What follows belongs to an exercise in optimizing a design on an open flow for small area; a production flow would make more cautious choices.
Function was checked by simulation only, so behaviour that the tests miss may differ from the original.
Some runs may be left out. An edit can pass the tests and still lose a function that they never use.

==> design.v <==
module Controller(
  input         clock,
  input         reset,
  input         io_controller_in_controller_reset,
  input         io_controller_in_address_generation_complete,
  input         io_controller_in_loading_initial_weights_complete,
  input         io_controller_in_load_datapoint_complete,
  input         io_controller_in_load_buffer_weight_memory_complete,
  input         io_controller_in_save_data_complete,
  input  [17:0] io_controller_in_nn_description_table_input,
  output        io_controller_out_load_initial_weights,
  output        io_controller_out_load_datapoint,
  output        io_controller_out_load_new_request,
  output        io_controller_out_load_data_from_buffer,
  output        io_controller_out_load_same_data,
  output [1:0]  io_controller_out_read_memoryUnits_0,
  output [1:0]  io_controller_out_read_memoryUnits_1,
  output [1:0]  io_controller_out_read_memoryUnits_2,
  output [1:0]  io_controller_out_read_memoryUnits_3,
  output [17:0] io_controller_out_max_iteration,
  output        io_controller_out_address_generator_address_valid,
  output        io_controller_out_address_generator_enable_valid,
  output        io_controller_out_address_generator_reset,
  output [17:0] io_controller_out_loading_layer,
  output [17:0] io_controller_out_loading_activations_0,
  output [17:0] io_controller_out_loading_activations_1,
  output [17:0] io_controller_out_loading_activations_2,
  output [17:0] io_controller_out_loading_activations_3,
  output [1:0]  io_controller_out_write_memoryUnits_0,
  output [1:0]  io_controller_out_write_memoryUnits_1,
  output [1:0]  io_controller_out_write_memoryUnits_2,
  output [1:0]  io_controller_out_write_memoryUnits_3,
  output        io_controller_out_weight_buffer_load_request,
  output        io_controller_out_save_data_request,
  output [17:0] io_controller_out_current_buffer_memory_pointer,
  output [17:0] io_controller_out_nn_description_table_address
);
  reg  load_initial_weights_out;  
  reg  load_datapoint;  
  reg  load_new_request;  
  reg  load_data_from_buffer;  
  reg  load_same_data;  
  reg [1:0] read_memoryUnits_0;  
  reg [1:0] read_memoryUnits_1;  
  reg [1:0] read_memoryUnits_2;  
  reg [1:0] read_memoryUnits_3;  
  reg  address_generator_address_valid;  
  reg  address_generator_enable_valid;  
  reg  address_generator_reset;  
  reg [1:0] write_memoryUnits_0;  
  reg [1:0] write_memoryUnits_1;  
  reg [1:0] write_memoryUnits_2;  
  reg [1:0] write_memoryUnits_3;  
  reg [17:0] loading_activations_0;  
  reg [17:0] loading_activations_1;  
  reg [17:0] loading_activations_2;  
  reg [17:0] loading_activations_3;  
  reg  weight_buffer_load_request;  
  reg [3:0] curr_state;  
  reg [17:0] current_layer;  
  reg [17:0] iteration_layer;  
  reg [17:0] loading_layer;  
  reg [17:0] max_layer;  
  reg [17:0] current_layer_total_activations;  
  reg [17:0] current_layer_current_activation;  
  reg [17:0] current_layer_next_activation;  
  reg [17:0] current_buffer_memory_pointer;  
  reg [17:0] current_loading_activation;  
  reg [17:0] next_loading_activation;  
  reg [17:0] loading_layer_total_activations;  
  reg [17:0] current_layer_max_computations;  
  reg [1:0] current_read_memory_usage;  
  reg [1:0] previous_read_memory_usage;  
  reg  load_initial_weights;  
  reg  load_weight_buffer_signal;  
  wire  _T_4 = current_layer == max_layer;  
  wire  _T_5 = current_layer_current_activation > current_layer_total_activations;  
  wire [17:0] _current_layer_T_1 = current_layer + 18'h1;  
  wire [17:0] _GEN_3 = _T_5 ? _current_layer_T_1 : current_layer;  
  wire [17:0] _GEN_4 = _T_5 ? 18'h1 : current_layer_current_activation;  
  wire [17:0] _GEN_5 = _T_5 ? 18'h0 : current_buffer_memory_pointer;  
  wire  _GEN_6 = _T_5 | load_data_from_buffer;  
  wire  _GEN_7 = _T_5 ? load_same_data : 1'h1;  
  wire [17:0] _GEN_8 = current_layer == 18'h0 | current_layer == max_layer & current_layer_current_activation >
    current_layer_total_activations ? 18'h0 : _GEN_5;  
  wire [17:0] _GEN_9 = current_layer == 18'h0 | current_layer == max_layer & current_layer_current_activation >
    current_layer_total_activations ? 18'h2 : _GEN_3;  
  wire [17:0] _GEN_10 = current_layer == 18'h0 | current_layer == max_layer & current_layer_current_activation >
    current_layer_total_activations ? 18'h1 : _GEN_4;  
  wire  _GEN_11 = current_layer == 18'h0 | current_layer == max_layer & current_layer_current_activation >
    current_layer_total_activations | load_initial_weights;  
  wire  _GEN_12 = current_layer == 18'h0 | current_layer == max_layer & current_layer_current_activation >
    current_layer_total_activations | load_new_request;  
  wire  _GEN_13 = current_layer == 18'h0 | current_layer == max_layer & current_layer_current_activation >
    current_layer_total_activations ? load_data_from_buffer : _GEN_6;  
  wire  _GEN_14 = current_layer == 18'h0 | current_layer == max_layer & current_layer_current_activation >
    current_layer_total_activations ? load_same_data : _GEN_7;  
  wire [3:0] _GEN_15 = io_controller_in_controller_reset ? 4'h0 : 4'h3;  
  wire [17:0] _iteration_layer_T_1 = current_layer - 18'h1;  
  wire [3:0] _GEN_16 = io_controller_in_controller_reset ? 4'h0 : 4'h4;  
  wire [3:0] _GEN_17 = io_controller_in_controller_reset ? 4'h0 : 4'h5;  
  wire [17:0] _T_13 = current_layer_current_activation + 18'h4;  
  wire  _T_14 = _T_13 > current_layer_total_activations;  
  wire [17:0] _GEN_18 = _T_14 ? _current_layer_T_1 : current_layer;  
  wire [17:0] _GEN_19 = _T_14 ? 18'h1 : _T_13;  
  wire [17:0] _GEN_20 = _T_13 > current_layer_total_activations & _T_4 ? 18'h2 : _GEN_18;  
  wire [17:0] _GEN_21 = _T_13 > current_layer_total_activations & _T_4 ? 18'h1 : _GEN_19;  
  wire [3:0] _GEN_22 = io_controller_in_controller_reset ? 4'h0 : 4'h6;  
  wire [17:0] _current_layer_max_computations_T_1 = io_controller_in_nn_description_table_input + 18'h1;  
  wire [3:0] _GEN_23 = load_initial_weights ? 4'h8 : 4'h7;  
  wire [3:0] _GEN_24 = io_controller_in_controller_reset ? 4'h0 : _GEN_23;  
  wire [1:0] _GEN_25 = 18'h0 >= current_layer_total_activations ? 2'h0 : 2'h1;  
  wire [1:0] _GEN_26 = 18'h1 >= current_layer_total_activations ? 2'h0 : 2'h1;  
  wire [1:0] _GEN_27 = 18'h2 >= current_layer_total_activations ? 2'h0 : 2'h1;  
  wire [1:0] _GEN_28 = 18'h3 >= current_layer_total_activations ? 2'h0 : 2'h1;  
  wire [3:0] _GEN_29 = io_controller_in_loading_initial_weights_complete ? 4'h7 : curr_state;  
  wire [3:0] _GEN_30 = io_controller_in_controller_reset ? 4'h0 : _GEN_29;  
  wire [3:0] _GEN_31 = io_controller_in_load_datapoint_complete ? 4'h9 : curr_state;  
  wire [3:0] _GEN_32 = io_controller_in_controller_reset ? 4'h0 : _GEN_31;  
  wire [18:0] _T_29 = {{1'd0}, current_layer_current_activation};  
  wire [1:0] _GEN_33 = previous_read_memory_usage == 2'h1 ? 2'h2 : 2'h1;  
  wire [1:0] _GEN_34 = _T_29[17:0] > current_layer_total_activations ? 2'h0 : _GEN_33;  
  wire [1:0] _GEN_35 = _T_29[17:0] > current_layer_total_activations ? current_read_memory_usage : _GEN_33;  
  wire [17:0] _T_34 = current_layer_current_activation + 18'h1;  
  wire [1:0] _GEN_37 = _T_34 > current_layer_total_activations ? 2'h0 : _GEN_33;  
  wire [1:0] _GEN_38 = _T_34 > current_layer_total_activations ? _GEN_35 : _GEN_33;  
  wire [17:0] _T_38 = current_layer_current_activation + 18'h2;  
  wire [1:0] _GEN_40 = _T_38 > current_layer_total_activations ? 2'h0 : _GEN_33;  
  wire [1:0] _GEN_41 = _T_38 > current_layer_total_activations ? _GEN_38 : _GEN_33;  
  wire [17:0] _T_42 = current_layer_current_activation + 18'h3;  
  wire [1:0] _GEN_43 = _T_42 > current_layer_total_activations ? 2'h0 : _GEN_33;  
  wire [1:0] _GEN_44 = _T_42 > current_layer_total_activations ? _GEN_41 : _GEN_33;  
  wire [18:0] _T_45 = {{1'd0}, current_loading_activation};  
  wire [1:0] _GEN_45 = previous_read_memory_usage == 2'h2 ? 2'h2 : 2'h1;  
  wire [1:0] _GEN_46 = _T_45[17:0] > loading_layer_total_activations ? 2'h0 : _GEN_45;  
  wire [17:0] _GEN_48 = _T_45[17:0] > loading_layer_total_activations ? loading_activations_0 : _T_45[17:0];  
  wire [17:0] _T_50 = current_loading_activation + 18'h1;  
  wire [1:0] _GEN_50 = _T_50 > loading_layer_total_activations ? 2'h0 : _GEN_45;  
  wire [17:0] _GEN_52 = _T_50 > loading_layer_total_activations ? loading_activations_1 : _T_50;  
  wire [17:0] _T_54 = current_loading_activation + 18'h2;  
  wire [1:0] _GEN_54 = _T_54 > loading_layer_total_activations ? 2'h0 : _GEN_45;  
  wire [17:0] _GEN_56 = _T_54 > loading_layer_total_activations ? loading_activations_2 : _T_54;  
  wire [17:0] _T_58 = current_loading_activation + 18'h3;  
  wire [1:0] _GEN_58 = _T_58 > loading_layer_total_activations ? 2'h0 : _GEN_45;  
  wire [17:0] _GEN_60 = _T_58 > loading_layer_total_activations ? loading_activations_3 : _T_58;  
  wire [17:0] _next_loading_activation_T_1 = current_loading_activation + 18'h4;  
  wire  _GEN_61 = io_controller_in_load_buffer_weight_memory_complete | load_weight_buffer_signal;  
  wire [3:0] _GEN_62 = io_controller_in_address_generation_complete ? 4'ha : curr_state;  
  wire [3:0] _GEN_63 = io_controller_in_controller_reset ? 4'h0 : _GEN_62;  
  wire [17:0] _current_buffer_memory_pointer_T_1 = current_buffer_memory_pointer + 18'h4;  
  wire [17:0] _GEN_64 = (load_weight_buffer_signal | io_controller_in_load_buffer_weight_memory_complete) &
    io_controller_in_save_data_complete ? _current_buffer_memory_pointer_T_1 : current_buffer_memory_pointer;  
  wire [3:0] _GEN_65 = (load_weight_buffer_signal | io_controller_in_load_buffer_weight_memory_complete) &
    io_controller_in_save_data_complete ? 4'h2 : curr_state;  
  wire [3:0] _GEN_66 = io_controller_in_controller_reset ? 4'h0 : _GEN_65;  
  wire [17:0] _GEN_67 = io_controller_in_controller_reset ? current_buffer_memory_pointer : _GEN_64;  
  wire [1:0] _GEN_68 = 4'ha == curr_state ? current_read_memory_usage : previous_read_memory_usage;  
  wire [17:0] _GEN_69 = 4'ha == curr_state ? current_layer_next_activation : current_layer_current_activation;  
  wire [17:0] _GEN_70 = 4'ha == curr_state ? next_loading_activation : current_loading_activation;  
  wire [1:0] _GEN_72 = 4'ha == curr_state ? 2'h0 : read_memoryUnits_0;  
  wire [1:0] _GEN_73 = 4'ha == curr_state ? 2'h0 : write_memoryUnits_0;  
  wire [1:0] _GEN_74 = 4'ha == curr_state ? 2'h0 : read_memoryUnits_1;  
  wire [1:0] _GEN_75 = 4'ha == curr_state ? 2'h0 : write_memoryUnits_1;  
  wire [1:0] _GEN_76 = 4'ha == curr_state ? 2'h0 : read_memoryUnits_2;  
  wire [1:0] _GEN_77 = 4'ha == curr_state ? 2'h0 : write_memoryUnits_2;  
  wire [1:0] _GEN_78 = 4'ha == curr_state ? 2'h0 : read_memoryUnits_3;  
  wire [1:0] _GEN_79 = 4'ha == curr_state ? 2'h0 : write_memoryUnits_3;  
  wire  _GEN_80 = 4'ha == curr_state | address_generator_reset;  
  wire  _GEN_81 = 4'ha == curr_state ? 1'h0 : address_generator_address_valid;  
  wire  _GEN_82 = 4'ha == curr_state ? 1'h0 : address_generator_enable_valid;  
  wire  _GEN_83 = 4'ha == curr_state ? 1'h0 : weight_buffer_load_request;  
  wire  _GEN_85 = 4'ha == curr_state ? _GEN_61 : load_weight_buffer_signal;  
  wire [3:0] _GEN_86 = 4'ha == curr_state ? _GEN_66 : curr_state;  
  wire [17:0] _GEN_87 = 4'ha == curr_state ? _GEN_67 : current_buffer_memory_pointer;  
  wire  _GEN_89 = 4'h9 == curr_state ? 1'h0 : load_datapoint;  
  wire  _GEN_90 = 4'h9 == curr_state ? 1'h0 : load_new_request;  
  wire  _GEN_91 = 4'h9 == curr_state ? 1'h0 : load_data_from_buffer;  
  wire  _GEN_92 = 4'h9 == curr_state ? 1'h0 : load_same_data;  
  wire [1:0] _GEN_93 = 4'h9 == curr_state ? _GEN_34 : _GEN_72;  
  wire [1:0] _GEN_94 = 4'h9 == curr_state ? _GEN_44 : current_read_memory_usage;  
  wire [1:0] _GEN_95 = 4'h9 == curr_state ? _GEN_37 : _GEN_74;  
  wire [1:0] _GEN_96 = 4'h9 == curr_state ? _GEN_40 : _GEN_76;  
  wire [1:0] _GEN_97 = 4'h9 == curr_state ? _GEN_43 : _GEN_78;  
  wire [17:0] _GEN_98 = 4'h9 == curr_state ? _T_13 : current_layer_next_activation;  
  wire [1:0] _GEN_99 = 4'h9 == curr_state ? _GEN_46 : _GEN_73;  
  wire [17:0] _GEN_101 = 4'h9 == curr_state ? _GEN_48 : loading_activations_0;  
  wire [1:0] _GEN_102 = 4'h9 == curr_state ? _GEN_50 : _GEN_75;  
  wire [17:0] _GEN_103 = 4'h9 == curr_state ? _GEN_52 : loading_activations_1;  
  wire [1:0] _GEN_104 = 4'h9 == curr_state ? _GEN_54 : _GEN_77;  
  wire [17:0] _GEN_105 = 4'h9 == curr_state ? _GEN_56 : loading_activations_2;  
  wire [1:0] _GEN_106 = 4'h9 == curr_state ? _GEN_58 : _GEN_79;  
  wire [17:0] _GEN_107 = 4'h9 == curr_state ? _GEN_60 : loading_activations_3;  
  wire [17:0] _GEN_108 = 4'h9 == curr_state ? _next_loading_activation_T_1 : next_loading_activation;  
  wire  _GEN_109 = 4'h9 == curr_state | _GEN_81;  
  wire  _GEN_110 = 4'h9 == curr_state | _GEN_82;  
  wire  _GEN_111 = 4'h9 == curr_state ? 1'h0 : _GEN_80;  
  wire  _GEN_112 = 4'h9 == curr_state | _GEN_83;  
  wire  _GEN_113 = 4'h9 == curr_state ? _GEN_61 : _GEN_85;  
  wire [3:0] _GEN_114 = 4'h9 == curr_state ? _GEN_63 : _GEN_86;  
  wire [1:0] _GEN_115 = 4'h9 == curr_state ? previous_read_memory_usage : _GEN_68;  
  wire [17:0] _GEN_116 = 4'h9 == curr_state ? current_layer_current_activation : _GEN_69;  
  wire [17:0] _GEN_117 = 4'h9 == curr_state ? current_loading_activation : _GEN_70;  
  wire  _GEN_118 = 4'h9 == curr_state ? 1'h0 : 4'ha == curr_state;  
  wire [17:0] _GEN_119 = 4'h9 == curr_state ? current_buffer_memory_pointer : _GEN_87;  
  wire  _GEN_120 = 4'h7 == curr_state ? 1'h0 : load_initial_weights_out;  
  wire [17:0] _GEN_122 = 4'h7 == curr_state ? io_controller_in_nn_description_table_input :
    loading_layer_total_activations;  
  wire  _GEN_123 = 4'h7 == curr_state | _GEN_89;  
  wire [3:0] _GEN_124 = 4'h7 == curr_state ? _GEN_32 : _GEN_114;  
  wire  _GEN_125 = 4'h7 == curr_state ? load_new_request : _GEN_90;  
  wire  _GEN_126 = 4'h7 == curr_state ? load_data_from_buffer : _GEN_91;  
  wire  _GEN_127 = 4'h7 == curr_state ? load_same_data : _GEN_92;  
  wire [1:0] _GEN_128 = 4'h7 == curr_state ? read_memoryUnits_0 : _GEN_93;  
  wire [1:0] _GEN_129 = 4'h7 == curr_state ? current_read_memory_usage : _GEN_94;  
  wire [1:0] _GEN_130 = 4'h7 == curr_state ? read_memoryUnits_1 : _GEN_95;  
  wire [1:0] _GEN_131 = 4'h7 == curr_state ? read_memoryUnits_2 : _GEN_96;  
  wire [1:0] _GEN_132 = 4'h7 == curr_state ? read_memoryUnits_3 : _GEN_97;  
  wire [17:0] _GEN_133 = 4'h7 == curr_state ? current_layer_next_activation : _GEN_98;  
  wire [1:0] _GEN_134 = 4'h7 == curr_state ? write_memoryUnits_0 : _GEN_99;  
  wire [17:0] _GEN_136 = 4'h7 == curr_state ? loading_activations_0 : _GEN_101;  
  wire [1:0] _GEN_137 = 4'h7 == curr_state ? write_memoryUnits_1 : _GEN_102;  
  wire [17:0] _GEN_138 = 4'h7 == curr_state ? loading_activations_1 : _GEN_103;  
  wire [1:0] _GEN_139 = 4'h7 == curr_state ? write_memoryUnits_2 : _GEN_104;  
  wire [17:0] _GEN_140 = 4'h7 == curr_state ? loading_activations_2 : _GEN_105;  
  wire [1:0] _GEN_141 = 4'h7 == curr_state ? write_memoryUnits_3 : _GEN_106;  
  wire [17:0] _GEN_142 = 4'h7 == curr_state ? loading_activations_3 : _GEN_107;  
  wire [17:0] _GEN_143 = 4'h7 == curr_state ? next_loading_activation : _GEN_108;  
  wire  _GEN_144 = 4'h7 == curr_state ? address_generator_address_valid : _GEN_109;  
  wire  _GEN_145 = 4'h7 == curr_state ? address_generator_enable_valid : _GEN_110;  
  wire  _GEN_146 = 4'h7 == curr_state ? address_generator_reset : _GEN_111;  
  wire  _GEN_147 = 4'h7 == curr_state ? weight_buffer_load_request : _GEN_112;  
  wire  _GEN_148 = 4'h7 == curr_state ? load_weight_buffer_signal : _GEN_113;  
  wire [1:0] _GEN_149 = 4'h7 == curr_state ? previous_read_memory_usage : _GEN_115;  
  wire [17:0] _GEN_150 = 4'h7 == curr_state ? current_layer_current_activation : _GEN_116;  
  wire [17:0] _GEN_151 = 4'h7 == curr_state ? current_loading_activation : _GEN_117;  
  wire  _GEN_152 = 4'h7 == curr_state ? 1'h0 : _GEN_118;  
  wire [17:0] _GEN_153 = 4'h7 == curr_state ? current_buffer_memory_pointer : _GEN_119;  
  wire  _GEN_154 = 4'h8 == curr_state | _GEN_120;  
  wire [1:0] _GEN_155 = 4'h8 == curr_state ? _GEN_25 : _GEN_134;  
  wire [1:0] _GEN_156 = 4'h8 == curr_state ? _GEN_26 : _GEN_137;  
  wire [1:0] _GEN_157 = 4'h8 == curr_state ? _GEN_27 : _GEN_139;  
  wire [1:0] _GEN_158 = 4'h8 == curr_state ? _GEN_28 : _GEN_141;  
  wire  _GEN_159 = 4'h8 == curr_state ? 1'h0 : load_initial_weights;  
  wire [3:0] _GEN_160 = 4'h8 == curr_state ? _GEN_30 : _GEN_124;  
  wire [17:0] _GEN_162 = 4'h8 == curr_state ? loading_layer_total_activations : _GEN_122;  
  wire  _GEN_163 = 4'h8 == curr_state ? load_datapoint : _GEN_123;  
  wire  _GEN_164 = 4'h8 == curr_state ? load_new_request : _GEN_125;  
  wire  _GEN_165 = 4'h8 == curr_state ? load_data_from_buffer : _GEN_126;  
  wire  _GEN_166 = 4'h8 == curr_state ? load_same_data : _GEN_127;  
  wire [1:0] _GEN_167 = 4'h8 == curr_state ? read_memoryUnits_0 : _GEN_128;  
  wire [1:0] _GEN_168 = 4'h8 == curr_state ? current_read_memory_usage : _GEN_129;  
  wire [1:0] _GEN_169 = 4'h8 == curr_state ? read_memoryUnits_1 : _GEN_130;  
  wire [1:0] _GEN_170 = 4'h8 == curr_state ? read_memoryUnits_2 : _GEN_131;  
  wire [1:0] _GEN_171 = 4'h8 == curr_state ? read_memoryUnits_3 : _GEN_132;  
  wire [17:0] _GEN_172 = 4'h8 == curr_state ? current_layer_next_activation : _GEN_133;  
  wire [17:0] _GEN_174 = 4'h8 == curr_state ? loading_activations_0 : _GEN_136;  
  wire [17:0] _GEN_175 = 4'h8 == curr_state ? loading_activations_1 : _GEN_138;  
  wire [17:0] _GEN_176 = 4'h8 == curr_state ? loading_activations_2 : _GEN_140;  
  wire [17:0] _GEN_177 = 4'h8 == curr_state ? loading_activations_3 : _GEN_142;  
  wire [17:0] _GEN_178 = 4'h8 == curr_state ? next_loading_activation : _GEN_143;  
  wire  _GEN_179 = 4'h8 == curr_state ? address_generator_address_valid : _GEN_144;  
  wire  _GEN_180 = 4'h8 == curr_state ? address_generator_enable_valid : _GEN_145;  
  wire  _GEN_181 = 4'h8 == curr_state ? address_generator_reset : _GEN_146;  
  wire  _GEN_182 = 4'h8 == curr_state ? weight_buffer_load_request : _GEN_147;  
  wire  _GEN_183 = 4'h8 == curr_state ? load_weight_buffer_signal : _GEN_148;  
  wire [1:0] _GEN_184 = 4'h8 == curr_state ? previous_read_memory_usage : _GEN_149;  
  wire [17:0] _GEN_185 = 4'h8 == curr_state ? current_layer_current_activation : _GEN_150;  
  wire [17:0] _GEN_186 = 4'h8 == curr_state ? current_loading_activation : _GEN_151;  
  wire  _GEN_187 = 4'h8 == curr_state ? 1'h0 : _GEN_152;  
  wire [17:0] _GEN_188 = 4'h8 == curr_state ? current_buffer_memory_pointer : _GEN_153;  
  wire [17:0] _GEN_190 = 4'h6 == curr_state ? _current_layer_max_computations_T_1 : current_layer_max_computations;  
  wire [17:0] _GEN_191 = 4'h6 == curr_state ? loading_layer : 18'h0;  
  wire [3:0] _GEN_192 = 4'h6 == curr_state ? _GEN_24 : _GEN_160;  
  wire  _GEN_193 = 4'h6 == curr_state ? load_initial_weights_out : _GEN_154;  
  wire [1:0] _GEN_194 = 4'h6 == curr_state ? write_memoryUnits_0 : _GEN_155;  
  wire [1:0] _GEN_195 = 4'h6 == curr_state ? write_memoryUnits_1 : _GEN_156;  
  wire [1:0] _GEN_196 = 4'h6 == curr_state ? write_memoryUnits_2 : _GEN_157;  
  wire [1:0] _GEN_197 = 4'h6 == curr_state ? write_memoryUnits_3 : _GEN_158;  
  wire  _GEN_198 = 4'h6 == curr_state ? load_initial_weights : _GEN_159;  
  wire [17:0] _GEN_199 = 4'h6 == curr_state ? loading_layer_total_activations : _GEN_162;  
  wire  _GEN_200 = 4'h6 == curr_state ? load_datapoint : _GEN_163;  
  wire  _GEN_201 = 4'h6 == curr_state ? load_new_request : _GEN_164;  
  wire  _GEN_202 = 4'h6 == curr_state ? load_data_from_buffer : _GEN_165;  
  wire  _GEN_203 = 4'h6 == curr_state ? load_same_data : _GEN_166;  
  wire [1:0] _GEN_204 = 4'h6 == curr_state ? read_memoryUnits_0 : _GEN_167;  
  wire [1:0] _GEN_205 = 4'h6 == curr_state ? current_read_memory_usage : _GEN_168;  
  wire [1:0] _GEN_206 = 4'h6 == curr_state ? read_memoryUnits_1 : _GEN_169;  
  wire [1:0] _GEN_207 = 4'h6 == curr_state ? read_memoryUnits_2 : _GEN_170;  
  wire [1:0] _GEN_208 = 4'h6 == curr_state ? read_memoryUnits_3 : _GEN_171;  
  wire [17:0] _GEN_209 = 4'h6 == curr_state ? current_layer_next_activation : _GEN_172;  
  wire [17:0] _GEN_211 = 4'h6 == curr_state ? loading_activations_0 : _GEN_174;  
  wire [17:0] _GEN_212 = 4'h6 == curr_state ? loading_activations_1 : _GEN_175;  
  wire [17:0] _GEN_213 = 4'h6 == curr_state ? loading_activations_2 : _GEN_176;  
  wire [17:0] _GEN_214 = 4'h6 == curr_state ? loading_activations_3 : _GEN_177;  
  wire [17:0] _GEN_215 = 4'h6 == curr_state ? next_loading_activation : _GEN_178;  
  wire  _GEN_216 = 4'h6 == curr_state ? address_generator_address_valid : _GEN_179;  
  wire  _GEN_217 = 4'h6 == curr_state ? address_generator_enable_valid : _GEN_180;  
  wire  _GEN_218 = 4'h6 == curr_state ? address_generator_reset : _GEN_181;  
  wire  _GEN_219 = 4'h6 == curr_state ? weight_buffer_load_request : _GEN_182;  
  wire  _GEN_220 = 4'h6 == curr_state ? load_weight_buffer_signal : _GEN_183;  
  wire [1:0] _GEN_221 = 4'h6 == curr_state ? previous_read_memory_usage : _GEN_184;  
  wire [17:0] _GEN_222 = 4'h6 == curr_state ? current_layer_current_activation : _GEN_185;  
  wire [17:0] _GEN_223 = 4'h6 == curr_state ? current_loading_activation : _GEN_186;  
  wire  _GEN_224 = 4'h6 == curr_state ? 1'h0 : _GEN_187;  
  wire [17:0] _GEN_225 = 4'h6 == curr_state ? current_buffer_memory_pointer : _GEN_188;  
  wire [17:0] _GEN_227 = 4'h5 == curr_state ? iteration_layer : _GEN_191;  
  wire [17:0] _GEN_228 = 4'h5 == curr_state ? _GEN_20 : loading_layer;  
  wire [17:0] _GEN_229 = 4'h5 == curr_state ? _GEN_21 : _GEN_223;  
  wire [3:0] _GEN_230 = 4'h5 == curr_state ? _GEN_22 : _GEN_192;  
  wire [17:0] _GEN_231 = 4'h5 == curr_state ? current_layer_max_computations : _GEN_190;  
  wire  _GEN_232 = 4'h5 == curr_state ? load_initial_weights_out : _GEN_193;  
  wire [1:0] _GEN_233 = 4'h5 == curr_state ? write_memoryUnits_0 : _GEN_194;  
  wire [1:0] _GEN_234 = 4'h5 == curr_state ? write_memoryUnits_1 : _GEN_195;  
  wire [1:0] _GEN_235 = 4'h5 == curr_state ? write_memoryUnits_2 : _GEN_196;  
  wire [1:0] _GEN_236 = 4'h5 == curr_state ? write_memoryUnits_3 : _GEN_197;  
  wire  _GEN_237 = 4'h5 == curr_state ? load_initial_weights : _GEN_198;  
  wire [17:0] _GEN_238 = 4'h5 == curr_state ? loading_layer_total_activations : _GEN_199;  
  wire  _GEN_239 = 4'h5 == curr_state ? load_datapoint : _GEN_200;  
  wire  _GEN_240 = 4'h5 == curr_state ? load_new_request : _GEN_201;  
  wire  _GEN_241 = 4'h5 == curr_state ? load_data_from_buffer : _GEN_202;  
  wire  _GEN_242 = 4'h5 == curr_state ? load_same_data : _GEN_203;  
  wire [1:0] _GEN_243 = 4'h5 == curr_state ? read_memoryUnits_0 : _GEN_204;  
  wire [1:0] _GEN_244 = 4'h5 == curr_state ? current_read_memory_usage : _GEN_205;  
  wire [1:0] _GEN_245 = 4'h5 == curr_state ? read_memoryUnits_1 : _GEN_206;  
  wire [1:0] _GEN_246 = 4'h5 == curr_state ? read_memoryUnits_2 : _GEN_207;  
  wire [1:0] _GEN_247 = 4'h5 == curr_state ? read_memoryUnits_3 : _GEN_208;  
  wire [17:0] _GEN_248 = 4'h5 == curr_state ? current_layer_next_activation : _GEN_209;  
  wire [17:0] _GEN_250 = 4'h5 == curr_state ? loading_activations_0 : _GEN_211;  
  wire [17:0] _GEN_251 = 4'h5 == curr_state ? loading_activations_1 : _GEN_212;  
  wire [17:0] _GEN_252 = 4'h5 == curr_state ? loading_activations_2 : _GEN_213;  
  wire [17:0] _GEN_253 = 4'h5 == curr_state ? loading_activations_3 : _GEN_214;  
  wire [17:0] _GEN_254 = 4'h5 == curr_state ? next_loading_activation : _GEN_215;  
  wire  _GEN_255 = 4'h5 == curr_state ? address_generator_address_valid : _GEN_216;  
  wire  _GEN_256 = 4'h5 == curr_state ? address_generator_enable_valid : _GEN_217;  
  wire  _GEN_257 = 4'h5 == curr_state ? address_generator_reset : _GEN_218;  
  wire  _GEN_258 = 4'h5 == curr_state ? weight_buffer_load_request : _GEN_219;  
  wire  _GEN_259 = 4'h5 == curr_state ? load_weight_buffer_signal : _GEN_220;  
  wire [1:0] _GEN_260 = 4'h5 == curr_state ? previous_read_memory_usage : _GEN_221;  
  wire [17:0] _GEN_261 = 4'h5 == curr_state ? current_layer_current_activation : _GEN_222;  
  wire  _GEN_262 = 4'h5 == curr_state ? 1'h0 : _GEN_224;  
  wire [17:0] _GEN_263 = 4'h5 == curr_state ? current_buffer_memory_pointer : _GEN_225;  
  wire [17:0] _GEN_264 = 4'h4 == curr_state ? io_controller_in_nn_description_table_input :
    current_layer_total_activations;  
  wire [3:0] _GEN_265 = 4'h4 == curr_state ? _GEN_17 : _GEN_230;  
  wire [17:0] _GEN_267 = 4'h4 == curr_state ? 18'h0 : _GEN_227;  
  wire [17:0] _GEN_268 = 4'h4 == curr_state ? loading_layer : _GEN_228;  
  wire [17:0] _GEN_269 = 4'h4 == curr_state ? current_loading_activation : _GEN_229;  
  wire [17:0] _GEN_270 = 4'h4 == curr_state ? current_layer_max_computations : _GEN_231;  
  wire  _GEN_271 = 4'h4 == curr_state ? load_initial_weights_out : _GEN_232;  
  wire [1:0] _GEN_272 = 4'h4 == curr_state ? write_memoryUnits_0 : _GEN_233;  
  wire [1:0] _GEN_273 = 4'h4 == curr_state ? write_memoryUnits_1 : _GEN_234;  
  wire [1:0] _GEN_274 = 4'h4 == curr_state ? write_memoryUnits_2 : _GEN_235;  
  wire [1:0] _GEN_275 = 4'h4 == curr_state ? write_memoryUnits_3 : _GEN_236;  
  wire  _GEN_276 = 4'h4 == curr_state ? load_initial_weights : _GEN_237;  
  wire [17:0] _GEN_277 = 4'h4 == curr_state ? loading_layer_total_activations : _GEN_238;  
  wire  _GEN_278 = 4'h4 == curr_state ? load_datapoint : _GEN_239;  
  wire  _GEN_279 = 4'h4 == curr_state ? load_new_request : _GEN_240;  
  wire  _GEN_280 = 4'h4 == curr_state ? load_data_from_buffer : _GEN_241;  
  wire  _GEN_281 = 4'h4 == curr_state ? load_same_data : _GEN_242;  
  wire [1:0] _GEN_282 = 4'h4 == curr_state ? read_memoryUnits_0 : _GEN_243;  
  wire [1:0] _GEN_283 = 4'h4 == curr_state ? current_read_memory_usage : _GEN_244;  
  wire [1:0] _GEN_284 = 4'h4 == curr_state ? read_memoryUnits_1 : _GEN_245;  
  wire [1:0] _GEN_285 = 4'h4 == curr_state ? read_memoryUnits_2 : _GEN_246;  
  wire [1:0] _GEN_286 = 4'h4 == curr_state ? read_memoryUnits_3 : _GEN_247;  
  wire [17:0] _GEN_287 = 4'h4 == curr_state ? current_layer_next_activation : _GEN_248;  
  wire [17:0] _GEN_289 = 4'h4 == curr_state ? loading_activations_0 : _GEN_250;  
  wire [17:0] _GEN_290 = 4'h4 == curr_state ? loading_activations_1 : _GEN_251;  
  wire [17:0] _GEN_291 = 4'h4 == curr_state ? loading_activations_2 : _GEN_252;  
  wire [17:0] _GEN_292 = 4'h4 == curr_state ? loading_activations_3 : _GEN_253;  
  wire [17:0] _GEN_293 = 4'h4 == curr_state ? next_loading_activation : _GEN_254;  
  wire  _GEN_294 = 4'h4 == curr_state ? address_generator_address_valid : _GEN_255;  
  wire  _GEN_295 = 4'h4 == curr_state ? address_generator_enable_valid : _GEN_256;  
  wire  _GEN_296 = 4'h4 == curr_state ? address_generator_reset : _GEN_257;  
  wire  _GEN_297 = 4'h4 == curr_state ? weight_buffer_load_request : _GEN_258;  
  wire  _GEN_298 = 4'h4 == curr_state ? load_weight_buffer_signal : _GEN_259;  
  wire [1:0] _GEN_299 = 4'h4 == curr_state ? previous_read_memory_usage : _GEN_260;  
  wire [17:0] _GEN_300 = 4'h4 == curr_state ? current_layer_current_activation : _GEN_261;  
  wire  _GEN_301 = 4'h4 == curr_state ? 1'h0 : _GEN_262;  
  wire [17:0] _GEN_302 = 4'h4 == curr_state ? current_buffer_memory_pointer : _GEN_263;  
  wire [17:0] _GEN_304 = 4'h3 == curr_state ? current_layer : _GEN_267;  
  wire [17:0] _GEN_305 = 4'h3 == curr_state ? _iteration_layer_T_1 : iteration_layer;  
  wire [3:0] _GEN_306 = 4'h3 == curr_state ? _GEN_16 : _GEN_265;  
  wire [17:0] _GEN_307 = 4'h3 == curr_state ? current_layer_total_activations : _GEN_264;  
  wire [17:0] _GEN_308 = 4'h3 == curr_state ? loading_layer : _GEN_268;  
  wire [17:0] _GEN_309 = 4'h3 == curr_state ? current_loading_activation : _GEN_269;  
  wire [17:0] _GEN_310 = 4'h3 == curr_state ? current_layer_max_computations : _GEN_270;  
  wire  _GEN_311 = 4'h3 == curr_state ? load_initial_weights_out : _GEN_271;  
  wire  _GEN_316 = 4'h3 == curr_state ? load_initial_weights : _GEN_276;  
  wire [17:0] _GEN_317 = 4'h3 == curr_state ? loading_layer_total_activations : _GEN_277;  
  wire  _GEN_318 = 4'h3 == curr_state ? load_datapoint : _GEN_278;  
  wire  _GEN_319 = 4'h3 == curr_state ? load_new_request : _GEN_279;  
  wire  _GEN_320 = 4'h3 == curr_state ? load_data_from_buffer : _GEN_280;  
  wire  _GEN_321 = 4'h3 == curr_state ? load_same_data : _GEN_281;  
  wire [1:0] _GEN_323 = 4'h3 == curr_state ? current_read_memory_usage : _GEN_283;  
  wire [17:0] _GEN_327 = 4'h3 == curr_state ? current_layer_next_activation : _GEN_287;  
  wire [17:0] _GEN_333 = 4'h3 == curr_state ? next_loading_activation : _GEN_293;  
  wire  _GEN_334 = 4'h3 == curr_state ? address_generator_address_valid : _GEN_294;  
  wire  _GEN_335 = 4'h3 == curr_state ? address_generator_enable_valid : _GEN_295;  
  wire  _GEN_336 = 4'h3 == curr_state ? address_generator_reset : _GEN_296;  
  wire  _GEN_337 = 4'h3 == curr_state ? weight_buffer_load_request : _GEN_297;  
  wire  _GEN_338 = 4'h3 == curr_state ? load_weight_buffer_signal : _GEN_298;  
  wire [1:0] _GEN_339 = 4'h3 == curr_state ? previous_read_memory_usage : _GEN_299;  
  wire [17:0] _GEN_340 = 4'h3 == curr_state ? current_layer_current_activation : _GEN_300;  
  wire  _GEN_341 = 4'h3 == curr_state ? 1'h0 : _GEN_301;  
  wire [17:0] _GEN_342 = 4'h3 == curr_state ? current_buffer_memory_pointer : _GEN_302;  
  wire  _GEN_344 = 4'h2 == curr_state ? 1'h0 : _GEN_341;  
  wire [17:0] _GEN_354 = 4'h2 == curr_state ? 18'h0 : _GEN_304;  
  wire  _GEN_381 = 4'h2 == curr_state ? address_generator_reset : _GEN_336;  
  wire  _GEN_387 = 4'h1 == curr_state ? 1'h0 : _GEN_344;  
  wire [17:0] _GEN_396 = 4'h1 == curr_state ? 18'h0 : _GEN_354;  
  wire  _GEN_423 = 4'h1 == curr_state ? address_generator_reset : _GEN_381;  
  wire  _GEN_465 = 4'h0 == curr_state ? address_generator_reset : _GEN_423;  
  assign io_controller_out_load_initial_weights = load_initial_weights_out;  
  assign io_controller_out_load_datapoint = load_datapoint;  
  assign io_controller_out_load_new_request = load_new_request;  
  assign io_controller_out_load_data_from_buffer = load_data_from_buffer;  
  assign io_controller_out_load_same_data = load_same_data;  
  assign io_controller_out_read_memoryUnits_0 = read_memoryUnits_0;  
  assign io_controller_out_read_memoryUnits_1 = read_memoryUnits_1;  
  assign io_controller_out_read_memoryUnits_2 = read_memoryUnits_2;  
  assign io_controller_out_read_memoryUnits_3 = read_memoryUnits_3;  
  assign io_controller_out_max_iteration = current_layer_max_computations;  
  assign io_controller_out_address_generator_address_valid = address_generator_address_valid;  
  assign io_controller_out_address_generator_enable_valid = address_generator_enable_valid;  
  assign io_controller_out_address_generator_reset = address_generator_reset;  
  assign io_controller_out_loading_layer = loading_layer;  
  assign io_controller_out_loading_activations_0 = loading_activations_0;  
  assign io_controller_out_loading_activations_1 = loading_activations_1;  
  assign io_controller_out_loading_activations_2 = loading_activations_2;  
  assign io_controller_out_loading_activations_3 = loading_activations_3;  
  assign io_controller_out_write_memoryUnits_0 = write_memoryUnits_0;  
  assign io_controller_out_write_memoryUnits_1 = write_memoryUnits_1;  
  assign io_controller_out_write_memoryUnits_2 = write_memoryUnits_2;  
  assign io_controller_out_write_memoryUnits_3 = write_memoryUnits_3;  
  assign io_controller_out_weight_buffer_load_request = weight_buffer_load_request;  
  assign io_controller_out_save_data_request = 4'h0 == curr_state ? 1'h0 : _GEN_387;  
  assign io_controller_out_current_buffer_memory_pointer = current_buffer_memory_pointer;  
  assign io_controller_out_nn_description_table_address = 4'h0 == curr_state ? 18'h0 : _GEN_396;  
  always @(posedge clock) begin
    if (reset) begin  
      load_initial_weights_out <= 1'h0;  
    end else if (!(4'h0 == curr_state)) begin  
      if (!(4'h1 == curr_state)) begin  
        if (!(4'h2 == curr_state)) begin  
          load_initial_weights_out <= _GEN_311;
        end
      end
    end
    if (reset) begin  
      load_datapoint <= 1'h0;  
    end else if (!(4'h0 == curr_state)) begin  
      if (!(4'h1 == curr_state)) begin  
        if (!(4'h2 == curr_state)) begin  
          load_datapoint <= _GEN_318;
        end
      end
    end
    if (reset) begin  
      load_new_request <= 1'h0;  
    end else if (!(4'h0 == curr_state)) begin  
      if (!(4'h1 == curr_state)) begin  
        if (4'h2 == curr_state) begin  
          load_new_request <= _GEN_12;
        end else begin
          load_new_request <= _GEN_319;
        end
      end
    end
    if (reset) begin  
      load_data_from_buffer <= 1'h0;  
    end else if (!(4'h0 == curr_state)) begin  
      if (!(4'h1 == curr_state)) begin  
        if (4'h2 == curr_state) begin  
          load_data_from_buffer <= _GEN_13;
        end else begin
          load_data_from_buffer <= _GEN_320;
        end
      end
    end
    if (reset) begin  
      load_same_data <= 1'h0;  
    end else if (!(4'h0 == curr_state)) begin  
      if (!(4'h1 == curr_state)) begin  
        if (4'h2 == curr_state) begin  
          load_same_data <= _GEN_14;
        end else begin
          load_same_data <= _GEN_321;
        end
      end
    end
    if (!(4'h0 == curr_state)) begin  
      if (!(4'h1 == curr_state)) begin  
        if (!(4'h2 == curr_state)) begin  
          if (!(4'h3 == curr_state)) begin  
            read_memoryUnits_0 <= _GEN_282;
          end
        end
      end
    end
    if (!(4'h0 == curr_state)) begin  
      if (!(4'h1 == curr_state)) begin  
        if (!(4'h2 == curr_state)) begin  
          if (!(4'h3 == curr_state)) begin  
            read_memoryUnits_1 <= _GEN_284;
          end
        end
      end
    end
    if (!(4'h0 == curr_state)) begin  
      if (!(4'h1 == curr_state)) begin  
        if (!(4'h2 == curr_state)) begin  
          if (!(4'h3 == curr_state)) begin  
            read_memoryUnits_2 <= _GEN_285;
          end
        end
      end
    end
    if (!(4'h0 == curr_state)) begin  
      if (!(4'h1 == curr_state)) begin  
        if (!(4'h2 == curr_state)) begin  
          if (!(4'h3 == curr_state)) begin  
            read_memoryUnits_3 <= _GEN_286;
          end
        end
      end
    end
    if (reset) begin  
      address_generator_address_valid <= 1'h0;  
    end else if (!(4'h0 == curr_state)) begin  
      if (!(4'h1 == curr_state)) begin  
        if (!(4'h2 == curr_state)) begin  
          address_generator_address_valid <= _GEN_334;
        end
      end
    end
    if (reset) begin  
      address_generator_enable_valid <= 1'h0;  
    end else if (!(4'h0 == curr_state)) begin  
      if (!(4'h1 == curr_state)) begin  
        if (!(4'h2 == curr_state)) begin  
          address_generator_enable_valid <= _GEN_335;
        end
      end
    end
    address_generator_reset <= reset | _GEN_465;  
    if (!(4'h0 == curr_state)) begin  
      if (!(4'h1 == curr_state)) begin  
        if (!(4'h2 == curr_state)) begin  
          if (!(4'h3 == curr_state)) begin  
            write_memoryUnits_0 <= _GEN_272;
          end
        end
      end
    end
    if (!(4'h0 == curr_state)) begin  
      if (!(4'h1 == curr_state)) begin  
        if (!(4'h2 == curr_state)) begin  
          if (!(4'h3 == curr_state)) begin  
            write_memoryUnits_1 <= _GEN_273;
          end
        end
      end
    end
    if (!(4'h0 == curr_state)) begin  
      if (!(4'h1 == curr_state)) begin  
        if (!(4'h2 == curr_state)) begin  
          if (!(4'h3 == curr_state)) begin  
            write_memoryUnits_2 <= _GEN_274;
          end
        end
      end
    end
    if (!(4'h0 == curr_state)) begin  
      if (!(4'h1 == curr_state)) begin  
        if (!(4'h2 == curr_state)) begin  
          if (!(4'h3 == curr_state)) begin  
            write_memoryUnits_3 <= _GEN_275;
          end
        end
      end
    end
    if (!(4'h0 == curr_state)) begin  
      if (!(4'h1 == curr_state)) begin  
        if (!(4'h2 == curr_state)) begin  
          if (!(4'h3 == curr_state)) begin  
            loading_activations_0 <= _GEN_289;
          end
        end
      end
    end
    if (!(4'h0 == curr_state)) begin  
      if (!(4'h1 == curr_state)) begin  
        if (!(4'h2 == curr_state)) begin  
          if (!(4'h3 == curr_state)) begin  
            loading_activations_1 <= _GEN_290;
          end
        end
      end
    end
    if (!(4'h0 == curr_state)) begin  
      if (!(4'h1 == curr_state)) begin  
        if (!(4'h2 == curr_state)) begin  
          if (!(4'h3 == curr_state)) begin  
            loading_activations_2 <= _GEN_291;
          end
        end
      end
    end
    if (!(4'h0 == curr_state)) begin  
      if (!(4'h1 == curr_state)) begin  
        if (!(4'h2 == curr_state)) begin  
          if (!(4'h3 == curr_state)) begin  
            loading_activations_3 <= _GEN_292;
          end
        end
      end
    end
    if (reset) begin  
      weight_buffer_load_request <= 1'h0;  
    end else if (!(4'h0 == curr_state)) begin  
      if (!(4'h1 == curr_state)) begin  
        if (!(4'h2 == curr_state)) begin  
          weight_buffer_load_request <= _GEN_337;
        end
      end
    end
    if (reset) begin  
      curr_state <= 4'h0;  
    end else if (4'h0 == curr_state) begin  
      if (io_controller_in_controller_reset) begin  
        curr_state <= 4'h0;  
      end else begin
        curr_state <= 4'h1;  
      end
    end else if (4'h1 == curr_state) begin  
      if (io_controller_in_controller_reset) begin  
        curr_state <= 4'h0;  
      end else begin
        curr_state <= 4'h2;  
      end
    end else if (4'h2 == curr_state) begin  
      curr_state <= _GEN_15;
    end else begin
      curr_state <= _GEN_306;
    end
    if (reset) begin  
      current_layer <= 18'h0;  
    end else if (4'h0 == curr_state) begin  
      current_layer <= 18'h0;  
    end else if (!(4'h1 == curr_state)) begin  
      if (4'h2 == curr_state) begin  
        current_layer <= _GEN_9;
      end
    end
    if (reset) begin  
      iteration_layer <= 18'h0;  
    end else if (!(4'h0 == curr_state)) begin  
      if (!(4'h1 == curr_state)) begin  
        if (!(4'h2 == curr_state)) begin  
          iteration_layer <= _GEN_305;
        end
      end
    end
    if (reset) begin  
      loading_layer <= 18'h0;  
    end else if (!(4'h0 == curr_state)) begin  
      if (!(4'h1 == curr_state)) begin  
        if (!(4'h2 == curr_state)) begin  
          loading_layer <= _GEN_308;
        end
      end
    end
    if (reset) begin  
      max_layer <= 18'h0;  
    end else if (!(4'h0 == curr_state)) begin  
      if (4'h1 == curr_state) begin  
        max_layer <= io_controller_in_nn_description_table_input;  
      end
    end
    if (reset) begin  
      current_layer_total_activations <= 18'h0;  
    end else if (!(4'h0 == curr_state)) begin  
      if (!(4'h1 == curr_state)) begin  
        if (!(4'h2 == curr_state)) begin  
          current_layer_total_activations <= _GEN_307;
        end
      end
    end
    if (reset) begin  
      current_layer_current_activation <= 18'h1;  
    end else if (!(4'h0 == curr_state)) begin  
      if (!(4'h1 == curr_state)) begin  
        if (4'h2 == curr_state) begin  
          current_layer_current_activation <= _GEN_10;
        end else begin
          current_layer_current_activation <= _GEN_340;
        end
      end
    end
    if (reset) begin  
      current_layer_next_activation <= 18'h1;  
    end else if (!(4'h0 == curr_state)) begin  
      if (!(4'h1 == curr_state)) begin  
        if (!(4'h2 == curr_state)) begin  
          current_layer_next_activation <= _GEN_327;
        end
      end
    end
    if (reset) begin  
      current_buffer_memory_pointer <= 18'h0;  
    end else if (!(4'h0 == curr_state)) begin  
      if (!(4'h1 == curr_state)) begin  
        if (4'h2 == curr_state) begin  
          current_buffer_memory_pointer <= _GEN_8;
        end else begin
          current_buffer_memory_pointer <= _GEN_342;
        end
      end
    end
    if (reset) begin  
      current_loading_activation <= 18'h1;  
    end else if (!(4'h0 == curr_state)) begin  
      if (!(4'h1 == curr_state)) begin  
        if (!(4'h2 == curr_state)) begin  
          current_loading_activation <= _GEN_309;
        end
      end
    end
    if (reset) begin  
      next_loading_activation <= 18'h1;  
    end else if (!(4'h0 == curr_state)) begin  
      if (!(4'h1 == curr_state)) begin  
        if (!(4'h2 == curr_state)) begin  
          next_loading_activation <= _GEN_333;
        end
      end
    end
    if (reset) begin  
      loading_layer_total_activations <= 18'h0;  
    end else if (!(4'h0 == curr_state)) begin  
      if (!(4'h1 == curr_state)) begin  
        if (!(4'h2 == curr_state)) begin  
          loading_layer_total_activations <= _GEN_317;
        end
      end
    end
    if (reset) begin  
      current_layer_max_computations <= 18'h0;  
    end else if (!(4'h0 == curr_state)) begin  
      if (!(4'h1 == curr_state)) begin  
        if (!(4'h2 == curr_state)) begin  
          current_layer_max_computations <= _GEN_310;
        end
      end
    end
    if (reset) begin  
      current_read_memory_usage <= 2'h0;  
    end else if (!(4'h0 == curr_state)) begin  
      if (!(4'h1 == curr_state)) begin  
        if (!(4'h2 == curr_state)) begin  
          current_read_memory_usage <= _GEN_323;
        end
      end
    end
    if (reset) begin  
      previous_read_memory_usage <= 2'h2;  
    end else if (!(4'h0 == curr_state)) begin  
      if (!(4'h1 == curr_state)) begin  
        if (!(4'h2 == curr_state)) begin  
          previous_read_memory_usage <= _GEN_339;
        end
      end
    end
    if (reset) begin  
      load_initial_weights <= 1'h0;  
    end else if (!(4'h0 == curr_state)) begin  
      if (!(4'h1 == curr_state)) begin  
        if (4'h2 == curr_state) begin  
          load_initial_weights <= _GEN_11;
        end else begin
          load_initial_weights <= _GEN_316;
        end
      end
    end
    if (reset) begin  
      load_weight_buffer_signal <= 1'h0;  
    end else if (!(4'h0 == curr_state)) begin  
      if (!(4'h1 == curr_state)) begin  
        if (4'h2 == curr_state) begin  
          load_weight_buffer_signal <= 1'h0;  
        end else begin
          load_weight_buffer_signal <= _GEN_338;
        end
      end
    end
  end
endmodule
module LoadPEMemory(
  input         clock,
  input         reset,
  input         io_load_pe_memory_in_load_initial_weights,
  input         io_load_pe_memory_in_load_datapoint,
  input         io_load_pe_memory_in_load_new_request,
  input         io_load_pe_memory_in_load_data_from_buffer,
  input         io_load_pe_memory_in_load_same_data,
  input  [17:0] io_load_pe_memory_in_loading_layer,
  input  [17:0] io_load_pe_memory_in_loading_length,
  input  [17:0] io_load_pe_memory_in_loading_activations_0,
  input  [17:0] io_load_pe_memory_in_loading_activations_1,
  input  [17:0] io_load_pe_memory_in_loading_activations_2,
  input  [17:0] io_load_pe_memory_in_loading_activations_3,
  input  [1:0]  io_load_pe_memory_in_write_memoryUnits_0,
  input  [1:0]  io_load_pe_memory_in_write_memoryUnits_1,
  input  [1:0]  io_load_pe_memory_in_write_memoryUnits_2,
  input  [1:0]  io_load_pe_memory_in_write_memoryUnits_3,
  input         io_load_pe_memory_in_weight_buffer_load_request,
  input  [17:0] io_load_pe_memory_in_buffer_memory_output,
  input         io_load_pe_memory_in_new_datapoint_ready,
  input         io_load_pe_memory_in_interconnect_load_ready,
  input  [17:0] io_load_pe_memory_in_interconnect_memory_output,
  output        io_load_pe_memory_out_load_initial_weights_complete,
  output        io_load_pe_memory_out_load_datapoint_complete,
  output        io_load_pe_memory_out_load_buffer_weight_memory_complete,
  output        io_load_pe_memory_out_datapoint_memory_write_enable,
  output [17:0] io_load_pe_memory_out_datapoint_memory_write_data,
  output [17:0] io_load_pe_memory_out_datapoint_memory_write_address,
  output [17:0] io_load_pe_memory_out_buffer_memory_write_address,
  output [17:0] io_load_pe_memory_out_weight_buffer_memory_write_data,
  output [17:0] io_load_pe_memory_out_weight_buffer_memory_write_address,
  output [17:0] io_load_pe_memory_out_interconnect_loading_layer,
  output [17:0] io_load_pe_memory_out_interconnect_loading_activation,
  output        io_load_pe_memory_out_interconnect_load_request,
  output [17:0] io_load_pe_memory_out_interconnect_load_read_address,
  output        io_load_pe_memory_out_load_new_data_request,
  output [1:0]  io_load_pe_memory_out_write_memoryUnits_0,
  output [1:0]  io_load_pe_memory_out_write_memoryUnits_1,
  output [1:0]  io_load_pe_memory_out_write_memoryUnits_2,
  output [1:0]  io_load_pe_memory_out_write_memoryUnits_3
);
  reg [1:0] write_memoryUnits_l_0;  
  reg [1:0] write_memoryUnits_l_1;  
  reg [1:0] write_memoryUnits_l_2;  
  reg [1:0] write_memoryUnits_l_3;  
  reg [1:0] copy_buffer_state;  
  reg [17:0] current_copy_address2;  
  reg [17:0] current_save_address2;  
  reg [17:0] loading_length;  
  reg  load_datapoint_complete;  
  reg [17:0] current_copy_address;  
  reg [17:0] current_save_address;  
  reg [1:0] current_state;  
  reg [17:0] current_pe;  
  wire [1:0] previous_pe;  
  wire  weight_loading;  
  assign previous_pe = current_pe[1:0] - 2'h1;
  assign weight_loading = current_state == 2'h2;
  assign io_load_pe_memory_out_write_memoryUnits_0 = weight_loading & previous_pe == 2'h0 ? write_memoryUnits_l_0 : 2'h0;  
  assign io_load_pe_memory_out_write_memoryUnits_1 = weight_loading & previous_pe == 2'h1 ? write_memoryUnits_l_1 : 2'h0;  
  assign io_load_pe_memory_out_write_memoryUnits_2 = weight_loading & previous_pe == 2'h2 ? write_memoryUnits_l_2 : 2'h0;  
  assign io_load_pe_memory_out_write_memoryUnits_3 = weight_loading & previous_pe == 2'h3 ? write_memoryUnits_l_3 : 2'h0;  
  reg  load_initial_weights_complete;  
  reg  load_buffer_weight_memory_complete;  
  reg [17:0] loading_layer;  
  wire [17:0] _GEN_1 = io_load_pe_memory_in_load_initial_weights | io_load_pe_memory_in_weight_buffer_load_request ?
    io_load_pe_memory_in_loading_length : loading_length;  
  wire [17:0] _next_pe_T_1 = current_pe + 18'h1;  
  wire [1:0] _GEN_4 = 2'h1 == current_pe[1:0] ? write_memoryUnits_l_1 :
    write_memoryUnits_l_0;  
  wire [1:0] _GEN_5 = 2'h2 == current_pe[1:0] ? write_memoryUnits_l_2 : _GEN_4;  
  wire [1:0] _GEN_6 = 2'h3 == current_pe[1:0] ? write_memoryUnits_l_3 : _GEN_5;  
  wire  _GEN_7 = io_load_pe_memory_in_load_initial_weights | load_initial_weights_complete;  
  wire  _GEN_8 = io_load_pe_memory_in_load_initial_weights ? load_buffer_weight_memory_complete : 1'h1;  
  wire [17:0] _GEN_10 = 2'h1 == current_pe[1:0] ? io_load_pe_memory_in_loading_activations_1 :
    io_load_pe_memory_in_loading_activations_0;  
  wire [17:0] _GEN_11 = 2'h2 == current_pe[1:0] ? io_load_pe_memory_in_loading_activations_2 : _GEN_10;  
  wire [17:0] _GEN_12 = 2'h3 == current_pe[1:0] ? io_load_pe_memory_in_loading_activations_3 : _GEN_11;  
  wire [17:0] _GEN_13 = io_load_pe_memory_in_load_initial_weights ? 18'h2 : loading_layer;  
  wire [17:0] _GEN_63 = 2'h1 == current_state ? _next_pe_T_1 : 18'h0;  
  wire [17:0] next_pe = 2'h0 == current_state ? 18'h0 : _GEN_63;  
  wire [17:0] _GEN_14 = io_load_pe_memory_in_load_initial_weights ? next_pe : _GEN_12;  
  wire [1:0] _GEN_16 = io_load_pe_memory_in_interconnect_load_ready ? 2'h2 : current_state;  
  wire [17:0] _GEN_17 = io_load_pe_memory_in_interconnect_load_ready ? _next_pe_T_1 : current_pe;  
  wire [17:0] _GEN_19 = io_load_pe_memory_in_interconnect_load_ready ? 18'h0 : _GEN_13;  
  wire [17:0] _GEN_20 = io_load_pe_memory_in_interconnect_load_ready ? 18'h0 : _GEN_14;  
  wire  _GEN_21 = io_load_pe_memory_in_interconnect_load_ready ? 1'h0 : 1'h1;  
  wire [17:0] _GEN_25 = _GEN_6 == 2'h0 ? 18'h0 : _GEN_19;  
  wire [17:0] _GEN_26 = _GEN_6 == 2'h0 ? 18'h0 : _GEN_20;  
  wire  _GEN_27 = _GEN_6 == 2'h0 ? 1'h0 : _GEN_21;  
  wire [17:0] _current_copy_address_T_1 = current_copy_address + 18'h1;  
  wire  _T_7 = current_copy_address == loading_length;  
  wire  _T_8 = current_pe == 18'h4;  
  wire  _GEN_38 = _T_8 ? _GEN_7 : load_initial_weights_complete;  
  wire  _GEN_39 = _T_8 ? _GEN_8 : load_buffer_weight_memory_complete;  
  wire [1:0] _GEN_40 = _T_8 ? 2'h3 : 2'h1;  
  wire  _GEN_41 = _T_7 ? _GEN_38 : load_initial_weights_complete;  
  wire  _GEN_42 = _T_7 ? _GEN_39 : load_buffer_weight_memory_complete;  
  wire [1:0] _GEN_43 = _T_7 ? _GEN_40 : 2'h2;  
  wire [1:0] _GEN_44 = ~io_load_pe_memory_in_load_initial_weights & ~io_load_pe_memory_in_weight_buffer_load_request ? 2'h0
     : current_state;  
  wire  _GEN_46 = 2'h3 == current_state ? 1'h0 : load_initial_weights_complete;  
  wire  _GEN_47 = 2'h3 == current_state ? 1'h0 : load_buffer_weight_memory_complete;  
  wire [1:0] _GEN_48 = 2'h3 == current_state ? _GEN_44 : current_state;  
  wire [17:0] _GEN_50 = 2'h2 == current_state ? current_copy_address : 18'h0;  
  wire [17:0] _GEN_51 = 2'h2 == current_state ? current_save_address : 18'h0;  
  wire [17:0] _GEN_56 = 2'h2 == current_state ? io_load_pe_memory_in_interconnect_memory_output : 18'h0;  
  wire [17:0] _GEN_66 = 2'h1 == current_state ? 18'h0 : _GEN_50;  
  wire [17:0] _GEN_67 = 2'h1 == current_state ? 18'h0 : _GEN_51;  
  wire [17:0] _GEN_72 = 2'h1 == current_state ? 18'h0 : _GEN_56;  
  wire [17:0] _GEN_76 = 2'h1 == current_state ? _GEN_25 : 18'h0;  
  wire [17:0] _GEN_77 = 2'h1 == current_state ? _GEN_26 : 18'h0;  
  wire  _GEN_78 = 2'h1 == current_state & _GEN_27;  
  wire [17:0] _GEN_88 = 2'h0 == current_state ? 18'h0 : _GEN_66;  
  wire [17:0] _GEN_90 = 2'h0 == current_state ? _GEN_1 : loading_length;  
  wire  _T_13 = io_load_pe_memory_in_load_new_request & io_load_pe_memory_in_load_datapoint;  
  wire [17:0] _GEN_105 = io_load_pe_memory_in_load_data_from_buffer ? current_copy_address2 : 18'h0;  
  wire [17:0] _GEN_106 = io_load_pe_memory_in_load_data_from_buffer ? io_load_pe_memory_in_buffer_memory_output :
    io_load_pe_memory_in_interconnect_memory_output;  
  wire [17:0] _GEN_107 = io_load_pe_memory_in_load_data_from_buffer ? _GEN_88 : current_copy_address2;  
  wire [17:0] _current_copy_address2_T_1 = current_copy_address2 + 18'h1;  
  wire  _GEN_108 = current_copy_address2 == loading_length | load_datapoint_complete;  
  wire  _T_19 = ~io_load_pe_memory_in_load_datapoint;  
  wire [1:0] _GEN_110 = ~io_load_pe_memory_in_load_datapoint ? 2'h0 : copy_buffer_state;  
  wire  _GEN_112 = 2'h2 == copy_buffer_state ? 1'h0 : load_datapoint_complete;  
  wire [17:0] _GEN_113 = 2'h2 == copy_buffer_state ? 18'h0 : _GEN_88;  
  wire  _GEN_117 = 2'h1 == copy_buffer_state ? 1'h0 : _T_13;  
  wire [17:0] _GEN_119 = 2'h1 == copy_buffer_state ? _GEN_105 : 18'h0;  
  wire [17:0] _GEN_120 = 2'h1 == copy_buffer_state ? _GEN_106 : 18'h0;  
  wire [17:0] _GEN_121 = 2'h1 == copy_buffer_state ? _GEN_107 : _GEN_113;  
  wire [17:0] _GEN_122 = 2'h1 == copy_buffer_state ? current_save_address2 : 18'h0;  
  wire  _GEN_126 = 2'h1 == copy_buffer_state ? _GEN_108 : _GEN_112;  
  wire  _GEN_139 = 2'h0 == copy_buffer_state ? load_datapoint_complete : _GEN_126;  
  wire  _GEN_140 = io_load_pe_memory_in_load_same_data & io_load_pe_memory_in_load_datapoint | _GEN_139;  
  assign io_load_pe_memory_out_load_initial_weights_complete = load_initial_weights_complete;  
  assign io_load_pe_memory_out_load_datapoint_complete = load_datapoint_complete;  
  assign io_load_pe_memory_out_load_buffer_weight_memory_complete = load_buffer_weight_memory_complete;  
  assign io_load_pe_memory_out_datapoint_memory_write_enable = 2'h0 == copy_buffer_state ? 1'h0 : 2'h1 ==
    copy_buffer_state;  
  assign io_load_pe_memory_out_datapoint_memory_write_data = 2'h0 == copy_buffer_state ? 18'h0 : _GEN_120;  
  assign io_load_pe_memory_out_datapoint_memory_write_address = 2'h0 == copy_buffer_state ? 18'h0 : _GEN_122;  
  assign io_load_pe_memory_out_buffer_memory_write_address = 2'h0 == copy_buffer_state ? 18'h0 : _GEN_119;  
  assign io_load_pe_memory_out_weight_buffer_memory_write_data = 2'h0 == current_state ? 18'h0 : _GEN_72;  
  assign io_load_pe_memory_out_weight_buffer_memory_write_address = 2'h0 == current_state ? 18'h0 : _GEN_67;  
  assign io_load_pe_memory_out_interconnect_loading_layer = 2'h0 == current_state ? 18'h0 : _GEN_76;  
  assign io_load_pe_memory_out_interconnect_loading_activation = 2'h0 == current_state ? 18'h0 : _GEN_77;  
  assign io_load_pe_memory_out_interconnect_load_request = 2'h0 == current_state ? 1'h0 : _GEN_78;  
  assign io_load_pe_memory_out_interconnect_load_read_address = 2'h0 == copy_buffer_state ? _GEN_88 : _GEN_121;  
  assign io_load_pe_memory_out_load_new_data_request = 2'h0 == copy_buffer_state ? _T_13 : _GEN_117;  
  always @(posedge clock) begin
    if (reset) begin  
      copy_buffer_state <= 2'h0;  
    end else if (2'h0 == copy_buffer_state) begin  
      if (io_load_pe_memory_in_load_data_from_buffer | io_load_pe_memory_in_new_datapoint_ready) begin  
        copy_buffer_state <= 2'h1;  
      end
    end else if (2'h1 == copy_buffer_state) begin  
      if (current_copy_address2 == loading_length) begin  
        copy_buffer_state <= 2'h2;  
      end
    end else if (2'h2 == copy_buffer_state) begin  
      copy_buffer_state <= _GEN_110;
    end
    if (reset) begin  
      current_copy_address2 <= 18'h0;  
    end else if (2'h0 == copy_buffer_state) begin  
      current_copy_address2 <= 18'h0;  
    end else if (2'h1 == copy_buffer_state) begin  
      current_copy_address2 <= _current_copy_address2_T_1;  
    end
    if (reset) begin  
      current_save_address2 <= 18'h0;  
    end else if (2'h0 == copy_buffer_state) begin  
      current_save_address2 <= 18'h0;  
    end else if (2'h1 == copy_buffer_state) begin  
      current_save_address2 <= current_copy_address2;  
    end
    if (reset) begin  
      loading_length <= 18'h0;  
    end else if (2'h0 == copy_buffer_state) begin  
      if (io_load_pe_memory_in_load_data_from_buffer | io_load_pe_memory_in_new_datapoint_ready) begin  
        loading_length <= io_load_pe_memory_in_loading_length;  
      end else begin
        loading_length <= _GEN_90;
      end
    end else begin
      loading_length <= _GEN_90;
    end
    if (reset) begin  
      load_datapoint_complete <= 1'h0;  
    end else if (_T_19) begin  
      load_datapoint_complete <= 1'h0;  
    end else begin
      load_datapoint_complete <= _GEN_140;
    end
    if (reset) begin  
      current_copy_address <= 18'h0;  
    end else if (!(2'h0 == current_state)) begin  
      if (2'h1 == current_state) begin  
        current_copy_address <= 18'h0;  
      end else if (2'h2 == current_state) begin  
        current_copy_address <= _current_copy_address_T_1;  
      end
    end
    if (reset) begin  
      current_save_address <= 18'h0;  
    end else if (!(2'h0 == current_state)) begin  
      if (2'h1 == current_state) begin  
        current_save_address <= 18'h0;  
      end else if (2'h2 == current_state) begin  
        current_save_address <= current_copy_address;  
      end
    end
    if (reset) begin  
      current_state <= 2'h0;  
    end else if (2'h0 == current_state) begin  
      if (io_load_pe_memory_in_load_initial_weights | io_load_pe_memory_in_weight_buffer_load_request) begin  
        current_state <= 2'h1;  
      end
    end else if (2'h1 == current_state) begin  
      if (_GEN_6 == 2'h0) begin  
        current_state <= 2'h3;  
      end else begin
        current_state <= _GEN_16;
      end
    end else if (2'h2 == current_state) begin  
      current_state <= _GEN_43;
    end else begin
      current_state <= _GEN_48;
    end
    if (reset) begin  
      current_pe <= 18'h0;  
    end else if (2'h0 == current_state) begin  
      current_pe <= 18'h0;  
    end else if (2'h1 == current_state) begin  
      if (!(_GEN_6 == 2'h0)) begin  
        current_pe <= _GEN_17;
      end
    end
    if (reset) begin  
      load_initial_weights_complete <= 1'h0;  
    end else if (2'h0 == current_state) begin  
      load_initial_weights_complete <= 1'h0;  
    end else if (2'h1 == current_state) begin  
      if (_GEN_6 == 2'h0) begin  
        load_initial_weights_complete <= _GEN_7;
      end
    end else if (2'h2 == current_state) begin  
      load_initial_weights_complete <= _GEN_41;
    end else begin
      load_initial_weights_complete <= _GEN_46;
    end
    if (reset) begin  
      load_buffer_weight_memory_complete <= 1'h0;  
    end else if (2'h0 == current_state) begin  
      load_buffer_weight_memory_complete <= 1'h0;  
    end else if (2'h1 == current_state) begin  
      if (_GEN_6 == 2'h0) begin  
        load_buffer_weight_memory_complete <= _GEN_8;
      end
    end else if (2'h2 == current_state) begin  
      load_buffer_weight_memory_complete <= _GEN_42;
    end else begin
      load_buffer_weight_memory_complete <= _GEN_47;
    end
    if (reset) begin  
      loading_layer <= 18'h0;  
    end else if (2'h0 == current_state) begin  
      if (io_load_pe_memory_in_load_initial_weights | io_load_pe_memory_in_weight_buffer_load_request) begin  
        loading_layer <= io_load_pe_memory_in_loading_layer;  
      end
    end
  end
  always @(posedge clock) begin
    if (2'h0 == current_state & (io_load_pe_memory_in_load_initial_weights | io_load_pe_memory_in_weight_buffer_load_request)) begin  
      write_memoryUnits_l_0 <= io_load_pe_memory_in_write_memoryUnits_0;  
      write_memoryUnits_l_1 <= io_load_pe_memory_in_write_memoryUnits_1;  
      write_memoryUnits_l_2 <= io_load_pe_memory_in_write_memoryUnits_2;  
      write_memoryUnits_l_3 <= io_load_pe_memory_in_write_memoryUnits_3;  
    end
  end
endmodule
module SavePEOutput(
  input         clock,
  input         reset,
  input         io_save_pe_output_in_save_data_request,
  input  [17:0] io_save_pe_output_in_current_buffer_memory_pointer,
  input  [17:0] io_save_pe_output_in_PE_outputs_0,
  input  [17:0] io_save_pe_output_in_PE_outputs_1,
  input  [17:0] io_save_pe_output_in_PE_outputs_2,
  input  [17:0] io_save_pe_output_in_PE_outputs_3,
  output        io_save_pe_output_out_save_data_complete,
  output        io_save_pe_output_out_buffer_memory_write_enable,
  output [17:0] io_save_pe_output_out_buffer_memory_write_address,
  output [17:0] io_save_pe_output_out_buffer_memory_write_data,
  output [1:0]  io_save_stage
);
  reg [17:0] current_save_stage;  
  reg [1:0] curr_state;  
  reg  save_data_complete;  
  reg [17:0] buffer_memory_pointer;  
  reg [17:0] max_iter;  
  wire [17:0] _max_iter_T_1 = 18'h4 - 18'h1;  
  wire [17:0] _current_save_stage_T_1 = current_save_stage + 18'h1;  
  wire [17:0] _io_save_pe_output_out_buffer_memory_write_address_T_1 = buffer_memory_pointer + current_save_stage;  
  wire [17:0] _GEN_5 = io_save_pe_output_in_PE_outputs_0;
  assign io_save_stage = current_save_stage[1:0];
  wire  _GEN_6 = current_save_stage == max_iter | save_data_complete;  
  wire [1:0] _GEN_8 = ~io_save_pe_output_in_save_data_request ? 2'h0 : curr_state;  
  wire [17:0] _GEN_15 = 2'h1 == curr_state ? _io_save_pe_output_out_buffer_memory_write_address_T_1 : 18'h0;  
  wire [17:0] _GEN_16 = 2'h1 == curr_state ? _GEN_5 : 18'h0;  
  assign io_save_pe_output_out_save_data_complete = save_data_complete;  
  assign io_save_pe_output_out_buffer_memory_write_enable = 2'h0 == curr_state ? 1'h0 : 2'h1 == curr_state;  
  assign io_save_pe_output_out_buffer_memory_write_address = 2'h0 == curr_state ? 18'h0 : _GEN_15;  
  assign io_save_pe_output_out_buffer_memory_write_data = 2'h0 == curr_state ? 18'h0 : _GEN_16;  
  always @(posedge clock) begin
    if (reset) begin  
      current_save_stage <= 18'h0;  
    end else if (2'h0 == curr_state) begin  
      current_save_stage <= 18'h0;  
    end else if (2'h1 == curr_state) begin  
      current_save_stage <= _current_save_stage_T_1;  
    end
    if (reset) begin  
      curr_state <= 2'h0;  
    end else if (2'h0 == curr_state) begin  
      if (io_save_pe_output_in_save_data_request) begin  
        curr_state <= 2'h1;  
      end
    end else if (2'h1 == curr_state) begin  
      if (current_save_stage == max_iter) begin  
        curr_state <= 2'h2;  
      end
    end else if (2'h2 == curr_state) begin  
      curr_state <= _GEN_8;
    end
    if (reset) begin  
      save_data_complete <= 1'h0;  
    end else if (2'h0 == curr_state) begin  
      save_data_complete <= 1'h0;  
    end else if (2'h1 == curr_state) begin  
      save_data_complete <= _GEN_6;
    end else if (2'h2 == curr_state) begin  
      save_data_complete <= io_save_pe_output_in_save_data_request;  
    end
    if (reset) begin  
      buffer_memory_pointer <= 18'h0;  
    end else if (2'h0 == curr_state) begin  
      if (io_save_pe_output_in_save_data_request) begin  
        buffer_memory_pointer <= io_save_pe_output_in_current_buffer_memory_pointer;  
      end
    end
    if (reset) begin  
      max_iter <= 18'h0;  
    end else if (2'h0 == curr_state) begin  
      max_iter <= _max_iter_T_1;  
    end
  end
endmodule
module AddressGenerator(
  input         clock,
  input         reset,
  input  [1:0]  io_address_generator_in_memoryUnits_0,
  input  [1:0]  io_address_generator_in_memoryUnits_1,
  input  [1:0]  io_address_generator_in_memoryUnits_2,
  input  [1:0]  io_address_generator_in_memoryUnits_3,
  input  [17:0] io_address_generator_in_max_iteration,
  input         io_address_generator_in_address_valid,
  input         io_address_generator_in_enable_valid,
  input         io_address_generator_in_reset,
  output [17:0] io_address_generator_out_Address,
  output [1:0]  io_address_generator_out_read_enables_0,
  output [1:0]  io_address_generator_out_read_enables_1,
  output [1:0]  io_address_generator_out_read_enables_2,
  output [1:0]  io_address_generator_out_read_enables_3,
  output        io_address_generator_out_bias_valid,
  output        io_address_generator_out_neuron_reset,
  output        io_address_generator_out_address_generation_complete
);
  reg [17:0] Address;  
  reg  address_generation_complete;  
  wire [17:0] _T_1 = io_address_generator_in_max_iteration - 18'h1;  
  wire [17:0] _Address_T_1 = Address + 18'h1;  
  wire  _T_5 = Address == _T_1;  
  wire  _GEN_4 = Address == io_address_generator_in_max_iteration ? 1'h0 : address_generation_complete;  
  wire  _GEN_7 = Address == _T_1 ? 1'h0 : 1'h1;  
  wire [17:0] _GEN_9 = Address == _T_1 ? _Address_T_1 : Address;  
  wire  _GEN_10 = Address == _T_1 | _GEN_4;  
  wire  _GEN_11 = Address < _T_1 ? 1'h0 : _GEN_7;  
  wire  _GEN_12 = Address < _T_1 ? 1'h0 : _T_5;  
  wire  _GEN_15 = io_address_generator_in_reset | _GEN_11;  
  wire  _GEN_16 = io_address_generator_in_reset ? 1'h0 : _GEN_12;  
  assign io_address_generator_out_Address = Address;  
  assign io_address_generator_out_read_enables_0 = io_address_generator_in_enable_valid ?
    io_address_generator_in_memoryUnits_0 : 2'h0;  
  assign io_address_generator_out_read_enables_1 = io_address_generator_in_enable_valid ?
    io_address_generator_in_memoryUnits_1 : 2'h0;  
  assign io_address_generator_out_read_enables_2 = io_address_generator_in_enable_valid ?
    io_address_generator_in_memoryUnits_2 : 2'h0;  
  assign io_address_generator_out_read_enables_3 = io_address_generator_in_enable_valid ?
    io_address_generator_in_memoryUnits_3 : 2'h0;  
  assign io_address_generator_out_bias_valid = io_address_generator_in_address_valid & _GEN_16;  
  assign io_address_generator_out_neuron_reset = io_address_generator_in_address_valid ? _GEN_15 : 1'h1;  
  assign io_address_generator_out_address_generation_complete = address_generation_complete;  
  always @(posedge clock) begin
    if (reset) begin  
      Address <= 18'h0;  
    end else if (io_address_generator_in_address_valid | io_address_generator_in_reset) begin  
      if (io_address_generator_in_reset) begin  
        Address <= 18'h0;  
      end else if (Address < _T_1) begin  
        Address <= _Address_T_1;  
      end else begin
        Address <= _GEN_9;
      end
    end
    if (reset) begin  
      address_generation_complete <= 1'h0;  
    end else if (io_address_generator_in_address_valid | io_address_generator_in_reset) begin  
      if (io_address_generator_in_reset) begin  
        address_generation_complete <= 1'h0;  
      end else if (Address < _T_1) begin  
        address_generation_complete <= 1'h0;  
      end else begin
        address_generation_complete <= _GEN_10;
      end
    end
  end
endmodule
module NNDescriptionTableAccess(
  input         clock,
  input  [9:0]  io_Addr,
  output [17:0] io_rdData
);
  reg [17:0] mem [0:31];
  initial $readmemb("nn_description_table.mem", mem);
  reg [4:0] addr_pipe_0;
  assign io_rdData = mem[addr_pipe_0];
  always @(posedge clock) begin
    addr_pipe_0 <= io_Addr[4:0];
  end
endmodule
module ControlUnitIntegrated(
  input         clock,
  input         reset,
  input         io_controlUnit_in_controller_reset,
  input         io_controlUnit_in_interconnect_new_datapoint_ready,
  input         io_controlUnit_in_interconnect_load_ready,
  input  [17:0] io_controlUnit_in_interconnect_memory_output,
  input  [17:0] io_controlUnit_in_PE_outputs_0,
  input  [17:0] io_controlUnit_in_PE_outputs_1,
  input  [17:0] io_controlUnit_in_PE_outputs_2,
  input  [17:0] io_controlUnit_in_PE_outputs_3,
  output [1:0]  io_controlUnit_out_write_memoryUnits_0,
  output [1:0]  io_controlUnit_out_write_memoryUnits_1,
  output [1:0]  io_controlUnit_out_write_memoryUnits_2,
  output [1:0]  io_controlUnit_out_write_memoryUnits_3,
  output [17:0] io_controlUnit_out_weight_buffer_memory_write_data,
  output [17:0] io_controlUnit_out_weight_buffer_memory_write_address,
  output [17:0] io_controlUnit_out_interconnect_loading_layer,
  output [17:0] io_controlUnit_out_interconnect_loading_activation,
  output        io_controlUnit_out_interconnect_load_request,
  output [17:0] io_controlUnit_out_interconnect_load_read_address,
  output        io_controlUnit_out_load_new_data_request,
  output        io_controlUnit_out_datapoint_memory_write_enable,
  output [17:0] io_controlUnit_out_datapoint_memory_write_data,
  output [17:0] io_controlUnit_out_datapoint_memory_write_address,
  output [4:0]  io_controlUnit_out_Address,
  output [1:0]  io_controlUnit_out_read_memoryUnits_0,
  output [1:0]  io_controlUnit_out_read_memoryUnits_1,
  output [1:0]  io_controlUnit_out_read_memoryUnits_2,
  output [1:0]  io_controlUnit_out_read_memoryUnits_3,
  output        io_controlUnit_out_neuron_reset,
  output        io_controlUnit_out_bias_valid,
  output        io_controlUnit_out_result_valid,
  output [17:0] io_controlUnit_out_result_address,
  output [17:0] io_controlUnit_out_result_data,
  output [1:0]  io_controlUnit_out_save_stage
);
  assign io_controlUnit_out_result_valid = save_pe_outputs_io_save_pe_output_out_buffer_memory_write_enable;
  assign io_controlUnit_out_result_address = save_pe_outputs_io_save_pe_output_out_buffer_memory_write_address;
  assign io_controlUnit_out_result_data = save_pe_outputs_io_save_pe_output_out_buffer_memory_write_data;
  wire  controller_clock;  
  wire  controller_reset;  
  wire  controller_io_controller_in_controller_reset;  
  wire  controller_io_controller_in_address_generation_complete;  
  wire  controller_io_controller_in_loading_initial_weights_complete;  
  wire  controller_io_controller_in_load_datapoint_complete;  
  wire  controller_io_controller_in_load_buffer_weight_memory_complete;  
  wire  controller_io_controller_in_save_data_complete;  
  wire [17:0] controller_io_controller_in_nn_description_table_input;  
  wire  controller_io_controller_out_load_initial_weights;  
  wire  controller_io_controller_out_load_datapoint;  
  wire  controller_io_controller_out_load_new_request;  
  wire  controller_io_controller_out_load_data_from_buffer;  
  wire  controller_io_controller_out_load_same_data;  
  wire [1:0] controller_io_controller_out_read_memoryUnits_0;  
  wire [1:0] controller_io_controller_out_read_memoryUnits_1;  
  wire [1:0] controller_io_controller_out_read_memoryUnits_2;  
  wire [1:0] controller_io_controller_out_read_memoryUnits_3;  
  wire [17:0] controller_io_controller_out_max_iteration;  
  wire  controller_io_controller_out_address_generator_address_valid;  
  wire  controller_io_controller_out_address_generator_enable_valid;  
  wire  controller_io_controller_out_address_generator_reset;  
  wire [17:0] controller_io_controller_out_loading_layer;  
  wire [17:0] controller_io_controller_out_loading_activations_0;  
  wire [17:0] controller_io_controller_out_loading_activations_1;  
  wire [17:0] controller_io_controller_out_loading_activations_2;  
  wire [17:0] controller_io_controller_out_loading_activations_3;  
  wire [1:0] controller_io_controller_out_write_memoryUnits_0;  
  wire [1:0] controller_io_controller_out_write_memoryUnits_1;  
  wire [1:0] controller_io_controller_out_write_memoryUnits_2;  
  wire [1:0] controller_io_controller_out_write_memoryUnits_3;  
  wire  controller_io_controller_out_weight_buffer_load_request;  
  wire  controller_io_controller_out_save_data_request;  
  wire [17:0] controller_io_controller_out_current_buffer_memory_pointer;  
  wire [17:0] controller_io_controller_out_nn_description_table_address;  
  wire  load_pe_memory_clock;  
  wire  load_pe_memory_reset;  
  wire  load_pe_memory_io_load_pe_memory_in_load_initial_weights;  
  wire  load_pe_memory_io_load_pe_memory_in_load_datapoint;  
  wire  load_pe_memory_io_load_pe_memory_in_load_new_request;  
  wire  load_pe_memory_io_load_pe_memory_in_load_data_from_buffer;  
  wire  load_pe_memory_io_load_pe_memory_in_load_same_data;  
  wire [17:0] load_pe_memory_io_load_pe_memory_in_loading_layer;  
  wire [17:0] load_pe_memory_io_load_pe_memory_in_loading_length;  
  wire [17:0] load_pe_memory_io_load_pe_memory_in_loading_activations_0;  
  wire [17:0] load_pe_memory_io_load_pe_memory_in_loading_activations_1;  
  wire [17:0] load_pe_memory_io_load_pe_memory_in_loading_activations_2;  
  wire [17:0] load_pe_memory_io_load_pe_memory_in_loading_activations_3;  
  wire [1:0] load_pe_memory_io_load_pe_memory_in_write_memoryUnits_0;  
  wire [1:0] load_pe_memory_io_load_pe_memory_in_write_memoryUnits_1;  
  wire [1:0] load_pe_memory_io_load_pe_memory_in_write_memoryUnits_2;  
  wire [1:0] load_pe_memory_io_load_pe_memory_in_write_memoryUnits_3;  
  wire  load_pe_memory_io_load_pe_memory_in_weight_buffer_load_request;  
  wire [17:0] load_pe_memory_io_load_pe_memory_in_buffer_memory_output;  
  wire  load_pe_memory_io_load_pe_memory_in_new_datapoint_ready;  
  wire  load_pe_memory_io_load_pe_memory_in_interconnect_load_ready;  
  wire [17:0] load_pe_memory_io_load_pe_memory_in_interconnect_memory_output;  
  wire  load_pe_memory_io_load_pe_memory_out_load_initial_weights_complete;  
  wire  load_pe_memory_io_load_pe_memory_out_load_datapoint_complete;  
  wire  load_pe_memory_io_load_pe_memory_out_load_buffer_weight_memory_complete;  
  wire  load_pe_memory_io_load_pe_memory_out_datapoint_memory_write_enable;  
  wire [17:0] load_pe_memory_io_load_pe_memory_out_datapoint_memory_write_data;  
  wire [17:0] load_pe_memory_io_load_pe_memory_out_datapoint_memory_write_address;  
  wire [17:0] load_pe_memory_io_load_pe_memory_out_buffer_memory_write_address;  
  wire [17:0] load_pe_memory_io_load_pe_memory_out_weight_buffer_memory_write_data;  
  wire [17:0] load_pe_memory_io_load_pe_memory_out_weight_buffer_memory_write_address;  
  wire [17:0] load_pe_memory_io_load_pe_memory_out_interconnect_loading_layer;  
  wire [17:0] load_pe_memory_io_load_pe_memory_out_interconnect_loading_activation;  
  wire  load_pe_memory_io_load_pe_memory_out_interconnect_load_request;  
  wire [17:0] load_pe_memory_io_load_pe_memory_out_interconnect_load_read_address;  
  wire  load_pe_memory_io_load_pe_memory_out_load_new_data_request;  
  wire  save_pe_outputs_clock;  
  wire  save_pe_outputs_reset;  
  wire  save_pe_outputs_io_save_pe_output_in_save_data_request;  
  wire [17:0] save_pe_outputs_io_save_pe_output_in_current_buffer_memory_pointer;  
  wire [17:0] save_pe_outputs_io_save_pe_output_in_PE_outputs_0;  
  wire [17:0] save_pe_outputs_io_save_pe_output_in_PE_outputs_1;  
  wire [17:0] save_pe_outputs_io_save_pe_output_in_PE_outputs_2;  
  wire [17:0] save_pe_outputs_io_save_pe_output_in_PE_outputs_3;  
  wire  save_pe_outputs_io_save_pe_output_out_save_data_complete;  
  wire  save_pe_outputs_io_save_pe_output_out_buffer_memory_write_enable;  
  wire [17:0] save_pe_outputs_io_save_pe_output_out_buffer_memory_write_address;  
  wire [17:0] save_pe_outputs_io_save_pe_output_out_buffer_memory_write_data;  
  wire  address_generator_clock;  
  wire  address_generator_reset;  
  wire [1:0] address_generator_io_address_generator_in_memoryUnits_0;  
  wire [1:0] address_generator_io_address_generator_in_memoryUnits_1;  
  wire [1:0] address_generator_io_address_generator_in_memoryUnits_2;  
  wire [1:0] address_generator_io_address_generator_in_memoryUnits_3;  
  wire [17:0] address_generator_io_address_generator_in_max_iteration;  
  wire  address_generator_io_address_generator_in_address_valid;  
  wire  address_generator_io_address_generator_in_enable_valid;  
  wire  address_generator_io_address_generator_in_reset;  
  wire [17:0] address_generator_io_address_generator_out_Address;  
  wire [1:0] address_generator_io_address_generator_out_read_enables_0;  
  wire [1:0] address_generator_io_address_generator_out_read_enables_1;  
  wire [1:0] address_generator_io_address_generator_out_read_enables_2;  
  wire [1:0] address_generator_io_address_generator_out_read_enables_3;  
  wire  address_generator_io_address_generator_out_bias_valid;  
  wire  address_generator_io_address_generator_out_neuron_reset;  
  wire  address_generator_io_address_generator_out_address_generation_complete;  
  wire  buffer_datapoint_memory_access_clock;  
  wire  buffer_datapoint_memory_access_io_wrEna;  
  wire [9:0] buffer_datapoint_memory_access_io_Addr;  
  wire [17:0] buffer_datapoint_memory_access_io_dataIn;  
  wire [17:0] buffer_datapoint_memory_access_io_rdData;  
  wire  nn_description_table_access_clock;  
  wire  nn_description_table_access_io_wrEna;  
  wire [9:0] nn_description_table_access_io_Addr;  
  wire [17:0] nn_description_table_access_io_dataIn;  
  wire [17:0] nn_description_table_access_io_rdData;  
  wire [17:0] _buffer_datapoint_memory_access_io_Addr_T =
    save_pe_outputs_io_save_pe_output_out_buffer_memory_write_address |
    load_pe_memory_io_load_pe_memory_out_buffer_memory_write_address;  
  Controller controller (  
    .clock(controller_clock),
    .reset(controller_reset),
    .io_controller_in_controller_reset(controller_io_controller_in_controller_reset),
    .io_controller_in_address_generation_complete(controller_io_controller_in_address_generation_complete),
    .io_controller_in_loading_initial_weights_complete(controller_io_controller_in_loading_initial_weights_complete),
    .io_controller_in_load_datapoint_complete(controller_io_controller_in_load_datapoint_complete),
    .io_controller_in_load_buffer_weight_memory_complete(controller_io_controller_in_load_buffer_weight_memory_complete)
      ,
    .io_controller_in_save_data_complete(controller_io_controller_in_save_data_complete),
    .io_controller_in_nn_description_table_input(controller_io_controller_in_nn_description_table_input),
    .io_controller_out_load_initial_weights(controller_io_controller_out_load_initial_weights),
    .io_controller_out_load_datapoint(controller_io_controller_out_load_datapoint),
    .io_controller_out_load_new_request(controller_io_controller_out_load_new_request),
    .io_controller_out_load_data_from_buffer(controller_io_controller_out_load_data_from_buffer),
    .io_controller_out_load_same_data(controller_io_controller_out_load_same_data),
    .io_controller_out_read_memoryUnits_0(controller_io_controller_out_read_memoryUnits_0),
    .io_controller_out_read_memoryUnits_1(controller_io_controller_out_read_memoryUnits_1),
    .io_controller_out_read_memoryUnits_2(controller_io_controller_out_read_memoryUnits_2),
    .io_controller_out_read_memoryUnits_3(controller_io_controller_out_read_memoryUnits_3),
    .io_controller_out_max_iteration(controller_io_controller_out_max_iteration),
    .io_controller_out_address_generator_address_valid(controller_io_controller_out_address_generator_address_valid),
    .io_controller_out_address_generator_enable_valid(controller_io_controller_out_address_generator_enable_valid),
    .io_controller_out_address_generator_reset(controller_io_controller_out_address_generator_reset),
    .io_controller_out_loading_layer(controller_io_controller_out_loading_layer),
    .io_controller_out_loading_activations_0(controller_io_controller_out_loading_activations_0),
    .io_controller_out_loading_activations_1(controller_io_controller_out_loading_activations_1),
    .io_controller_out_loading_activations_2(controller_io_controller_out_loading_activations_2),
    .io_controller_out_loading_activations_3(controller_io_controller_out_loading_activations_3),
    .io_controller_out_write_memoryUnits_0(controller_io_controller_out_write_memoryUnits_0),
    .io_controller_out_write_memoryUnits_1(controller_io_controller_out_write_memoryUnits_1),
    .io_controller_out_write_memoryUnits_2(controller_io_controller_out_write_memoryUnits_2),
    .io_controller_out_write_memoryUnits_3(controller_io_controller_out_write_memoryUnits_3),
    .io_controller_out_weight_buffer_load_request(controller_io_controller_out_weight_buffer_load_request),
    .io_controller_out_save_data_request(controller_io_controller_out_save_data_request),
    .io_controller_out_current_buffer_memory_pointer(controller_io_controller_out_current_buffer_memory_pointer),
    .io_controller_out_nn_description_table_address(controller_io_controller_out_nn_description_table_address)
  );
  LoadPEMemory load_pe_memory (  
    .clock(load_pe_memory_clock),
    .reset(load_pe_memory_reset),
    .io_load_pe_memory_in_load_initial_weights(load_pe_memory_io_load_pe_memory_in_load_initial_weights),
    .io_load_pe_memory_in_load_datapoint(load_pe_memory_io_load_pe_memory_in_load_datapoint),
    .io_load_pe_memory_in_load_new_request(load_pe_memory_io_load_pe_memory_in_load_new_request),
    .io_load_pe_memory_in_load_data_from_buffer(load_pe_memory_io_load_pe_memory_in_load_data_from_buffer),
    .io_load_pe_memory_in_load_same_data(load_pe_memory_io_load_pe_memory_in_load_same_data),
    .io_load_pe_memory_in_loading_layer(load_pe_memory_io_load_pe_memory_in_loading_layer),
    .io_load_pe_memory_in_loading_length(load_pe_memory_io_load_pe_memory_in_loading_length),
    .io_load_pe_memory_in_loading_activations_0(load_pe_memory_io_load_pe_memory_in_loading_activations_0),
    .io_load_pe_memory_in_loading_activations_1(load_pe_memory_io_load_pe_memory_in_loading_activations_1),
    .io_load_pe_memory_in_loading_activations_2(load_pe_memory_io_load_pe_memory_in_loading_activations_2),
    .io_load_pe_memory_in_loading_activations_3(load_pe_memory_io_load_pe_memory_in_loading_activations_3),
    .io_load_pe_memory_in_write_memoryUnits_0(load_pe_memory_io_load_pe_memory_in_write_memoryUnits_0),
    .io_load_pe_memory_in_write_memoryUnits_1(load_pe_memory_io_load_pe_memory_in_write_memoryUnits_1),
    .io_load_pe_memory_in_write_memoryUnits_2(load_pe_memory_io_load_pe_memory_in_write_memoryUnits_2),
    .io_load_pe_memory_in_write_memoryUnits_3(load_pe_memory_io_load_pe_memory_in_write_memoryUnits_3),
    .io_load_pe_memory_in_weight_buffer_load_request(load_pe_memory_io_load_pe_memory_in_weight_buffer_load_request),
    .io_load_pe_memory_in_buffer_memory_output(load_pe_memory_io_load_pe_memory_in_buffer_memory_output),
    .io_load_pe_memory_in_new_datapoint_ready(load_pe_memory_io_load_pe_memory_in_new_datapoint_ready),
    .io_load_pe_memory_in_interconnect_load_ready(load_pe_memory_io_load_pe_memory_in_interconnect_load_ready),
    .io_load_pe_memory_in_interconnect_memory_output(load_pe_memory_io_load_pe_memory_in_interconnect_memory_output),
    .io_load_pe_memory_out_load_initial_weights_complete(
      load_pe_memory_io_load_pe_memory_out_load_initial_weights_complete),
    .io_load_pe_memory_out_load_datapoint_complete(load_pe_memory_io_load_pe_memory_out_load_datapoint_complete),
    .io_load_pe_memory_out_load_buffer_weight_memory_complete(
      load_pe_memory_io_load_pe_memory_out_load_buffer_weight_memory_complete),
    .io_load_pe_memory_out_datapoint_memory_write_enable(
      load_pe_memory_io_load_pe_memory_out_datapoint_memory_write_enable),
    .io_load_pe_memory_out_datapoint_memory_write_data(load_pe_memory_io_load_pe_memory_out_datapoint_memory_write_data)
      ,
    .io_load_pe_memory_out_datapoint_memory_write_address(
      load_pe_memory_io_load_pe_memory_out_datapoint_memory_write_address),
    .io_load_pe_memory_out_buffer_memory_write_address(load_pe_memory_io_load_pe_memory_out_buffer_memory_write_address)
      ,
    .io_load_pe_memory_out_weight_buffer_memory_write_data(
      load_pe_memory_io_load_pe_memory_out_weight_buffer_memory_write_data),
    .io_load_pe_memory_out_weight_buffer_memory_write_address(
      load_pe_memory_io_load_pe_memory_out_weight_buffer_memory_write_address),
    .io_load_pe_memory_out_interconnect_loading_layer(load_pe_memory_io_load_pe_memory_out_interconnect_loading_layer),
    .io_load_pe_memory_out_interconnect_loading_activation(
      load_pe_memory_io_load_pe_memory_out_interconnect_loading_activation),
    .io_load_pe_memory_out_interconnect_load_request(load_pe_memory_io_load_pe_memory_out_interconnect_load_request),
    .io_load_pe_memory_out_interconnect_load_read_address(
      load_pe_memory_io_load_pe_memory_out_interconnect_load_read_address),
    .io_load_pe_memory_out_load_new_data_request(load_pe_memory_io_load_pe_memory_out_load_new_data_request),
    .io_load_pe_memory_out_write_memoryUnits_0(io_controlUnit_out_write_memoryUnits_0),
    .io_load_pe_memory_out_write_memoryUnits_1(io_controlUnit_out_write_memoryUnits_1),
    .io_load_pe_memory_out_write_memoryUnits_2(io_controlUnit_out_write_memoryUnits_2),
    .io_load_pe_memory_out_write_memoryUnits_3(io_controlUnit_out_write_memoryUnits_3)
  );
  SavePEOutput save_pe_outputs (  
    .clock(save_pe_outputs_clock),
    .reset(save_pe_outputs_reset),
    .io_save_pe_output_in_save_data_request(save_pe_outputs_io_save_pe_output_in_save_data_request),
    .io_save_pe_output_in_current_buffer_memory_pointer(
      save_pe_outputs_io_save_pe_output_in_current_buffer_memory_pointer),
    .io_save_pe_output_in_PE_outputs_0(save_pe_outputs_io_save_pe_output_in_PE_outputs_0),
    .io_save_pe_output_in_PE_outputs_1(save_pe_outputs_io_save_pe_output_in_PE_outputs_1),
    .io_save_pe_output_in_PE_outputs_2(save_pe_outputs_io_save_pe_output_in_PE_outputs_2),
    .io_save_pe_output_in_PE_outputs_3(save_pe_outputs_io_save_pe_output_in_PE_outputs_3),
    .io_save_pe_output_out_save_data_complete(save_pe_outputs_io_save_pe_output_out_save_data_complete),
    .io_save_pe_output_out_buffer_memory_write_enable(save_pe_outputs_io_save_pe_output_out_buffer_memory_write_enable),
    .io_save_pe_output_out_buffer_memory_write_address(save_pe_outputs_io_save_pe_output_out_buffer_memory_write_address
      ),
    .io_save_pe_output_out_buffer_memory_write_data(save_pe_outputs_io_save_pe_output_out_buffer_memory_write_data),
    .io_save_stage(io_controlUnit_out_save_stage)
  );
  AddressGenerator address_generator (  
    .clock(address_generator_clock),
    .reset(address_generator_reset),
    .io_address_generator_in_memoryUnits_0(address_generator_io_address_generator_in_memoryUnits_0),
    .io_address_generator_in_memoryUnits_1(address_generator_io_address_generator_in_memoryUnits_1),
    .io_address_generator_in_memoryUnits_2(address_generator_io_address_generator_in_memoryUnits_2),
    .io_address_generator_in_memoryUnits_3(address_generator_io_address_generator_in_memoryUnits_3),
    .io_address_generator_in_max_iteration(address_generator_io_address_generator_in_max_iteration),
    .io_address_generator_in_address_valid(address_generator_io_address_generator_in_address_valid),
    .io_address_generator_in_enable_valid(address_generator_io_address_generator_in_enable_valid),
    .io_address_generator_in_reset(address_generator_io_address_generator_in_reset),
    .io_address_generator_out_Address(address_generator_io_address_generator_out_Address),
    .io_address_generator_out_read_enables_0(address_generator_io_address_generator_out_read_enables_0),
    .io_address_generator_out_read_enables_1(address_generator_io_address_generator_out_read_enables_1),
    .io_address_generator_out_read_enables_2(address_generator_io_address_generator_out_read_enables_2),
    .io_address_generator_out_read_enables_3(address_generator_io_address_generator_out_read_enables_3),
    .io_address_generator_out_bias_valid(address_generator_io_address_generator_out_bias_valid),
    .io_address_generator_out_neuron_reset(address_generator_io_address_generator_out_neuron_reset),
    .io_address_generator_out_address_generation_complete(
      address_generator_io_address_generator_out_address_generation_complete)
  );
  BufMem buffer_datapoint_memory_access (  
    .clock(buffer_datapoint_memory_access_clock),
    .io_wrEna(buffer_datapoint_memory_access_io_wrEna),
    .io_Addr(buffer_datapoint_memory_access_io_Addr),
    .io_dataIn(buffer_datapoint_memory_access_io_dataIn),
    .io_rdData(buffer_datapoint_memory_access_io_rdData)
  );
  NNDescriptionTableAccess nn_description_table_access (  
    .clock(nn_description_table_access_clock),
    .io_Addr(nn_description_table_access_io_Addr),
    .io_rdData(nn_description_table_access_io_rdData)
  );
  assign io_controlUnit_out_weight_buffer_memory_write_data =
    load_pe_memory_io_load_pe_memory_out_weight_buffer_memory_write_data;  
  assign io_controlUnit_out_weight_buffer_memory_write_address =
    load_pe_memory_io_load_pe_memory_out_weight_buffer_memory_write_address;  
  assign io_controlUnit_out_interconnect_loading_layer = load_pe_memory_io_load_pe_memory_out_interconnect_loading_layer
    ;  
  assign io_controlUnit_out_interconnect_loading_activation =
    load_pe_memory_io_load_pe_memory_out_interconnect_loading_activation;  
  assign io_controlUnit_out_interconnect_load_request = load_pe_memory_io_load_pe_memory_out_interconnect_load_request;  
  assign io_controlUnit_out_interconnect_load_read_address =
    load_pe_memory_io_load_pe_memory_out_interconnect_load_read_address;  
  assign io_controlUnit_out_load_new_data_request = load_pe_memory_io_load_pe_memory_out_load_new_data_request;  
  assign io_controlUnit_out_datapoint_memory_write_enable =
    load_pe_memory_io_load_pe_memory_out_datapoint_memory_write_enable;  
  assign io_controlUnit_out_datapoint_memory_write_data =
    load_pe_memory_io_load_pe_memory_out_datapoint_memory_write_data;  
  assign io_controlUnit_out_datapoint_memory_write_address =
    load_pe_memory_io_load_pe_memory_out_datapoint_memory_write_address;  
  assign io_controlUnit_out_Address = address_generator_io_address_generator_out_Address[4:0];  
  assign io_controlUnit_out_read_memoryUnits_0 = address_generator_io_address_generator_out_read_enables_0;  
  assign io_controlUnit_out_read_memoryUnits_1 = address_generator_io_address_generator_out_read_enables_1;  
  assign io_controlUnit_out_read_memoryUnits_2 = address_generator_io_address_generator_out_read_enables_2;  
  assign io_controlUnit_out_read_memoryUnits_3 = address_generator_io_address_generator_out_read_enables_3;  
  assign io_controlUnit_out_neuron_reset = address_generator_io_address_generator_out_neuron_reset;  
  assign io_controlUnit_out_bias_valid = address_generator_io_address_generator_out_bias_valid;  
  assign controller_clock = clock;
  assign controller_reset = reset;
  assign controller_io_controller_in_controller_reset = io_controlUnit_in_controller_reset;  
  assign controller_io_controller_in_address_generation_complete =
    address_generator_io_address_generator_out_address_generation_complete;  
  assign controller_io_controller_in_loading_initial_weights_complete =
    load_pe_memory_io_load_pe_memory_out_load_initial_weights_complete;  
  assign controller_io_controller_in_load_datapoint_complete =
    load_pe_memory_io_load_pe_memory_out_load_datapoint_complete;  
  assign controller_io_controller_in_load_buffer_weight_memory_complete =
    load_pe_memory_io_load_pe_memory_out_load_buffer_weight_memory_complete;  
  assign controller_io_controller_in_save_data_complete = save_pe_outputs_io_save_pe_output_out_save_data_complete;  
  assign controller_io_controller_in_nn_description_table_input = nn_description_table_access_io_rdData;  
  assign load_pe_memory_clock = clock;
  assign load_pe_memory_reset = reset;
  assign load_pe_memory_io_load_pe_memory_in_load_initial_weights = controller_io_controller_out_load_initial_weights;  
  assign load_pe_memory_io_load_pe_memory_in_load_datapoint = controller_io_controller_out_load_datapoint;  
  assign load_pe_memory_io_load_pe_memory_in_load_new_request = controller_io_controller_out_load_new_request;  
  assign load_pe_memory_io_load_pe_memory_in_load_data_from_buffer = controller_io_controller_out_load_data_from_buffer;  
  assign load_pe_memory_io_load_pe_memory_in_load_same_data = controller_io_controller_out_load_same_data;  
  assign load_pe_memory_io_load_pe_memory_in_loading_layer = controller_io_controller_out_loading_layer;  
  assign load_pe_memory_io_load_pe_memory_in_loading_length = controller_io_controller_out_max_iteration;  
  assign load_pe_memory_io_load_pe_memory_in_loading_activations_0 = controller_io_controller_out_loading_activations_0;  
  assign load_pe_memory_io_load_pe_memory_in_loading_activations_1 = controller_io_controller_out_loading_activations_1;  
  assign load_pe_memory_io_load_pe_memory_in_loading_activations_2 = controller_io_controller_out_loading_activations_2;  
  assign load_pe_memory_io_load_pe_memory_in_loading_activations_3 = controller_io_controller_out_loading_activations_3;  
  assign load_pe_memory_io_load_pe_memory_in_write_memoryUnits_0 = controller_io_controller_out_write_memoryUnits_0;  
  assign load_pe_memory_io_load_pe_memory_in_write_memoryUnits_1 = controller_io_controller_out_write_memoryUnits_1;  
  assign load_pe_memory_io_load_pe_memory_in_write_memoryUnits_2 = controller_io_controller_out_write_memoryUnits_2;  
  assign load_pe_memory_io_load_pe_memory_in_write_memoryUnits_3 = controller_io_controller_out_write_memoryUnits_3;  
  assign load_pe_memory_io_load_pe_memory_in_weight_buffer_load_request =
    controller_io_controller_out_weight_buffer_load_request;  
  assign load_pe_memory_io_load_pe_memory_in_buffer_memory_output = buffer_datapoint_memory_access_io_rdData;  
  assign load_pe_memory_io_load_pe_memory_in_new_datapoint_ready = io_controlUnit_in_interconnect_new_datapoint_ready;  
  assign load_pe_memory_io_load_pe_memory_in_interconnect_load_ready = io_controlUnit_in_interconnect_load_ready;  
  assign load_pe_memory_io_load_pe_memory_in_interconnect_memory_output = io_controlUnit_in_interconnect_memory_output;  
  assign save_pe_outputs_clock = clock;
  assign save_pe_outputs_reset = reset;
  assign save_pe_outputs_io_save_pe_output_in_save_data_request = controller_io_controller_out_save_data_request;  
  assign save_pe_outputs_io_save_pe_output_in_current_buffer_memory_pointer =
    controller_io_controller_out_current_buffer_memory_pointer;  
  assign save_pe_outputs_io_save_pe_output_in_PE_outputs_0 = io_controlUnit_in_PE_outputs_0;  
  assign save_pe_outputs_io_save_pe_output_in_PE_outputs_1 = io_controlUnit_in_PE_outputs_1;  
  assign save_pe_outputs_io_save_pe_output_in_PE_outputs_2 = io_controlUnit_in_PE_outputs_2;  
  assign save_pe_outputs_io_save_pe_output_in_PE_outputs_3 = io_controlUnit_in_PE_outputs_3;  
  assign address_generator_clock = clock;
  assign address_generator_reset = reset;
  assign address_generator_io_address_generator_in_memoryUnits_0 = controller_io_controller_out_read_memoryUnits_0;  
  assign address_generator_io_address_generator_in_memoryUnits_1 = controller_io_controller_out_read_memoryUnits_1;  
  assign address_generator_io_address_generator_in_memoryUnits_2 = controller_io_controller_out_read_memoryUnits_2;  
  assign address_generator_io_address_generator_in_memoryUnits_3 = controller_io_controller_out_read_memoryUnits_3;  
  assign address_generator_io_address_generator_in_max_iteration = controller_io_controller_out_max_iteration;  
  assign address_generator_io_address_generator_in_address_valid =
    controller_io_controller_out_address_generator_address_valid;  
  assign address_generator_io_address_generator_in_enable_valid =
    controller_io_controller_out_address_generator_enable_valid;  
  assign address_generator_io_address_generator_in_reset = controller_io_controller_out_address_generator_reset;  
  assign buffer_datapoint_memory_access_clock = clock;
  assign buffer_datapoint_memory_access_io_wrEna = save_pe_outputs_io_save_pe_output_out_buffer_memory_write_enable;  
  assign buffer_datapoint_memory_access_io_Addr = _buffer_datapoint_memory_access_io_Addr_T[9:0];  
  assign buffer_datapoint_memory_access_io_dataIn = save_pe_outputs_io_save_pe_output_out_buffer_memory_write_data;  
  assign nn_description_table_access_clock = clock;
  assign nn_description_table_access_io_wrEna = 1'h0;  
  assign nn_description_table_access_io_Addr = controller_io_controller_out_nn_description_table_address[9:0];  
  assign nn_description_table_access_io_dataIn = 18'h0;  
endmodule
module BufMem(
  input         clock,
  input         io_wrEna,
  input  [9:0]  io_Addr,
  input  [17:0] io_dataIn,
  output [17:0] io_rdData
);
  reg [6:0] mem [0:10];
  reg [3:0] ap;
  wire [6:0] rd = (ap < 4'd11) ? mem[ap] : 7'd0;
  assign io_rdData = io_wrEna ? 18'h0 : {6'h0, rd, 5'h0};
  always @(posedge clock) begin
    if (io_wrEna && io_Addr[4:0] < 5'd11) mem[io_Addr[3:0]] <= io_dataIn[11:5];
    ap <= io_Addr[3:0];
  end
endmodule
module NeuronArchitecture(
  input         clock,
  input         reset,
  input         io_neuron_architecture_in_controller_reset,
  input         io_neuron_architecture_in_interconnect_new_datapoint_ready,
  input         io_neuron_architecture_in_interconnect_load_ready,
  input  [17:0] io_neuron_architecture_in_interconnect_memory_output,
  output [17:0] io_neuron_architecture_out_interconnect_loading_layer,
  output [17:0] io_neuron_architecture_out_interconnect_loading_activation,
  output        io_neuron_architecture_out_interconnect_load_request,
  output [17:0] io_neuron_architecture_out_interconnect_load_read_address,
  output        io_neuron_architecture_out_load_new_data_request,
  output        io_neuron_architecture_out_result_valid,
  output [17:0] io_neuron_architecture_out_result_address,
  output [17:0] io_neuron_architecture_out_result_data
);
  wire  control_unit_clock;  
  wire  control_unit_reset;  
  wire  control_unit_io_controlUnit_in_controller_reset;  
  wire  control_unit_io_controlUnit_in_interconnect_new_datapoint_ready;  
  wire  control_unit_io_controlUnit_in_interconnect_load_ready;  
  wire [17:0] control_unit_io_controlUnit_in_interconnect_memory_output;  
  wire [17:0] control_unit_io_controlUnit_in_PE_outputs_0;  
  wire [17:0] control_unit_io_controlUnit_in_PE_outputs_1;  
  wire [17:0] control_unit_io_controlUnit_in_PE_outputs_2;  
  wire [17:0] control_unit_io_controlUnit_in_PE_outputs_3;  
  wire [1:0] control_unit_io_controlUnit_out_write_memoryUnits_0;  
  wire [1:0] control_unit_io_controlUnit_out_write_memoryUnits_1;  
  wire [1:0] control_unit_io_controlUnit_out_write_memoryUnits_2;  
  wire [1:0] control_unit_io_controlUnit_out_write_memoryUnits_3;  
  wire [17:0] control_unit_io_controlUnit_out_weight_buffer_memory_write_data;  
  wire [17:0] control_unit_io_controlUnit_out_weight_buffer_memory_write_address;  
  wire [17:0] control_unit_io_controlUnit_out_interconnect_loading_layer;  
  wire [17:0] control_unit_io_controlUnit_out_interconnect_loading_activation;  
  wire  control_unit_io_controlUnit_out_interconnect_load_request;  
  wire [17:0] control_unit_io_controlUnit_out_interconnect_load_read_address;  
  wire  control_unit_io_controlUnit_out_load_new_data_request;  
  wire  control_unit_io_controlUnit_out_datapoint_memory_write_enable;  
  wire [17:0] control_unit_io_controlUnit_out_datapoint_memory_write_data;  
  wire [17:0] control_unit_io_controlUnit_out_datapoint_memory_write_address;  
  wire [4:0] control_unit_io_controlUnit_out_Address;  
  wire [1:0] control_unit_io_controlUnit_out_read_memoryUnits_0;  
  wire [1:0] control_unit_io_controlUnit_out_read_memoryUnits_1;  
  wire [1:0] control_unit_io_controlUnit_out_read_memoryUnits_2;  
  wire [1:0] control_unit_io_controlUnit_out_read_memoryUnits_3;  
  wire  control_unit_io_controlUnit_out_neuron_reset;  
  wire  control_unit_io_controlUnit_out_bias_valid;  
  wire [1:0] save_stage;
  ControlUnitIntegrated control_unit (  
    .clock(control_unit_clock),
    .reset(control_unit_reset),
    .io_controlUnit_in_controller_reset(control_unit_io_controlUnit_in_controller_reset),
    .io_controlUnit_in_interconnect_new_datapoint_ready(control_unit_io_controlUnit_in_interconnect_new_datapoint_ready)
      ,
    .io_controlUnit_in_interconnect_load_ready(control_unit_io_controlUnit_in_interconnect_load_ready),
    .io_controlUnit_in_interconnect_memory_output(control_unit_io_controlUnit_in_interconnect_memory_output),
    .io_controlUnit_in_PE_outputs_0(control_unit_io_controlUnit_in_PE_outputs_0),
    .io_controlUnit_in_PE_outputs_1(control_unit_io_controlUnit_in_PE_outputs_1),
    .io_controlUnit_in_PE_outputs_2(control_unit_io_controlUnit_in_PE_outputs_2),
    .io_controlUnit_in_PE_outputs_3(control_unit_io_controlUnit_in_PE_outputs_3),
    .io_controlUnit_out_write_memoryUnits_0(control_unit_io_controlUnit_out_write_memoryUnits_0),
    .io_controlUnit_out_write_memoryUnits_1(control_unit_io_controlUnit_out_write_memoryUnits_1),
    .io_controlUnit_out_write_memoryUnits_2(control_unit_io_controlUnit_out_write_memoryUnits_2),
    .io_controlUnit_out_write_memoryUnits_3(control_unit_io_controlUnit_out_write_memoryUnits_3),
    .io_controlUnit_out_weight_buffer_memory_write_data(control_unit_io_controlUnit_out_weight_buffer_memory_write_data)
      ,
    .io_controlUnit_out_weight_buffer_memory_write_address(
      control_unit_io_controlUnit_out_weight_buffer_memory_write_address),
    .io_controlUnit_out_interconnect_loading_layer(control_unit_io_controlUnit_out_interconnect_loading_layer),
    .io_controlUnit_out_interconnect_loading_activation(control_unit_io_controlUnit_out_interconnect_loading_activation)
      ,
    .io_controlUnit_out_interconnect_load_request(control_unit_io_controlUnit_out_interconnect_load_request),
    .io_controlUnit_out_interconnect_load_read_address(control_unit_io_controlUnit_out_interconnect_load_read_address),
    .io_controlUnit_out_load_new_data_request(control_unit_io_controlUnit_out_load_new_data_request),
    .io_controlUnit_out_datapoint_memory_write_enable(control_unit_io_controlUnit_out_datapoint_memory_write_enable),
    .io_controlUnit_out_datapoint_memory_write_data(control_unit_io_controlUnit_out_datapoint_memory_write_data),
    .io_controlUnit_out_datapoint_memory_write_address(control_unit_io_controlUnit_out_datapoint_memory_write_address),
    .io_controlUnit_out_Address(control_unit_io_controlUnit_out_Address),
    .io_controlUnit_out_read_memoryUnits_0(control_unit_io_controlUnit_out_read_memoryUnits_0),
    .io_controlUnit_out_read_memoryUnits_1(control_unit_io_controlUnit_out_read_memoryUnits_1),
    .io_controlUnit_out_read_memoryUnits_2(control_unit_io_controlUnit_out_read_memoryUnits_2),
    .io_controlUnit_out_read_memoryUnits_3(control_unit_io_controlUnit_out_read_memoryUnits_3),
    .io_controlUnit_out_neuron_reset(control_unit_io_controlUnit_out_neuron_reset),
    .io_controlUnit_out_bias_valid(control_unit_io_controlUnit_out_bias_valid),
    .io_controlUnit_out_result_valid(io_neuron_architecture_out_result_valid),
    .io_controlUnit_out_result_address(io_neuron_architecture_out_result_address),
    .io_controlUnit_out_result_data(io_neuron_architecture_out_result_data),
    .io_controlUnit_out_save_stage(save_stage)
  );
  assign control_unit_clock = clock;
  assign control_unit_reset = reset;
  assign control_unit_io_controlUnit_in_controller_reset = io_neuron_architecture_in_controller_reset;
  assign control_unit_io_controlUnit_in_interconnect_new_datapoint_ready = io_neuron_architecture_in_interconnect_new_datapoint_ready;
  assign control_unit_io_controlUnit_in_interconnect_load_ready = io_neuron_architecture_in_interconnect_load_ready;
  assign control_unit_io_controlUnit_in_interconnect_memory_output = io_neuron_architecture_in_interconnect_memory_output;
  assign io_neuron_architecture_out_interconnect_loading_layer = control_unit_io_controlUnit_out_interconnect_loading_layer;
  assign io_neuron_architecture_out_interconnect_loading_activation = control_unit_io_controlUnit_out_interconnect_loading_activation;
  assign io_neuron_architecture_out_interconnect_load_request = control_unit_io_controlUnit_out_interconnect_load_request;
  assign io_neuron_architecture_out_interconnect_load_read_address = control_unit_io_controlUnit_out_interconnect_load_read_address;
  assign io_neuron_architecture_out_load_new_data_request = control_unit_io_controlUnit_out_load_new_data_request;
  reg [3:0] rap;
  always @(posedge clock) rap <= control_unit_io_controlUnit_out_Address[3:0];
  wire dp_we = control_unit_io_controlUnit_out_datapoint_memory_write_enable;
  reg [17:0] dpm [0:15];
  always @(posedge clock) if (dp_we) dpm[control_unit_io_controlUnit_out_datapoint_memory_write_address[3:0]] <= control_unit_io_controlUnit_out_datapoint_memory_write_data;
  wire [17:0] dp_rd = dpm[rap];
  wire [3:0] w_wa = control_unit_io_controlUnit_out_weight_buffer_memory_write_address[3:0];
  wire [17:0] w_wd = control_unit_io_controlUnit_out_weight_buffer_memory_write_data;
  wire bias = control_unit_io_controlUnit_out_bias_valid;
  wire nrst = control_unit_io_controlUnit_out_neuron_reset;
  wire [17:0] op1 = bias ? {dp_rd[5:0], 12'h0} : dp_rd;
  reg [17:0] wa0 [0:15];
  reg [17:0] wb0 [0:15];
  always @(posedge clock) begin
    if (control_unit_io_controlUnit_out_write_memoryUnits_0[0]) wa0[w_wa] <= w_wd;
    if (control_unit_io_controlUnit_out_write_memoryUnits_0[1]) wb0[w_wa] <= w_wd;
  end
  wire [1:0] re0 = control_unit_io_controlUnit_out_read_memoryUnits_0;
  wire [17:0] op2_0 = re0 == 2'h1 ? wa0[rap] : re0 == 2'h2 ? wb0[rap] : 18'h0;
  wire [26:0] prod0 = $signed(op1) * $signed(op2_0);
  wire [26:0] mul0 = nrst ? 27'h0 : prod0;
  reg [26:0] acc0;
  reg [9:0] acc1_0;
  wire [26:0] sum0 = acc0 + mul0;
  always @(posedge clock) begin
    acc0 <= nrst ? 27'h0 : sum0;
    if (bias) acc1_0 <= sum0[26:17];
  end
  reg [17:0] wa1 [0:15];
  reg [17:0] wb1 [0:15];
  always @(posedge clock) begin
    if (control_unit_io_controlUnit_out_write_memoryUnits_1[0]) wa1[w_wa] <= w_wd;
    if (control_unit_io_controlUnit_out_write_memoryUnits_1[1]) wb1[w_wa] <= w_wd;
  end
  wire [1:0] re1 = control_unit_io_controlUnit_out_read_memoryUnits_1;
  wire [17:0] op2_1 = re1 == 2'h1 ? wa1[rap] : re1 == 2'h2 ? wb1[rap] : 18'h0;
  wire [26:0] prod1 = $signed(op1) * $signed(op2_1);
  wire [26:0] mul1 = nrst ? 27'h0 : prod1;
  reg [26:0] acc1;
  reg [9:0] acc1_1;
  wire [26:0] sum1 = acc1 + mul1;
  always @(posedge clock) begin
    acc1 <= nrst ? 27'h0 : sum1;
    if (bias) acc1_1 <= sum1[26:17];
  end
  reg [17:0] wa2 [0:15];
  reg [17:0] wb2 [0:15];
  always @(posedge clock) begin
    if (control_unit_io_controlUnit_out_write_memoryUnits_2[0]) wa2[w_wa] <= w_wd;
    if (control_unit_io_controlUnit_out_write_memoryUnits_2[1]) wb2[w_wa] <= w_wd;
  end
  wire [1:0] re2 = control_unit_io_controlUnit_out_read_memoryUnits_2;
  wire [17:0] op2_2 = re2 == 2'h1 ? wa2[rap] : re2 == 2'h2 ? wb2[rap] : 18'h0;
  wire [26:0] prod2 = $signed(op1) * $signed(op2_2);
  wire [26:0] mul2 = nrst ? 27'h0 : prod2;
  reg [26:0] acc2;
  reg [9:0] acc1_2;
  wire [26:0] sum2 = acc2 + mul2;
  always @(posedge clock) begin
    acc2 <= nrst ? 27'h0 : sum2;
    if (bias) acc1_2 <= sum2[26:17];
  end
  reg [17:0] wa3 [0:15];
  reg [17:0] wb3 [0:15];
  always @(posedge clock) begin
    if (control_unit_io_controlUnit_out_write_memoryUnits_3[0]) wa3[w_wa] <= w_wd;
    if (control_unit_io_controlUnit_out_write_memoryUnits_3[1]) wb3[w_wa] <= w_wd;
  end
  wire [1:0] re3 = control_unit_io_controlUnit_out_read_memoryUnits_3;
  wire [17:0] op2_3 = re3 == 2'h1 ? wa3[rap] : re3 == 2'h2 ? wb3[rap] : 18'h0;
  wire [26:0] prod3 = $signed(op1) * $signed(op2_3);
  wire [26:0] mul3 = nrst ? 27'h0 : prod3;
  reg [26:0] acc3;
  reg [9:0] acc1_3;
  wire [26:0] sum3 = acc3 + mul3;
  always @(posedge clock) begin
    acc3 <= nrst ? 27'h0 : sum3;
    if (bias) acc1_3 <= sum3[26:17];
  end
  reg [9:0] sig_lut [0:1023];
  initial $readmemb("sigmoidlut.mem", sig_lut);
  wire [9:0] sig_idx = save_stage == 2'h0 ? acc1_0 : save_stage == 2'h1 ? acc1_1 : save_stage == 2'h2 ? acc1_2 : acc1_3;
  wire [9:0] sig = sig_lut[sig_idx];
  assign control_unit_io_controlUnit_in_PE_outputs_0 = {3'h0, sig, 5'h0};
  assign control_unit_io_controlUnit_in_PE_outputs_1 = 18'h0;
  assign control_unit_io_controlUnit_in_PE_outputs_2 = 18'h0;
  assign control_unit_io_controlUnit_in_PE_outputs_3 = 18'h0;
endmodule
==> nn_description_table.mem <==
1010
1111
1010
1000
0110
0100
0100
0011
0011
0010
0001
0
0
0
0
0
0
0
0
0
0
0
0
0
0
0
0
0
0
0
0
0
==> sigmoidlut.mem <==
0001000001
0001000001
0001000001
0001000001
0001000001
0001000010
0001000010
0001000010
0001000010
0001000011
0001000011
0001000011
0001000011
0001000100
0001000100
0001000100
0001000100
0001000101
0001000101
0001000101
0001000101
0001000110
0001000110
0001000110
0001000110
0001000111
0001000111
0001000111
0001000111
0001001000
0001001000
0001001000
0001001000
0001001001
0001001001
0001001001
0001001001
0001001010
0001001010
0001001010
0001001010
0001001011
0001001011
0001001011
0001001011
0001001100
0001001100
0001001100
0001001100
0001001101
0001001101
0001001101
0001001101
0001001110
0001001110
0001001110
0001001110
0001001111
0001001111
0001001111
0001001111
0001001111
0001010000
0001010000
0001010000
0001010000
0001010001
0001010001
0001010001
0001010001
0001010010
0001010010
0001010010
0001010010
0001010011
0001010011
0001010011
0001010011
0001010011
0001010100
0001010100
0001010100
0001010100
0001010101
0001010101
0001010101
0001010101
0001010101
0001010110
0001010110
0001010110
0001010110
0001010111
0001010111
0001010111
0001010111
0001010111
0001011000
0001011000
0001011000
0001011000
0001011001
0001011001
0001011001
0001011001
0001011001
0001011010
0001011010
0001011010
0001011010
0001011010
0001011011
0001011011
0001011011
0001011011
0001011011
0001011100
0001011100
0001011100
0001011100
0001011100
0001011101
0001011101
0001011101
0001011101
0001011101
0001011110
0001011110
0001011110
0001011110
0001011110
0001011111
0001011111
0001011111
0001011111
0001011111
0001100000
0001100000
0001100000
0001100000
0001100000
0001100001
0001100001
0001100001
0001100001
0001100001
0001100001
0001100010
0001100010
0001100010
0001100010
0001100010
0001100011
0001100011
0001100011
0001100011
0001100011
0001100011
0001100100
0001100100
0001100100
0001100100
0001100100
0001100101
0001100101
0001100101
0001100101
0001100101
0001100101
0001100110
0001100110
0001100110
0001100110
0001100110
0001100110
0001100111
0001100111
0001100111
0001100111
0001100111
0001100111
0001100111
0001101000
0001101000
0001101000
0001101000
0001101000
0001101000
0001101001
0001101001
0001101001
0001101001
0001101001
0001101001
0001101001
0001101010
0001101010
0001101010
0001101010
0001101010
0001101010
0001101010
0001101011
0001101011
0001101011
0001101011
0001101011
0001101011
0001101011
0001101100
0001101100
0001101100
0001101100
0001101100
0001101100
0001101100
0001101101
0001101101
0001101101
0001101101
0001101101
0001101101
0001101101
0001101101
0001101110
0001101110
0001101110
0001101110
0001101110
0001101110
0001101110
0001101110
0001101111
0001101111
0001101111
0001101111
0001101111
0001101111
0001101111
0001101111
0001101111
0001110000
0001110000
0001110000
0001110000
0001110000
0001110000
0001110000
0001110000
0001110000
0001110001
0001110001
0001110001
0001110001
0001110001
0001110001
0001110001
0001110001
0001110001
0001110010
0001110010
0001110010
0001110010
0001110010
0001110010
0001110010
0001110010
0001110010
0001110010
0001110011
0001110011
0001110011
0001110011
0001110011
0001110011
0001110011
0001110011
0001110011
0001110011
0001110011
0001110100
0001110100
0001110100
0001110100
0001110100
0001110100
0001110100
0001110100
0001110100
0001110100
0001110100
0001110101
0001110101
0001110101
0001110101
0001110101
0001110101
0001110101
0001110101
0001110101
0001110101
0001110101
0001110101
0001110110
0001110110
0001110110
0001110110
0001110110
0001110110
0001110110
0001110110
0001110110
0001110110
0001110110
0001110110
0001110110
0001110111
0001110111
0001110111
0001110111
0001110111
0001110111
0001110111
0001110111
0001110111
0001110111
0001110111
0001110111
0001110111
0001110111
0001110111
0001111000
0001111000
0001111000
0001111000
0001111000
0001111000
0001111000
0001111000
0001111000
0001111000
0001111000
0001111000
0001111000
0001111000
0001111000
0001111000
0001111001
0001111001
0001111001
0001111001
0001111001
0001111001
0001111001
0001111001
0001111001
0001111001
0001111001
0001111001
0001111001
0001111001
0001111001
0001111001
0001111001
0001111001
0001111010
0001111010
0001111010
0001111010
0001111010
0001111010
0001111010
0001111010
0001111010
0001111010
0001111010
0001111010
0001111010
0001111010
0001111010
0001111010
0001111010
0001111010
0001111010
0001111010
0001111010
0001111011
0001111011
0001111011
0001111011
0001111011
0001111011
0001111011
0001111011
0001111011
0001111011
0001111011
0001111011
0001111011
0001111011
0001111011
0001111011
0001111011
0001111011
0001111011
0001111011
0001111011
0001111011
0001111011
0001111011
0001111100
0001111100
0001111100
0001111100
0001111100
0001111100
0001111100
0001111100
0001111100
0001111100
0001111100
0001111100
0001111100
0001111100
0001111100
0001111100
0001111100
0001111100
0001111100
0001111100
0001111100
0001111100
0001111100
0001111100
0001111100
0001111100
0001111100
0001111100
0001111100
0001111100
0001111101
0001111101
0001111101
0001111101
0001111101
0001111101
0001111101
0001111101
0001111101
0001111101
0001111101
0001111101
0001111101
0001111101
0001111101
0001111101
0001111101
0001111101
0001111101
0001111101
0001111101
0001111101
0001111101
0001111101
0001111101
0001111101
0001111101
0001111101
0001111101
0001111101
0001111101
0001111101
0001111101
0001111101
0001111101
0001111101
0001111101
0001111101
0001111110
0001111110
0001111110
0001111110
0001111110
0001111110
0001111110
0001111110
0001111110
0001111110
0001111110
0001111110
0001111110
0001111110
0001111110
0001111110
0001111110
0001111110
0001111110
0001111110
0001111110
0001111110
0001111110
0001111110
0001111110
0001111110
0001111110
0001111110
0001111110
0001111110
0001111110
0001111110
0001111110
0001111110
0000000011
0000000011
0000000011
0000000011
0000000011
0000000011
0000000011
0000000011
0000000011
0000000011
0000000011
0000000011
0000000011
0000000011
0000000011
0000000011
0000000011
0000000011
0000000011
0000000011
0000000011
0000000011
0000000011
0000000011
0000000011
0000000011
0000000011
0000000011
0000000011
0000000011
0000000011
0000000011
0000000011
0000000011
0000000011
0000000100
0000000100
0000000100
0000000100
0000000100
0000000100
0000000100
0000000100
0000000100
0000000100
0000000100
0000000100
0000000100
0000000100
0000000100
0000000100
0000000100
0000000100
0000000100
0000000100
0000000100
0000000100
0000000100
0000000100
0000000100
0000000100
0000000100
0000000100
0000000100
0000000100
0000000100
0000000100
0000000100
0000000100
0000000100
0000000100
0000000100
0000000100
0000000101
0000000101
0000000101
0000000101
0000000101
0000000101
0000000101
0000000101
0000000101
0000000101
0000000101
0000000101
0000000101
0000000101
0000000101
0000000101
0000000101
0000000101
0000000101
0000000101
0000000101
0000000101
0000000101
0000000101
0000000101
0000000101
0000000101
0000000101
0000000101
0000000101
0000000110
0000000110
0000000110
0000000110
0000000110
0000000110
0000000110
0000000110
0000000110
0000000110
0000000110
0000000110
0000000110
0000000110
0000000110
0000000110
0000000110
0000000110
0000000110
0000000110
0000000110
0000000110
0000000110
0000000110
0000000111
0000000111
0000000111
0000000111
0000000111
0000000111
0000000111
0000000111
0000000111
0000000111
0000000111
0000000111
0000000111
0000000111
0000000111
0000000111
0000000111
0000000111
0000000111
0000000111
0000000111
0000001000
0000001000
0000001000
0000001000
0000001000
0000001000
0000001000
0000001000
0000001000
0000001000
0000001000
0000001000
0000001000
0000001000
0000001000
0000001000
0000001000
0000001000
0000001001
0000001001
0000001001
0000001001
0000001001
0000001001
0000001001
0000001001
0000001001
0000001001
0000001001
0000001001
0000001001
0000001001
0000001001
0000001001
0000001010
0000001010
0000001010
0000001010
0000001010
0000001010
0000001010
0000001010
0000001010
0000001010
0000001010
0000001010
0000001010
0000001010
0000001010
0000001011
0000001011
0000001011
0000001011
0000001011
0000001011
0000001011
0000001011
0000001011
0000001011
0000001011
0000001011
0000001011
0000001100
0000001100
0000001100
0000001100
0000001100
0000001100
0000001100
0000001100
0000001100
0000001100
0000001100
0000001100
0000001101
0000001101
0000001101
0000001101
0000001101
0000001101
0000001101
0000001101
0000001101
0000001101
0000001101
0000001110
0000001110
0000001110
0000001110
0000001110
0000001110
0000001110
0000001110
0000001110
0000001110
0000001110
0000001111
0000001111
0000001111
0000001111
0000001111
0000001111
0000001111
0000001111
0000001111
0000001111
0000010000
0000010000
0000010000
0000010000
0000010000
0000010000
0000010000
0000010000
0000010000
0000010001
0000010001
0000010001
0000010001
0000010001
0000010001
0000010001
0000010001
0000010001
0000010010
0000010010
0000010010
0000010010
0000010010
0000010010
0000010010
0000010010
0000010010
0000010011
0000010011
0000010011
0000010011
0000010011
0000010011
0000010011
0000010011
0000010100
0000010100
0000010100
0000010100
0000010100
0000010100
0000010100
0000010100
0000010101
0000010101
0000010101
0000010101
0000010101
0000010101
0000010101
0000010110
0000010110
0000010110
0000010110
0000010110
0000010110
0000010110
0000010111
0000010111
0000010111
0000010111
0000010111
0000010111
0000010111
0000011000
0000011000
0000011000
0000011000
0000011000
0000011000
0000011000
0000011001
0000011001
0000011001
0000011001
0000011001
0000011001
0000011010
0000011010
0000011010
0000011010
0000011010
0000011010
0000011010
0000011011
0000011011
0000011011
0000011011
0000011011
0000011011
0000011100
0000011100
0000011100
0000011100
0000011100
0000011100
0000011101
0000011101
0000011101
0000011101
0000011101
0000011110
0000011110
0000011110
0000011110
0000011110
0000011110
0000011111
0000011111
0000011111
0000011111
0000011111
0000100000
0000100000
0000100000
0000100000
0000100000
0000100000
0000100001
0000100001
0000100001
0000100001
0000100001
0000100010
0000100010
0000100010
0000100010
0000100010
0000100011
0000100011
0000100011
0000100011
0000100011
0000100100
0000100100
0000100100
0000100100
0000100100
0000100101
0000100101
0000100101
0000100101
0000100101
0000100110
0000100110
0000100110
0000100110
0000100110
0000100111
0000100111
0000100111
0000100111
0000100111
0000101000
0000101000
0000101000
0000101000
0000101000
0000101001
0000101001
0000101001
0000101001
0000101010
0000101010
0000101010
0000101010
0000101010
0000101011
0000101011
0000101011
0000101011
0000101100
0000101100
0000101100
0000101100
0000101100
0000101101
0000101101
0000101101
0000101101
0000101110
0000101110
0000101110
0000101110
0000101110
0000101111
0000101111
0000101111
0000101111
0000110000
0000110000
0000110000
0000110000
0000110001
0000110001
0000110001
0000110001
0000110010
0000110010
0000110010
0000110010
0000110010
0000110011
0000110011
0000110011
0000110011
0000110100
0000110100
0000110100
0000110100
0000110101
0000110101
0000110101
0000110101
0000110110
0000110110
0000110110
0000110110
0000110111
0000110111
0000110111
0000110111
0000111000
0000111000
0000111000
0000111000
0000111001
0000111001
0000111001
0000111001
0000111010
0000111010
0000111010
0000111010
0000111011
0000111011
0000111011
0000111011
0000111100
0000111100
0000111100
0000111100
0000111101
0000111101
0000111101
0000111101
0000111110
0000111110
0000111110
0000111110
0000111111
0000111111
0000111111
0000111111
0001000000
0001000000
0001000000
0001000000
==> run.sh <==
#!/bin/bash
# synth_recipe.tcl (not shown) runs the flow's synth.tcl, then flattens the netlist and writes it again
# the make line also repeats each setting of config.mk as NAME=value (left out here)
make -C /OpenROAD-flow-scripts/flow DESIGN_CONFIG=/design/flow/config.mk WORK_HOME=/design/flow/orfs CLKGATE_MAP_FILE= SYNTH_SCRIPT=/design/flow/synth_recipe.tcl finish
==> config.mk <==
export PLATFORM = sky130hd
export DESIGN_NAME = NeuronArchitecture
export DESIGN_NICKNAME = NeuronArchitecture
export VERILOG_FILES = /design/flow/design.v
export SDC_FILE = /design/flow/constraint.sdc
export NUM_CORES = 4
export LEC_CHECK = 0
export ABC_AREA = 1
export CAP_MARGIN = 20
export CORE_MARGIN = 2
export CORE_UTILIZATION = 40
export SLEW_MARGIN = 20
export SYNTH_MEMORY_MAX_BITS = 16384
==> constraint.sdc <==
create_clock -name core_clock -period 12.0 [get_ports {clock}]
set_input_delay 2.4000 -clock core_clock [delete_from_list [all_inputs] [get_ports {clock}]]
set_output_delay 2.4000 -clock core_clock [all_outputs]
set_load 0.01 [all_outputs]
Run 1, I/O nets highlighted:
(1 px per um)
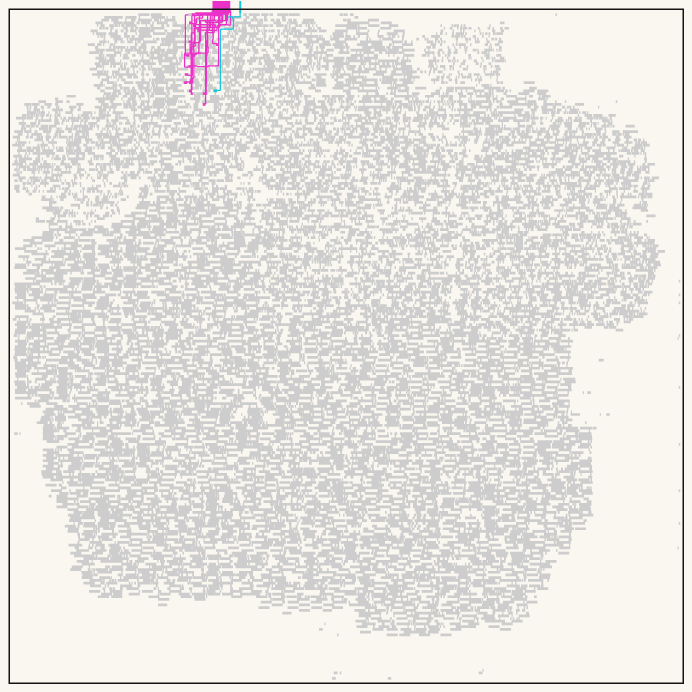
Key: cyan = io_neuron_architecture_in_interconnect_load_ready [direction input, edge top, end cells 2, buffers 1, wire 112 um]; magenta = io_neuron_architecture_out_interconnect_loading_activation [direction output, edge top, end cells 18, buffers 18, wire 1300 um]
port buffer count: 104
I/O Pins: 116

Run 1, placement by cell class:
(1 px per um)
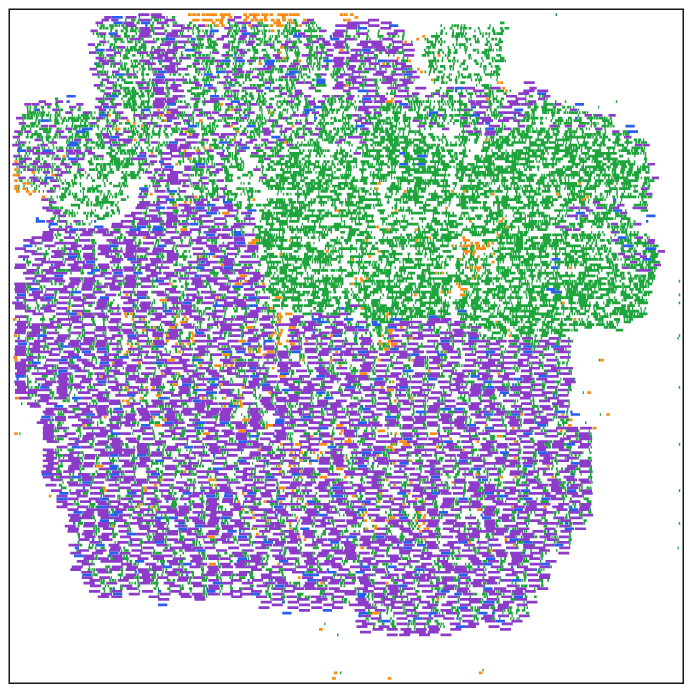
Key: green = all other logic [cells 13553]; blue = clock drivers and dummy loads [cells 627]; orange = other buffers and delay cells [cells 545]; purple = flops [cells 3252]

Run 1, signal routing as the flow saved it:
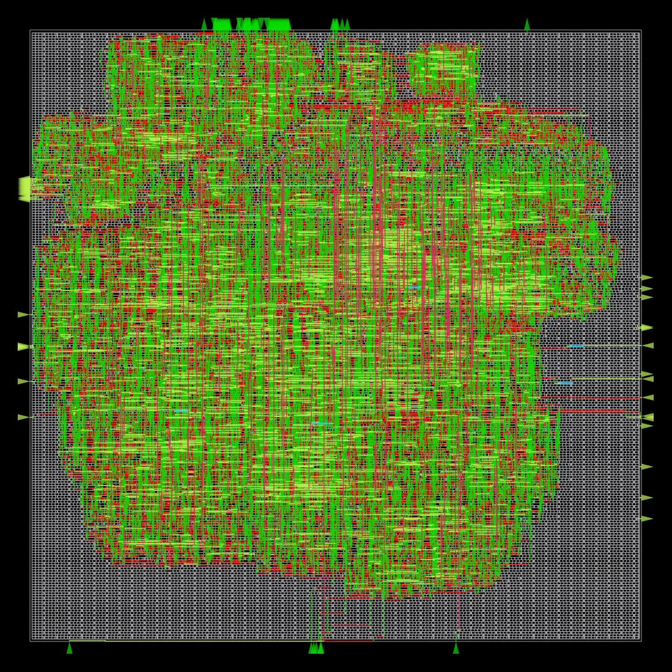
DR vias: 130000
WL/cell: 22.8 um
post-route met1 wirelength: 234000 um
DR WL met2: 246000 um
Total Wirelength: 546000 um

[run 1: registers in the layout (all words and copies together) (netlist names), 27 cells and up, named ones only]
name,flops
acc0,27
wb2,288
wa1,288
wa3,288
dpm,288
wb0,288
control_unit.buffer_datapoint_memory_access.mem,77
wa0,288
acc2,27
acc1,27
wb1,288
wb3,288
wa2,288
acc3,27
[run 1: stage by stage]
| stage | worst slack (ns) | area (um^2) | hold WS [ns] | util [%] |
|---|---|---|---|---|
| global route | 0.0697 | 198000 | 0.407 | 44.5 |
| CTS | 0.862 | 198000 | 0.392 | 44.4 |
| finish | 0.857 | 198000 | 0.403 | 44.5 |
| detailed placement | 0.917 | 187000 | 0.408 | 42.0 |
| global placement | 0.986 | 187000 | 0.402 | 42.0 |
| floorplan | 1.68 | 179000 | 0.368 | - |
[run 1: layer usage]
metal | global-route usage, % | up-vias
met5 | 0 | -
met4 | 9.04 | 10
met3 | 3.50 | 939
met2 | 37.4 | 5216
met1 | 33.2 | 64400
li1 | - | 59400
[run 1: cells by family (layout without fill, tap and decap cells)]
family / count (synthesis) / after routing / share of synthesized area (%)
buffers and inverters: 3061 / 3311 / 7.13
DFF: 3252 / 3252 / 52.1
muxes: 2 / 2 / 0.0112
and+or+nand+nor: 6858 / 6858 / 15.6
other: 1 / 23 / 0.00210
AOI/OAI and AO/OA: 2743 / 2743 / 9.01
xor gates and xnor gates: 278 / 278 / 1.36
adders and majority gates: 1522 / 1522 / 14.7
[run 1: placed cells by master, fill, tap and decap left out, drive strengths merged, types with 40 or more instances in the layout]
| cell type | n |
|---|---|
| nand4 | 57 |
| xor2 | 198 |
| clkbuf | 439 |
| a211oi | 53 |
| buf | 442 |
| inv | 2136 |
| nor4 | 40 |
| ha | 550 |
| fa | 972 |
| a221oi | 95 |
| clkinv | 169 |
| o22ai | 99 |
| a21oi | 747 |
| dfxtp | 447 |
| o211ai | 187 |
| edfxtp | 2805 |
| o221ai | 140 |
| clkdlybuf4s50 | 103 |
| o21ai | 1179 |
| nor2 | 2182 |
| xnor2 | 80 |
| nand2 | 3269 |
| nor3 | 117 |
| nand3 | 1130 |
[run 1: repair_timing]
| action | CTS | global route |
|---|---|---|
| endpoints found under the setup margin | 0 | 5 |
| setup buffers | 0 | 1 |
| resized for setup | 0 | 4 |
| endpoints found under the hold margin | 0 | 0 |
==> flow_summary.ini, run 1 <==
[sta]
period_needed_ns = 11.14
final-setup-viol-count = 0
max-slew-margin-rel_pct = 19.8
grt_setup_unrepaired = false
worst_pin_slew_ns = 1.20
skew_ns = 0.0701
drv_slew = 0
fmax_ghz = 0.0897
hold_violations = 0
setup_tns_ns = 0
fin_crit_sh_pct = 92.9

[setup_path]
cp_slowest_cell = dfxtp_4
critPathTopFamily = adder cells
path_class = reg2reg
cp.arrival_ns = 11.80
worst-path-max-fanout = 141
crit_path_end = acc1_2[9]$_DFFE_PN_
critical_path.startpoint_type = register
crit_top_cell = nand2_1
r2r_end = acc1_2[9]$_DFFE_PN_
required_ns = 12.66
r2r_slack_ns = 0.86
cp-end-kind = register
cp_num_cells = 42
r2r_cells = 42
cpPeakStageDelay_ns = 0.71
path_buf_inv = 9

[grt]
grt-ovfl-total = 0
grt_pass1_vias = 127000
grt_usage_pct = 23.7
grt_pass1_wl_um = 815000
antenna_found_initial = 22
grt_max_degree = 142

[cells_and_area]
biggestCellCategory = registers
final-clk-cell-share_pct = 5.46
synthToLayoutAreaGrowth_pct = 10.7
seq_share_pct = 47.1
nets = 19200
num-fill-cells = 41800
multi_input_area_share_pct = 37.1
stdcell_count = 23900
multi_input_cells = 11400
multi_input_area_mm2 = 0.0734
clkbuf_count = 439
n_antenna_cell = 12
nNonClkInverters = 2139
nonClockBufferCount = 545
drive_above_1_share_pct = 6.64
register_area_mm2 = 0.0932
n_sequential_cell = 3252
buf_share_pct = 2.51

[routing]
drt_iter0_markers = 14000
vias_per_cell = 5.43
dr_wl_met3_um = 43300
drcViolationCount = 0
first_pass_iters = 6
antenna_left = 0
topRoutingLayerUsed = met5

[cts]
cts-hold-fix-buffers = 0
clkLatencyLatePin_ns = 0.96
cts_buffer_depth = 4
cts_tree = done
htreeDepth = 5
cts.clk_slew.worst_paths_ns = 0.06
clockRootBuffer = clkbuf_16
clkSinkCount = 3252
numCtsBuffers = 345

[placed_design]
dp_hpwl_um = 359000
gp_congestion = 0.926
dp_cells = 23300

[floorplanning]
die_area_mm2 = 0.452
rows = 245
initial_utilization_pct = 40.2
die_y_um = 672
die_w_um = 672
nWellTaps = 5928
fp.coreArea_mm2 = 0.445

[worst_hold_path]
worstHoldPathType = reg2reg
min_path_cells = 0
min-delay-start = control_unit.controller.write_memoryUnits_3[0]$_DFFE_PP_

[outcome]
outcome = complete, no violations

[logic_synthesis]
synth.most_common_cell = nand2_1
ys_seq_area_share_pct = 52.1
syn-instance-count = 17700
yosysTopAreaCell = edfxtp_1
synth_edf_count = 2805
ys_ff_latch = 3252
yosys_most_used_dff = edfxtp_1
ys_types = 75
avgSynthCellArea_um2 = 10.1
ys_warn_count = 7
synth_top_area_share_pct = 47.1
synthArstFlopShare_pct = 0
synth.area.top_cells = edfxtp_1 (47%), fa_1 (11%), nand2_1 (6.8%), dfxtp_1 (5.0%), nor2_1 (4.6%)
yosys-top-cells-count = nand2_1 (3244), edfxtp_1 (2805), nor2_1 (2175), inv_1 (2082), nand3_1 (1126)
netlist_area_mm2 = 0.179

[flow_run]
drv_cap = 0
==> run 2, diff against run 1 <==
--- a/design.v
+++ b/design.v
@@ -51,24 +51,24 @@
   reg [1:0] write_memoryUnits_1;  
   reg [1:0] write_memoryUnits_2;  
   reg [1:0] write_memoryUnits_3;  
-  reg [17:0] loading_activations_0;  
-  reg [17:0] loading_activations_1;  
-  reg [17:0] loading_activations_2;  
-  reg [17:0] loading_activations_3;  
+  reg [4:0] loading_activations_0;  
+  reg [4:0] loading_activations_1;  
+  reg [4:0] loading_activations_2;  
+  reg [4:0] loading_activations_3;  
   reg  weight_buffer_load_request;  
   reg [3:0] curr_state;  
-  reg [17:0] current_layer;  
-  reg [17:0] iteration_layer;  
-  reg [17:0] loading_layer;  
-  reg [17:0] max_layer;  
-  reg [17:0] current_layer_total_activations;  
-  reg [17:0] current_layer_current_activation;  
-  reg [17:0] current_layer_next_activation;  
-  reg [17:0] current_buffer_memory_pointer;  
-  reg [17:0] current_loading_activation;  
-  reg [17:0] next_loading_activation;  
-  reg [17:0] loading_layer_total_activations;  
-  reg [17:0] current_layer_max_computations;  
+  reg [4:0] current_layer;  
+  reg [4:0] iteration_layer;  
+  reg [4:0] loading_layer;  
+  reg [4:0] max_layer;  
+  reg [4:0] current_layer_total_activations;  
+  reg [4:0] current_layer_current_activation;  
+  reg [4:0] current_layer_next_activation;  
+  reg [4:0] current_buffer_memory_pointer;  
+  reg [4:0] current_loading_activation;  
+  reg [4:0] next_loading_activation;  
+  reg [4:0] loading_layer_total_activations;  
+  reg [4:0] current_layer_max_computations;  
   reg [1:0] current_read_memory_usage;  
   reg [1:0] previous_read_memory_usage;  
   reg  load_initial_weights;  
@@ -842,14 +842,14 @@
   reg [1:0] write_memoryUnits_l_2;  
   reg [1:0] write_memoryUnits_l_3;  
   reg [1:0] copy_buffer_state;  
-  reg [17:0] current_copy_address2;  
-  reg [17:0] current_save_address2;  
-  reg [17:0] loading_length;  
+  reg [4:0] current_copy_address2;  
+  reg [4:0] current_save_address2;  
+  reg [4:0] loading_length;  
   reg  load_datapoint_complete;  
-  reg [17:0] current_copy_address;  
-  reg [17:0] current_save_address;  
+  reg [4:0] current_copy_address;  
+  reg [4:0] current_save_address;  
   reg [1:0] current_state;  
-  reg [17:0] current_pe;  
+  reg [2:0] current_pe;  
   wire [1:0] previous_pe;  
   wire  weight_loading;  
   assign previous_pe = current_pe[1:0] - 2'h1;
@@ -860,7 +860,7 @@
   assign io_load_pe_memory_out_write_memoryUnits_3 = weight_loading & previous_pe == 2'h3 ? write_memoryUnits_l_3 : 2'h0;  
   reg  load_initial_weights_complete;  
   reg  load_buffer_weight_memory_complete;  
-  reg [17:0] loading_layer;  
+  reg [4:0] loading_layer;  
   wire [17:0] _GEN_1 = io_load_pe_memory_in_load_initial_weights | io_load_pe_memory_in_weight_buffer_load_request ?
     io_load_pe_memory_in_loading_length : loading_length;  
   wire [17:0] _next_pe_T_1 = current_pe + 18'h1;  
@@ -1093,11 +1093,11 @@
   output [17:0] io_save_pe_output_out_buffer_memory_write_data,
   output [1:0]  io_save_stage
 );
-  reg [17:0] current_save_stage;  
+  reg [2:0] current_save_stage;  
   reg [1:0] curr_state;  
   reg  save_data_complete;  
-  reg [17:0] buffer_memory_pointer;  
-  reg [17:0] max_iter;  
+  reg [4:0] buffer_memory_pointer;  
+  reg [1:0] max_iter;  
   wire [17:0] _max_iter_T_1 = 18'h4 - 18'h1;  
   wire [17:0] _current_save_stage_T_1 = current_save_stage + 18'h1;  
   wire [17:0] _io_save_pe_output_out_buffer_memory_write_address_T_1 = buffer_memory_pointer + current_save_stage;  
@@ -1175,7 +1175,7 @@
   output        io_address_generator_out_neuron_reset,
   output        io_address_generator_out_address_generation_complete
 );
-  reg [17:0] Address;  
+  reg [4:0] Address;  
   reg  address_generation_complete;  
   wire [17:0] _T_1 = io_address_generator_in_max_iteration - 18'h1;  
   wire [17:0] _Address_T_1 = Address + 18'h1;  
==> flow_summary.ini, run 2 <==
[outcome]
outcome = complete, no violations

[logic_synthesis]
synth_xor_area_share_pct = 0.788
synth.area.top_cells = edfxtp_1 (50%), fa_1 (12%), nand2_1 (6.7%), inv_1 (4.6%), nor2_1 (4.1%)
synth_mux_area_share_pct = 0.0121
yosys_most_used_dff = edfxtp_1
avgSynthCellArea_um2 = 10.4
synthSimpleGateAreaFrac_pct = 14.5
synth_top_area_share_pct = 49.9
yosysTopAreaCell = edfxtp_1
synth_edf_count = 2753

[cts]
post_cts_buffers = 0
numCtsBuffers = 323
cts-hold-fix-buffers = 0
cts_buffer_depth = 4
clkLatencyLatePin_ns = 0.98
cts_resized = 0

[cells_and_area]
most-common-layout-cells = nand2_1 (2949), edfxtp_1 (2753), inv_1 (2021)
nets = 17400
final_common_cell = nand2_1
stdcell_count = 21600
synthToLayoutAreaGrowth_pct = 10.4
drive_above_1_share_pct = 6.77

[grt]
grt_usage_pct = 23.2
grt_pass1_wl_um = 735000
antenna_found_initial = 8
grt_pass1_vias = 114000

[sta]
worst_pin_slew_ns = 1.13
grt_setup_unrepaired = false
drv_slew = 0
skew_ns = 0.0871
hold_violations = 0
fin_crit_sh_pct = 93.7
setup_slack_ns = 0.756
max-slew-margin-rel_pct = 24.1
setup_tns_ns = 0
fmax_ghz = 0.0889
final-setup-viol-count = 0
period_needed_ns = 11.24

[floorplanning]
pin_count = 116
die_w_um = 648
die_y_um = 648
initial_utilization_pct = 40.1
die_area_mm2 = 0.419

[worst_hold_path]
worstHoldPathType = reg2reg

[routing]
antenna_left = 0
wl_per_cell_um = 22.7
vias_per_cell = 5.40
drcViolationCount = 0

[placed_design]
gp_congestion = 0.901
place_worst_setup_slack_ns = 1.00
dp_cells = 21000

[setup_path]
cp-end-kind = register
r2r_slack_ns = 0.76
cp.arrival_ns = 11.94
worst-path-max-fanout = 267
crit_top_cell = nand2_1
==> run 2: worst max-delay path, delay by kind of cell, from the launching register on <==
kind,cells,cell delay [ns]
fa+ha+maj,8,3.48
simple gates,12,1.69
flops,1,0.67
buf+inv,9,1.74
xor+xnor,1,0.20
compound gates,12,3.06
==> run 2: kinds of logic (layout without fill, tap and decap cells) <==
family	after synthesis	after routing
other	1	65
AO/OA/AOI/OAI	2416	2416
adder cells (fa/ha/maj)	1495	1495
buffers and inverters	2934	3078
multiplexers	2	2
AND/OR/NAND/NOR	5949	5949
XOR/XNOR	149	149
flip-flops	3001	3001
==> run 2: worst paths after layout <==
path                                                                                    from                  end  depth (start not counted)
worst min-delay path            control_unit.controller.write_memoryUnits_3[1]$_SDFFCE_PP0P_             register                          0
worst min register to register  control_unit.controller.write_memoryUnits_3[1]$_SDFFCE_PP0P_             register                          0
worst max register to register                                                      register  acc1_0[9]$_DFFE_PN_                         42
worst max-delay path                                                                register  acc1_0[9]$_DFFE_PN_                         42
==> run 2: per-stage QoR <==
stage,util (%),area [um^2],hold slack (ns)
after CTS,44.3,183000,0.417
final,44.3,183000,0.417
after global placement,41.8,172000,0.404
after floorplan,-,166000,0.355
after detailed placement,41.8,173000,0.405
after global routing,44.3,183000,0.422
==> run 2: area by class of cell <==
cell class / count / area (um^2)
Inverter: 2062 / 7790
Clock inverter: 182 / 1770
Antenna cell: 3 / 7.51
Multi-Input combinational cell: 10100 / 66400
Tap cell: 5474 / 6850
Sequential cell: 3001 / 87600
Timing Repair Buffer: 431 / 3840
Clock buffer: 403 / 8550
Fill cell: 38500 / 230000
==> run 2: per-layer routing <==
layer,vias to the layer above,global-route usage (%)
li1,53100,-
met3,793,3.46
met2,4691,37.0
met4,0,7.91
met1,58200,32.4
met5,-,0
Run 2, placement by cell class:
(1 px per um)
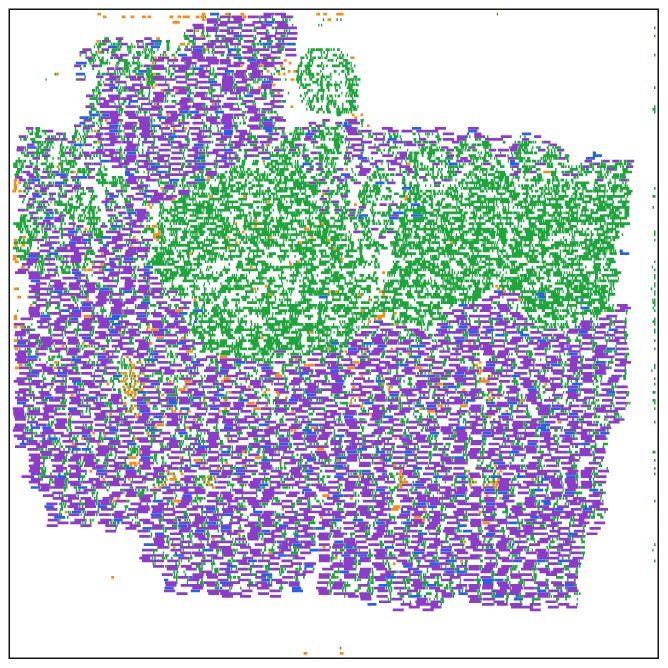
Key: purple = flops [cells 3001]; orange = other buffers and delay cells [cells 431]; green = all other logic [cells 12135]; blue = clock drivers and dummy loads [cells 585]

Run 2, signal routing as the flow saved it:
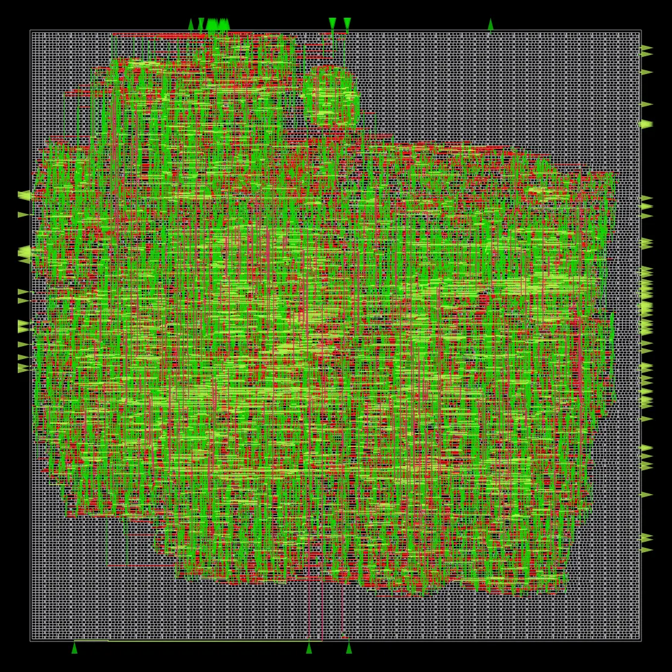
routed wl met3: 39200 um
post-route met1 wirelength: 209000 um
DR vias: 117000

--- run 3: outline of the changes from run 2 ---
design.v: 1829 -> 2357 lines; modules unchanged: 7
  NeuronArchitecture: edited, 188 -> 218 lines
  booth_mac27: new, 498 lines
==> module NeuronArchitecture as of run 3 <==
module NeuronArchitecture(
  input         clock,
  input         reset,
  input         io_neuron_architecture_in_controller_reset,
  input         io_neuron_architecture_in_interconnect_new_datapoint_ready,
  input         io_neuron_architecture_in_interconnect_load_ready,
  input  [17:0] io_neuron_architecture_in_interconnect_memory_output,
  output [17:0] io_neuron_architecture_out_interconnect_loading_layer,
  output [17:0] io_neuron_architecture_out_interconnect_loading_activation,
  output        io_neuron_architecture_out_interconnect_load_request,
  output [17:0] io_neuron_architecture_out_interconnect_load_read_address,
  output        io_neuron_architecture_out_load_new_data_request,
  output        io_neuron_architecture_out_result_valid,
  output [17:0] io_neuron_architecture_out_result_address,
  output [17:0] io_neuron_architecture_out_result_data
);
  wire  control_unit_clock;  
  wire  control_unit_reset;  
  wire  control_unit_io_controlUnit_in_controller_reset;  
  wire  control_unit_io_controlUnit_in_interconnect_new_datapoint_ready;  
  wire  control_unit_io_controlUnit_in_interconnect_load_ready;  
  wire [17:0] control_unit_io_controlUnit_in_interconnect_memory_output;  
  wire [17:0] control_unit_io_controlUnit_in_PE_outputs_0;  
  wire [17:0] control_unit_io_controlUnit_in_PE_outputs_1;  
  wire [17:0] control_unit_io_controlUnit_in_PE_outputs_2;  
  wire [17:0] control_unit_io_controlUnit_in_PE_outputs_3;  
  wire [1:0] control_unit_io_controlUnit_out_write_memoryUnits_0;  
  wire [1:0] control_unit_io_controlUnit_out_write_memoryUnits_1;  
  wire [1:0] control_unit_io_controlUnit_out_write_memoryUnits_2;  
  wire [1:0] control_unit_io_controlUnit_out_write_memoryUnits_3;  
  wire [17:0] control_unit_io_controlUnit_out_weight_buffer_memory_write_data;  
  wire [17:0] control_unit_io_controlUnit_out_weight_buffer_memory_write_address;  
  wire [17:0] control_unit_io_controlUnit_out_interconnect_loading_layer;  
  wire [17:0] control_unit_io_controlUnit_out_interconnect_loading_activation;  
  wire  control_unit_io_controlUnit_out_interconnect_load_request;  
  wire [17:0] control_unit_io_controlUnit_out_interconnect_load_read_address;  
  wire  control_unit_io_controlUnit_out_load_new_data_request;  
  wire  control_unit_io_controlUnit_out_datapoint_memory_write_enable;  
  wire [17:0] control_unit_io_controlUnit_out_datapoint_memory_write_data;  
  wire [17:0] control_unit_io_controlUnit_out_datapoint_memory_write_address;  
  wire [4:0] control_unit_io_controlUnit_out_Address;  
  wire [1:0] control_unit_io_controlUnit_out_read_memoryUnits_0;  
  wire [1:0] control_unit_io_controlUnit_out_read_memoryUnits_1;  
  wire [1:0] control_unit_io_controlUnit_out_read_memoryUnits_2;  
  wire [1:0] control_unit_io_controlUnit_out_read_memoryUnits_3;  
  wire  control_unit_io_controlUnit_out_neuron_reset;  
  wire  control_unit_io_controlUnit_out_bias_valid;  
  wire [1:0] save_stage;
  ControlUnitIntegrated control_unit (  
    .clock(control_unit_clock),
    .reset(control_unit_reset),
    .io_controlUnit_in_controller_reset(control_unit_io_controlUnit_in_controller_reset),
    .io_controlUnit_in_interconnect_new_datapoint_ready(control_unit_io_controlUnit_in_interconnect_new_datapoint_ready)
      ,
    .io_controlUnit_in_interconnect_load_ready(control_unit_io_controlUnit_in_interconnect_load_ready),
    .io_controlUnit_in_interconnect_memory_output(control_unit_io_controlUnit_in_interconnect_memory_output),
    .io_controlUnit_in_PE_outputs_0(control_unit_io_controlUnit_in_PE_outputs_0),
    .io_controlUnit_in_PE_outputs_1(control_unit_io_controlUnit_in_PE_outputs_1),
    .io_controlUnit_in_PE_outputs_2(control_unit_io_controlUnit_in_PE_outputs_2),
    .io_controlUnit_in_PE_outputs_3(control_unit_io_controlUnit_in_PE_outputs_3),
    .io_controlUnit_out_write_memoryUnits_0(control_unit_io_controlUnit_out_write_memoryUnits_0),
    .io_controlUnit_out_write_memoryUnits_1(control_unit_io_controlUnit_out_write_memoryUnits_1),
    .io_controlUnit_out_write_memoryUnits_2(control_unit_io_controlUnit_out_write_memoryUnits_2),
    .io_controlUnit_out_write_memoryUnits_3(control_unit_io_controlUnit_out_write_memoryUnits_3),
    .io_controlUnit_out_weight_buffer_memory_write_data(control_unit_io_controlUnit_out_weight_buffer_memory_write_data)
      ,
    .io_controlUnit_out_weight_buffer_memory_write_address(
      control_unit_io_controlUnit_out_weight_buffer_memory_write_address),
    .io_controlUnit_out_interconnect_loading_layer(control_unit_io_controlUnit_out_interconnect_loading_layer),
    .io_controlUnit_out_interconnect_loading_activation(control_unit_io_controlUnit_out_interconnect_loading_activation)
      ,
    .io_controlUnit_out_interconnect_load_request(control_unit_io_controlUnit_out_interconnect_load_request),
    .io_controlUnit_out_interconnect_load_read_address(control_unit_io_controlUnit_out_interconnect_load_read_address),
    .io_controlUnit_out_load_new_data_request(control_unit_io_controlUnit_out_load_new_data_request),
    .io_controlUnit_out_datapoint_memory_write_enable(control_unit_io_controlUnit_out_datapoint_memory_write_enable),
    .io_controlUnit_out_datapoint_memory_write_data(control_unit_io_controlUnit_out_datapoint_memory_write_data),
    .io_controlUnit_out_datapoint_memory_write_address(control_unit_io_controlUnit_out_datapoint_memory_write_address),
    .io_controlUnit_out_Address(control_unit_io_controlUnit_out_Address),
    .io_controlUnit_out_read_memoryUnits_0(control_unit_io_controlUnit_out_read_memoryUnits_0),
    .io_controlUnit_out_read_memoryUnits_1(control_unit_io_controlUnit_out_read_memoryUnits_1),
    .io_controlUnit_out_read_memoryUnits_2(control_unit_io_controlUnit_out_read_memoryUnits_2),
    .io_controlUnit_out_read_memoryUnits_3(control_unit_io_controlUnit_out_read_memoryUnits_3),
    .io_controlUnit_out_neuron_reset(control_unit_io_controlUnit_out_neuron_reset),
    .io_controlUnit_out_bias_valid(control_unit_io_controlUnit_out_bias_valid),
    .io_controlUnit_out_result_valid(io_neuron_architecture_out_result_valid),
    .io_controlUnit_out_result_address(io_neuron_architecture_out_result_address),
    .io_controlUnit_out_result_data(io_neuron_architecture_out_result_data),
    .io_controlUnit_out_save_stage(save_stage)
  );
  assign control_unit_clock = clock;
  assign control_unit_reset = reset;
  assign control_unit_io_controlUnit_in_controller_reset = io_neuron_architecture_in_controller_reset;
  assign control_unit_io_controlUnit_in_interconnect_new_datapoint_ready = io_neuron_architecture_in_interconnect_new_datapoint_ready;
  assign control_unit_io_controlUnit_in_interconnect_load_ready = io_neuron_architecture_in_interconnect_load_ready;
  assign control_unit_io_controlUnit_in_interconnect_memory_output = io_neuron_architecture_in_interconnect_memory_output;
  assign io_neuron_architecture_out_interconnect_loading_layer = control_unit_io_controlUnit_out_interconnect_loading_layer;
  assign io_neuron_architecture_out_interconnect_loading_activation = control_unit_io_controlUnit_out_interconnect_loading_activation;
  assign io_neuron_architecture_out_interconnect_load_request = control_unit_io_controlUnit_out_interconnect_load_request;
  assign io_neuron_architecture_out_interconnect_load_read_address = control_unit_io_controlUnit_out_interconnect_load_read_address;
  assign io_neuron_architecture_out_load_new_data_request = control_unit_io_controlUnit_out_load_new_data_request;
  reg [3:0] rap;
  always @(posedge clock) rap <= control_unit_io_controlUnit_out_Address[3:0];
  wire dp_we = control_unit_io_controlUnit_out_datapoint_memory_write_enable;
  reg [17:0] dpm [0:15];
  always @(posedge clock) if (dp_we) dpm[control_unit_io_controlUnit_out_datapoint_memory_write_address[3:0]] <= control_unit_io_controlUnit_out_datapoint_memory_write_data;
  wire [15:0] roh = 16'h1 << rap;
  reg [17:0] dp_rd;
  integer i;
  always @* begin
    dp_rd = 18'h0;
    for (i = 0; i < 16; i = i + 1) dp_rd = dp_rd | (dpm[i] & {18{roh[i]}});
  end
  wire [3:0] w_wa = control_unit_io_controlUnit_out_weight_buffer_memory_write_address[3:0];
  wire [17:0] w_wd = control_unit_io_controlUnit_out_weight_buffer_memory_write_data;
  wire bias = control_unit_io_controlUnit_out_bias_valid;
  wire nrst = control_unit_io_controlUnit_out_neuron_reset;
  wire [17:0] op1 = bias ? {dp_rd[5:0], 12'h0} : dp_rd;
  reg [17:0] wa0 [0:15];
  reg [17:0] wb0 [0:15];
  always @(posedge clock) begin
    if (control_unit_io_controlUnit_out_write_memoryUnits_0[0]) wa0[w_wa] <= w_wd;
    if (control_unit_io_controlUnit_out_write_memoryUnits_0[1]) wb0[w_wa] <= w_wd;
  end
  wire [1:0] re0 = control_unit_io_controlUnit_out_read_memoryUnits_0;
  wire [15:0] sa0 = roh & {16{re0 == 2'h1}};
  wire [15:0] sb0 = roh & {16{re0 == 2'h2}};
  reg [17:0] op2_0;
  integer i0;
  always @* begin
    op2_0 = 18'h0;
    for (i0 = 0; i0 < 16; i0 = i0 + 1) op2_0 = op2_0 | (wa0[i0] & {18{sa0[i0]}}) | (wb0[i0] & {18{sb0[i0]}});
  end
  reg [26:0] acc0;
  reg [9:0] acc1_0;
  wire [26:0] sum0;
  booth_mac27 mac0 (.a(op2_0), .b(op1), .c(acc0), .y(sum0));
  always @(posedge clock) begin
    acc0 <= nrst ? 27'h0 : sum0;
    if (bias) acc1_0 <= sum0[26:17];
  end
  reg [17:0] wa1 [0:15];
  reg [17:0] wb1 [0:15];
  always @(posedge clock) begin
    if (control_unit_io_controlUnit_out_write_memoryUnits_1[0]) wa1[w_wa] <= w_wd;
    if (control_unit_io_controlUnit_out_write_memoryUnits_1[1]) wb1[w_wa] <= w_wd;
  end
  wire [1:0] re1 = control_unit_io_controlUnit_out_read_memoryUnits_1;
  wire [15:0] sa1 = roh & {16{re1 == 2'h1}};
  wire [15:0] sb1 = roh & {16{re1 == 2'h2}};
  reg [17:0] op2_1;
  integer i1;
  always @* begin
    op2_1 = 18'h0;
    for (i1 = 0; i1 < 16; i1 = i1 + 1) op2_1 = op2_1 | (wa1[i1] & {18{sa1[i1]}}) | (wb1[i1] & {18{sb1[i1]}});
  end
  reg [26:0] acc1;
  reg [9:0] acc1_1;
  wire [26:0] sum1;
  booth_mac27 mac1 (.a(op2_1), .b(op1), .c(acc1), .y(sum1));
  always @(posedge clock) begin
    acc1 <= nrst ? 27'h0 : sum1;
    if (bias) acc1_1 <= sum1[26:17];
  end
  reg [17:0] wa2 [0:15];
  reg [17:0] wb2 [0:15];
  always @(posedge clock) begin
    if (control_unit_io_controlUnit_out_write_memoryUnits_2[0]) wa2[w_wa] <= w_wd;
    if (control_unit_io_controlUnit_out_write_memoryUnits_2[1]) wb2[w_wa] <= w_wd;
  end
  wire [1:0] re2 = control_unit_io_controlUnit_out_read_memoryUnits_2;
  wire [15:0] sa2 = roh & {16{re2 == 2'h1}};
  wire [15:0] sb2 = roh & {16{re2 == 2'h2}};
  reg [17:0] op2_2;
  integer i2;
  always @* begin
    op2_2 = 18'h0;
    for (i2 = 0; i2 < 16; i2 = i2 + 1) op2_2 = op2_2 | (wa2[i2] & {18{sa2[i2]}}) | (wb2[i2] & {18{sb2[i2]}});
  end
  reg [26:0] acc2;
  reg [9:0] acc1_2;
  wire [26:0] sum2;
  booth_mac27 mac2 (.a(op2_2), .b(op1), .c(acc2), .y(sum2));
  always @(posedge clock) begin
    acc2 <= nrst ? 27'h0 : sum2;
    if (bias) acc1_2 <= sum2[26:17];
  end
  reg [17:0] wa3 [0:15];
  reg [17:0] wb3 [0:15];
  always @(posedge clock) begin
    if (control_unit_io_controlUnit_out_write_memoryUnits_3[0]) wa3[w_wa] <= w_wd;
    if (control_unit_io_controlUnit_out_write_memoryUnits_3[1]) wb3[w_wa] <= w_wd;
  end
  wire [1:0] re3 = control_unit_io_controlUnit_out_read_memoryUnits_3;
  wire [15:0] sa3 = roh & {16{re3 == 2'h1}};
  wire [15:0] sb3 = roh & {16{re3 == 2'h2}};
  reg [17:0] op2_3;
  integer i3;
  always @* begin
    op2_3 = 18'h0;
    for (i3 = 0; i3 < 16; i3 = i3 + 1) op2_3 = op2_3 | (wa3[i3] & {18{sa3[i3]}}) | (wb3[i3] & {18{sb3[i3]}});
  end
  reg [26:0] acc3;
  reg [9:0] acc1_3;
  wire [26:0] sum3;
  booth_mac27 mac3 (.a(op2_3), .b(op1), .c(acc3), .y(sum3));
  always @(posedge clock) begin
    acc3 <= nrst ? 27'h0 : sum3;
    if (bias) acc1_3 <= sum3[26:17];
  end
  reg [9:0] sig_lut [0:1023];
  initial $readmemb("sigmoidlut.mem", sig_lut);
  wire [9:0] sig_idx = save_stage == 2'h0 ? acc1_0 : save_stage == 2'h1 ? acc1_1 : save_stage == 2'h2 ? acc1_2 : acc1_3;
  wire [9:0] sig = sig_lut[sig_idx];
  assign control_unit_io_controlUnit_in_PE_outputs_0 = {3'h0, sig, 5'h0};
  assign control_unit_io_controlUnit_in_PE_outputs_1 = 18'h0;
  assign control_unit_io_controlUnit_in_PE_outputs_2 = 18'h0;
  assign control_unit_io_controlUnit_in_PE_outputs_3 = 18'h0;
endmodule
--- a/config.mk
+++ b/config.mk
@@ -6,8 +6,9 @@
 export NUM_CORES = 4
 export LEC_CHECK = 0
-export ABC_AREA = 1
 export CAP_MARGIN = 20
 export CORE_MARGIN = 2
 export CORE_UTILIZATION = 40
+export CTS_CLUSTER_DIAMETER = 100
+export CTS_CLUSTER_SIZE = 24
 export SLEW_MARGIN = 20
 export SYNTH_MEMORY_MAX_BITS = 16384
==> flow_summary.ini, run 3 <==
[logic_synthesis]
synth.most_common_cell = edfxtp_1
synthArstFlopShare_pct = 0
synth_top_area_share_pct = 55.8
synthSimpleGateAreaFrac_pct = 6.48
syn-instance-count = 11400
yosys_most_used_dff = edfxtp_1
synth_fa_ha_area_share_pct = 9.31
synth_mux_area_share_pct = 1.93
yosysTopAreaCell = edfxtp_1
yosys-top-cells-count = edfxtp_1 (2753), a22oi_1 (876), inv_1 (744), nor2_1 (741), nand2_1 (553)
synth_xor_area_share_pct = 3.82
avgSynthCellArea_um2 = 13.0
synth_compound_area_share_pct = 14.7
synth_edf_count = 2753
synth_top_family_by_area = compound AO/OA/AOI/OAI gates
synth.area.top_cells = edfxtp_1 (56%), fa_1 (6.5%), a22oi_1 (4.4%), dfxtp_1 (3.4%), xnor2_1 (2.6%)
netlist_area_mm2 = 0.148
ys_types = 121
ys_ff_latch = 3001
ys_warn_count = 7
ys_seq_area_share_pct = 59.2

[placed_design]
dp_hpwl_um = 370000
dpl_cell_area_mm2 = 0.157
dp_cells = 16100
port_buffers = 53
gp_congestion = 0.969

[cells_and_area]
drive_above_1_share_pct = 9.50
synthToLayoutAreaGrowth_pct = 8.98
final_area_mm2 = 0.161
nets = 12100
most-common-layout-cells = edfxtp_1 (2753), a22oi_1 (875), inv_1 (744)
stdcell_count = 16400
final_common_cell = edfxtp_1

[floorplanning]
die_y_um = 613
pin_count = 116
rows = 223
die_w_um = 613
die_area_mm2 = 0.375
initial_utilization_pct = 40.2
fp.coreArea_mm2 = 0.369

[cts]
clkLatencyLatePin_ns = 0.95
cts_resized = 0
cts-hold-fix-buffers = 0
numCtsBuffers = 156
cts_buffer_depth = 4
cts_tree = done
cts.clk_slew.worst_paths_ns = 0.10
clockRootBuffer = clkbuf_16
clkSinkCount = 3001
post_cts_buffers = 0
htreeDepth = 4

[sta]
drv_slew = 0
max-slew-margin-rel_pct = 15.7
period_needed_ns = 10.36
worst_pin_slew_ns = 1.26
grt_setup_unrepaired = false
setup_tns_ns = 0
whs_ns = 0.427
fin_crit_sh_pct = 86.3
fmax_ghz = 0.0966
skew_ns = 0.106
hold_violations = 0
final-setup-viol-count = 0

[grt]
grt_pass1_wl_um = 790000
antenna_found_initial = 35
top_usage_layer = met2
grt.met3_usage_pct = 7.14
grt_pass1_vias = 101000
grt-ovfl-total = 0
grtUsageMet2_pct = 45.1
grt_max_degree = 97
grt_usage_pct = 29.6
use_met1_pct = 38.6

[routing]
drt_iter0_markers = 17400
first_pass_iters = 8
drcViolationCount = 0
vias_per_cell = 6.48
antenna_left = 0
wl_per_cell_um = 34.8

[setup_path]
critical_path.startpoint_type = register
required_ns = 12.65
cp_slowest_cell = dfxtp_4
cp.arrival_ns = 11.00
cp-end-kind = register
path_class = reg2reg
worst-path-max-fanout = 48
cpPeakStageDelay_ns = 0.88

[flow_run]
drv_cap = 0

[worst_hold_path]
worstHoldPathType = reg2reg

[outcome]
outcome = complete, no violations
run 3: path summary, 6_finish.rpt:
kind	depth (start not counted)	start	slack (ns)	end
setup / recovery	29	rap[2]$_DFF_P_	1.64	acc1_1[9]$_DFFE_PP_
hold reg to reg	0	control_unit.controller.write_memoryUnits_1[0]$_DFFE_PP_	0.43	register
setup reg to reg	29	rap[2]$_DFF_P_	1.64	acc1_1[9]$_DFFE_PP_
hold / removal	0	control_unit.controller.write_memoryUnits_1[0]$_DFFE_PP_	0.43	register
run 3: area by class of cell:
| class | count | area, um^2 |
|---|---|---|
| Timing Repair Buffer | 547 | 4630 |
| Sequential cell | 3001 | 87700 |
| Antenna cell | 37 | 92.6 |
| Fill cell | 33300 | 207000 |
| Clock buffer | 203 | 4120 |
| Inverter | 750 | 2820 |
| Multi-Input combinational cell | 6849 | 55500 |
| Clock inverter | 27 | 475 |
| Tap cell | 4950 | 6190 |
run 3: per-layer routing:
metal  up-vias  wire length [um]
met3      1623             71500
met2      8030            251000
met4        24             39100
met5         -               162
li1      42600                 -
met1     53700            207000
run 3: stage by stage:
| step | setup slack [ns] | utilization, % |
|---|---|---|
| global placement | 2.03 | 42.5 |
| detailed placement | 1.98 | 42.5 |
| finish | 1.64 | 43.8 |
| CTS | 1.87 | 43.7 |
| floorplan | 3.27 | - |
| global route | 1.34 | 43.8 |
run 3: kinds of logic after synthesis:
group / Yosys count
fa+ha+maj: 827
buf+inv: 1635
xor+xnor: 635
simple gates: 2048
flops: 3001
other cells: 1
compound gates: 3021
mux: 256
run 3: worst max-delay path, delay by kind of cell, from the launching register on:
| kind | cells | cell delay [ns] |
|---|---|---|
| buf+inv | 7 | 1.17 |
| xor+xnor | 1 | 0.43 |
| compound gates | 11 | 3.13 |
| flops | 1 | 0.88 |
| simple gates | 5 | 2.01 |
| fa+ha+maj | 5 | 2.30 |
Run 3, placement by cell class:
(1 px per um)
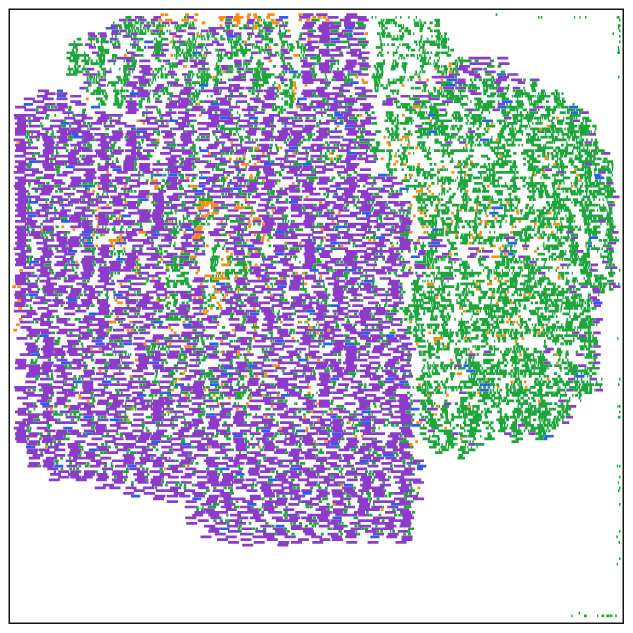
Key: purple = flops [cells 3001]; blue = clock drivers and dummy loads [cells 230]; orange = other buffers and delay cells [cells 547]; green = all other logic [cells 7599]

Run 3, signal routing as the flow saved it:
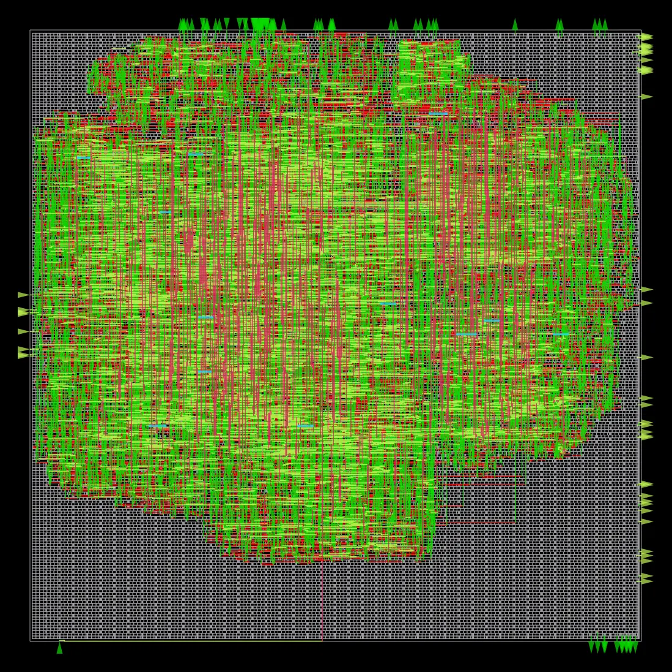
DR vias: 106000
DR WL met2: 251000 um
Total Wirelength: 570000 um
Max Used Layer: met5
routed wl met3: 71500 um

==> run 4, diff against run 3 <==
--- a/design.v
+++ b/design.v
@@ -51,23 +51,23 @@
   reg [1:0] write_memoryUnits_1;  
   reg [1:0] write_memoryUnits_2;  
   reg [1:0] write_memoryUnits_3;  
-  reg [4:0] loading_activations_0;  
-  reg [4:0] loading_activations_1;  
-  reg [4:0] loading_activations_2;  
-  reg [4:0] loading_activations_3;  
+  reg [3:0] loading_activations_0;  
+  reg [3:0] loading_activations_1;  
+  reg [3:0] loading_activations_2;  
+  reg [3:0] loading_activations_3;  
   reg  weight_buffer_load_request;  
   reg [3:0] curr_state;  
-  reg [4:0] current_layer;  
-  reg [4:0] iteration_layer;  
-  reg [4:0] loading_layer;  
-  reg [4:0] max_layer;  
-  reg [4:0] current_layer_total_activations;  
-  reg [4:0] current_layer_current_activation;  
-  reg [4:0] current_layer_next_activation;  
-  reg [4:0] current_buffer_memory_pointer;  
-  reg [4:0] current_loading_activation;  
-  reg [4:0] next_loading_activation;  
-  reg [4:0] loading_layer_total_activations;  
+  reg [3:0] current_layer;  
+  reg [3:0] iteration_layer;  
+  reg [3:0] loading_layer;  
+  reg [3:0] max_layer;  
+  reg [3:0] current_layer_total_activations;  
+  reg [3:0] current_layer_current_activation;  
+  reg [3:0] current_layer_next_activation;  
+  reg [3:0] current_buffer_memory_pointer;  
+  reg [3:0] current_loading_activation;  
+  reg [3:0] next_loading_activation;  
+  reg [3:0] loading_layer_total_activations;  
   reg [4:0] current_layer_max_computations;  
   reg [1:0] current_read_memory_usage;  
   reg [1:0] previous_read_memory_usage;  
@@ -860,7 +860,7 @@
   assign io_load_pe_memory_out_write_memoryUnits_3 = weight_loading & previous_pe == 2'h3 ? write_memoryUnits_l_3 : 2'h0;  
   reg  load_initial_weights_complete;  
   reg  load_buffer_weight_memory_complete;  
-  reg [4:0] loading_layer;  
+  reg [3:0] loading_layer;  
   wire [17:0] _GEN_1 = io_load_pe_memory_in_load_initial_weights | io_load_pe_memory_in_weight_buffer_load_request ?
     io_load_pe_memory_in_loading_length : loading_length;  
   wire [17:0] _next_pe_T_1 = current_pe + 18'h1;  
@@ -1096,7 +1096,7 @@
   reg [2:0] current_save_stage;  
   reg [1:0] curr_state;  
   reg  save_data_complete;  
-  reg [4:0] buffer_memory_pointer;  
+  reg [3:0] buffer_memory_pointer;  
   reg [1:0] max_iter;  
   wire [17:0] _max_iter_T_1 = 18'h4 - 18'h1;  
   wire [17:0] _current_save_stage_T_1 = current_save_stage + 18'h1;  
==> flow_summary.ini, run 4 <==
[logic_synthesis]
synth.area.top_cells = edfxtp_1 (56%), fa_1 (6.5%), a22oi_1 (4.8%), dfxtp_1 (3.3%), xnor2_1 (3.0%)
synth.most_common_cell = edfxtp_1
synth_edf_count = 2749
ys_ff_latch = 2987
synth_top_area_share_pct = 56.5
ys_seq_area_share_pct = 59.7
yosys-top-cells-count = edfxtp_1 (2749), a22oi_1 (938), inv_1 (742), nor2_1 (662), nand2_1 (506)
yosys_most_used_dff = edfxtp_1
synthArstFlopShare_pct = 0
syn-instance-count = 11200
avgSynthCellArea_um2 = 13.1
netlist_area_mm2 = 0.146
ys_types = 106
yosysTopAreaCell = edfxtp_1
ys_warn_count = 7

[sta]
drv_slew = 0
worst_pin_slew_ns = 1.26
period_needed_ns = 10.60
skew_ns = 0.121
max-slew-margin-rel_pct = 16.2
hold_violations = 0
final-setup-viol-count = 0
grt_setup_unrepaired = false
fmax_ghz = 0.0943
setup_tns_ns = 0
fin_crit_sh_pct = 88.3

[grt]
grt-ovfl-total = 0
grt_usage_pct = 29.1
antenna_found_initial = 33
grt_pass1_wl_um = 768000
grt_pass1_vias = 98500

[cts]
cts_tree = done
cts.clk_slew.worst_paths_ns = 0.10
cts_buffer_depth = 4
clkSinkCount = 2987
htreeDepth = 4
clkLatencyLatePin_ns = 0.95
cts_resized = 0
cts-hold-fix-buffers = 0
numCtsBuffers = 160
post_cts_buffers = 0
clockRootBuffer = clkbuf_16

[outcome]
outcome = complete, no violations

[routing]
wl_per_cell_um = 34.9
vias = 102000
vias_per_cell = 6.45
antenna_left = 0
wl_um = 554000
first_pass_iters = 7
drcViolationCount = 0

[setup_path]
cp-end-kind = register
critPathTopFamily = compound AO/OA/AOI/OAI gates
r2r_slack_ns = 1.40
worstReg2RegStart = rap[3]$_DFF_P_
r2r_cells = 32
cp_num_cells = 32
crit_path_end = acc3[26]$_SDFF_PP0_
path_buf_inv = 8
r2r_end = acc3[26]$_SDFF_PP0_
cpPeakStageDelay_ns = 0.91
required_ns = 12.81
path_class = reg2reg
critical_path.startpoint_type = register
worst-path-max-fanout = 45
cp.arrival_ns = 11.41
cp_slowest_cell = dfxtp_4

[cells_and_area]
final_common_cell = edfxtp_1
drive_above_1_share_pct = 9.54
most-common-layout-cells = edfxtp_1 (2749), a22oi_1 (938), inv_1 (740)
nets = 11800
synthToLayoutAreaGrowth_pct = 8.63

[placed_design]
gp_congestion = 0.968
port_buffers = 50
dpl_cell_area_mm2 = 0.154
dp_hpwl_um = 353000

[floorplanning]
rows = 222
die_w_um = 609
pin_count = 116
initial_utilization_pct = 40.1
die_y_um = 609
die_area_mm2 = 0.370

[worst_hold_path]
worstHoldPathType = reg2reg
min-delay-start = control_unit.controller.write_memoryUnits_3[0]$_DFFE_PP_
min_path_cells = 0

[flow_run]
drv_cap = 0
## run 4: cell types whose count changed after synthesis, sizes merged, moves of 24 or more
| cell | change |
|---|---|
| a21oi | -44 |
| nand2 | -47 |
| xnor2 | +48 |
| xor2 | -48 |
| nor2 | -84 |
| nor3 | -27 |
| nand3 | +35 |
| a32oi | -51 |
| a22oi | +65 |
| maj3 | -24 |
## run 4: cells by family after synthesis
logic type | Yosys count | synth area share [%]
AO/OA/AOI/OAI | 2898 | 14.2
XOR/XNOR | 632 | 3.83
adder cells (fa/ha/maj) | 802 | 9.26
buffers and inverters | 1613 | 4.57
flip-flops | 2987 | 59.7
multiplexers | 296 | 2.29
other | 1 | 0.00256
AND/OR/NAND/NOR | 1925 | 6.18
## run 4: cell type report
| type | instances | area, um^2 |
|---|---|---|
| Fill cell | 32800 | 206000 |
| Inverter | 751 | 2820 |
| Antenna cell | 16 | 40.0 |
| Clock inverter | 28 | 432 |
| Multi-Input combinational cell | 6618 | 54000 |
| Tap cell | 4816 | 6030 |
| Sequential cell | 2987 | 87300 |
| Timing Repair Buffer | 471 | 3940 |
| Clock buffer | 198 | 4230 |
## run 4: layer usage
metal | GRT usage, % | vias up | wire length (um)
li1 | - | 41300 | -
met1 | 38.3 | 52100 | 204000
met2 | 44.9 | 7420 | 245000
met3 | 6.48 | 1499 | 68600
met4 | 15.3 | 12 | 35700
met5 | 0 | - | 89
## run 4: per-stage QoR
stage | worst slack (ns) | std cells | util (%) | hold WS [ns]
2_1_floorplan | 3.60 | 11200 | - | 0.391
3_3_place_gp | 2.07 | 15600 | 42.2 | 0.409
3_5_place_dp | 2.04 | 15600 | 42.2 | 0.406
4_1_cts | 1.96 | 15900 | 43.5 | 0.445
5_1_grt | 1.38 | 15900 | 43.5 | 0.452
6_report | 1.40 | 15900 | 43.6 | 0.439
Run 4, routed metal, one colour a layer:
(1 px per um) Two of the layers only.
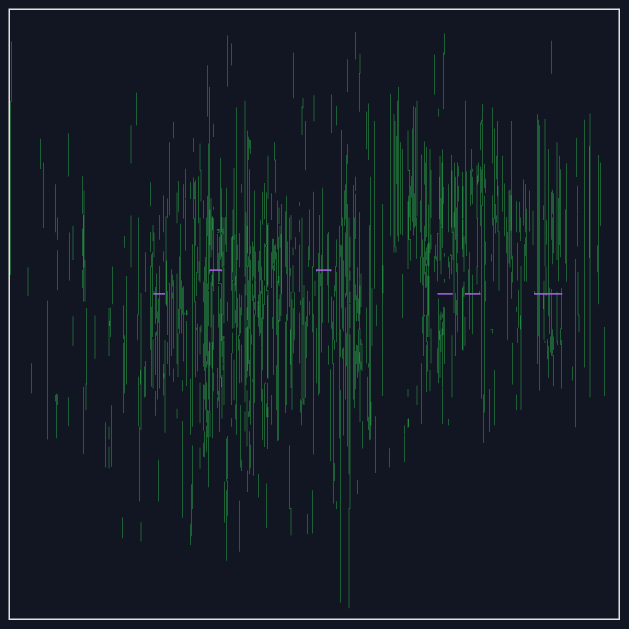
Key: green = met4 [wire length 35.7 mm]; purple = met5 [wire length 89.2 um]

Run 4, placement by cell class:
(1 px per um)
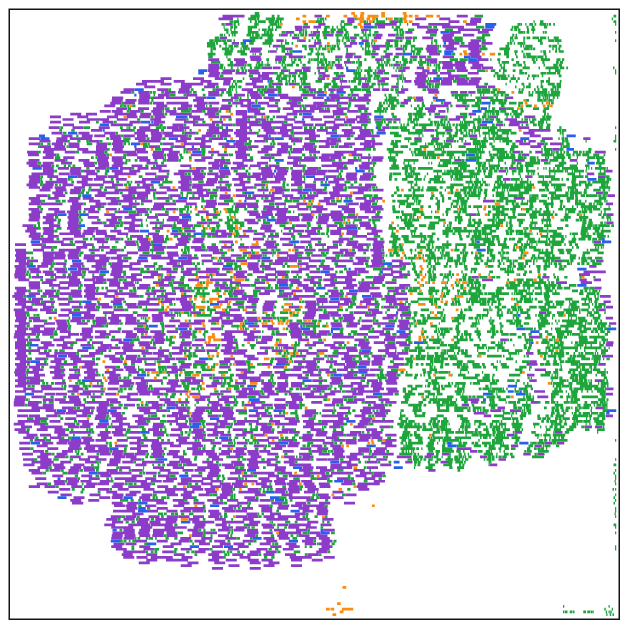
Key: orange = other buffers and delay cells [cells 471]; purple = flops [cells 2987]; blue = clock drivers and dummy loads [cells 226]; green = all other logic [cells 7369]
placeable core region: 0.365 mm^2
design area: 0.159 mm^2

==> run 5, diff against run 4 <==
--- a/config.mk
+++ b/config.mk
@@ -7,7 +7,7 @@
 export LEC_CHECK = 0
 export CAP_MARGIN = 20
 export CORE_MARGIN = 2
-export CORE_UTILIZATION = 40
+export CORE_UTILIZATION = 55
 export CTS_CLUSTER_DIAMETER = 100
 export CTS_CLUSTER_SIZE = 24
 export SLEW_MARGIN = 20
==> flow_summary.ini, run 5 <==
[outcome]
outcome = complete, no violations

[routing]
drt_iter0_markers = 17300
antenna_left = 0
first_pass_iters = 11
topRoutingLayerUsed = met5
wl_met2_um = 246000
drcViolationCount = 0
vias_per_cell = 7.10
dr_wl_met3_um = 79600
met1_length_um = 207000

[logic_synthesis]
yosysTopAreaCell = edfxtp_1
synth_top_area_share_pct = 56.5
synth.area.top_cells = edfxtp_1 (56%), fa_1 (6.5%), a22oi_1 (4.8%), dfxtp_1 (3.3%), xnor2_1 (3.0%)
ys_seq_area_share_pct = 59.7
ys_warn_count = 7
ys_ff_latch = 2987
synth_edf_count = 2749
syn-instance-count = 11200
synthArstFlopShare_pct = 0
avgSynthCellArea_um2 = 13.1
synth.most_common_cell = edfxtp_1
synth_xor_area_share_pct = 3.83
synth_fa_ha_area_share_pct = 9.26
netlist_area_mm2 = 0.146
ys_types = 106
yosys_most_used_dff = edfxtp_1
synth_mux_area_share_pct = 2.29
synth_compound_area_share_pct = 14.2
yosys-top-cells-count = edfxtp_1 (2749), a22oi_1 (938), inv_1 (742), nor2_1 (662), nand2_1 (506)
synthSimpleGateAreaFrac_pct = 6.18
synth_top_family_by_area = compound AO/OA/AOI/OAI gates

[setup_path]
critPathTopFamily = compound AO/OA/AOI/OAI gates
crit_top_cell = fa_1
cp.arrival_ns = 11.24
path_class = reg2reg
required_ns = 12.61
cp_slowest_cell = nand3_1
path_buf_inv = 6
worst-path-max-fanout = 39
cpPeakStageDelay_ns = 1.13
critical_path.startpoint_type = register
cp-end-kind = register

[sta]
period_needed_ns = 10.63
setup_tns_ns = 0
skew_ns = 0.0788
fin_crit_sh_pct = 88.6
grt_setup_unrepaired = false
drv_slew = 0
hold_violations = 0
worst_pin_slew_ns = 1.30
final-setup-viol-count = 0
fmax_ghz = 0.0941
setup_slack_ns = 1.37
max-slew-margin-rel_pct = 12.4

[floorplanning]
fp.coreArea_mm2 = 0.265
pin_count = 116
die_y_um = 520
die_area_mm2 = 0.270
rows = 189
die_w_um = 520
initial_utilization_pct = 55.2

[placed_design]
dp_hpwl_um = 370000
dp_cells = 14500
port_buffers = 50
gp_congestion = 0.991
place_worst_setup_slack_ns = 1.93
dpl_cell_area_mm2 = 0.153

[cells_and_area]
synthToLayoutAreaGrowth_pct = 7.91
drive_above_1_share_pct = 10.3
final_area_mm2 = 0.158
most-common-layout-cells = edfxtp_1 (2749), a22oi_1 (938), inv_1 (740)
final_common_cell = edfxtp_1
nets = 11900
stdcell_count = 14700

[cts]
clockRootBuffer = clkbuf_16
cts_tree = done
cts_buffer_depth = 4
cts_resized = 0
cts-hold-fix-buffers = 0
numCtsBuffers = 160
clkSinkCount = 2987
htreeDepth = 4
post_cts_buffers = 0
clkLatencyLatePin_ns = 0.91
cts.clk_slew.worst_paths_ns = 0.10

[grt]
grt_pass1_vias = 99500
grt_pass1_wl_um = 791000
grt_usage_pct = 41.9
grt-ovfl-total = 0
grt_max_degree = 105
antenna_found_initial = 33

[flow_run]
drv_cap = 0

[worst_hold_path]
worstHoldPathType = reg2reg
## run 5: cell counts after synthesis
No cell type changed its count.
## run 5: through the flow
stage | hold slack, ns | util (%)
after floorplan | 0.391 | -
after global placement | 0.406 | 57.8
after detailed placement | 0.405 | 57.8
after CTS | 0.422 | 59.5
after global routing | 0.432 | 59.6
final | 0.419 | 59.6
## run 5: cells by family (layout without fill, tap and decap cells)
group	Yosys count	count (layout)
other	1	88
AND/OR/NAND/NOR	1925	1925
multiplexers	296	296
AO/OA/AOI/OAI	2898	2898
flip-flops	2987	2987
XOR/XNOR	632	632
buffers and inverters	1613	1531
adder cells (fa/ha/maj)	802	802
## run 5: metal layers
metal | global-route usage, % | vias up
met5 | 0 | -
met4 | 25.5 | 30
met3 | 12.5 | 1691
met2 | 61.1 | 8182
met1 | 55.4 | 52800
li1 | - | 41500
## run 5: worst paths after layout
check,start,slack [ns],endpoint,cells past startpoint
worst max-delay path,rap[1]$_DFF_P_,1.37,acc1_1[8]$_DFFE_PP_,27
worst min-delay path,control_unit.controller.write_memoryUnits_2[1]$_SDFFCE_PP0P_,0.42,register,0
worst max register to register,rap[1]$_DFF_P_,1.37,acc1_1[8]$_DFFE_PP_,27
worst min register to register,control_unit.controller.write_memoryUnits_2[1]$_SDFFCE_PP0P_,0.42,register,0
## run 5: layout make-up
| class | instances | area [um^2] |
|---|---|---|
| Antenna cell | 23 | 57.6 |
| Clock buffer | 190 | 4180 |
| Clock inverter | 21 | 325 |
| Fill cell | 21000 | 107000 |
| Inverter | 751 | 2820 |
| Multi-Input combinational cell | 6618 | 53900 |
| Sequential cell | 2987 | 87300 |
| Tap cell | 3533 | 4420 |
| Timing Repair Buffer | 569 | 4750 |
Run 5, I/O nets highlighted:
(1 px per um)
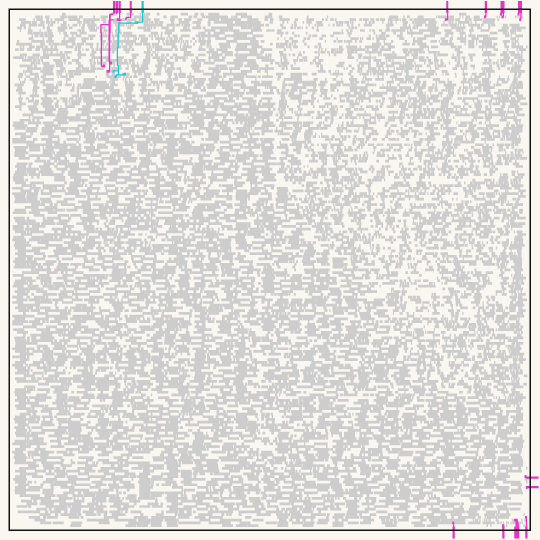
Key: magenta = io_neuron_architecture_out_interconnect_loading_activation [direction output, edge 10 top, 6 bottom, 2 right, end cells 18, buffers 4, wire 305 um]; cyan = io_neuron_architecture_in_interconnect_load_ready [direction input, edge top, end cells 3, buffers 1, wire 109 um]

Run 5, routed metal, one colour a layer:
(1.5 px per um) Two of the layers only.
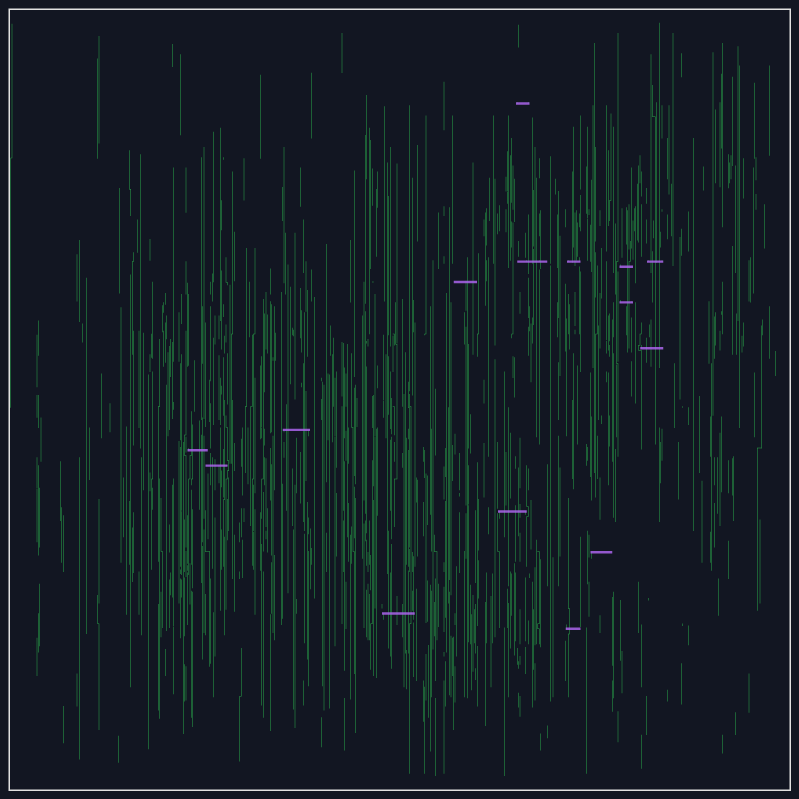
Key: purple = met5 [wire length 185 um]; green = met4 [wire length 42.8 mm]
WL/cell: 39.1 um
Total Wirelength: 575000 um
DR vias: 104000

==> run 6, diff against run 5 <==
--- a/config.mk
+++ b/config.mk
@@ -7,7 +7,7 @@
 export LEC_CHECK = 0
 export CAP_MARGIN = 20
 export CORE_MARGIN = 2
-export CORE_UTILIZATION = 55
+export CORE_UTILIZATION = 62
 export CTS_CLUSTER_DIAMETER = 100
 export CTS_CLUSTER_SIZE = 24
 export SLEW_MARGIN = 20
==> flow_summary.ini, run 6 <==
[outcome]
outcome = complete, no violations

[grt]
grt-ovfl-total = 0
antenna_found_initial = 45
grt_max_degree = 113
grt_pass1_vias = 99700

[routing]
drt_iter0_markers = 19000
vias_per_cell = 7.35
antenna_left = 0
first_pass_iters = 10
drcViolationCount = 0

[cells_and_area]
multi_input_area_mm2 = 0.0538
register_area_mm2 = 0.0873
drive_above_1_share_pct = 9.92
final_area_mm2 = 0.157
final_common_cell = edfxtp_1
num-fill-cells = 17100
synthToLayoutAreaGrowth_pct = 7.36
nets = 11800
most-common-layout-cells = edfxtp_1 (2749), a22oi_1 (938), inv_1 (740)

[sta]
grt_setup_unrepaired = false
final-setup-viol-count = 0
fmax_ghz = 0.0897
skew_ns = 0.0703
worst_pin_slew_ns = 1.32
hold_violations = 0
setup_slack_ns = 0.856
fin_crit_sh_pct = 92.9
setup_tns_ns = 0
max-slew-margin-rel_pct = 11.8
drv_slew = 0
period_needed_ns = 11.14

[floorplanning]
die_area_mm2 = 0.240
die_y_um = 490
pin_count = 116
rows = 178
initial_utilization_pct = 62.2
fp.coreArea_mm2 = 0.235

[logic_synthesis]
synth.area.top_cells = edfxtp_1 (56%), fa_1 (6.5%), a22oi_1 (4.8%), dfxtp_1 (3.3%), xnor2_1 (3.0%)
synth.most_common_cell = edfxtp_1
synth_top_area_share_pct = 56.5
synth_edf_count = 2749
syn-instance-count = 11200
synthSimpleGateAreaFrac_pct = 6.18
ys_ff_latch = 2987
synth_xor_area_share_pct = 3.83
synth_mux_area_share_pct = 2.29
ys_types = 106
yosysTopAreaCell = edfxtp_1
ys_warn_count = 7
ys_seq_area_share_pct = 59.7
synth_top_family_by_area = compound AO/OA/AOI/OAI gates
yosys_most_used_dff = edfxtp_1
netlist_area_mm2 = 0.146

[setup_path]
worst-path-max-fanout = 112
path_class = reg2reg
r2r_slack_ns = 0.86
crit_path_end = acc1_3[9]$_DFFE_PP_
cp-end-kind = register
critical_path.startpoint_type = register
r2r_end = acc1_3[9]$_DFFE_PP_
r2r_cells = 25

[placed_design]
gp_congestion = 1.01
dpl_cell_area_mm2 = 0.152
place_worst_setup_slack_ns = 1.66

[flow_run]
drv_cap = 0

[cts]
post_cts_buffers = 0
cts.clk_slew.worst_paths_ns = 0.09
cts_buffer_depth = 3
clockRootBuffer = clkbuf_16
cts_resized = 0
htreeDepth = 4
cts-hold-fix-buffers = 0
numCtsBuffers = 150
clkSinkCount = 2987

[worst_hold_path]
worstHoldPathType = reg2reg
-- run 6: cell counts after synthesis --
No cell type changed its count.
-- run 6: how the worst min path moves through the flow --
stage,from,end,depth (start not counted)
final,control_unit.controller.write_memoryUnits_2[0]$_DFFE_PP_,register,0
after global routing,control_unit.controller.write_memoryUnits_2[0]$_DFFE_PP_,register,0
after CTS,control_unit.controller.write_memoryUnits_2[0]$_DFFE_PP_,register,0
after detailed placement,control_unit.controller.write_memoryUnits_2[0]$_DFFE_PP_,register,0
after global placement,control_unit.controller.write_memoryUnits_0[1]$_SDFFCE_PP0P_,register,0
after floorplan,control_unit.address_generator.Address[0]$_SDFFE_PP0P_,rap[0]$_DFF_P_,0
-- run 6: metrics by stage --
stage                     std cells  utilization (%)
final                         14300             66.8
after global routing          14300             66.8
after CTS                     14300             66.7
after detailed placement      14100             64.8
after global placement        14100             64.8
after floorplan               11200                -
-- run 6: layout make-up --
type,count,share of cell area (%)
inverters,751,1.80
repair buffers,549,2.92
well taps,3150,2.51
diodes,33,0.0526
multi-input cells,6618,34.3
clock buffers,198,2.55
clock inverters,22,0.278
flip-flops and latches,2987,55.6
-- run 6: metal layers --
layer	up-vias	GRT usage, %	part of all wire (%)
li1	41500	-	-
met1	52100	59.4	34
met2	9349	64.8	42
met3	2168	16.0	16
met4	38	29.3	8.2
met5	-	0	0.046
-- run 6: worst max-delay path: stages (launching register included) --
cell and delay (ns):
dfxtp_4 0.77, buf_12 0.58, nor4bb_4 0.90, buf_12 0.35, buf_4 0.41, a2111o_1 0.32, mux2_2 0.78, nand2_1 0.37
nand2_1 0.15, buf_4 0.28, nand2_1 0.32, buf_4 0.35, o21ai_0 0.96, fa_1 0.59, inv_1 0.12, fa_1 0.17
inv_1 0.05, fa_1 0.49, fa_1 0.43, xor2_1 0.17, xnor2_1 0.14, xnor2_1 0.50, xnor2_1 0.18, xnor2_1 0.24
xnor3_1 0.62, xnor2_1 0.24
Run 6, placement by cell class:
(1 px per um)
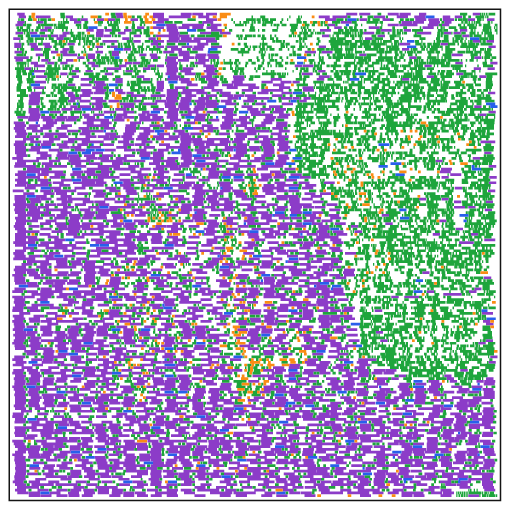
Key: blue = clock drivers and dummy loads [cells 220]; purple = flops [cells 2987]; green = all other logic [cells 7369]; orange = other buffers and delay cells [cells 549]

Run 6, routed metal, one colour a layer:
(1.5 px per um) Two of the layers only.
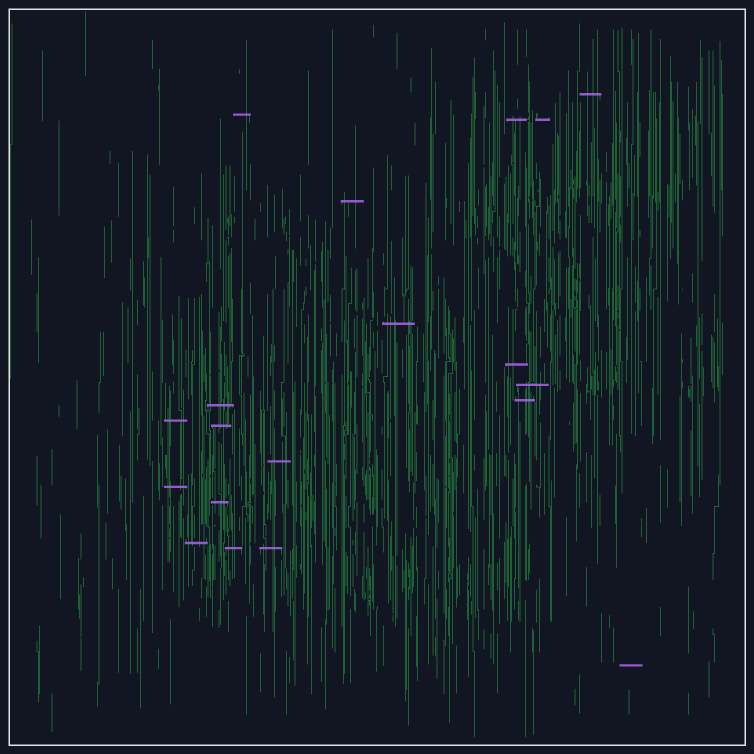
Key: purple = met5 [wire length 255 um]; green = met4 [wire length 45.1 mm]
DR vias: 105000
Total Wirelength: 548000 um
Tot GR Track Use: 45.5%
WL/cell: 38.3 um

==> run 7, diff against run 6 <==
--- a/design.v
+++ b/design.v
@@ -60,7 +60,7 @@
   reg [3:0] current_layer;  
   reg [3:0] iteration_layer;  
   reg [3:0] loading_layer;  
-  reg [3:0] max_layer;  
+  wire [3:0] max_layer = 4'd10;
   reg [3:0] current_layer_total_activations;  
   reg [3:0] current_layer_current_activation;  
   reg [3:0] current_layer_next_activation;  
@@ -671,13 +671,6 @@
       end
     end
     if (reset) begin  
-      max_layer <= 18'h0;  
-    end else if (!(4'h0 == curr_state)) begin  
-      if (4'h1 == curr_state) begin  
-        max_layer <= io_controller_in_nn_description_table_input;  
-      end
-    end
-    if (reset) begin  
       current_layer_total_activations <= 18'h0;  
     end else if (!(4'h0 == curr_state)) begin  
       if (!(4'h1 == curr_state)) begin  
@@ -1097,7 +1090,7 @@
   reg [1:0] curr_state;  
   reg  save_data_complete;  
   reg [3:0] buffer_memory_pointer;  
-  reg [1:0] max_iter;  
+  wire [1:0] max_iter = 2'd3;
   wire [17:0] _max_iter_T_1 = 18'h4 - 18'h1;  
   wire [17:0] _current_save_stage_T_1 = current_save_stage + 18'h1;  
   wire [17:0] _io_save_pe_output_out_buffer_memory_write_address_T_1 = buffer_memory_pointer + current_save_stage;  
@@ -1148,11 +1141,6 @@
         buffer_memory_pointer <= io_save_pe_output_in_current_buffer_memory_pointer;  
       end
     end
-    if (reset) begin  
-      max_iter <= 18'h0;  
-    end else if (2'h0 == curr_state) begin  
-      max_iter <= _max_iter_T_1;  
-    end
   end
 endmodule
 module AddressGenerator(
--- a/config.mk
+++ b/config.mk
@@ -7,7 +7,7 @@
 export LEC_CHECK = 0
 export CAP_MARGIN = 20
 export CORE_MARGIN = 2
-export CORE_UTILIZATION = 62
+export CORE_UTILIZATION = 40
 export CTS_CLUSTER_DIAMETER = 100
 export CTS_CLUSTER_SIZE = 24
 export SLEW_MARGIN = 20
==> flow_summary.ini, run 7 <==
[cts]
post_cts_buffers = 0
cts_resized = 0
htreeDepth = 4
clockRootBuffer = clkbuf_16
cts_buffer_depth = 4
cts.clk_slew.worst_paths_ns = 0.10
cts-hold-fix-buffers = 0
clkSinkCount = 2982
numCtsBuffers = 158

[floorplanning]
fp.coreArea_mm2 = 0.363
rows = 221
initial_utilization_pct = 40.2
pin_count = 116
die_area_mm2 = 0.370

[sta]
max-slew-margin-rel_pct = 13.2
period_needed_ns = 10.46
setup_tns_ns = 0
skew_ns = 0.126
fin_crit_sh_pct = 87.2
setup_slack_ns = 1.54
final-setup-viol-count = 0
drv_slew = 0
fmax_ghz = 0.0956
grt_setup_unrepaired = false
worst_pin_slew_ns = 1.30

[grt]
grtUsageMet2_pct = 43.6
grt_usage_pct = 28.7
top_usage_layer = met2
antenna_found_initial = 23
grt.met3_usage_pct = 7.29
grt_max_degree = 102
use_met1_pct = 37.8
grt_pass1_vias = 98600
grt-ovfl-total = 0

[setup_path]
worst-path-max-fanout = 59
cp_slowest_cell = o21ai_0
cp-end-kind = register
critical_path.startpoint_type = register
path_class = reg2reg
cpPeakStageDelay_ns = 0.96

[routing]
vias = 102000
vias_per_cell = 6.47
wl_per_cell_um = 34.7
antenna_left = 0
first_pass_iters = 9
drcViolationCount = 0
drt_iter0_markers = 16700
wl_um = 547000

[placed_design]
dp_cells = 15500
place_worst_setup_slack_ns = 2.04
gp_congestion = 0.944

[cells_and_area]
final_util_pct = 43.6
num-fill-cells = 32500
drive_above_1_share_pct = 9.14
nets = 11700
final_area_mm2 = 0.158
most-common-layout-cells = edfxtp_1 (2749), inv_1 (740), a22oi_1 (734)
final_common_cell = edfxtp_1

[logic_synthesis]
synth_top_area_share_pct = 56.6
synth_edf_count = 2749
ys_types = 110
synth.most_common_cell = edfxtp_1
avgSynthCellArea_um2 = 13.2
ys_warn_count = 7
netlist_area_mm2 = 0.146
yosys_most_used_dff = edfxtp_1
ys_seq_area_share_pct = 59.8
ys_ff_latch = 2982
syn-instance-count = 11100

[outcome]
outcome = complete, no violations

[worst_hold_path]
worstHoldPathType = reg2reg

[flow_run]
drv_cap = 0
-- run 7: cell count changes after synthesis, sizes merged, moves of 22 or more --
cell,delta
a21oi,+38
a221oi,+29
a22o,+60
a22oi,-206
and3,+22
buf,+57
clkbuf,-58
maj3,-33
nor2,-22
nor3,-23
o22ai,+107
xnor2,-82
xor2,+80
-- run 7: worst max-delay path, delay by kind of cell (launching register included) --
family / cells / cell delay, ns
xor gates and xnor gates: 1 / 0.41
and+or+nand+nor: 4 / 1.08
AOI/OAI and AO/OA: 13 / 4.07
buffers and inverters: 3 / 0.92
DFF: 1 / 0.74
adders and majority gates: 5 / 2.40
muxes: 1 / 0.49
-- run 7: logic make-up (layout without fill, tap and decap cells) --
kind of cell | Yosys count | after routing | synth area share [%]
DFF | 2982 | 2982 | 59.8
AOI/OAI and AO/OA | 2977 | 2977 | 14.6
and+or+nand+nor | 1820 | 1820 | 5.82
buffers and inverters | 1608 | 1422 | 4.69
adders and majority gates | 772 | 772 | 9.08
xor gates and xnor gates | 633 | 633 | 3.88
muxes | 285 | 285 | 2.17
other | 1 | 77 | 0.00257
-- run 7: final cells by class --
cell class	instances	area (um^2)	share of cell area, %
timing repair buffer	455	3820	2.42
sequential	2982	87200	55.2
antenna	12	30.0	0.0190
clock inverter	31	485	0.307
inverter	747	2810	1.77
clock buffer	189	4090	2.59
multi-input combinational	6552	53700	33.9
tap	4794	6000	3.79
-- run 7: final timing paths --
kind | startpoint | to | slack (ns) | cells after the start
worst max register to register | rap[2]$_DFF_P_ | acc1_2[9]$_DFFE_PP_ | 1.54 | 27
worst min-delay path | control_unit.controller.write_memoryUnits_2[1]$_SDFFCE_PP0P_ | register | 0.43 | 0
worst max-delay path | rap[2]$_DFF_P_ | acc1_2[9]$_DFFE_PP_ | 1.54 | 27
worst min register to register | control_unit.controller.write_memoryUnits_2[1]$_SDFFCE_PP0P_ | register | 0.43 | 0
-- run 7: routing by layer --
layer  part of all wire (%)  up-vias  wire, um
met4                    6.5       20     35700
met3                     13     1436     70000
met1                     37    51900    202000
li1                       -    41100         -
met2                     44     7574    239000
met5                  0.026        -       141
Run 7, signal routing as the flow saved it:
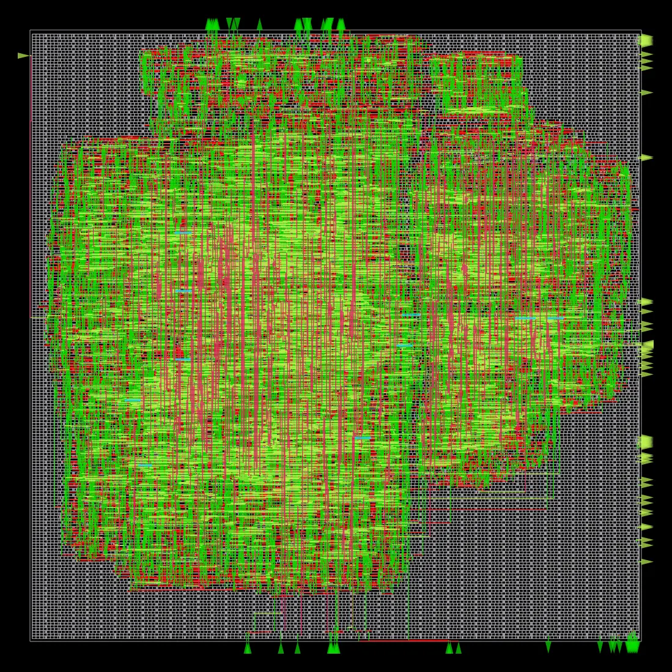
post-route met1 wirelength: 202000 um
DR WL met2: 239000 um

Run 7, placement by cell class:
(1 px per um)
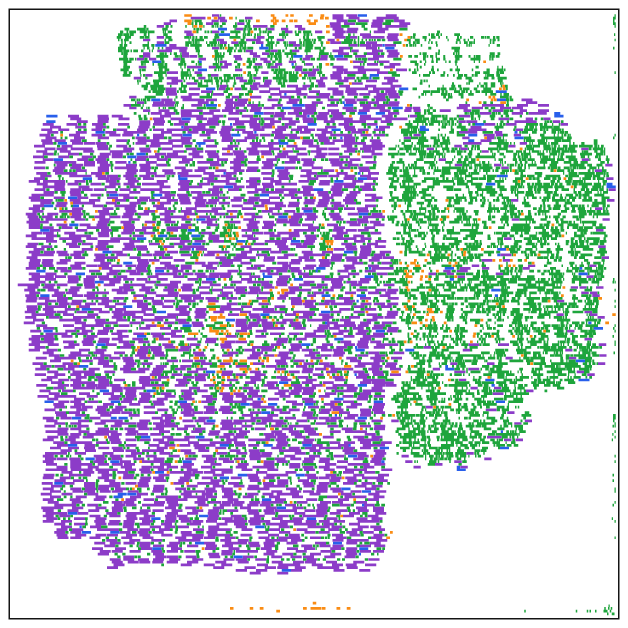
Key: purple = flops [cells 2982]; blue = clock drivers and dummy loads [cells 220]; orange = other buffers and delay cells [cells 455]; green = all other logic [cells 7299]


==> screenshots <==
Signal routing as the flow saved it.
image #1
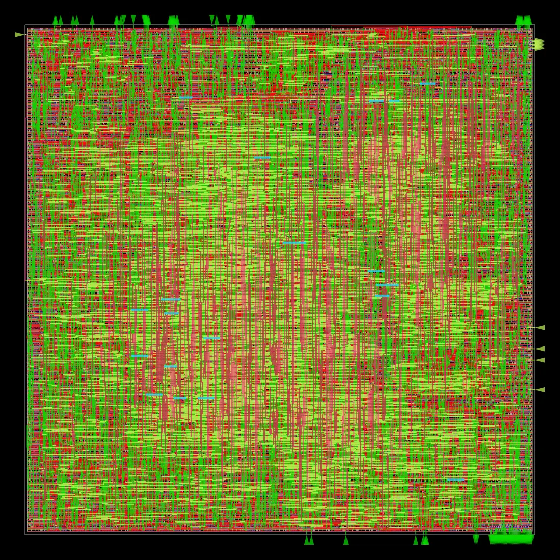
image #2
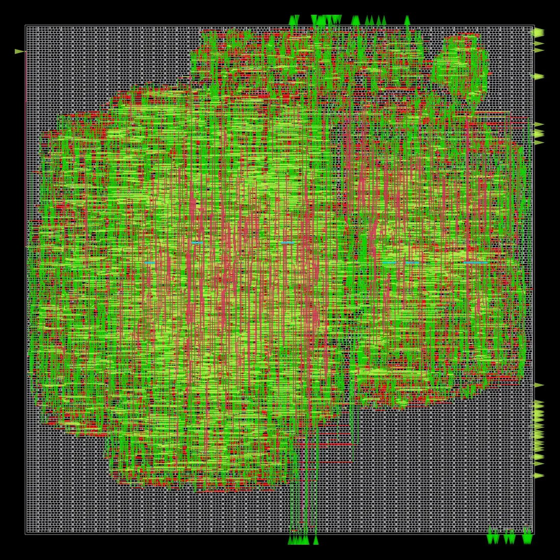
Image #1 is run 6.
Image #2 is run 4.
Of these, highest track usage: image #1


==> layout pictures side by side <==
Routed metal, one colour a layer.
(1 px per um) Two of the layers only.
Plate I
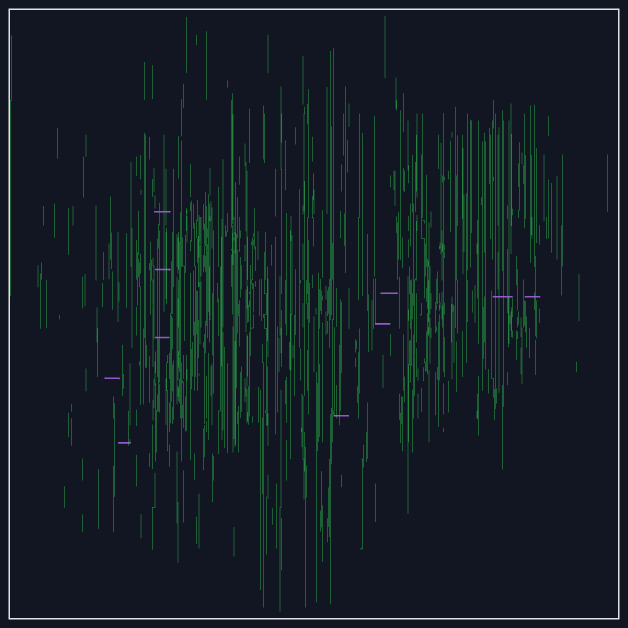
Plate II
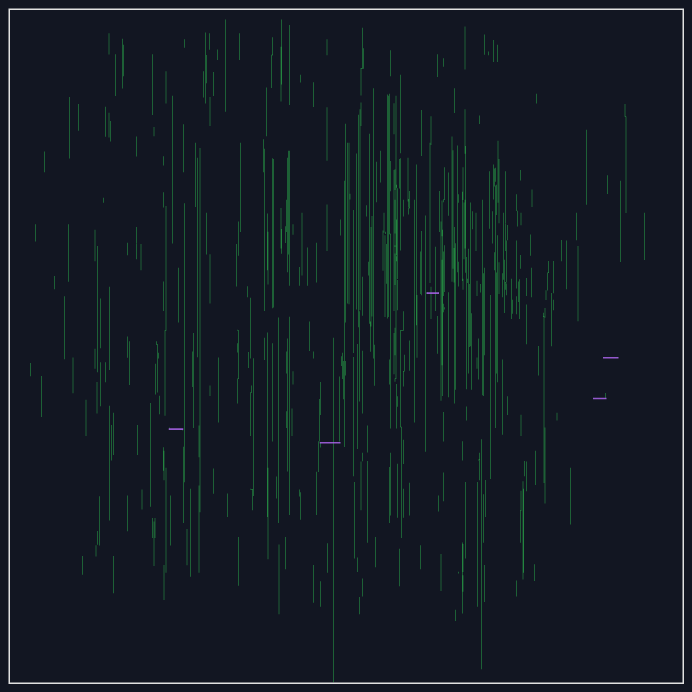
Plate III
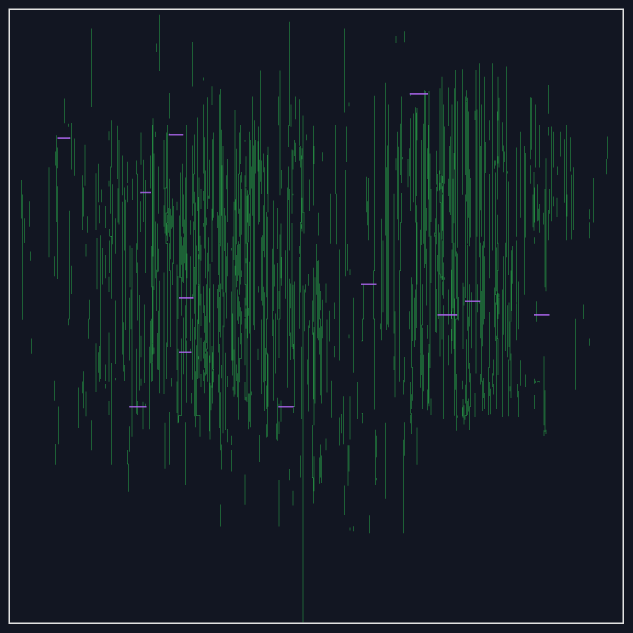
Plate IV
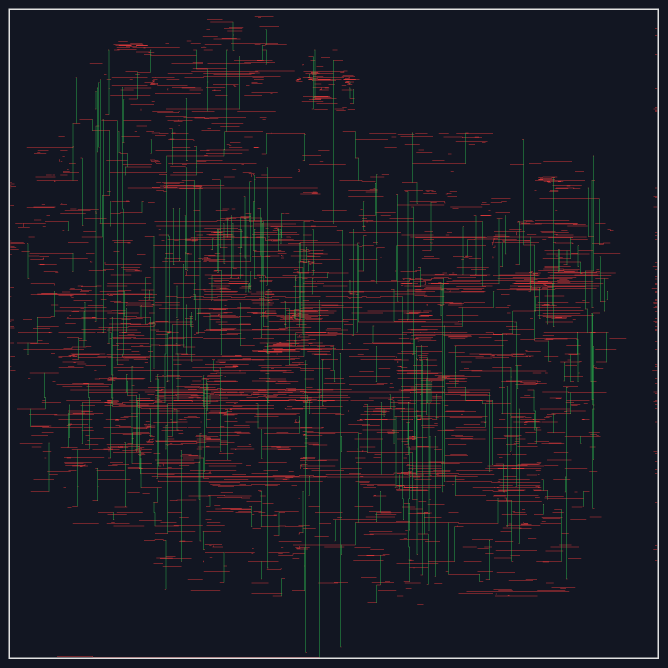
| picture | from |
|---|---|
| Plate I | run 7 |
| Plate III | run 3 |
| Plate II | run 1 |
| Plate IV | run 2 |

-- what the ideal ports hide --
In the flow no input, the clock included, has a driving cell. The finished layouts below were timed again as built, in two steps. Step 1, drivers: a clkbuf_16 drives clock and a buf_2 each remaining input, both assumed. Step 2 also shifts input and output timing later by t, the mid clock arrival at the registers, as if the neighbouring blocks saw the same clock. Slacks: no drivers / after step 1 / after step 2; pairs: no drivers / after step 1.
run	shift t [ns]	setup WS [ns]	slew at the worst register clock pin (ns)	cell pins on the clock port's net
run 1	1.035	0.857 / 0.857 / 0.857	0.07 / 0.07	1
run 2	1.036	0.756 / 0.756 / 0.756	0.08 / 0.08	1
run 3	1.008	1.644 / 1.644 / 1.644	0.11 / 0.11	1
run 4	1.000	1.399 / 1.399 / 1.399	0.11 / 0.11	1
run 5	0.976	1.372 / 1.372 / 1.372	0.10 / 0.10	1
run 6	0.953	0.856 / 0.856 / 0.856	0.11 / 0.11	1
run 7	1.003	1.540 / 1.540 / 1.540	0.10 / 0.10	1
After both steps every run listed still meets setup and hold.
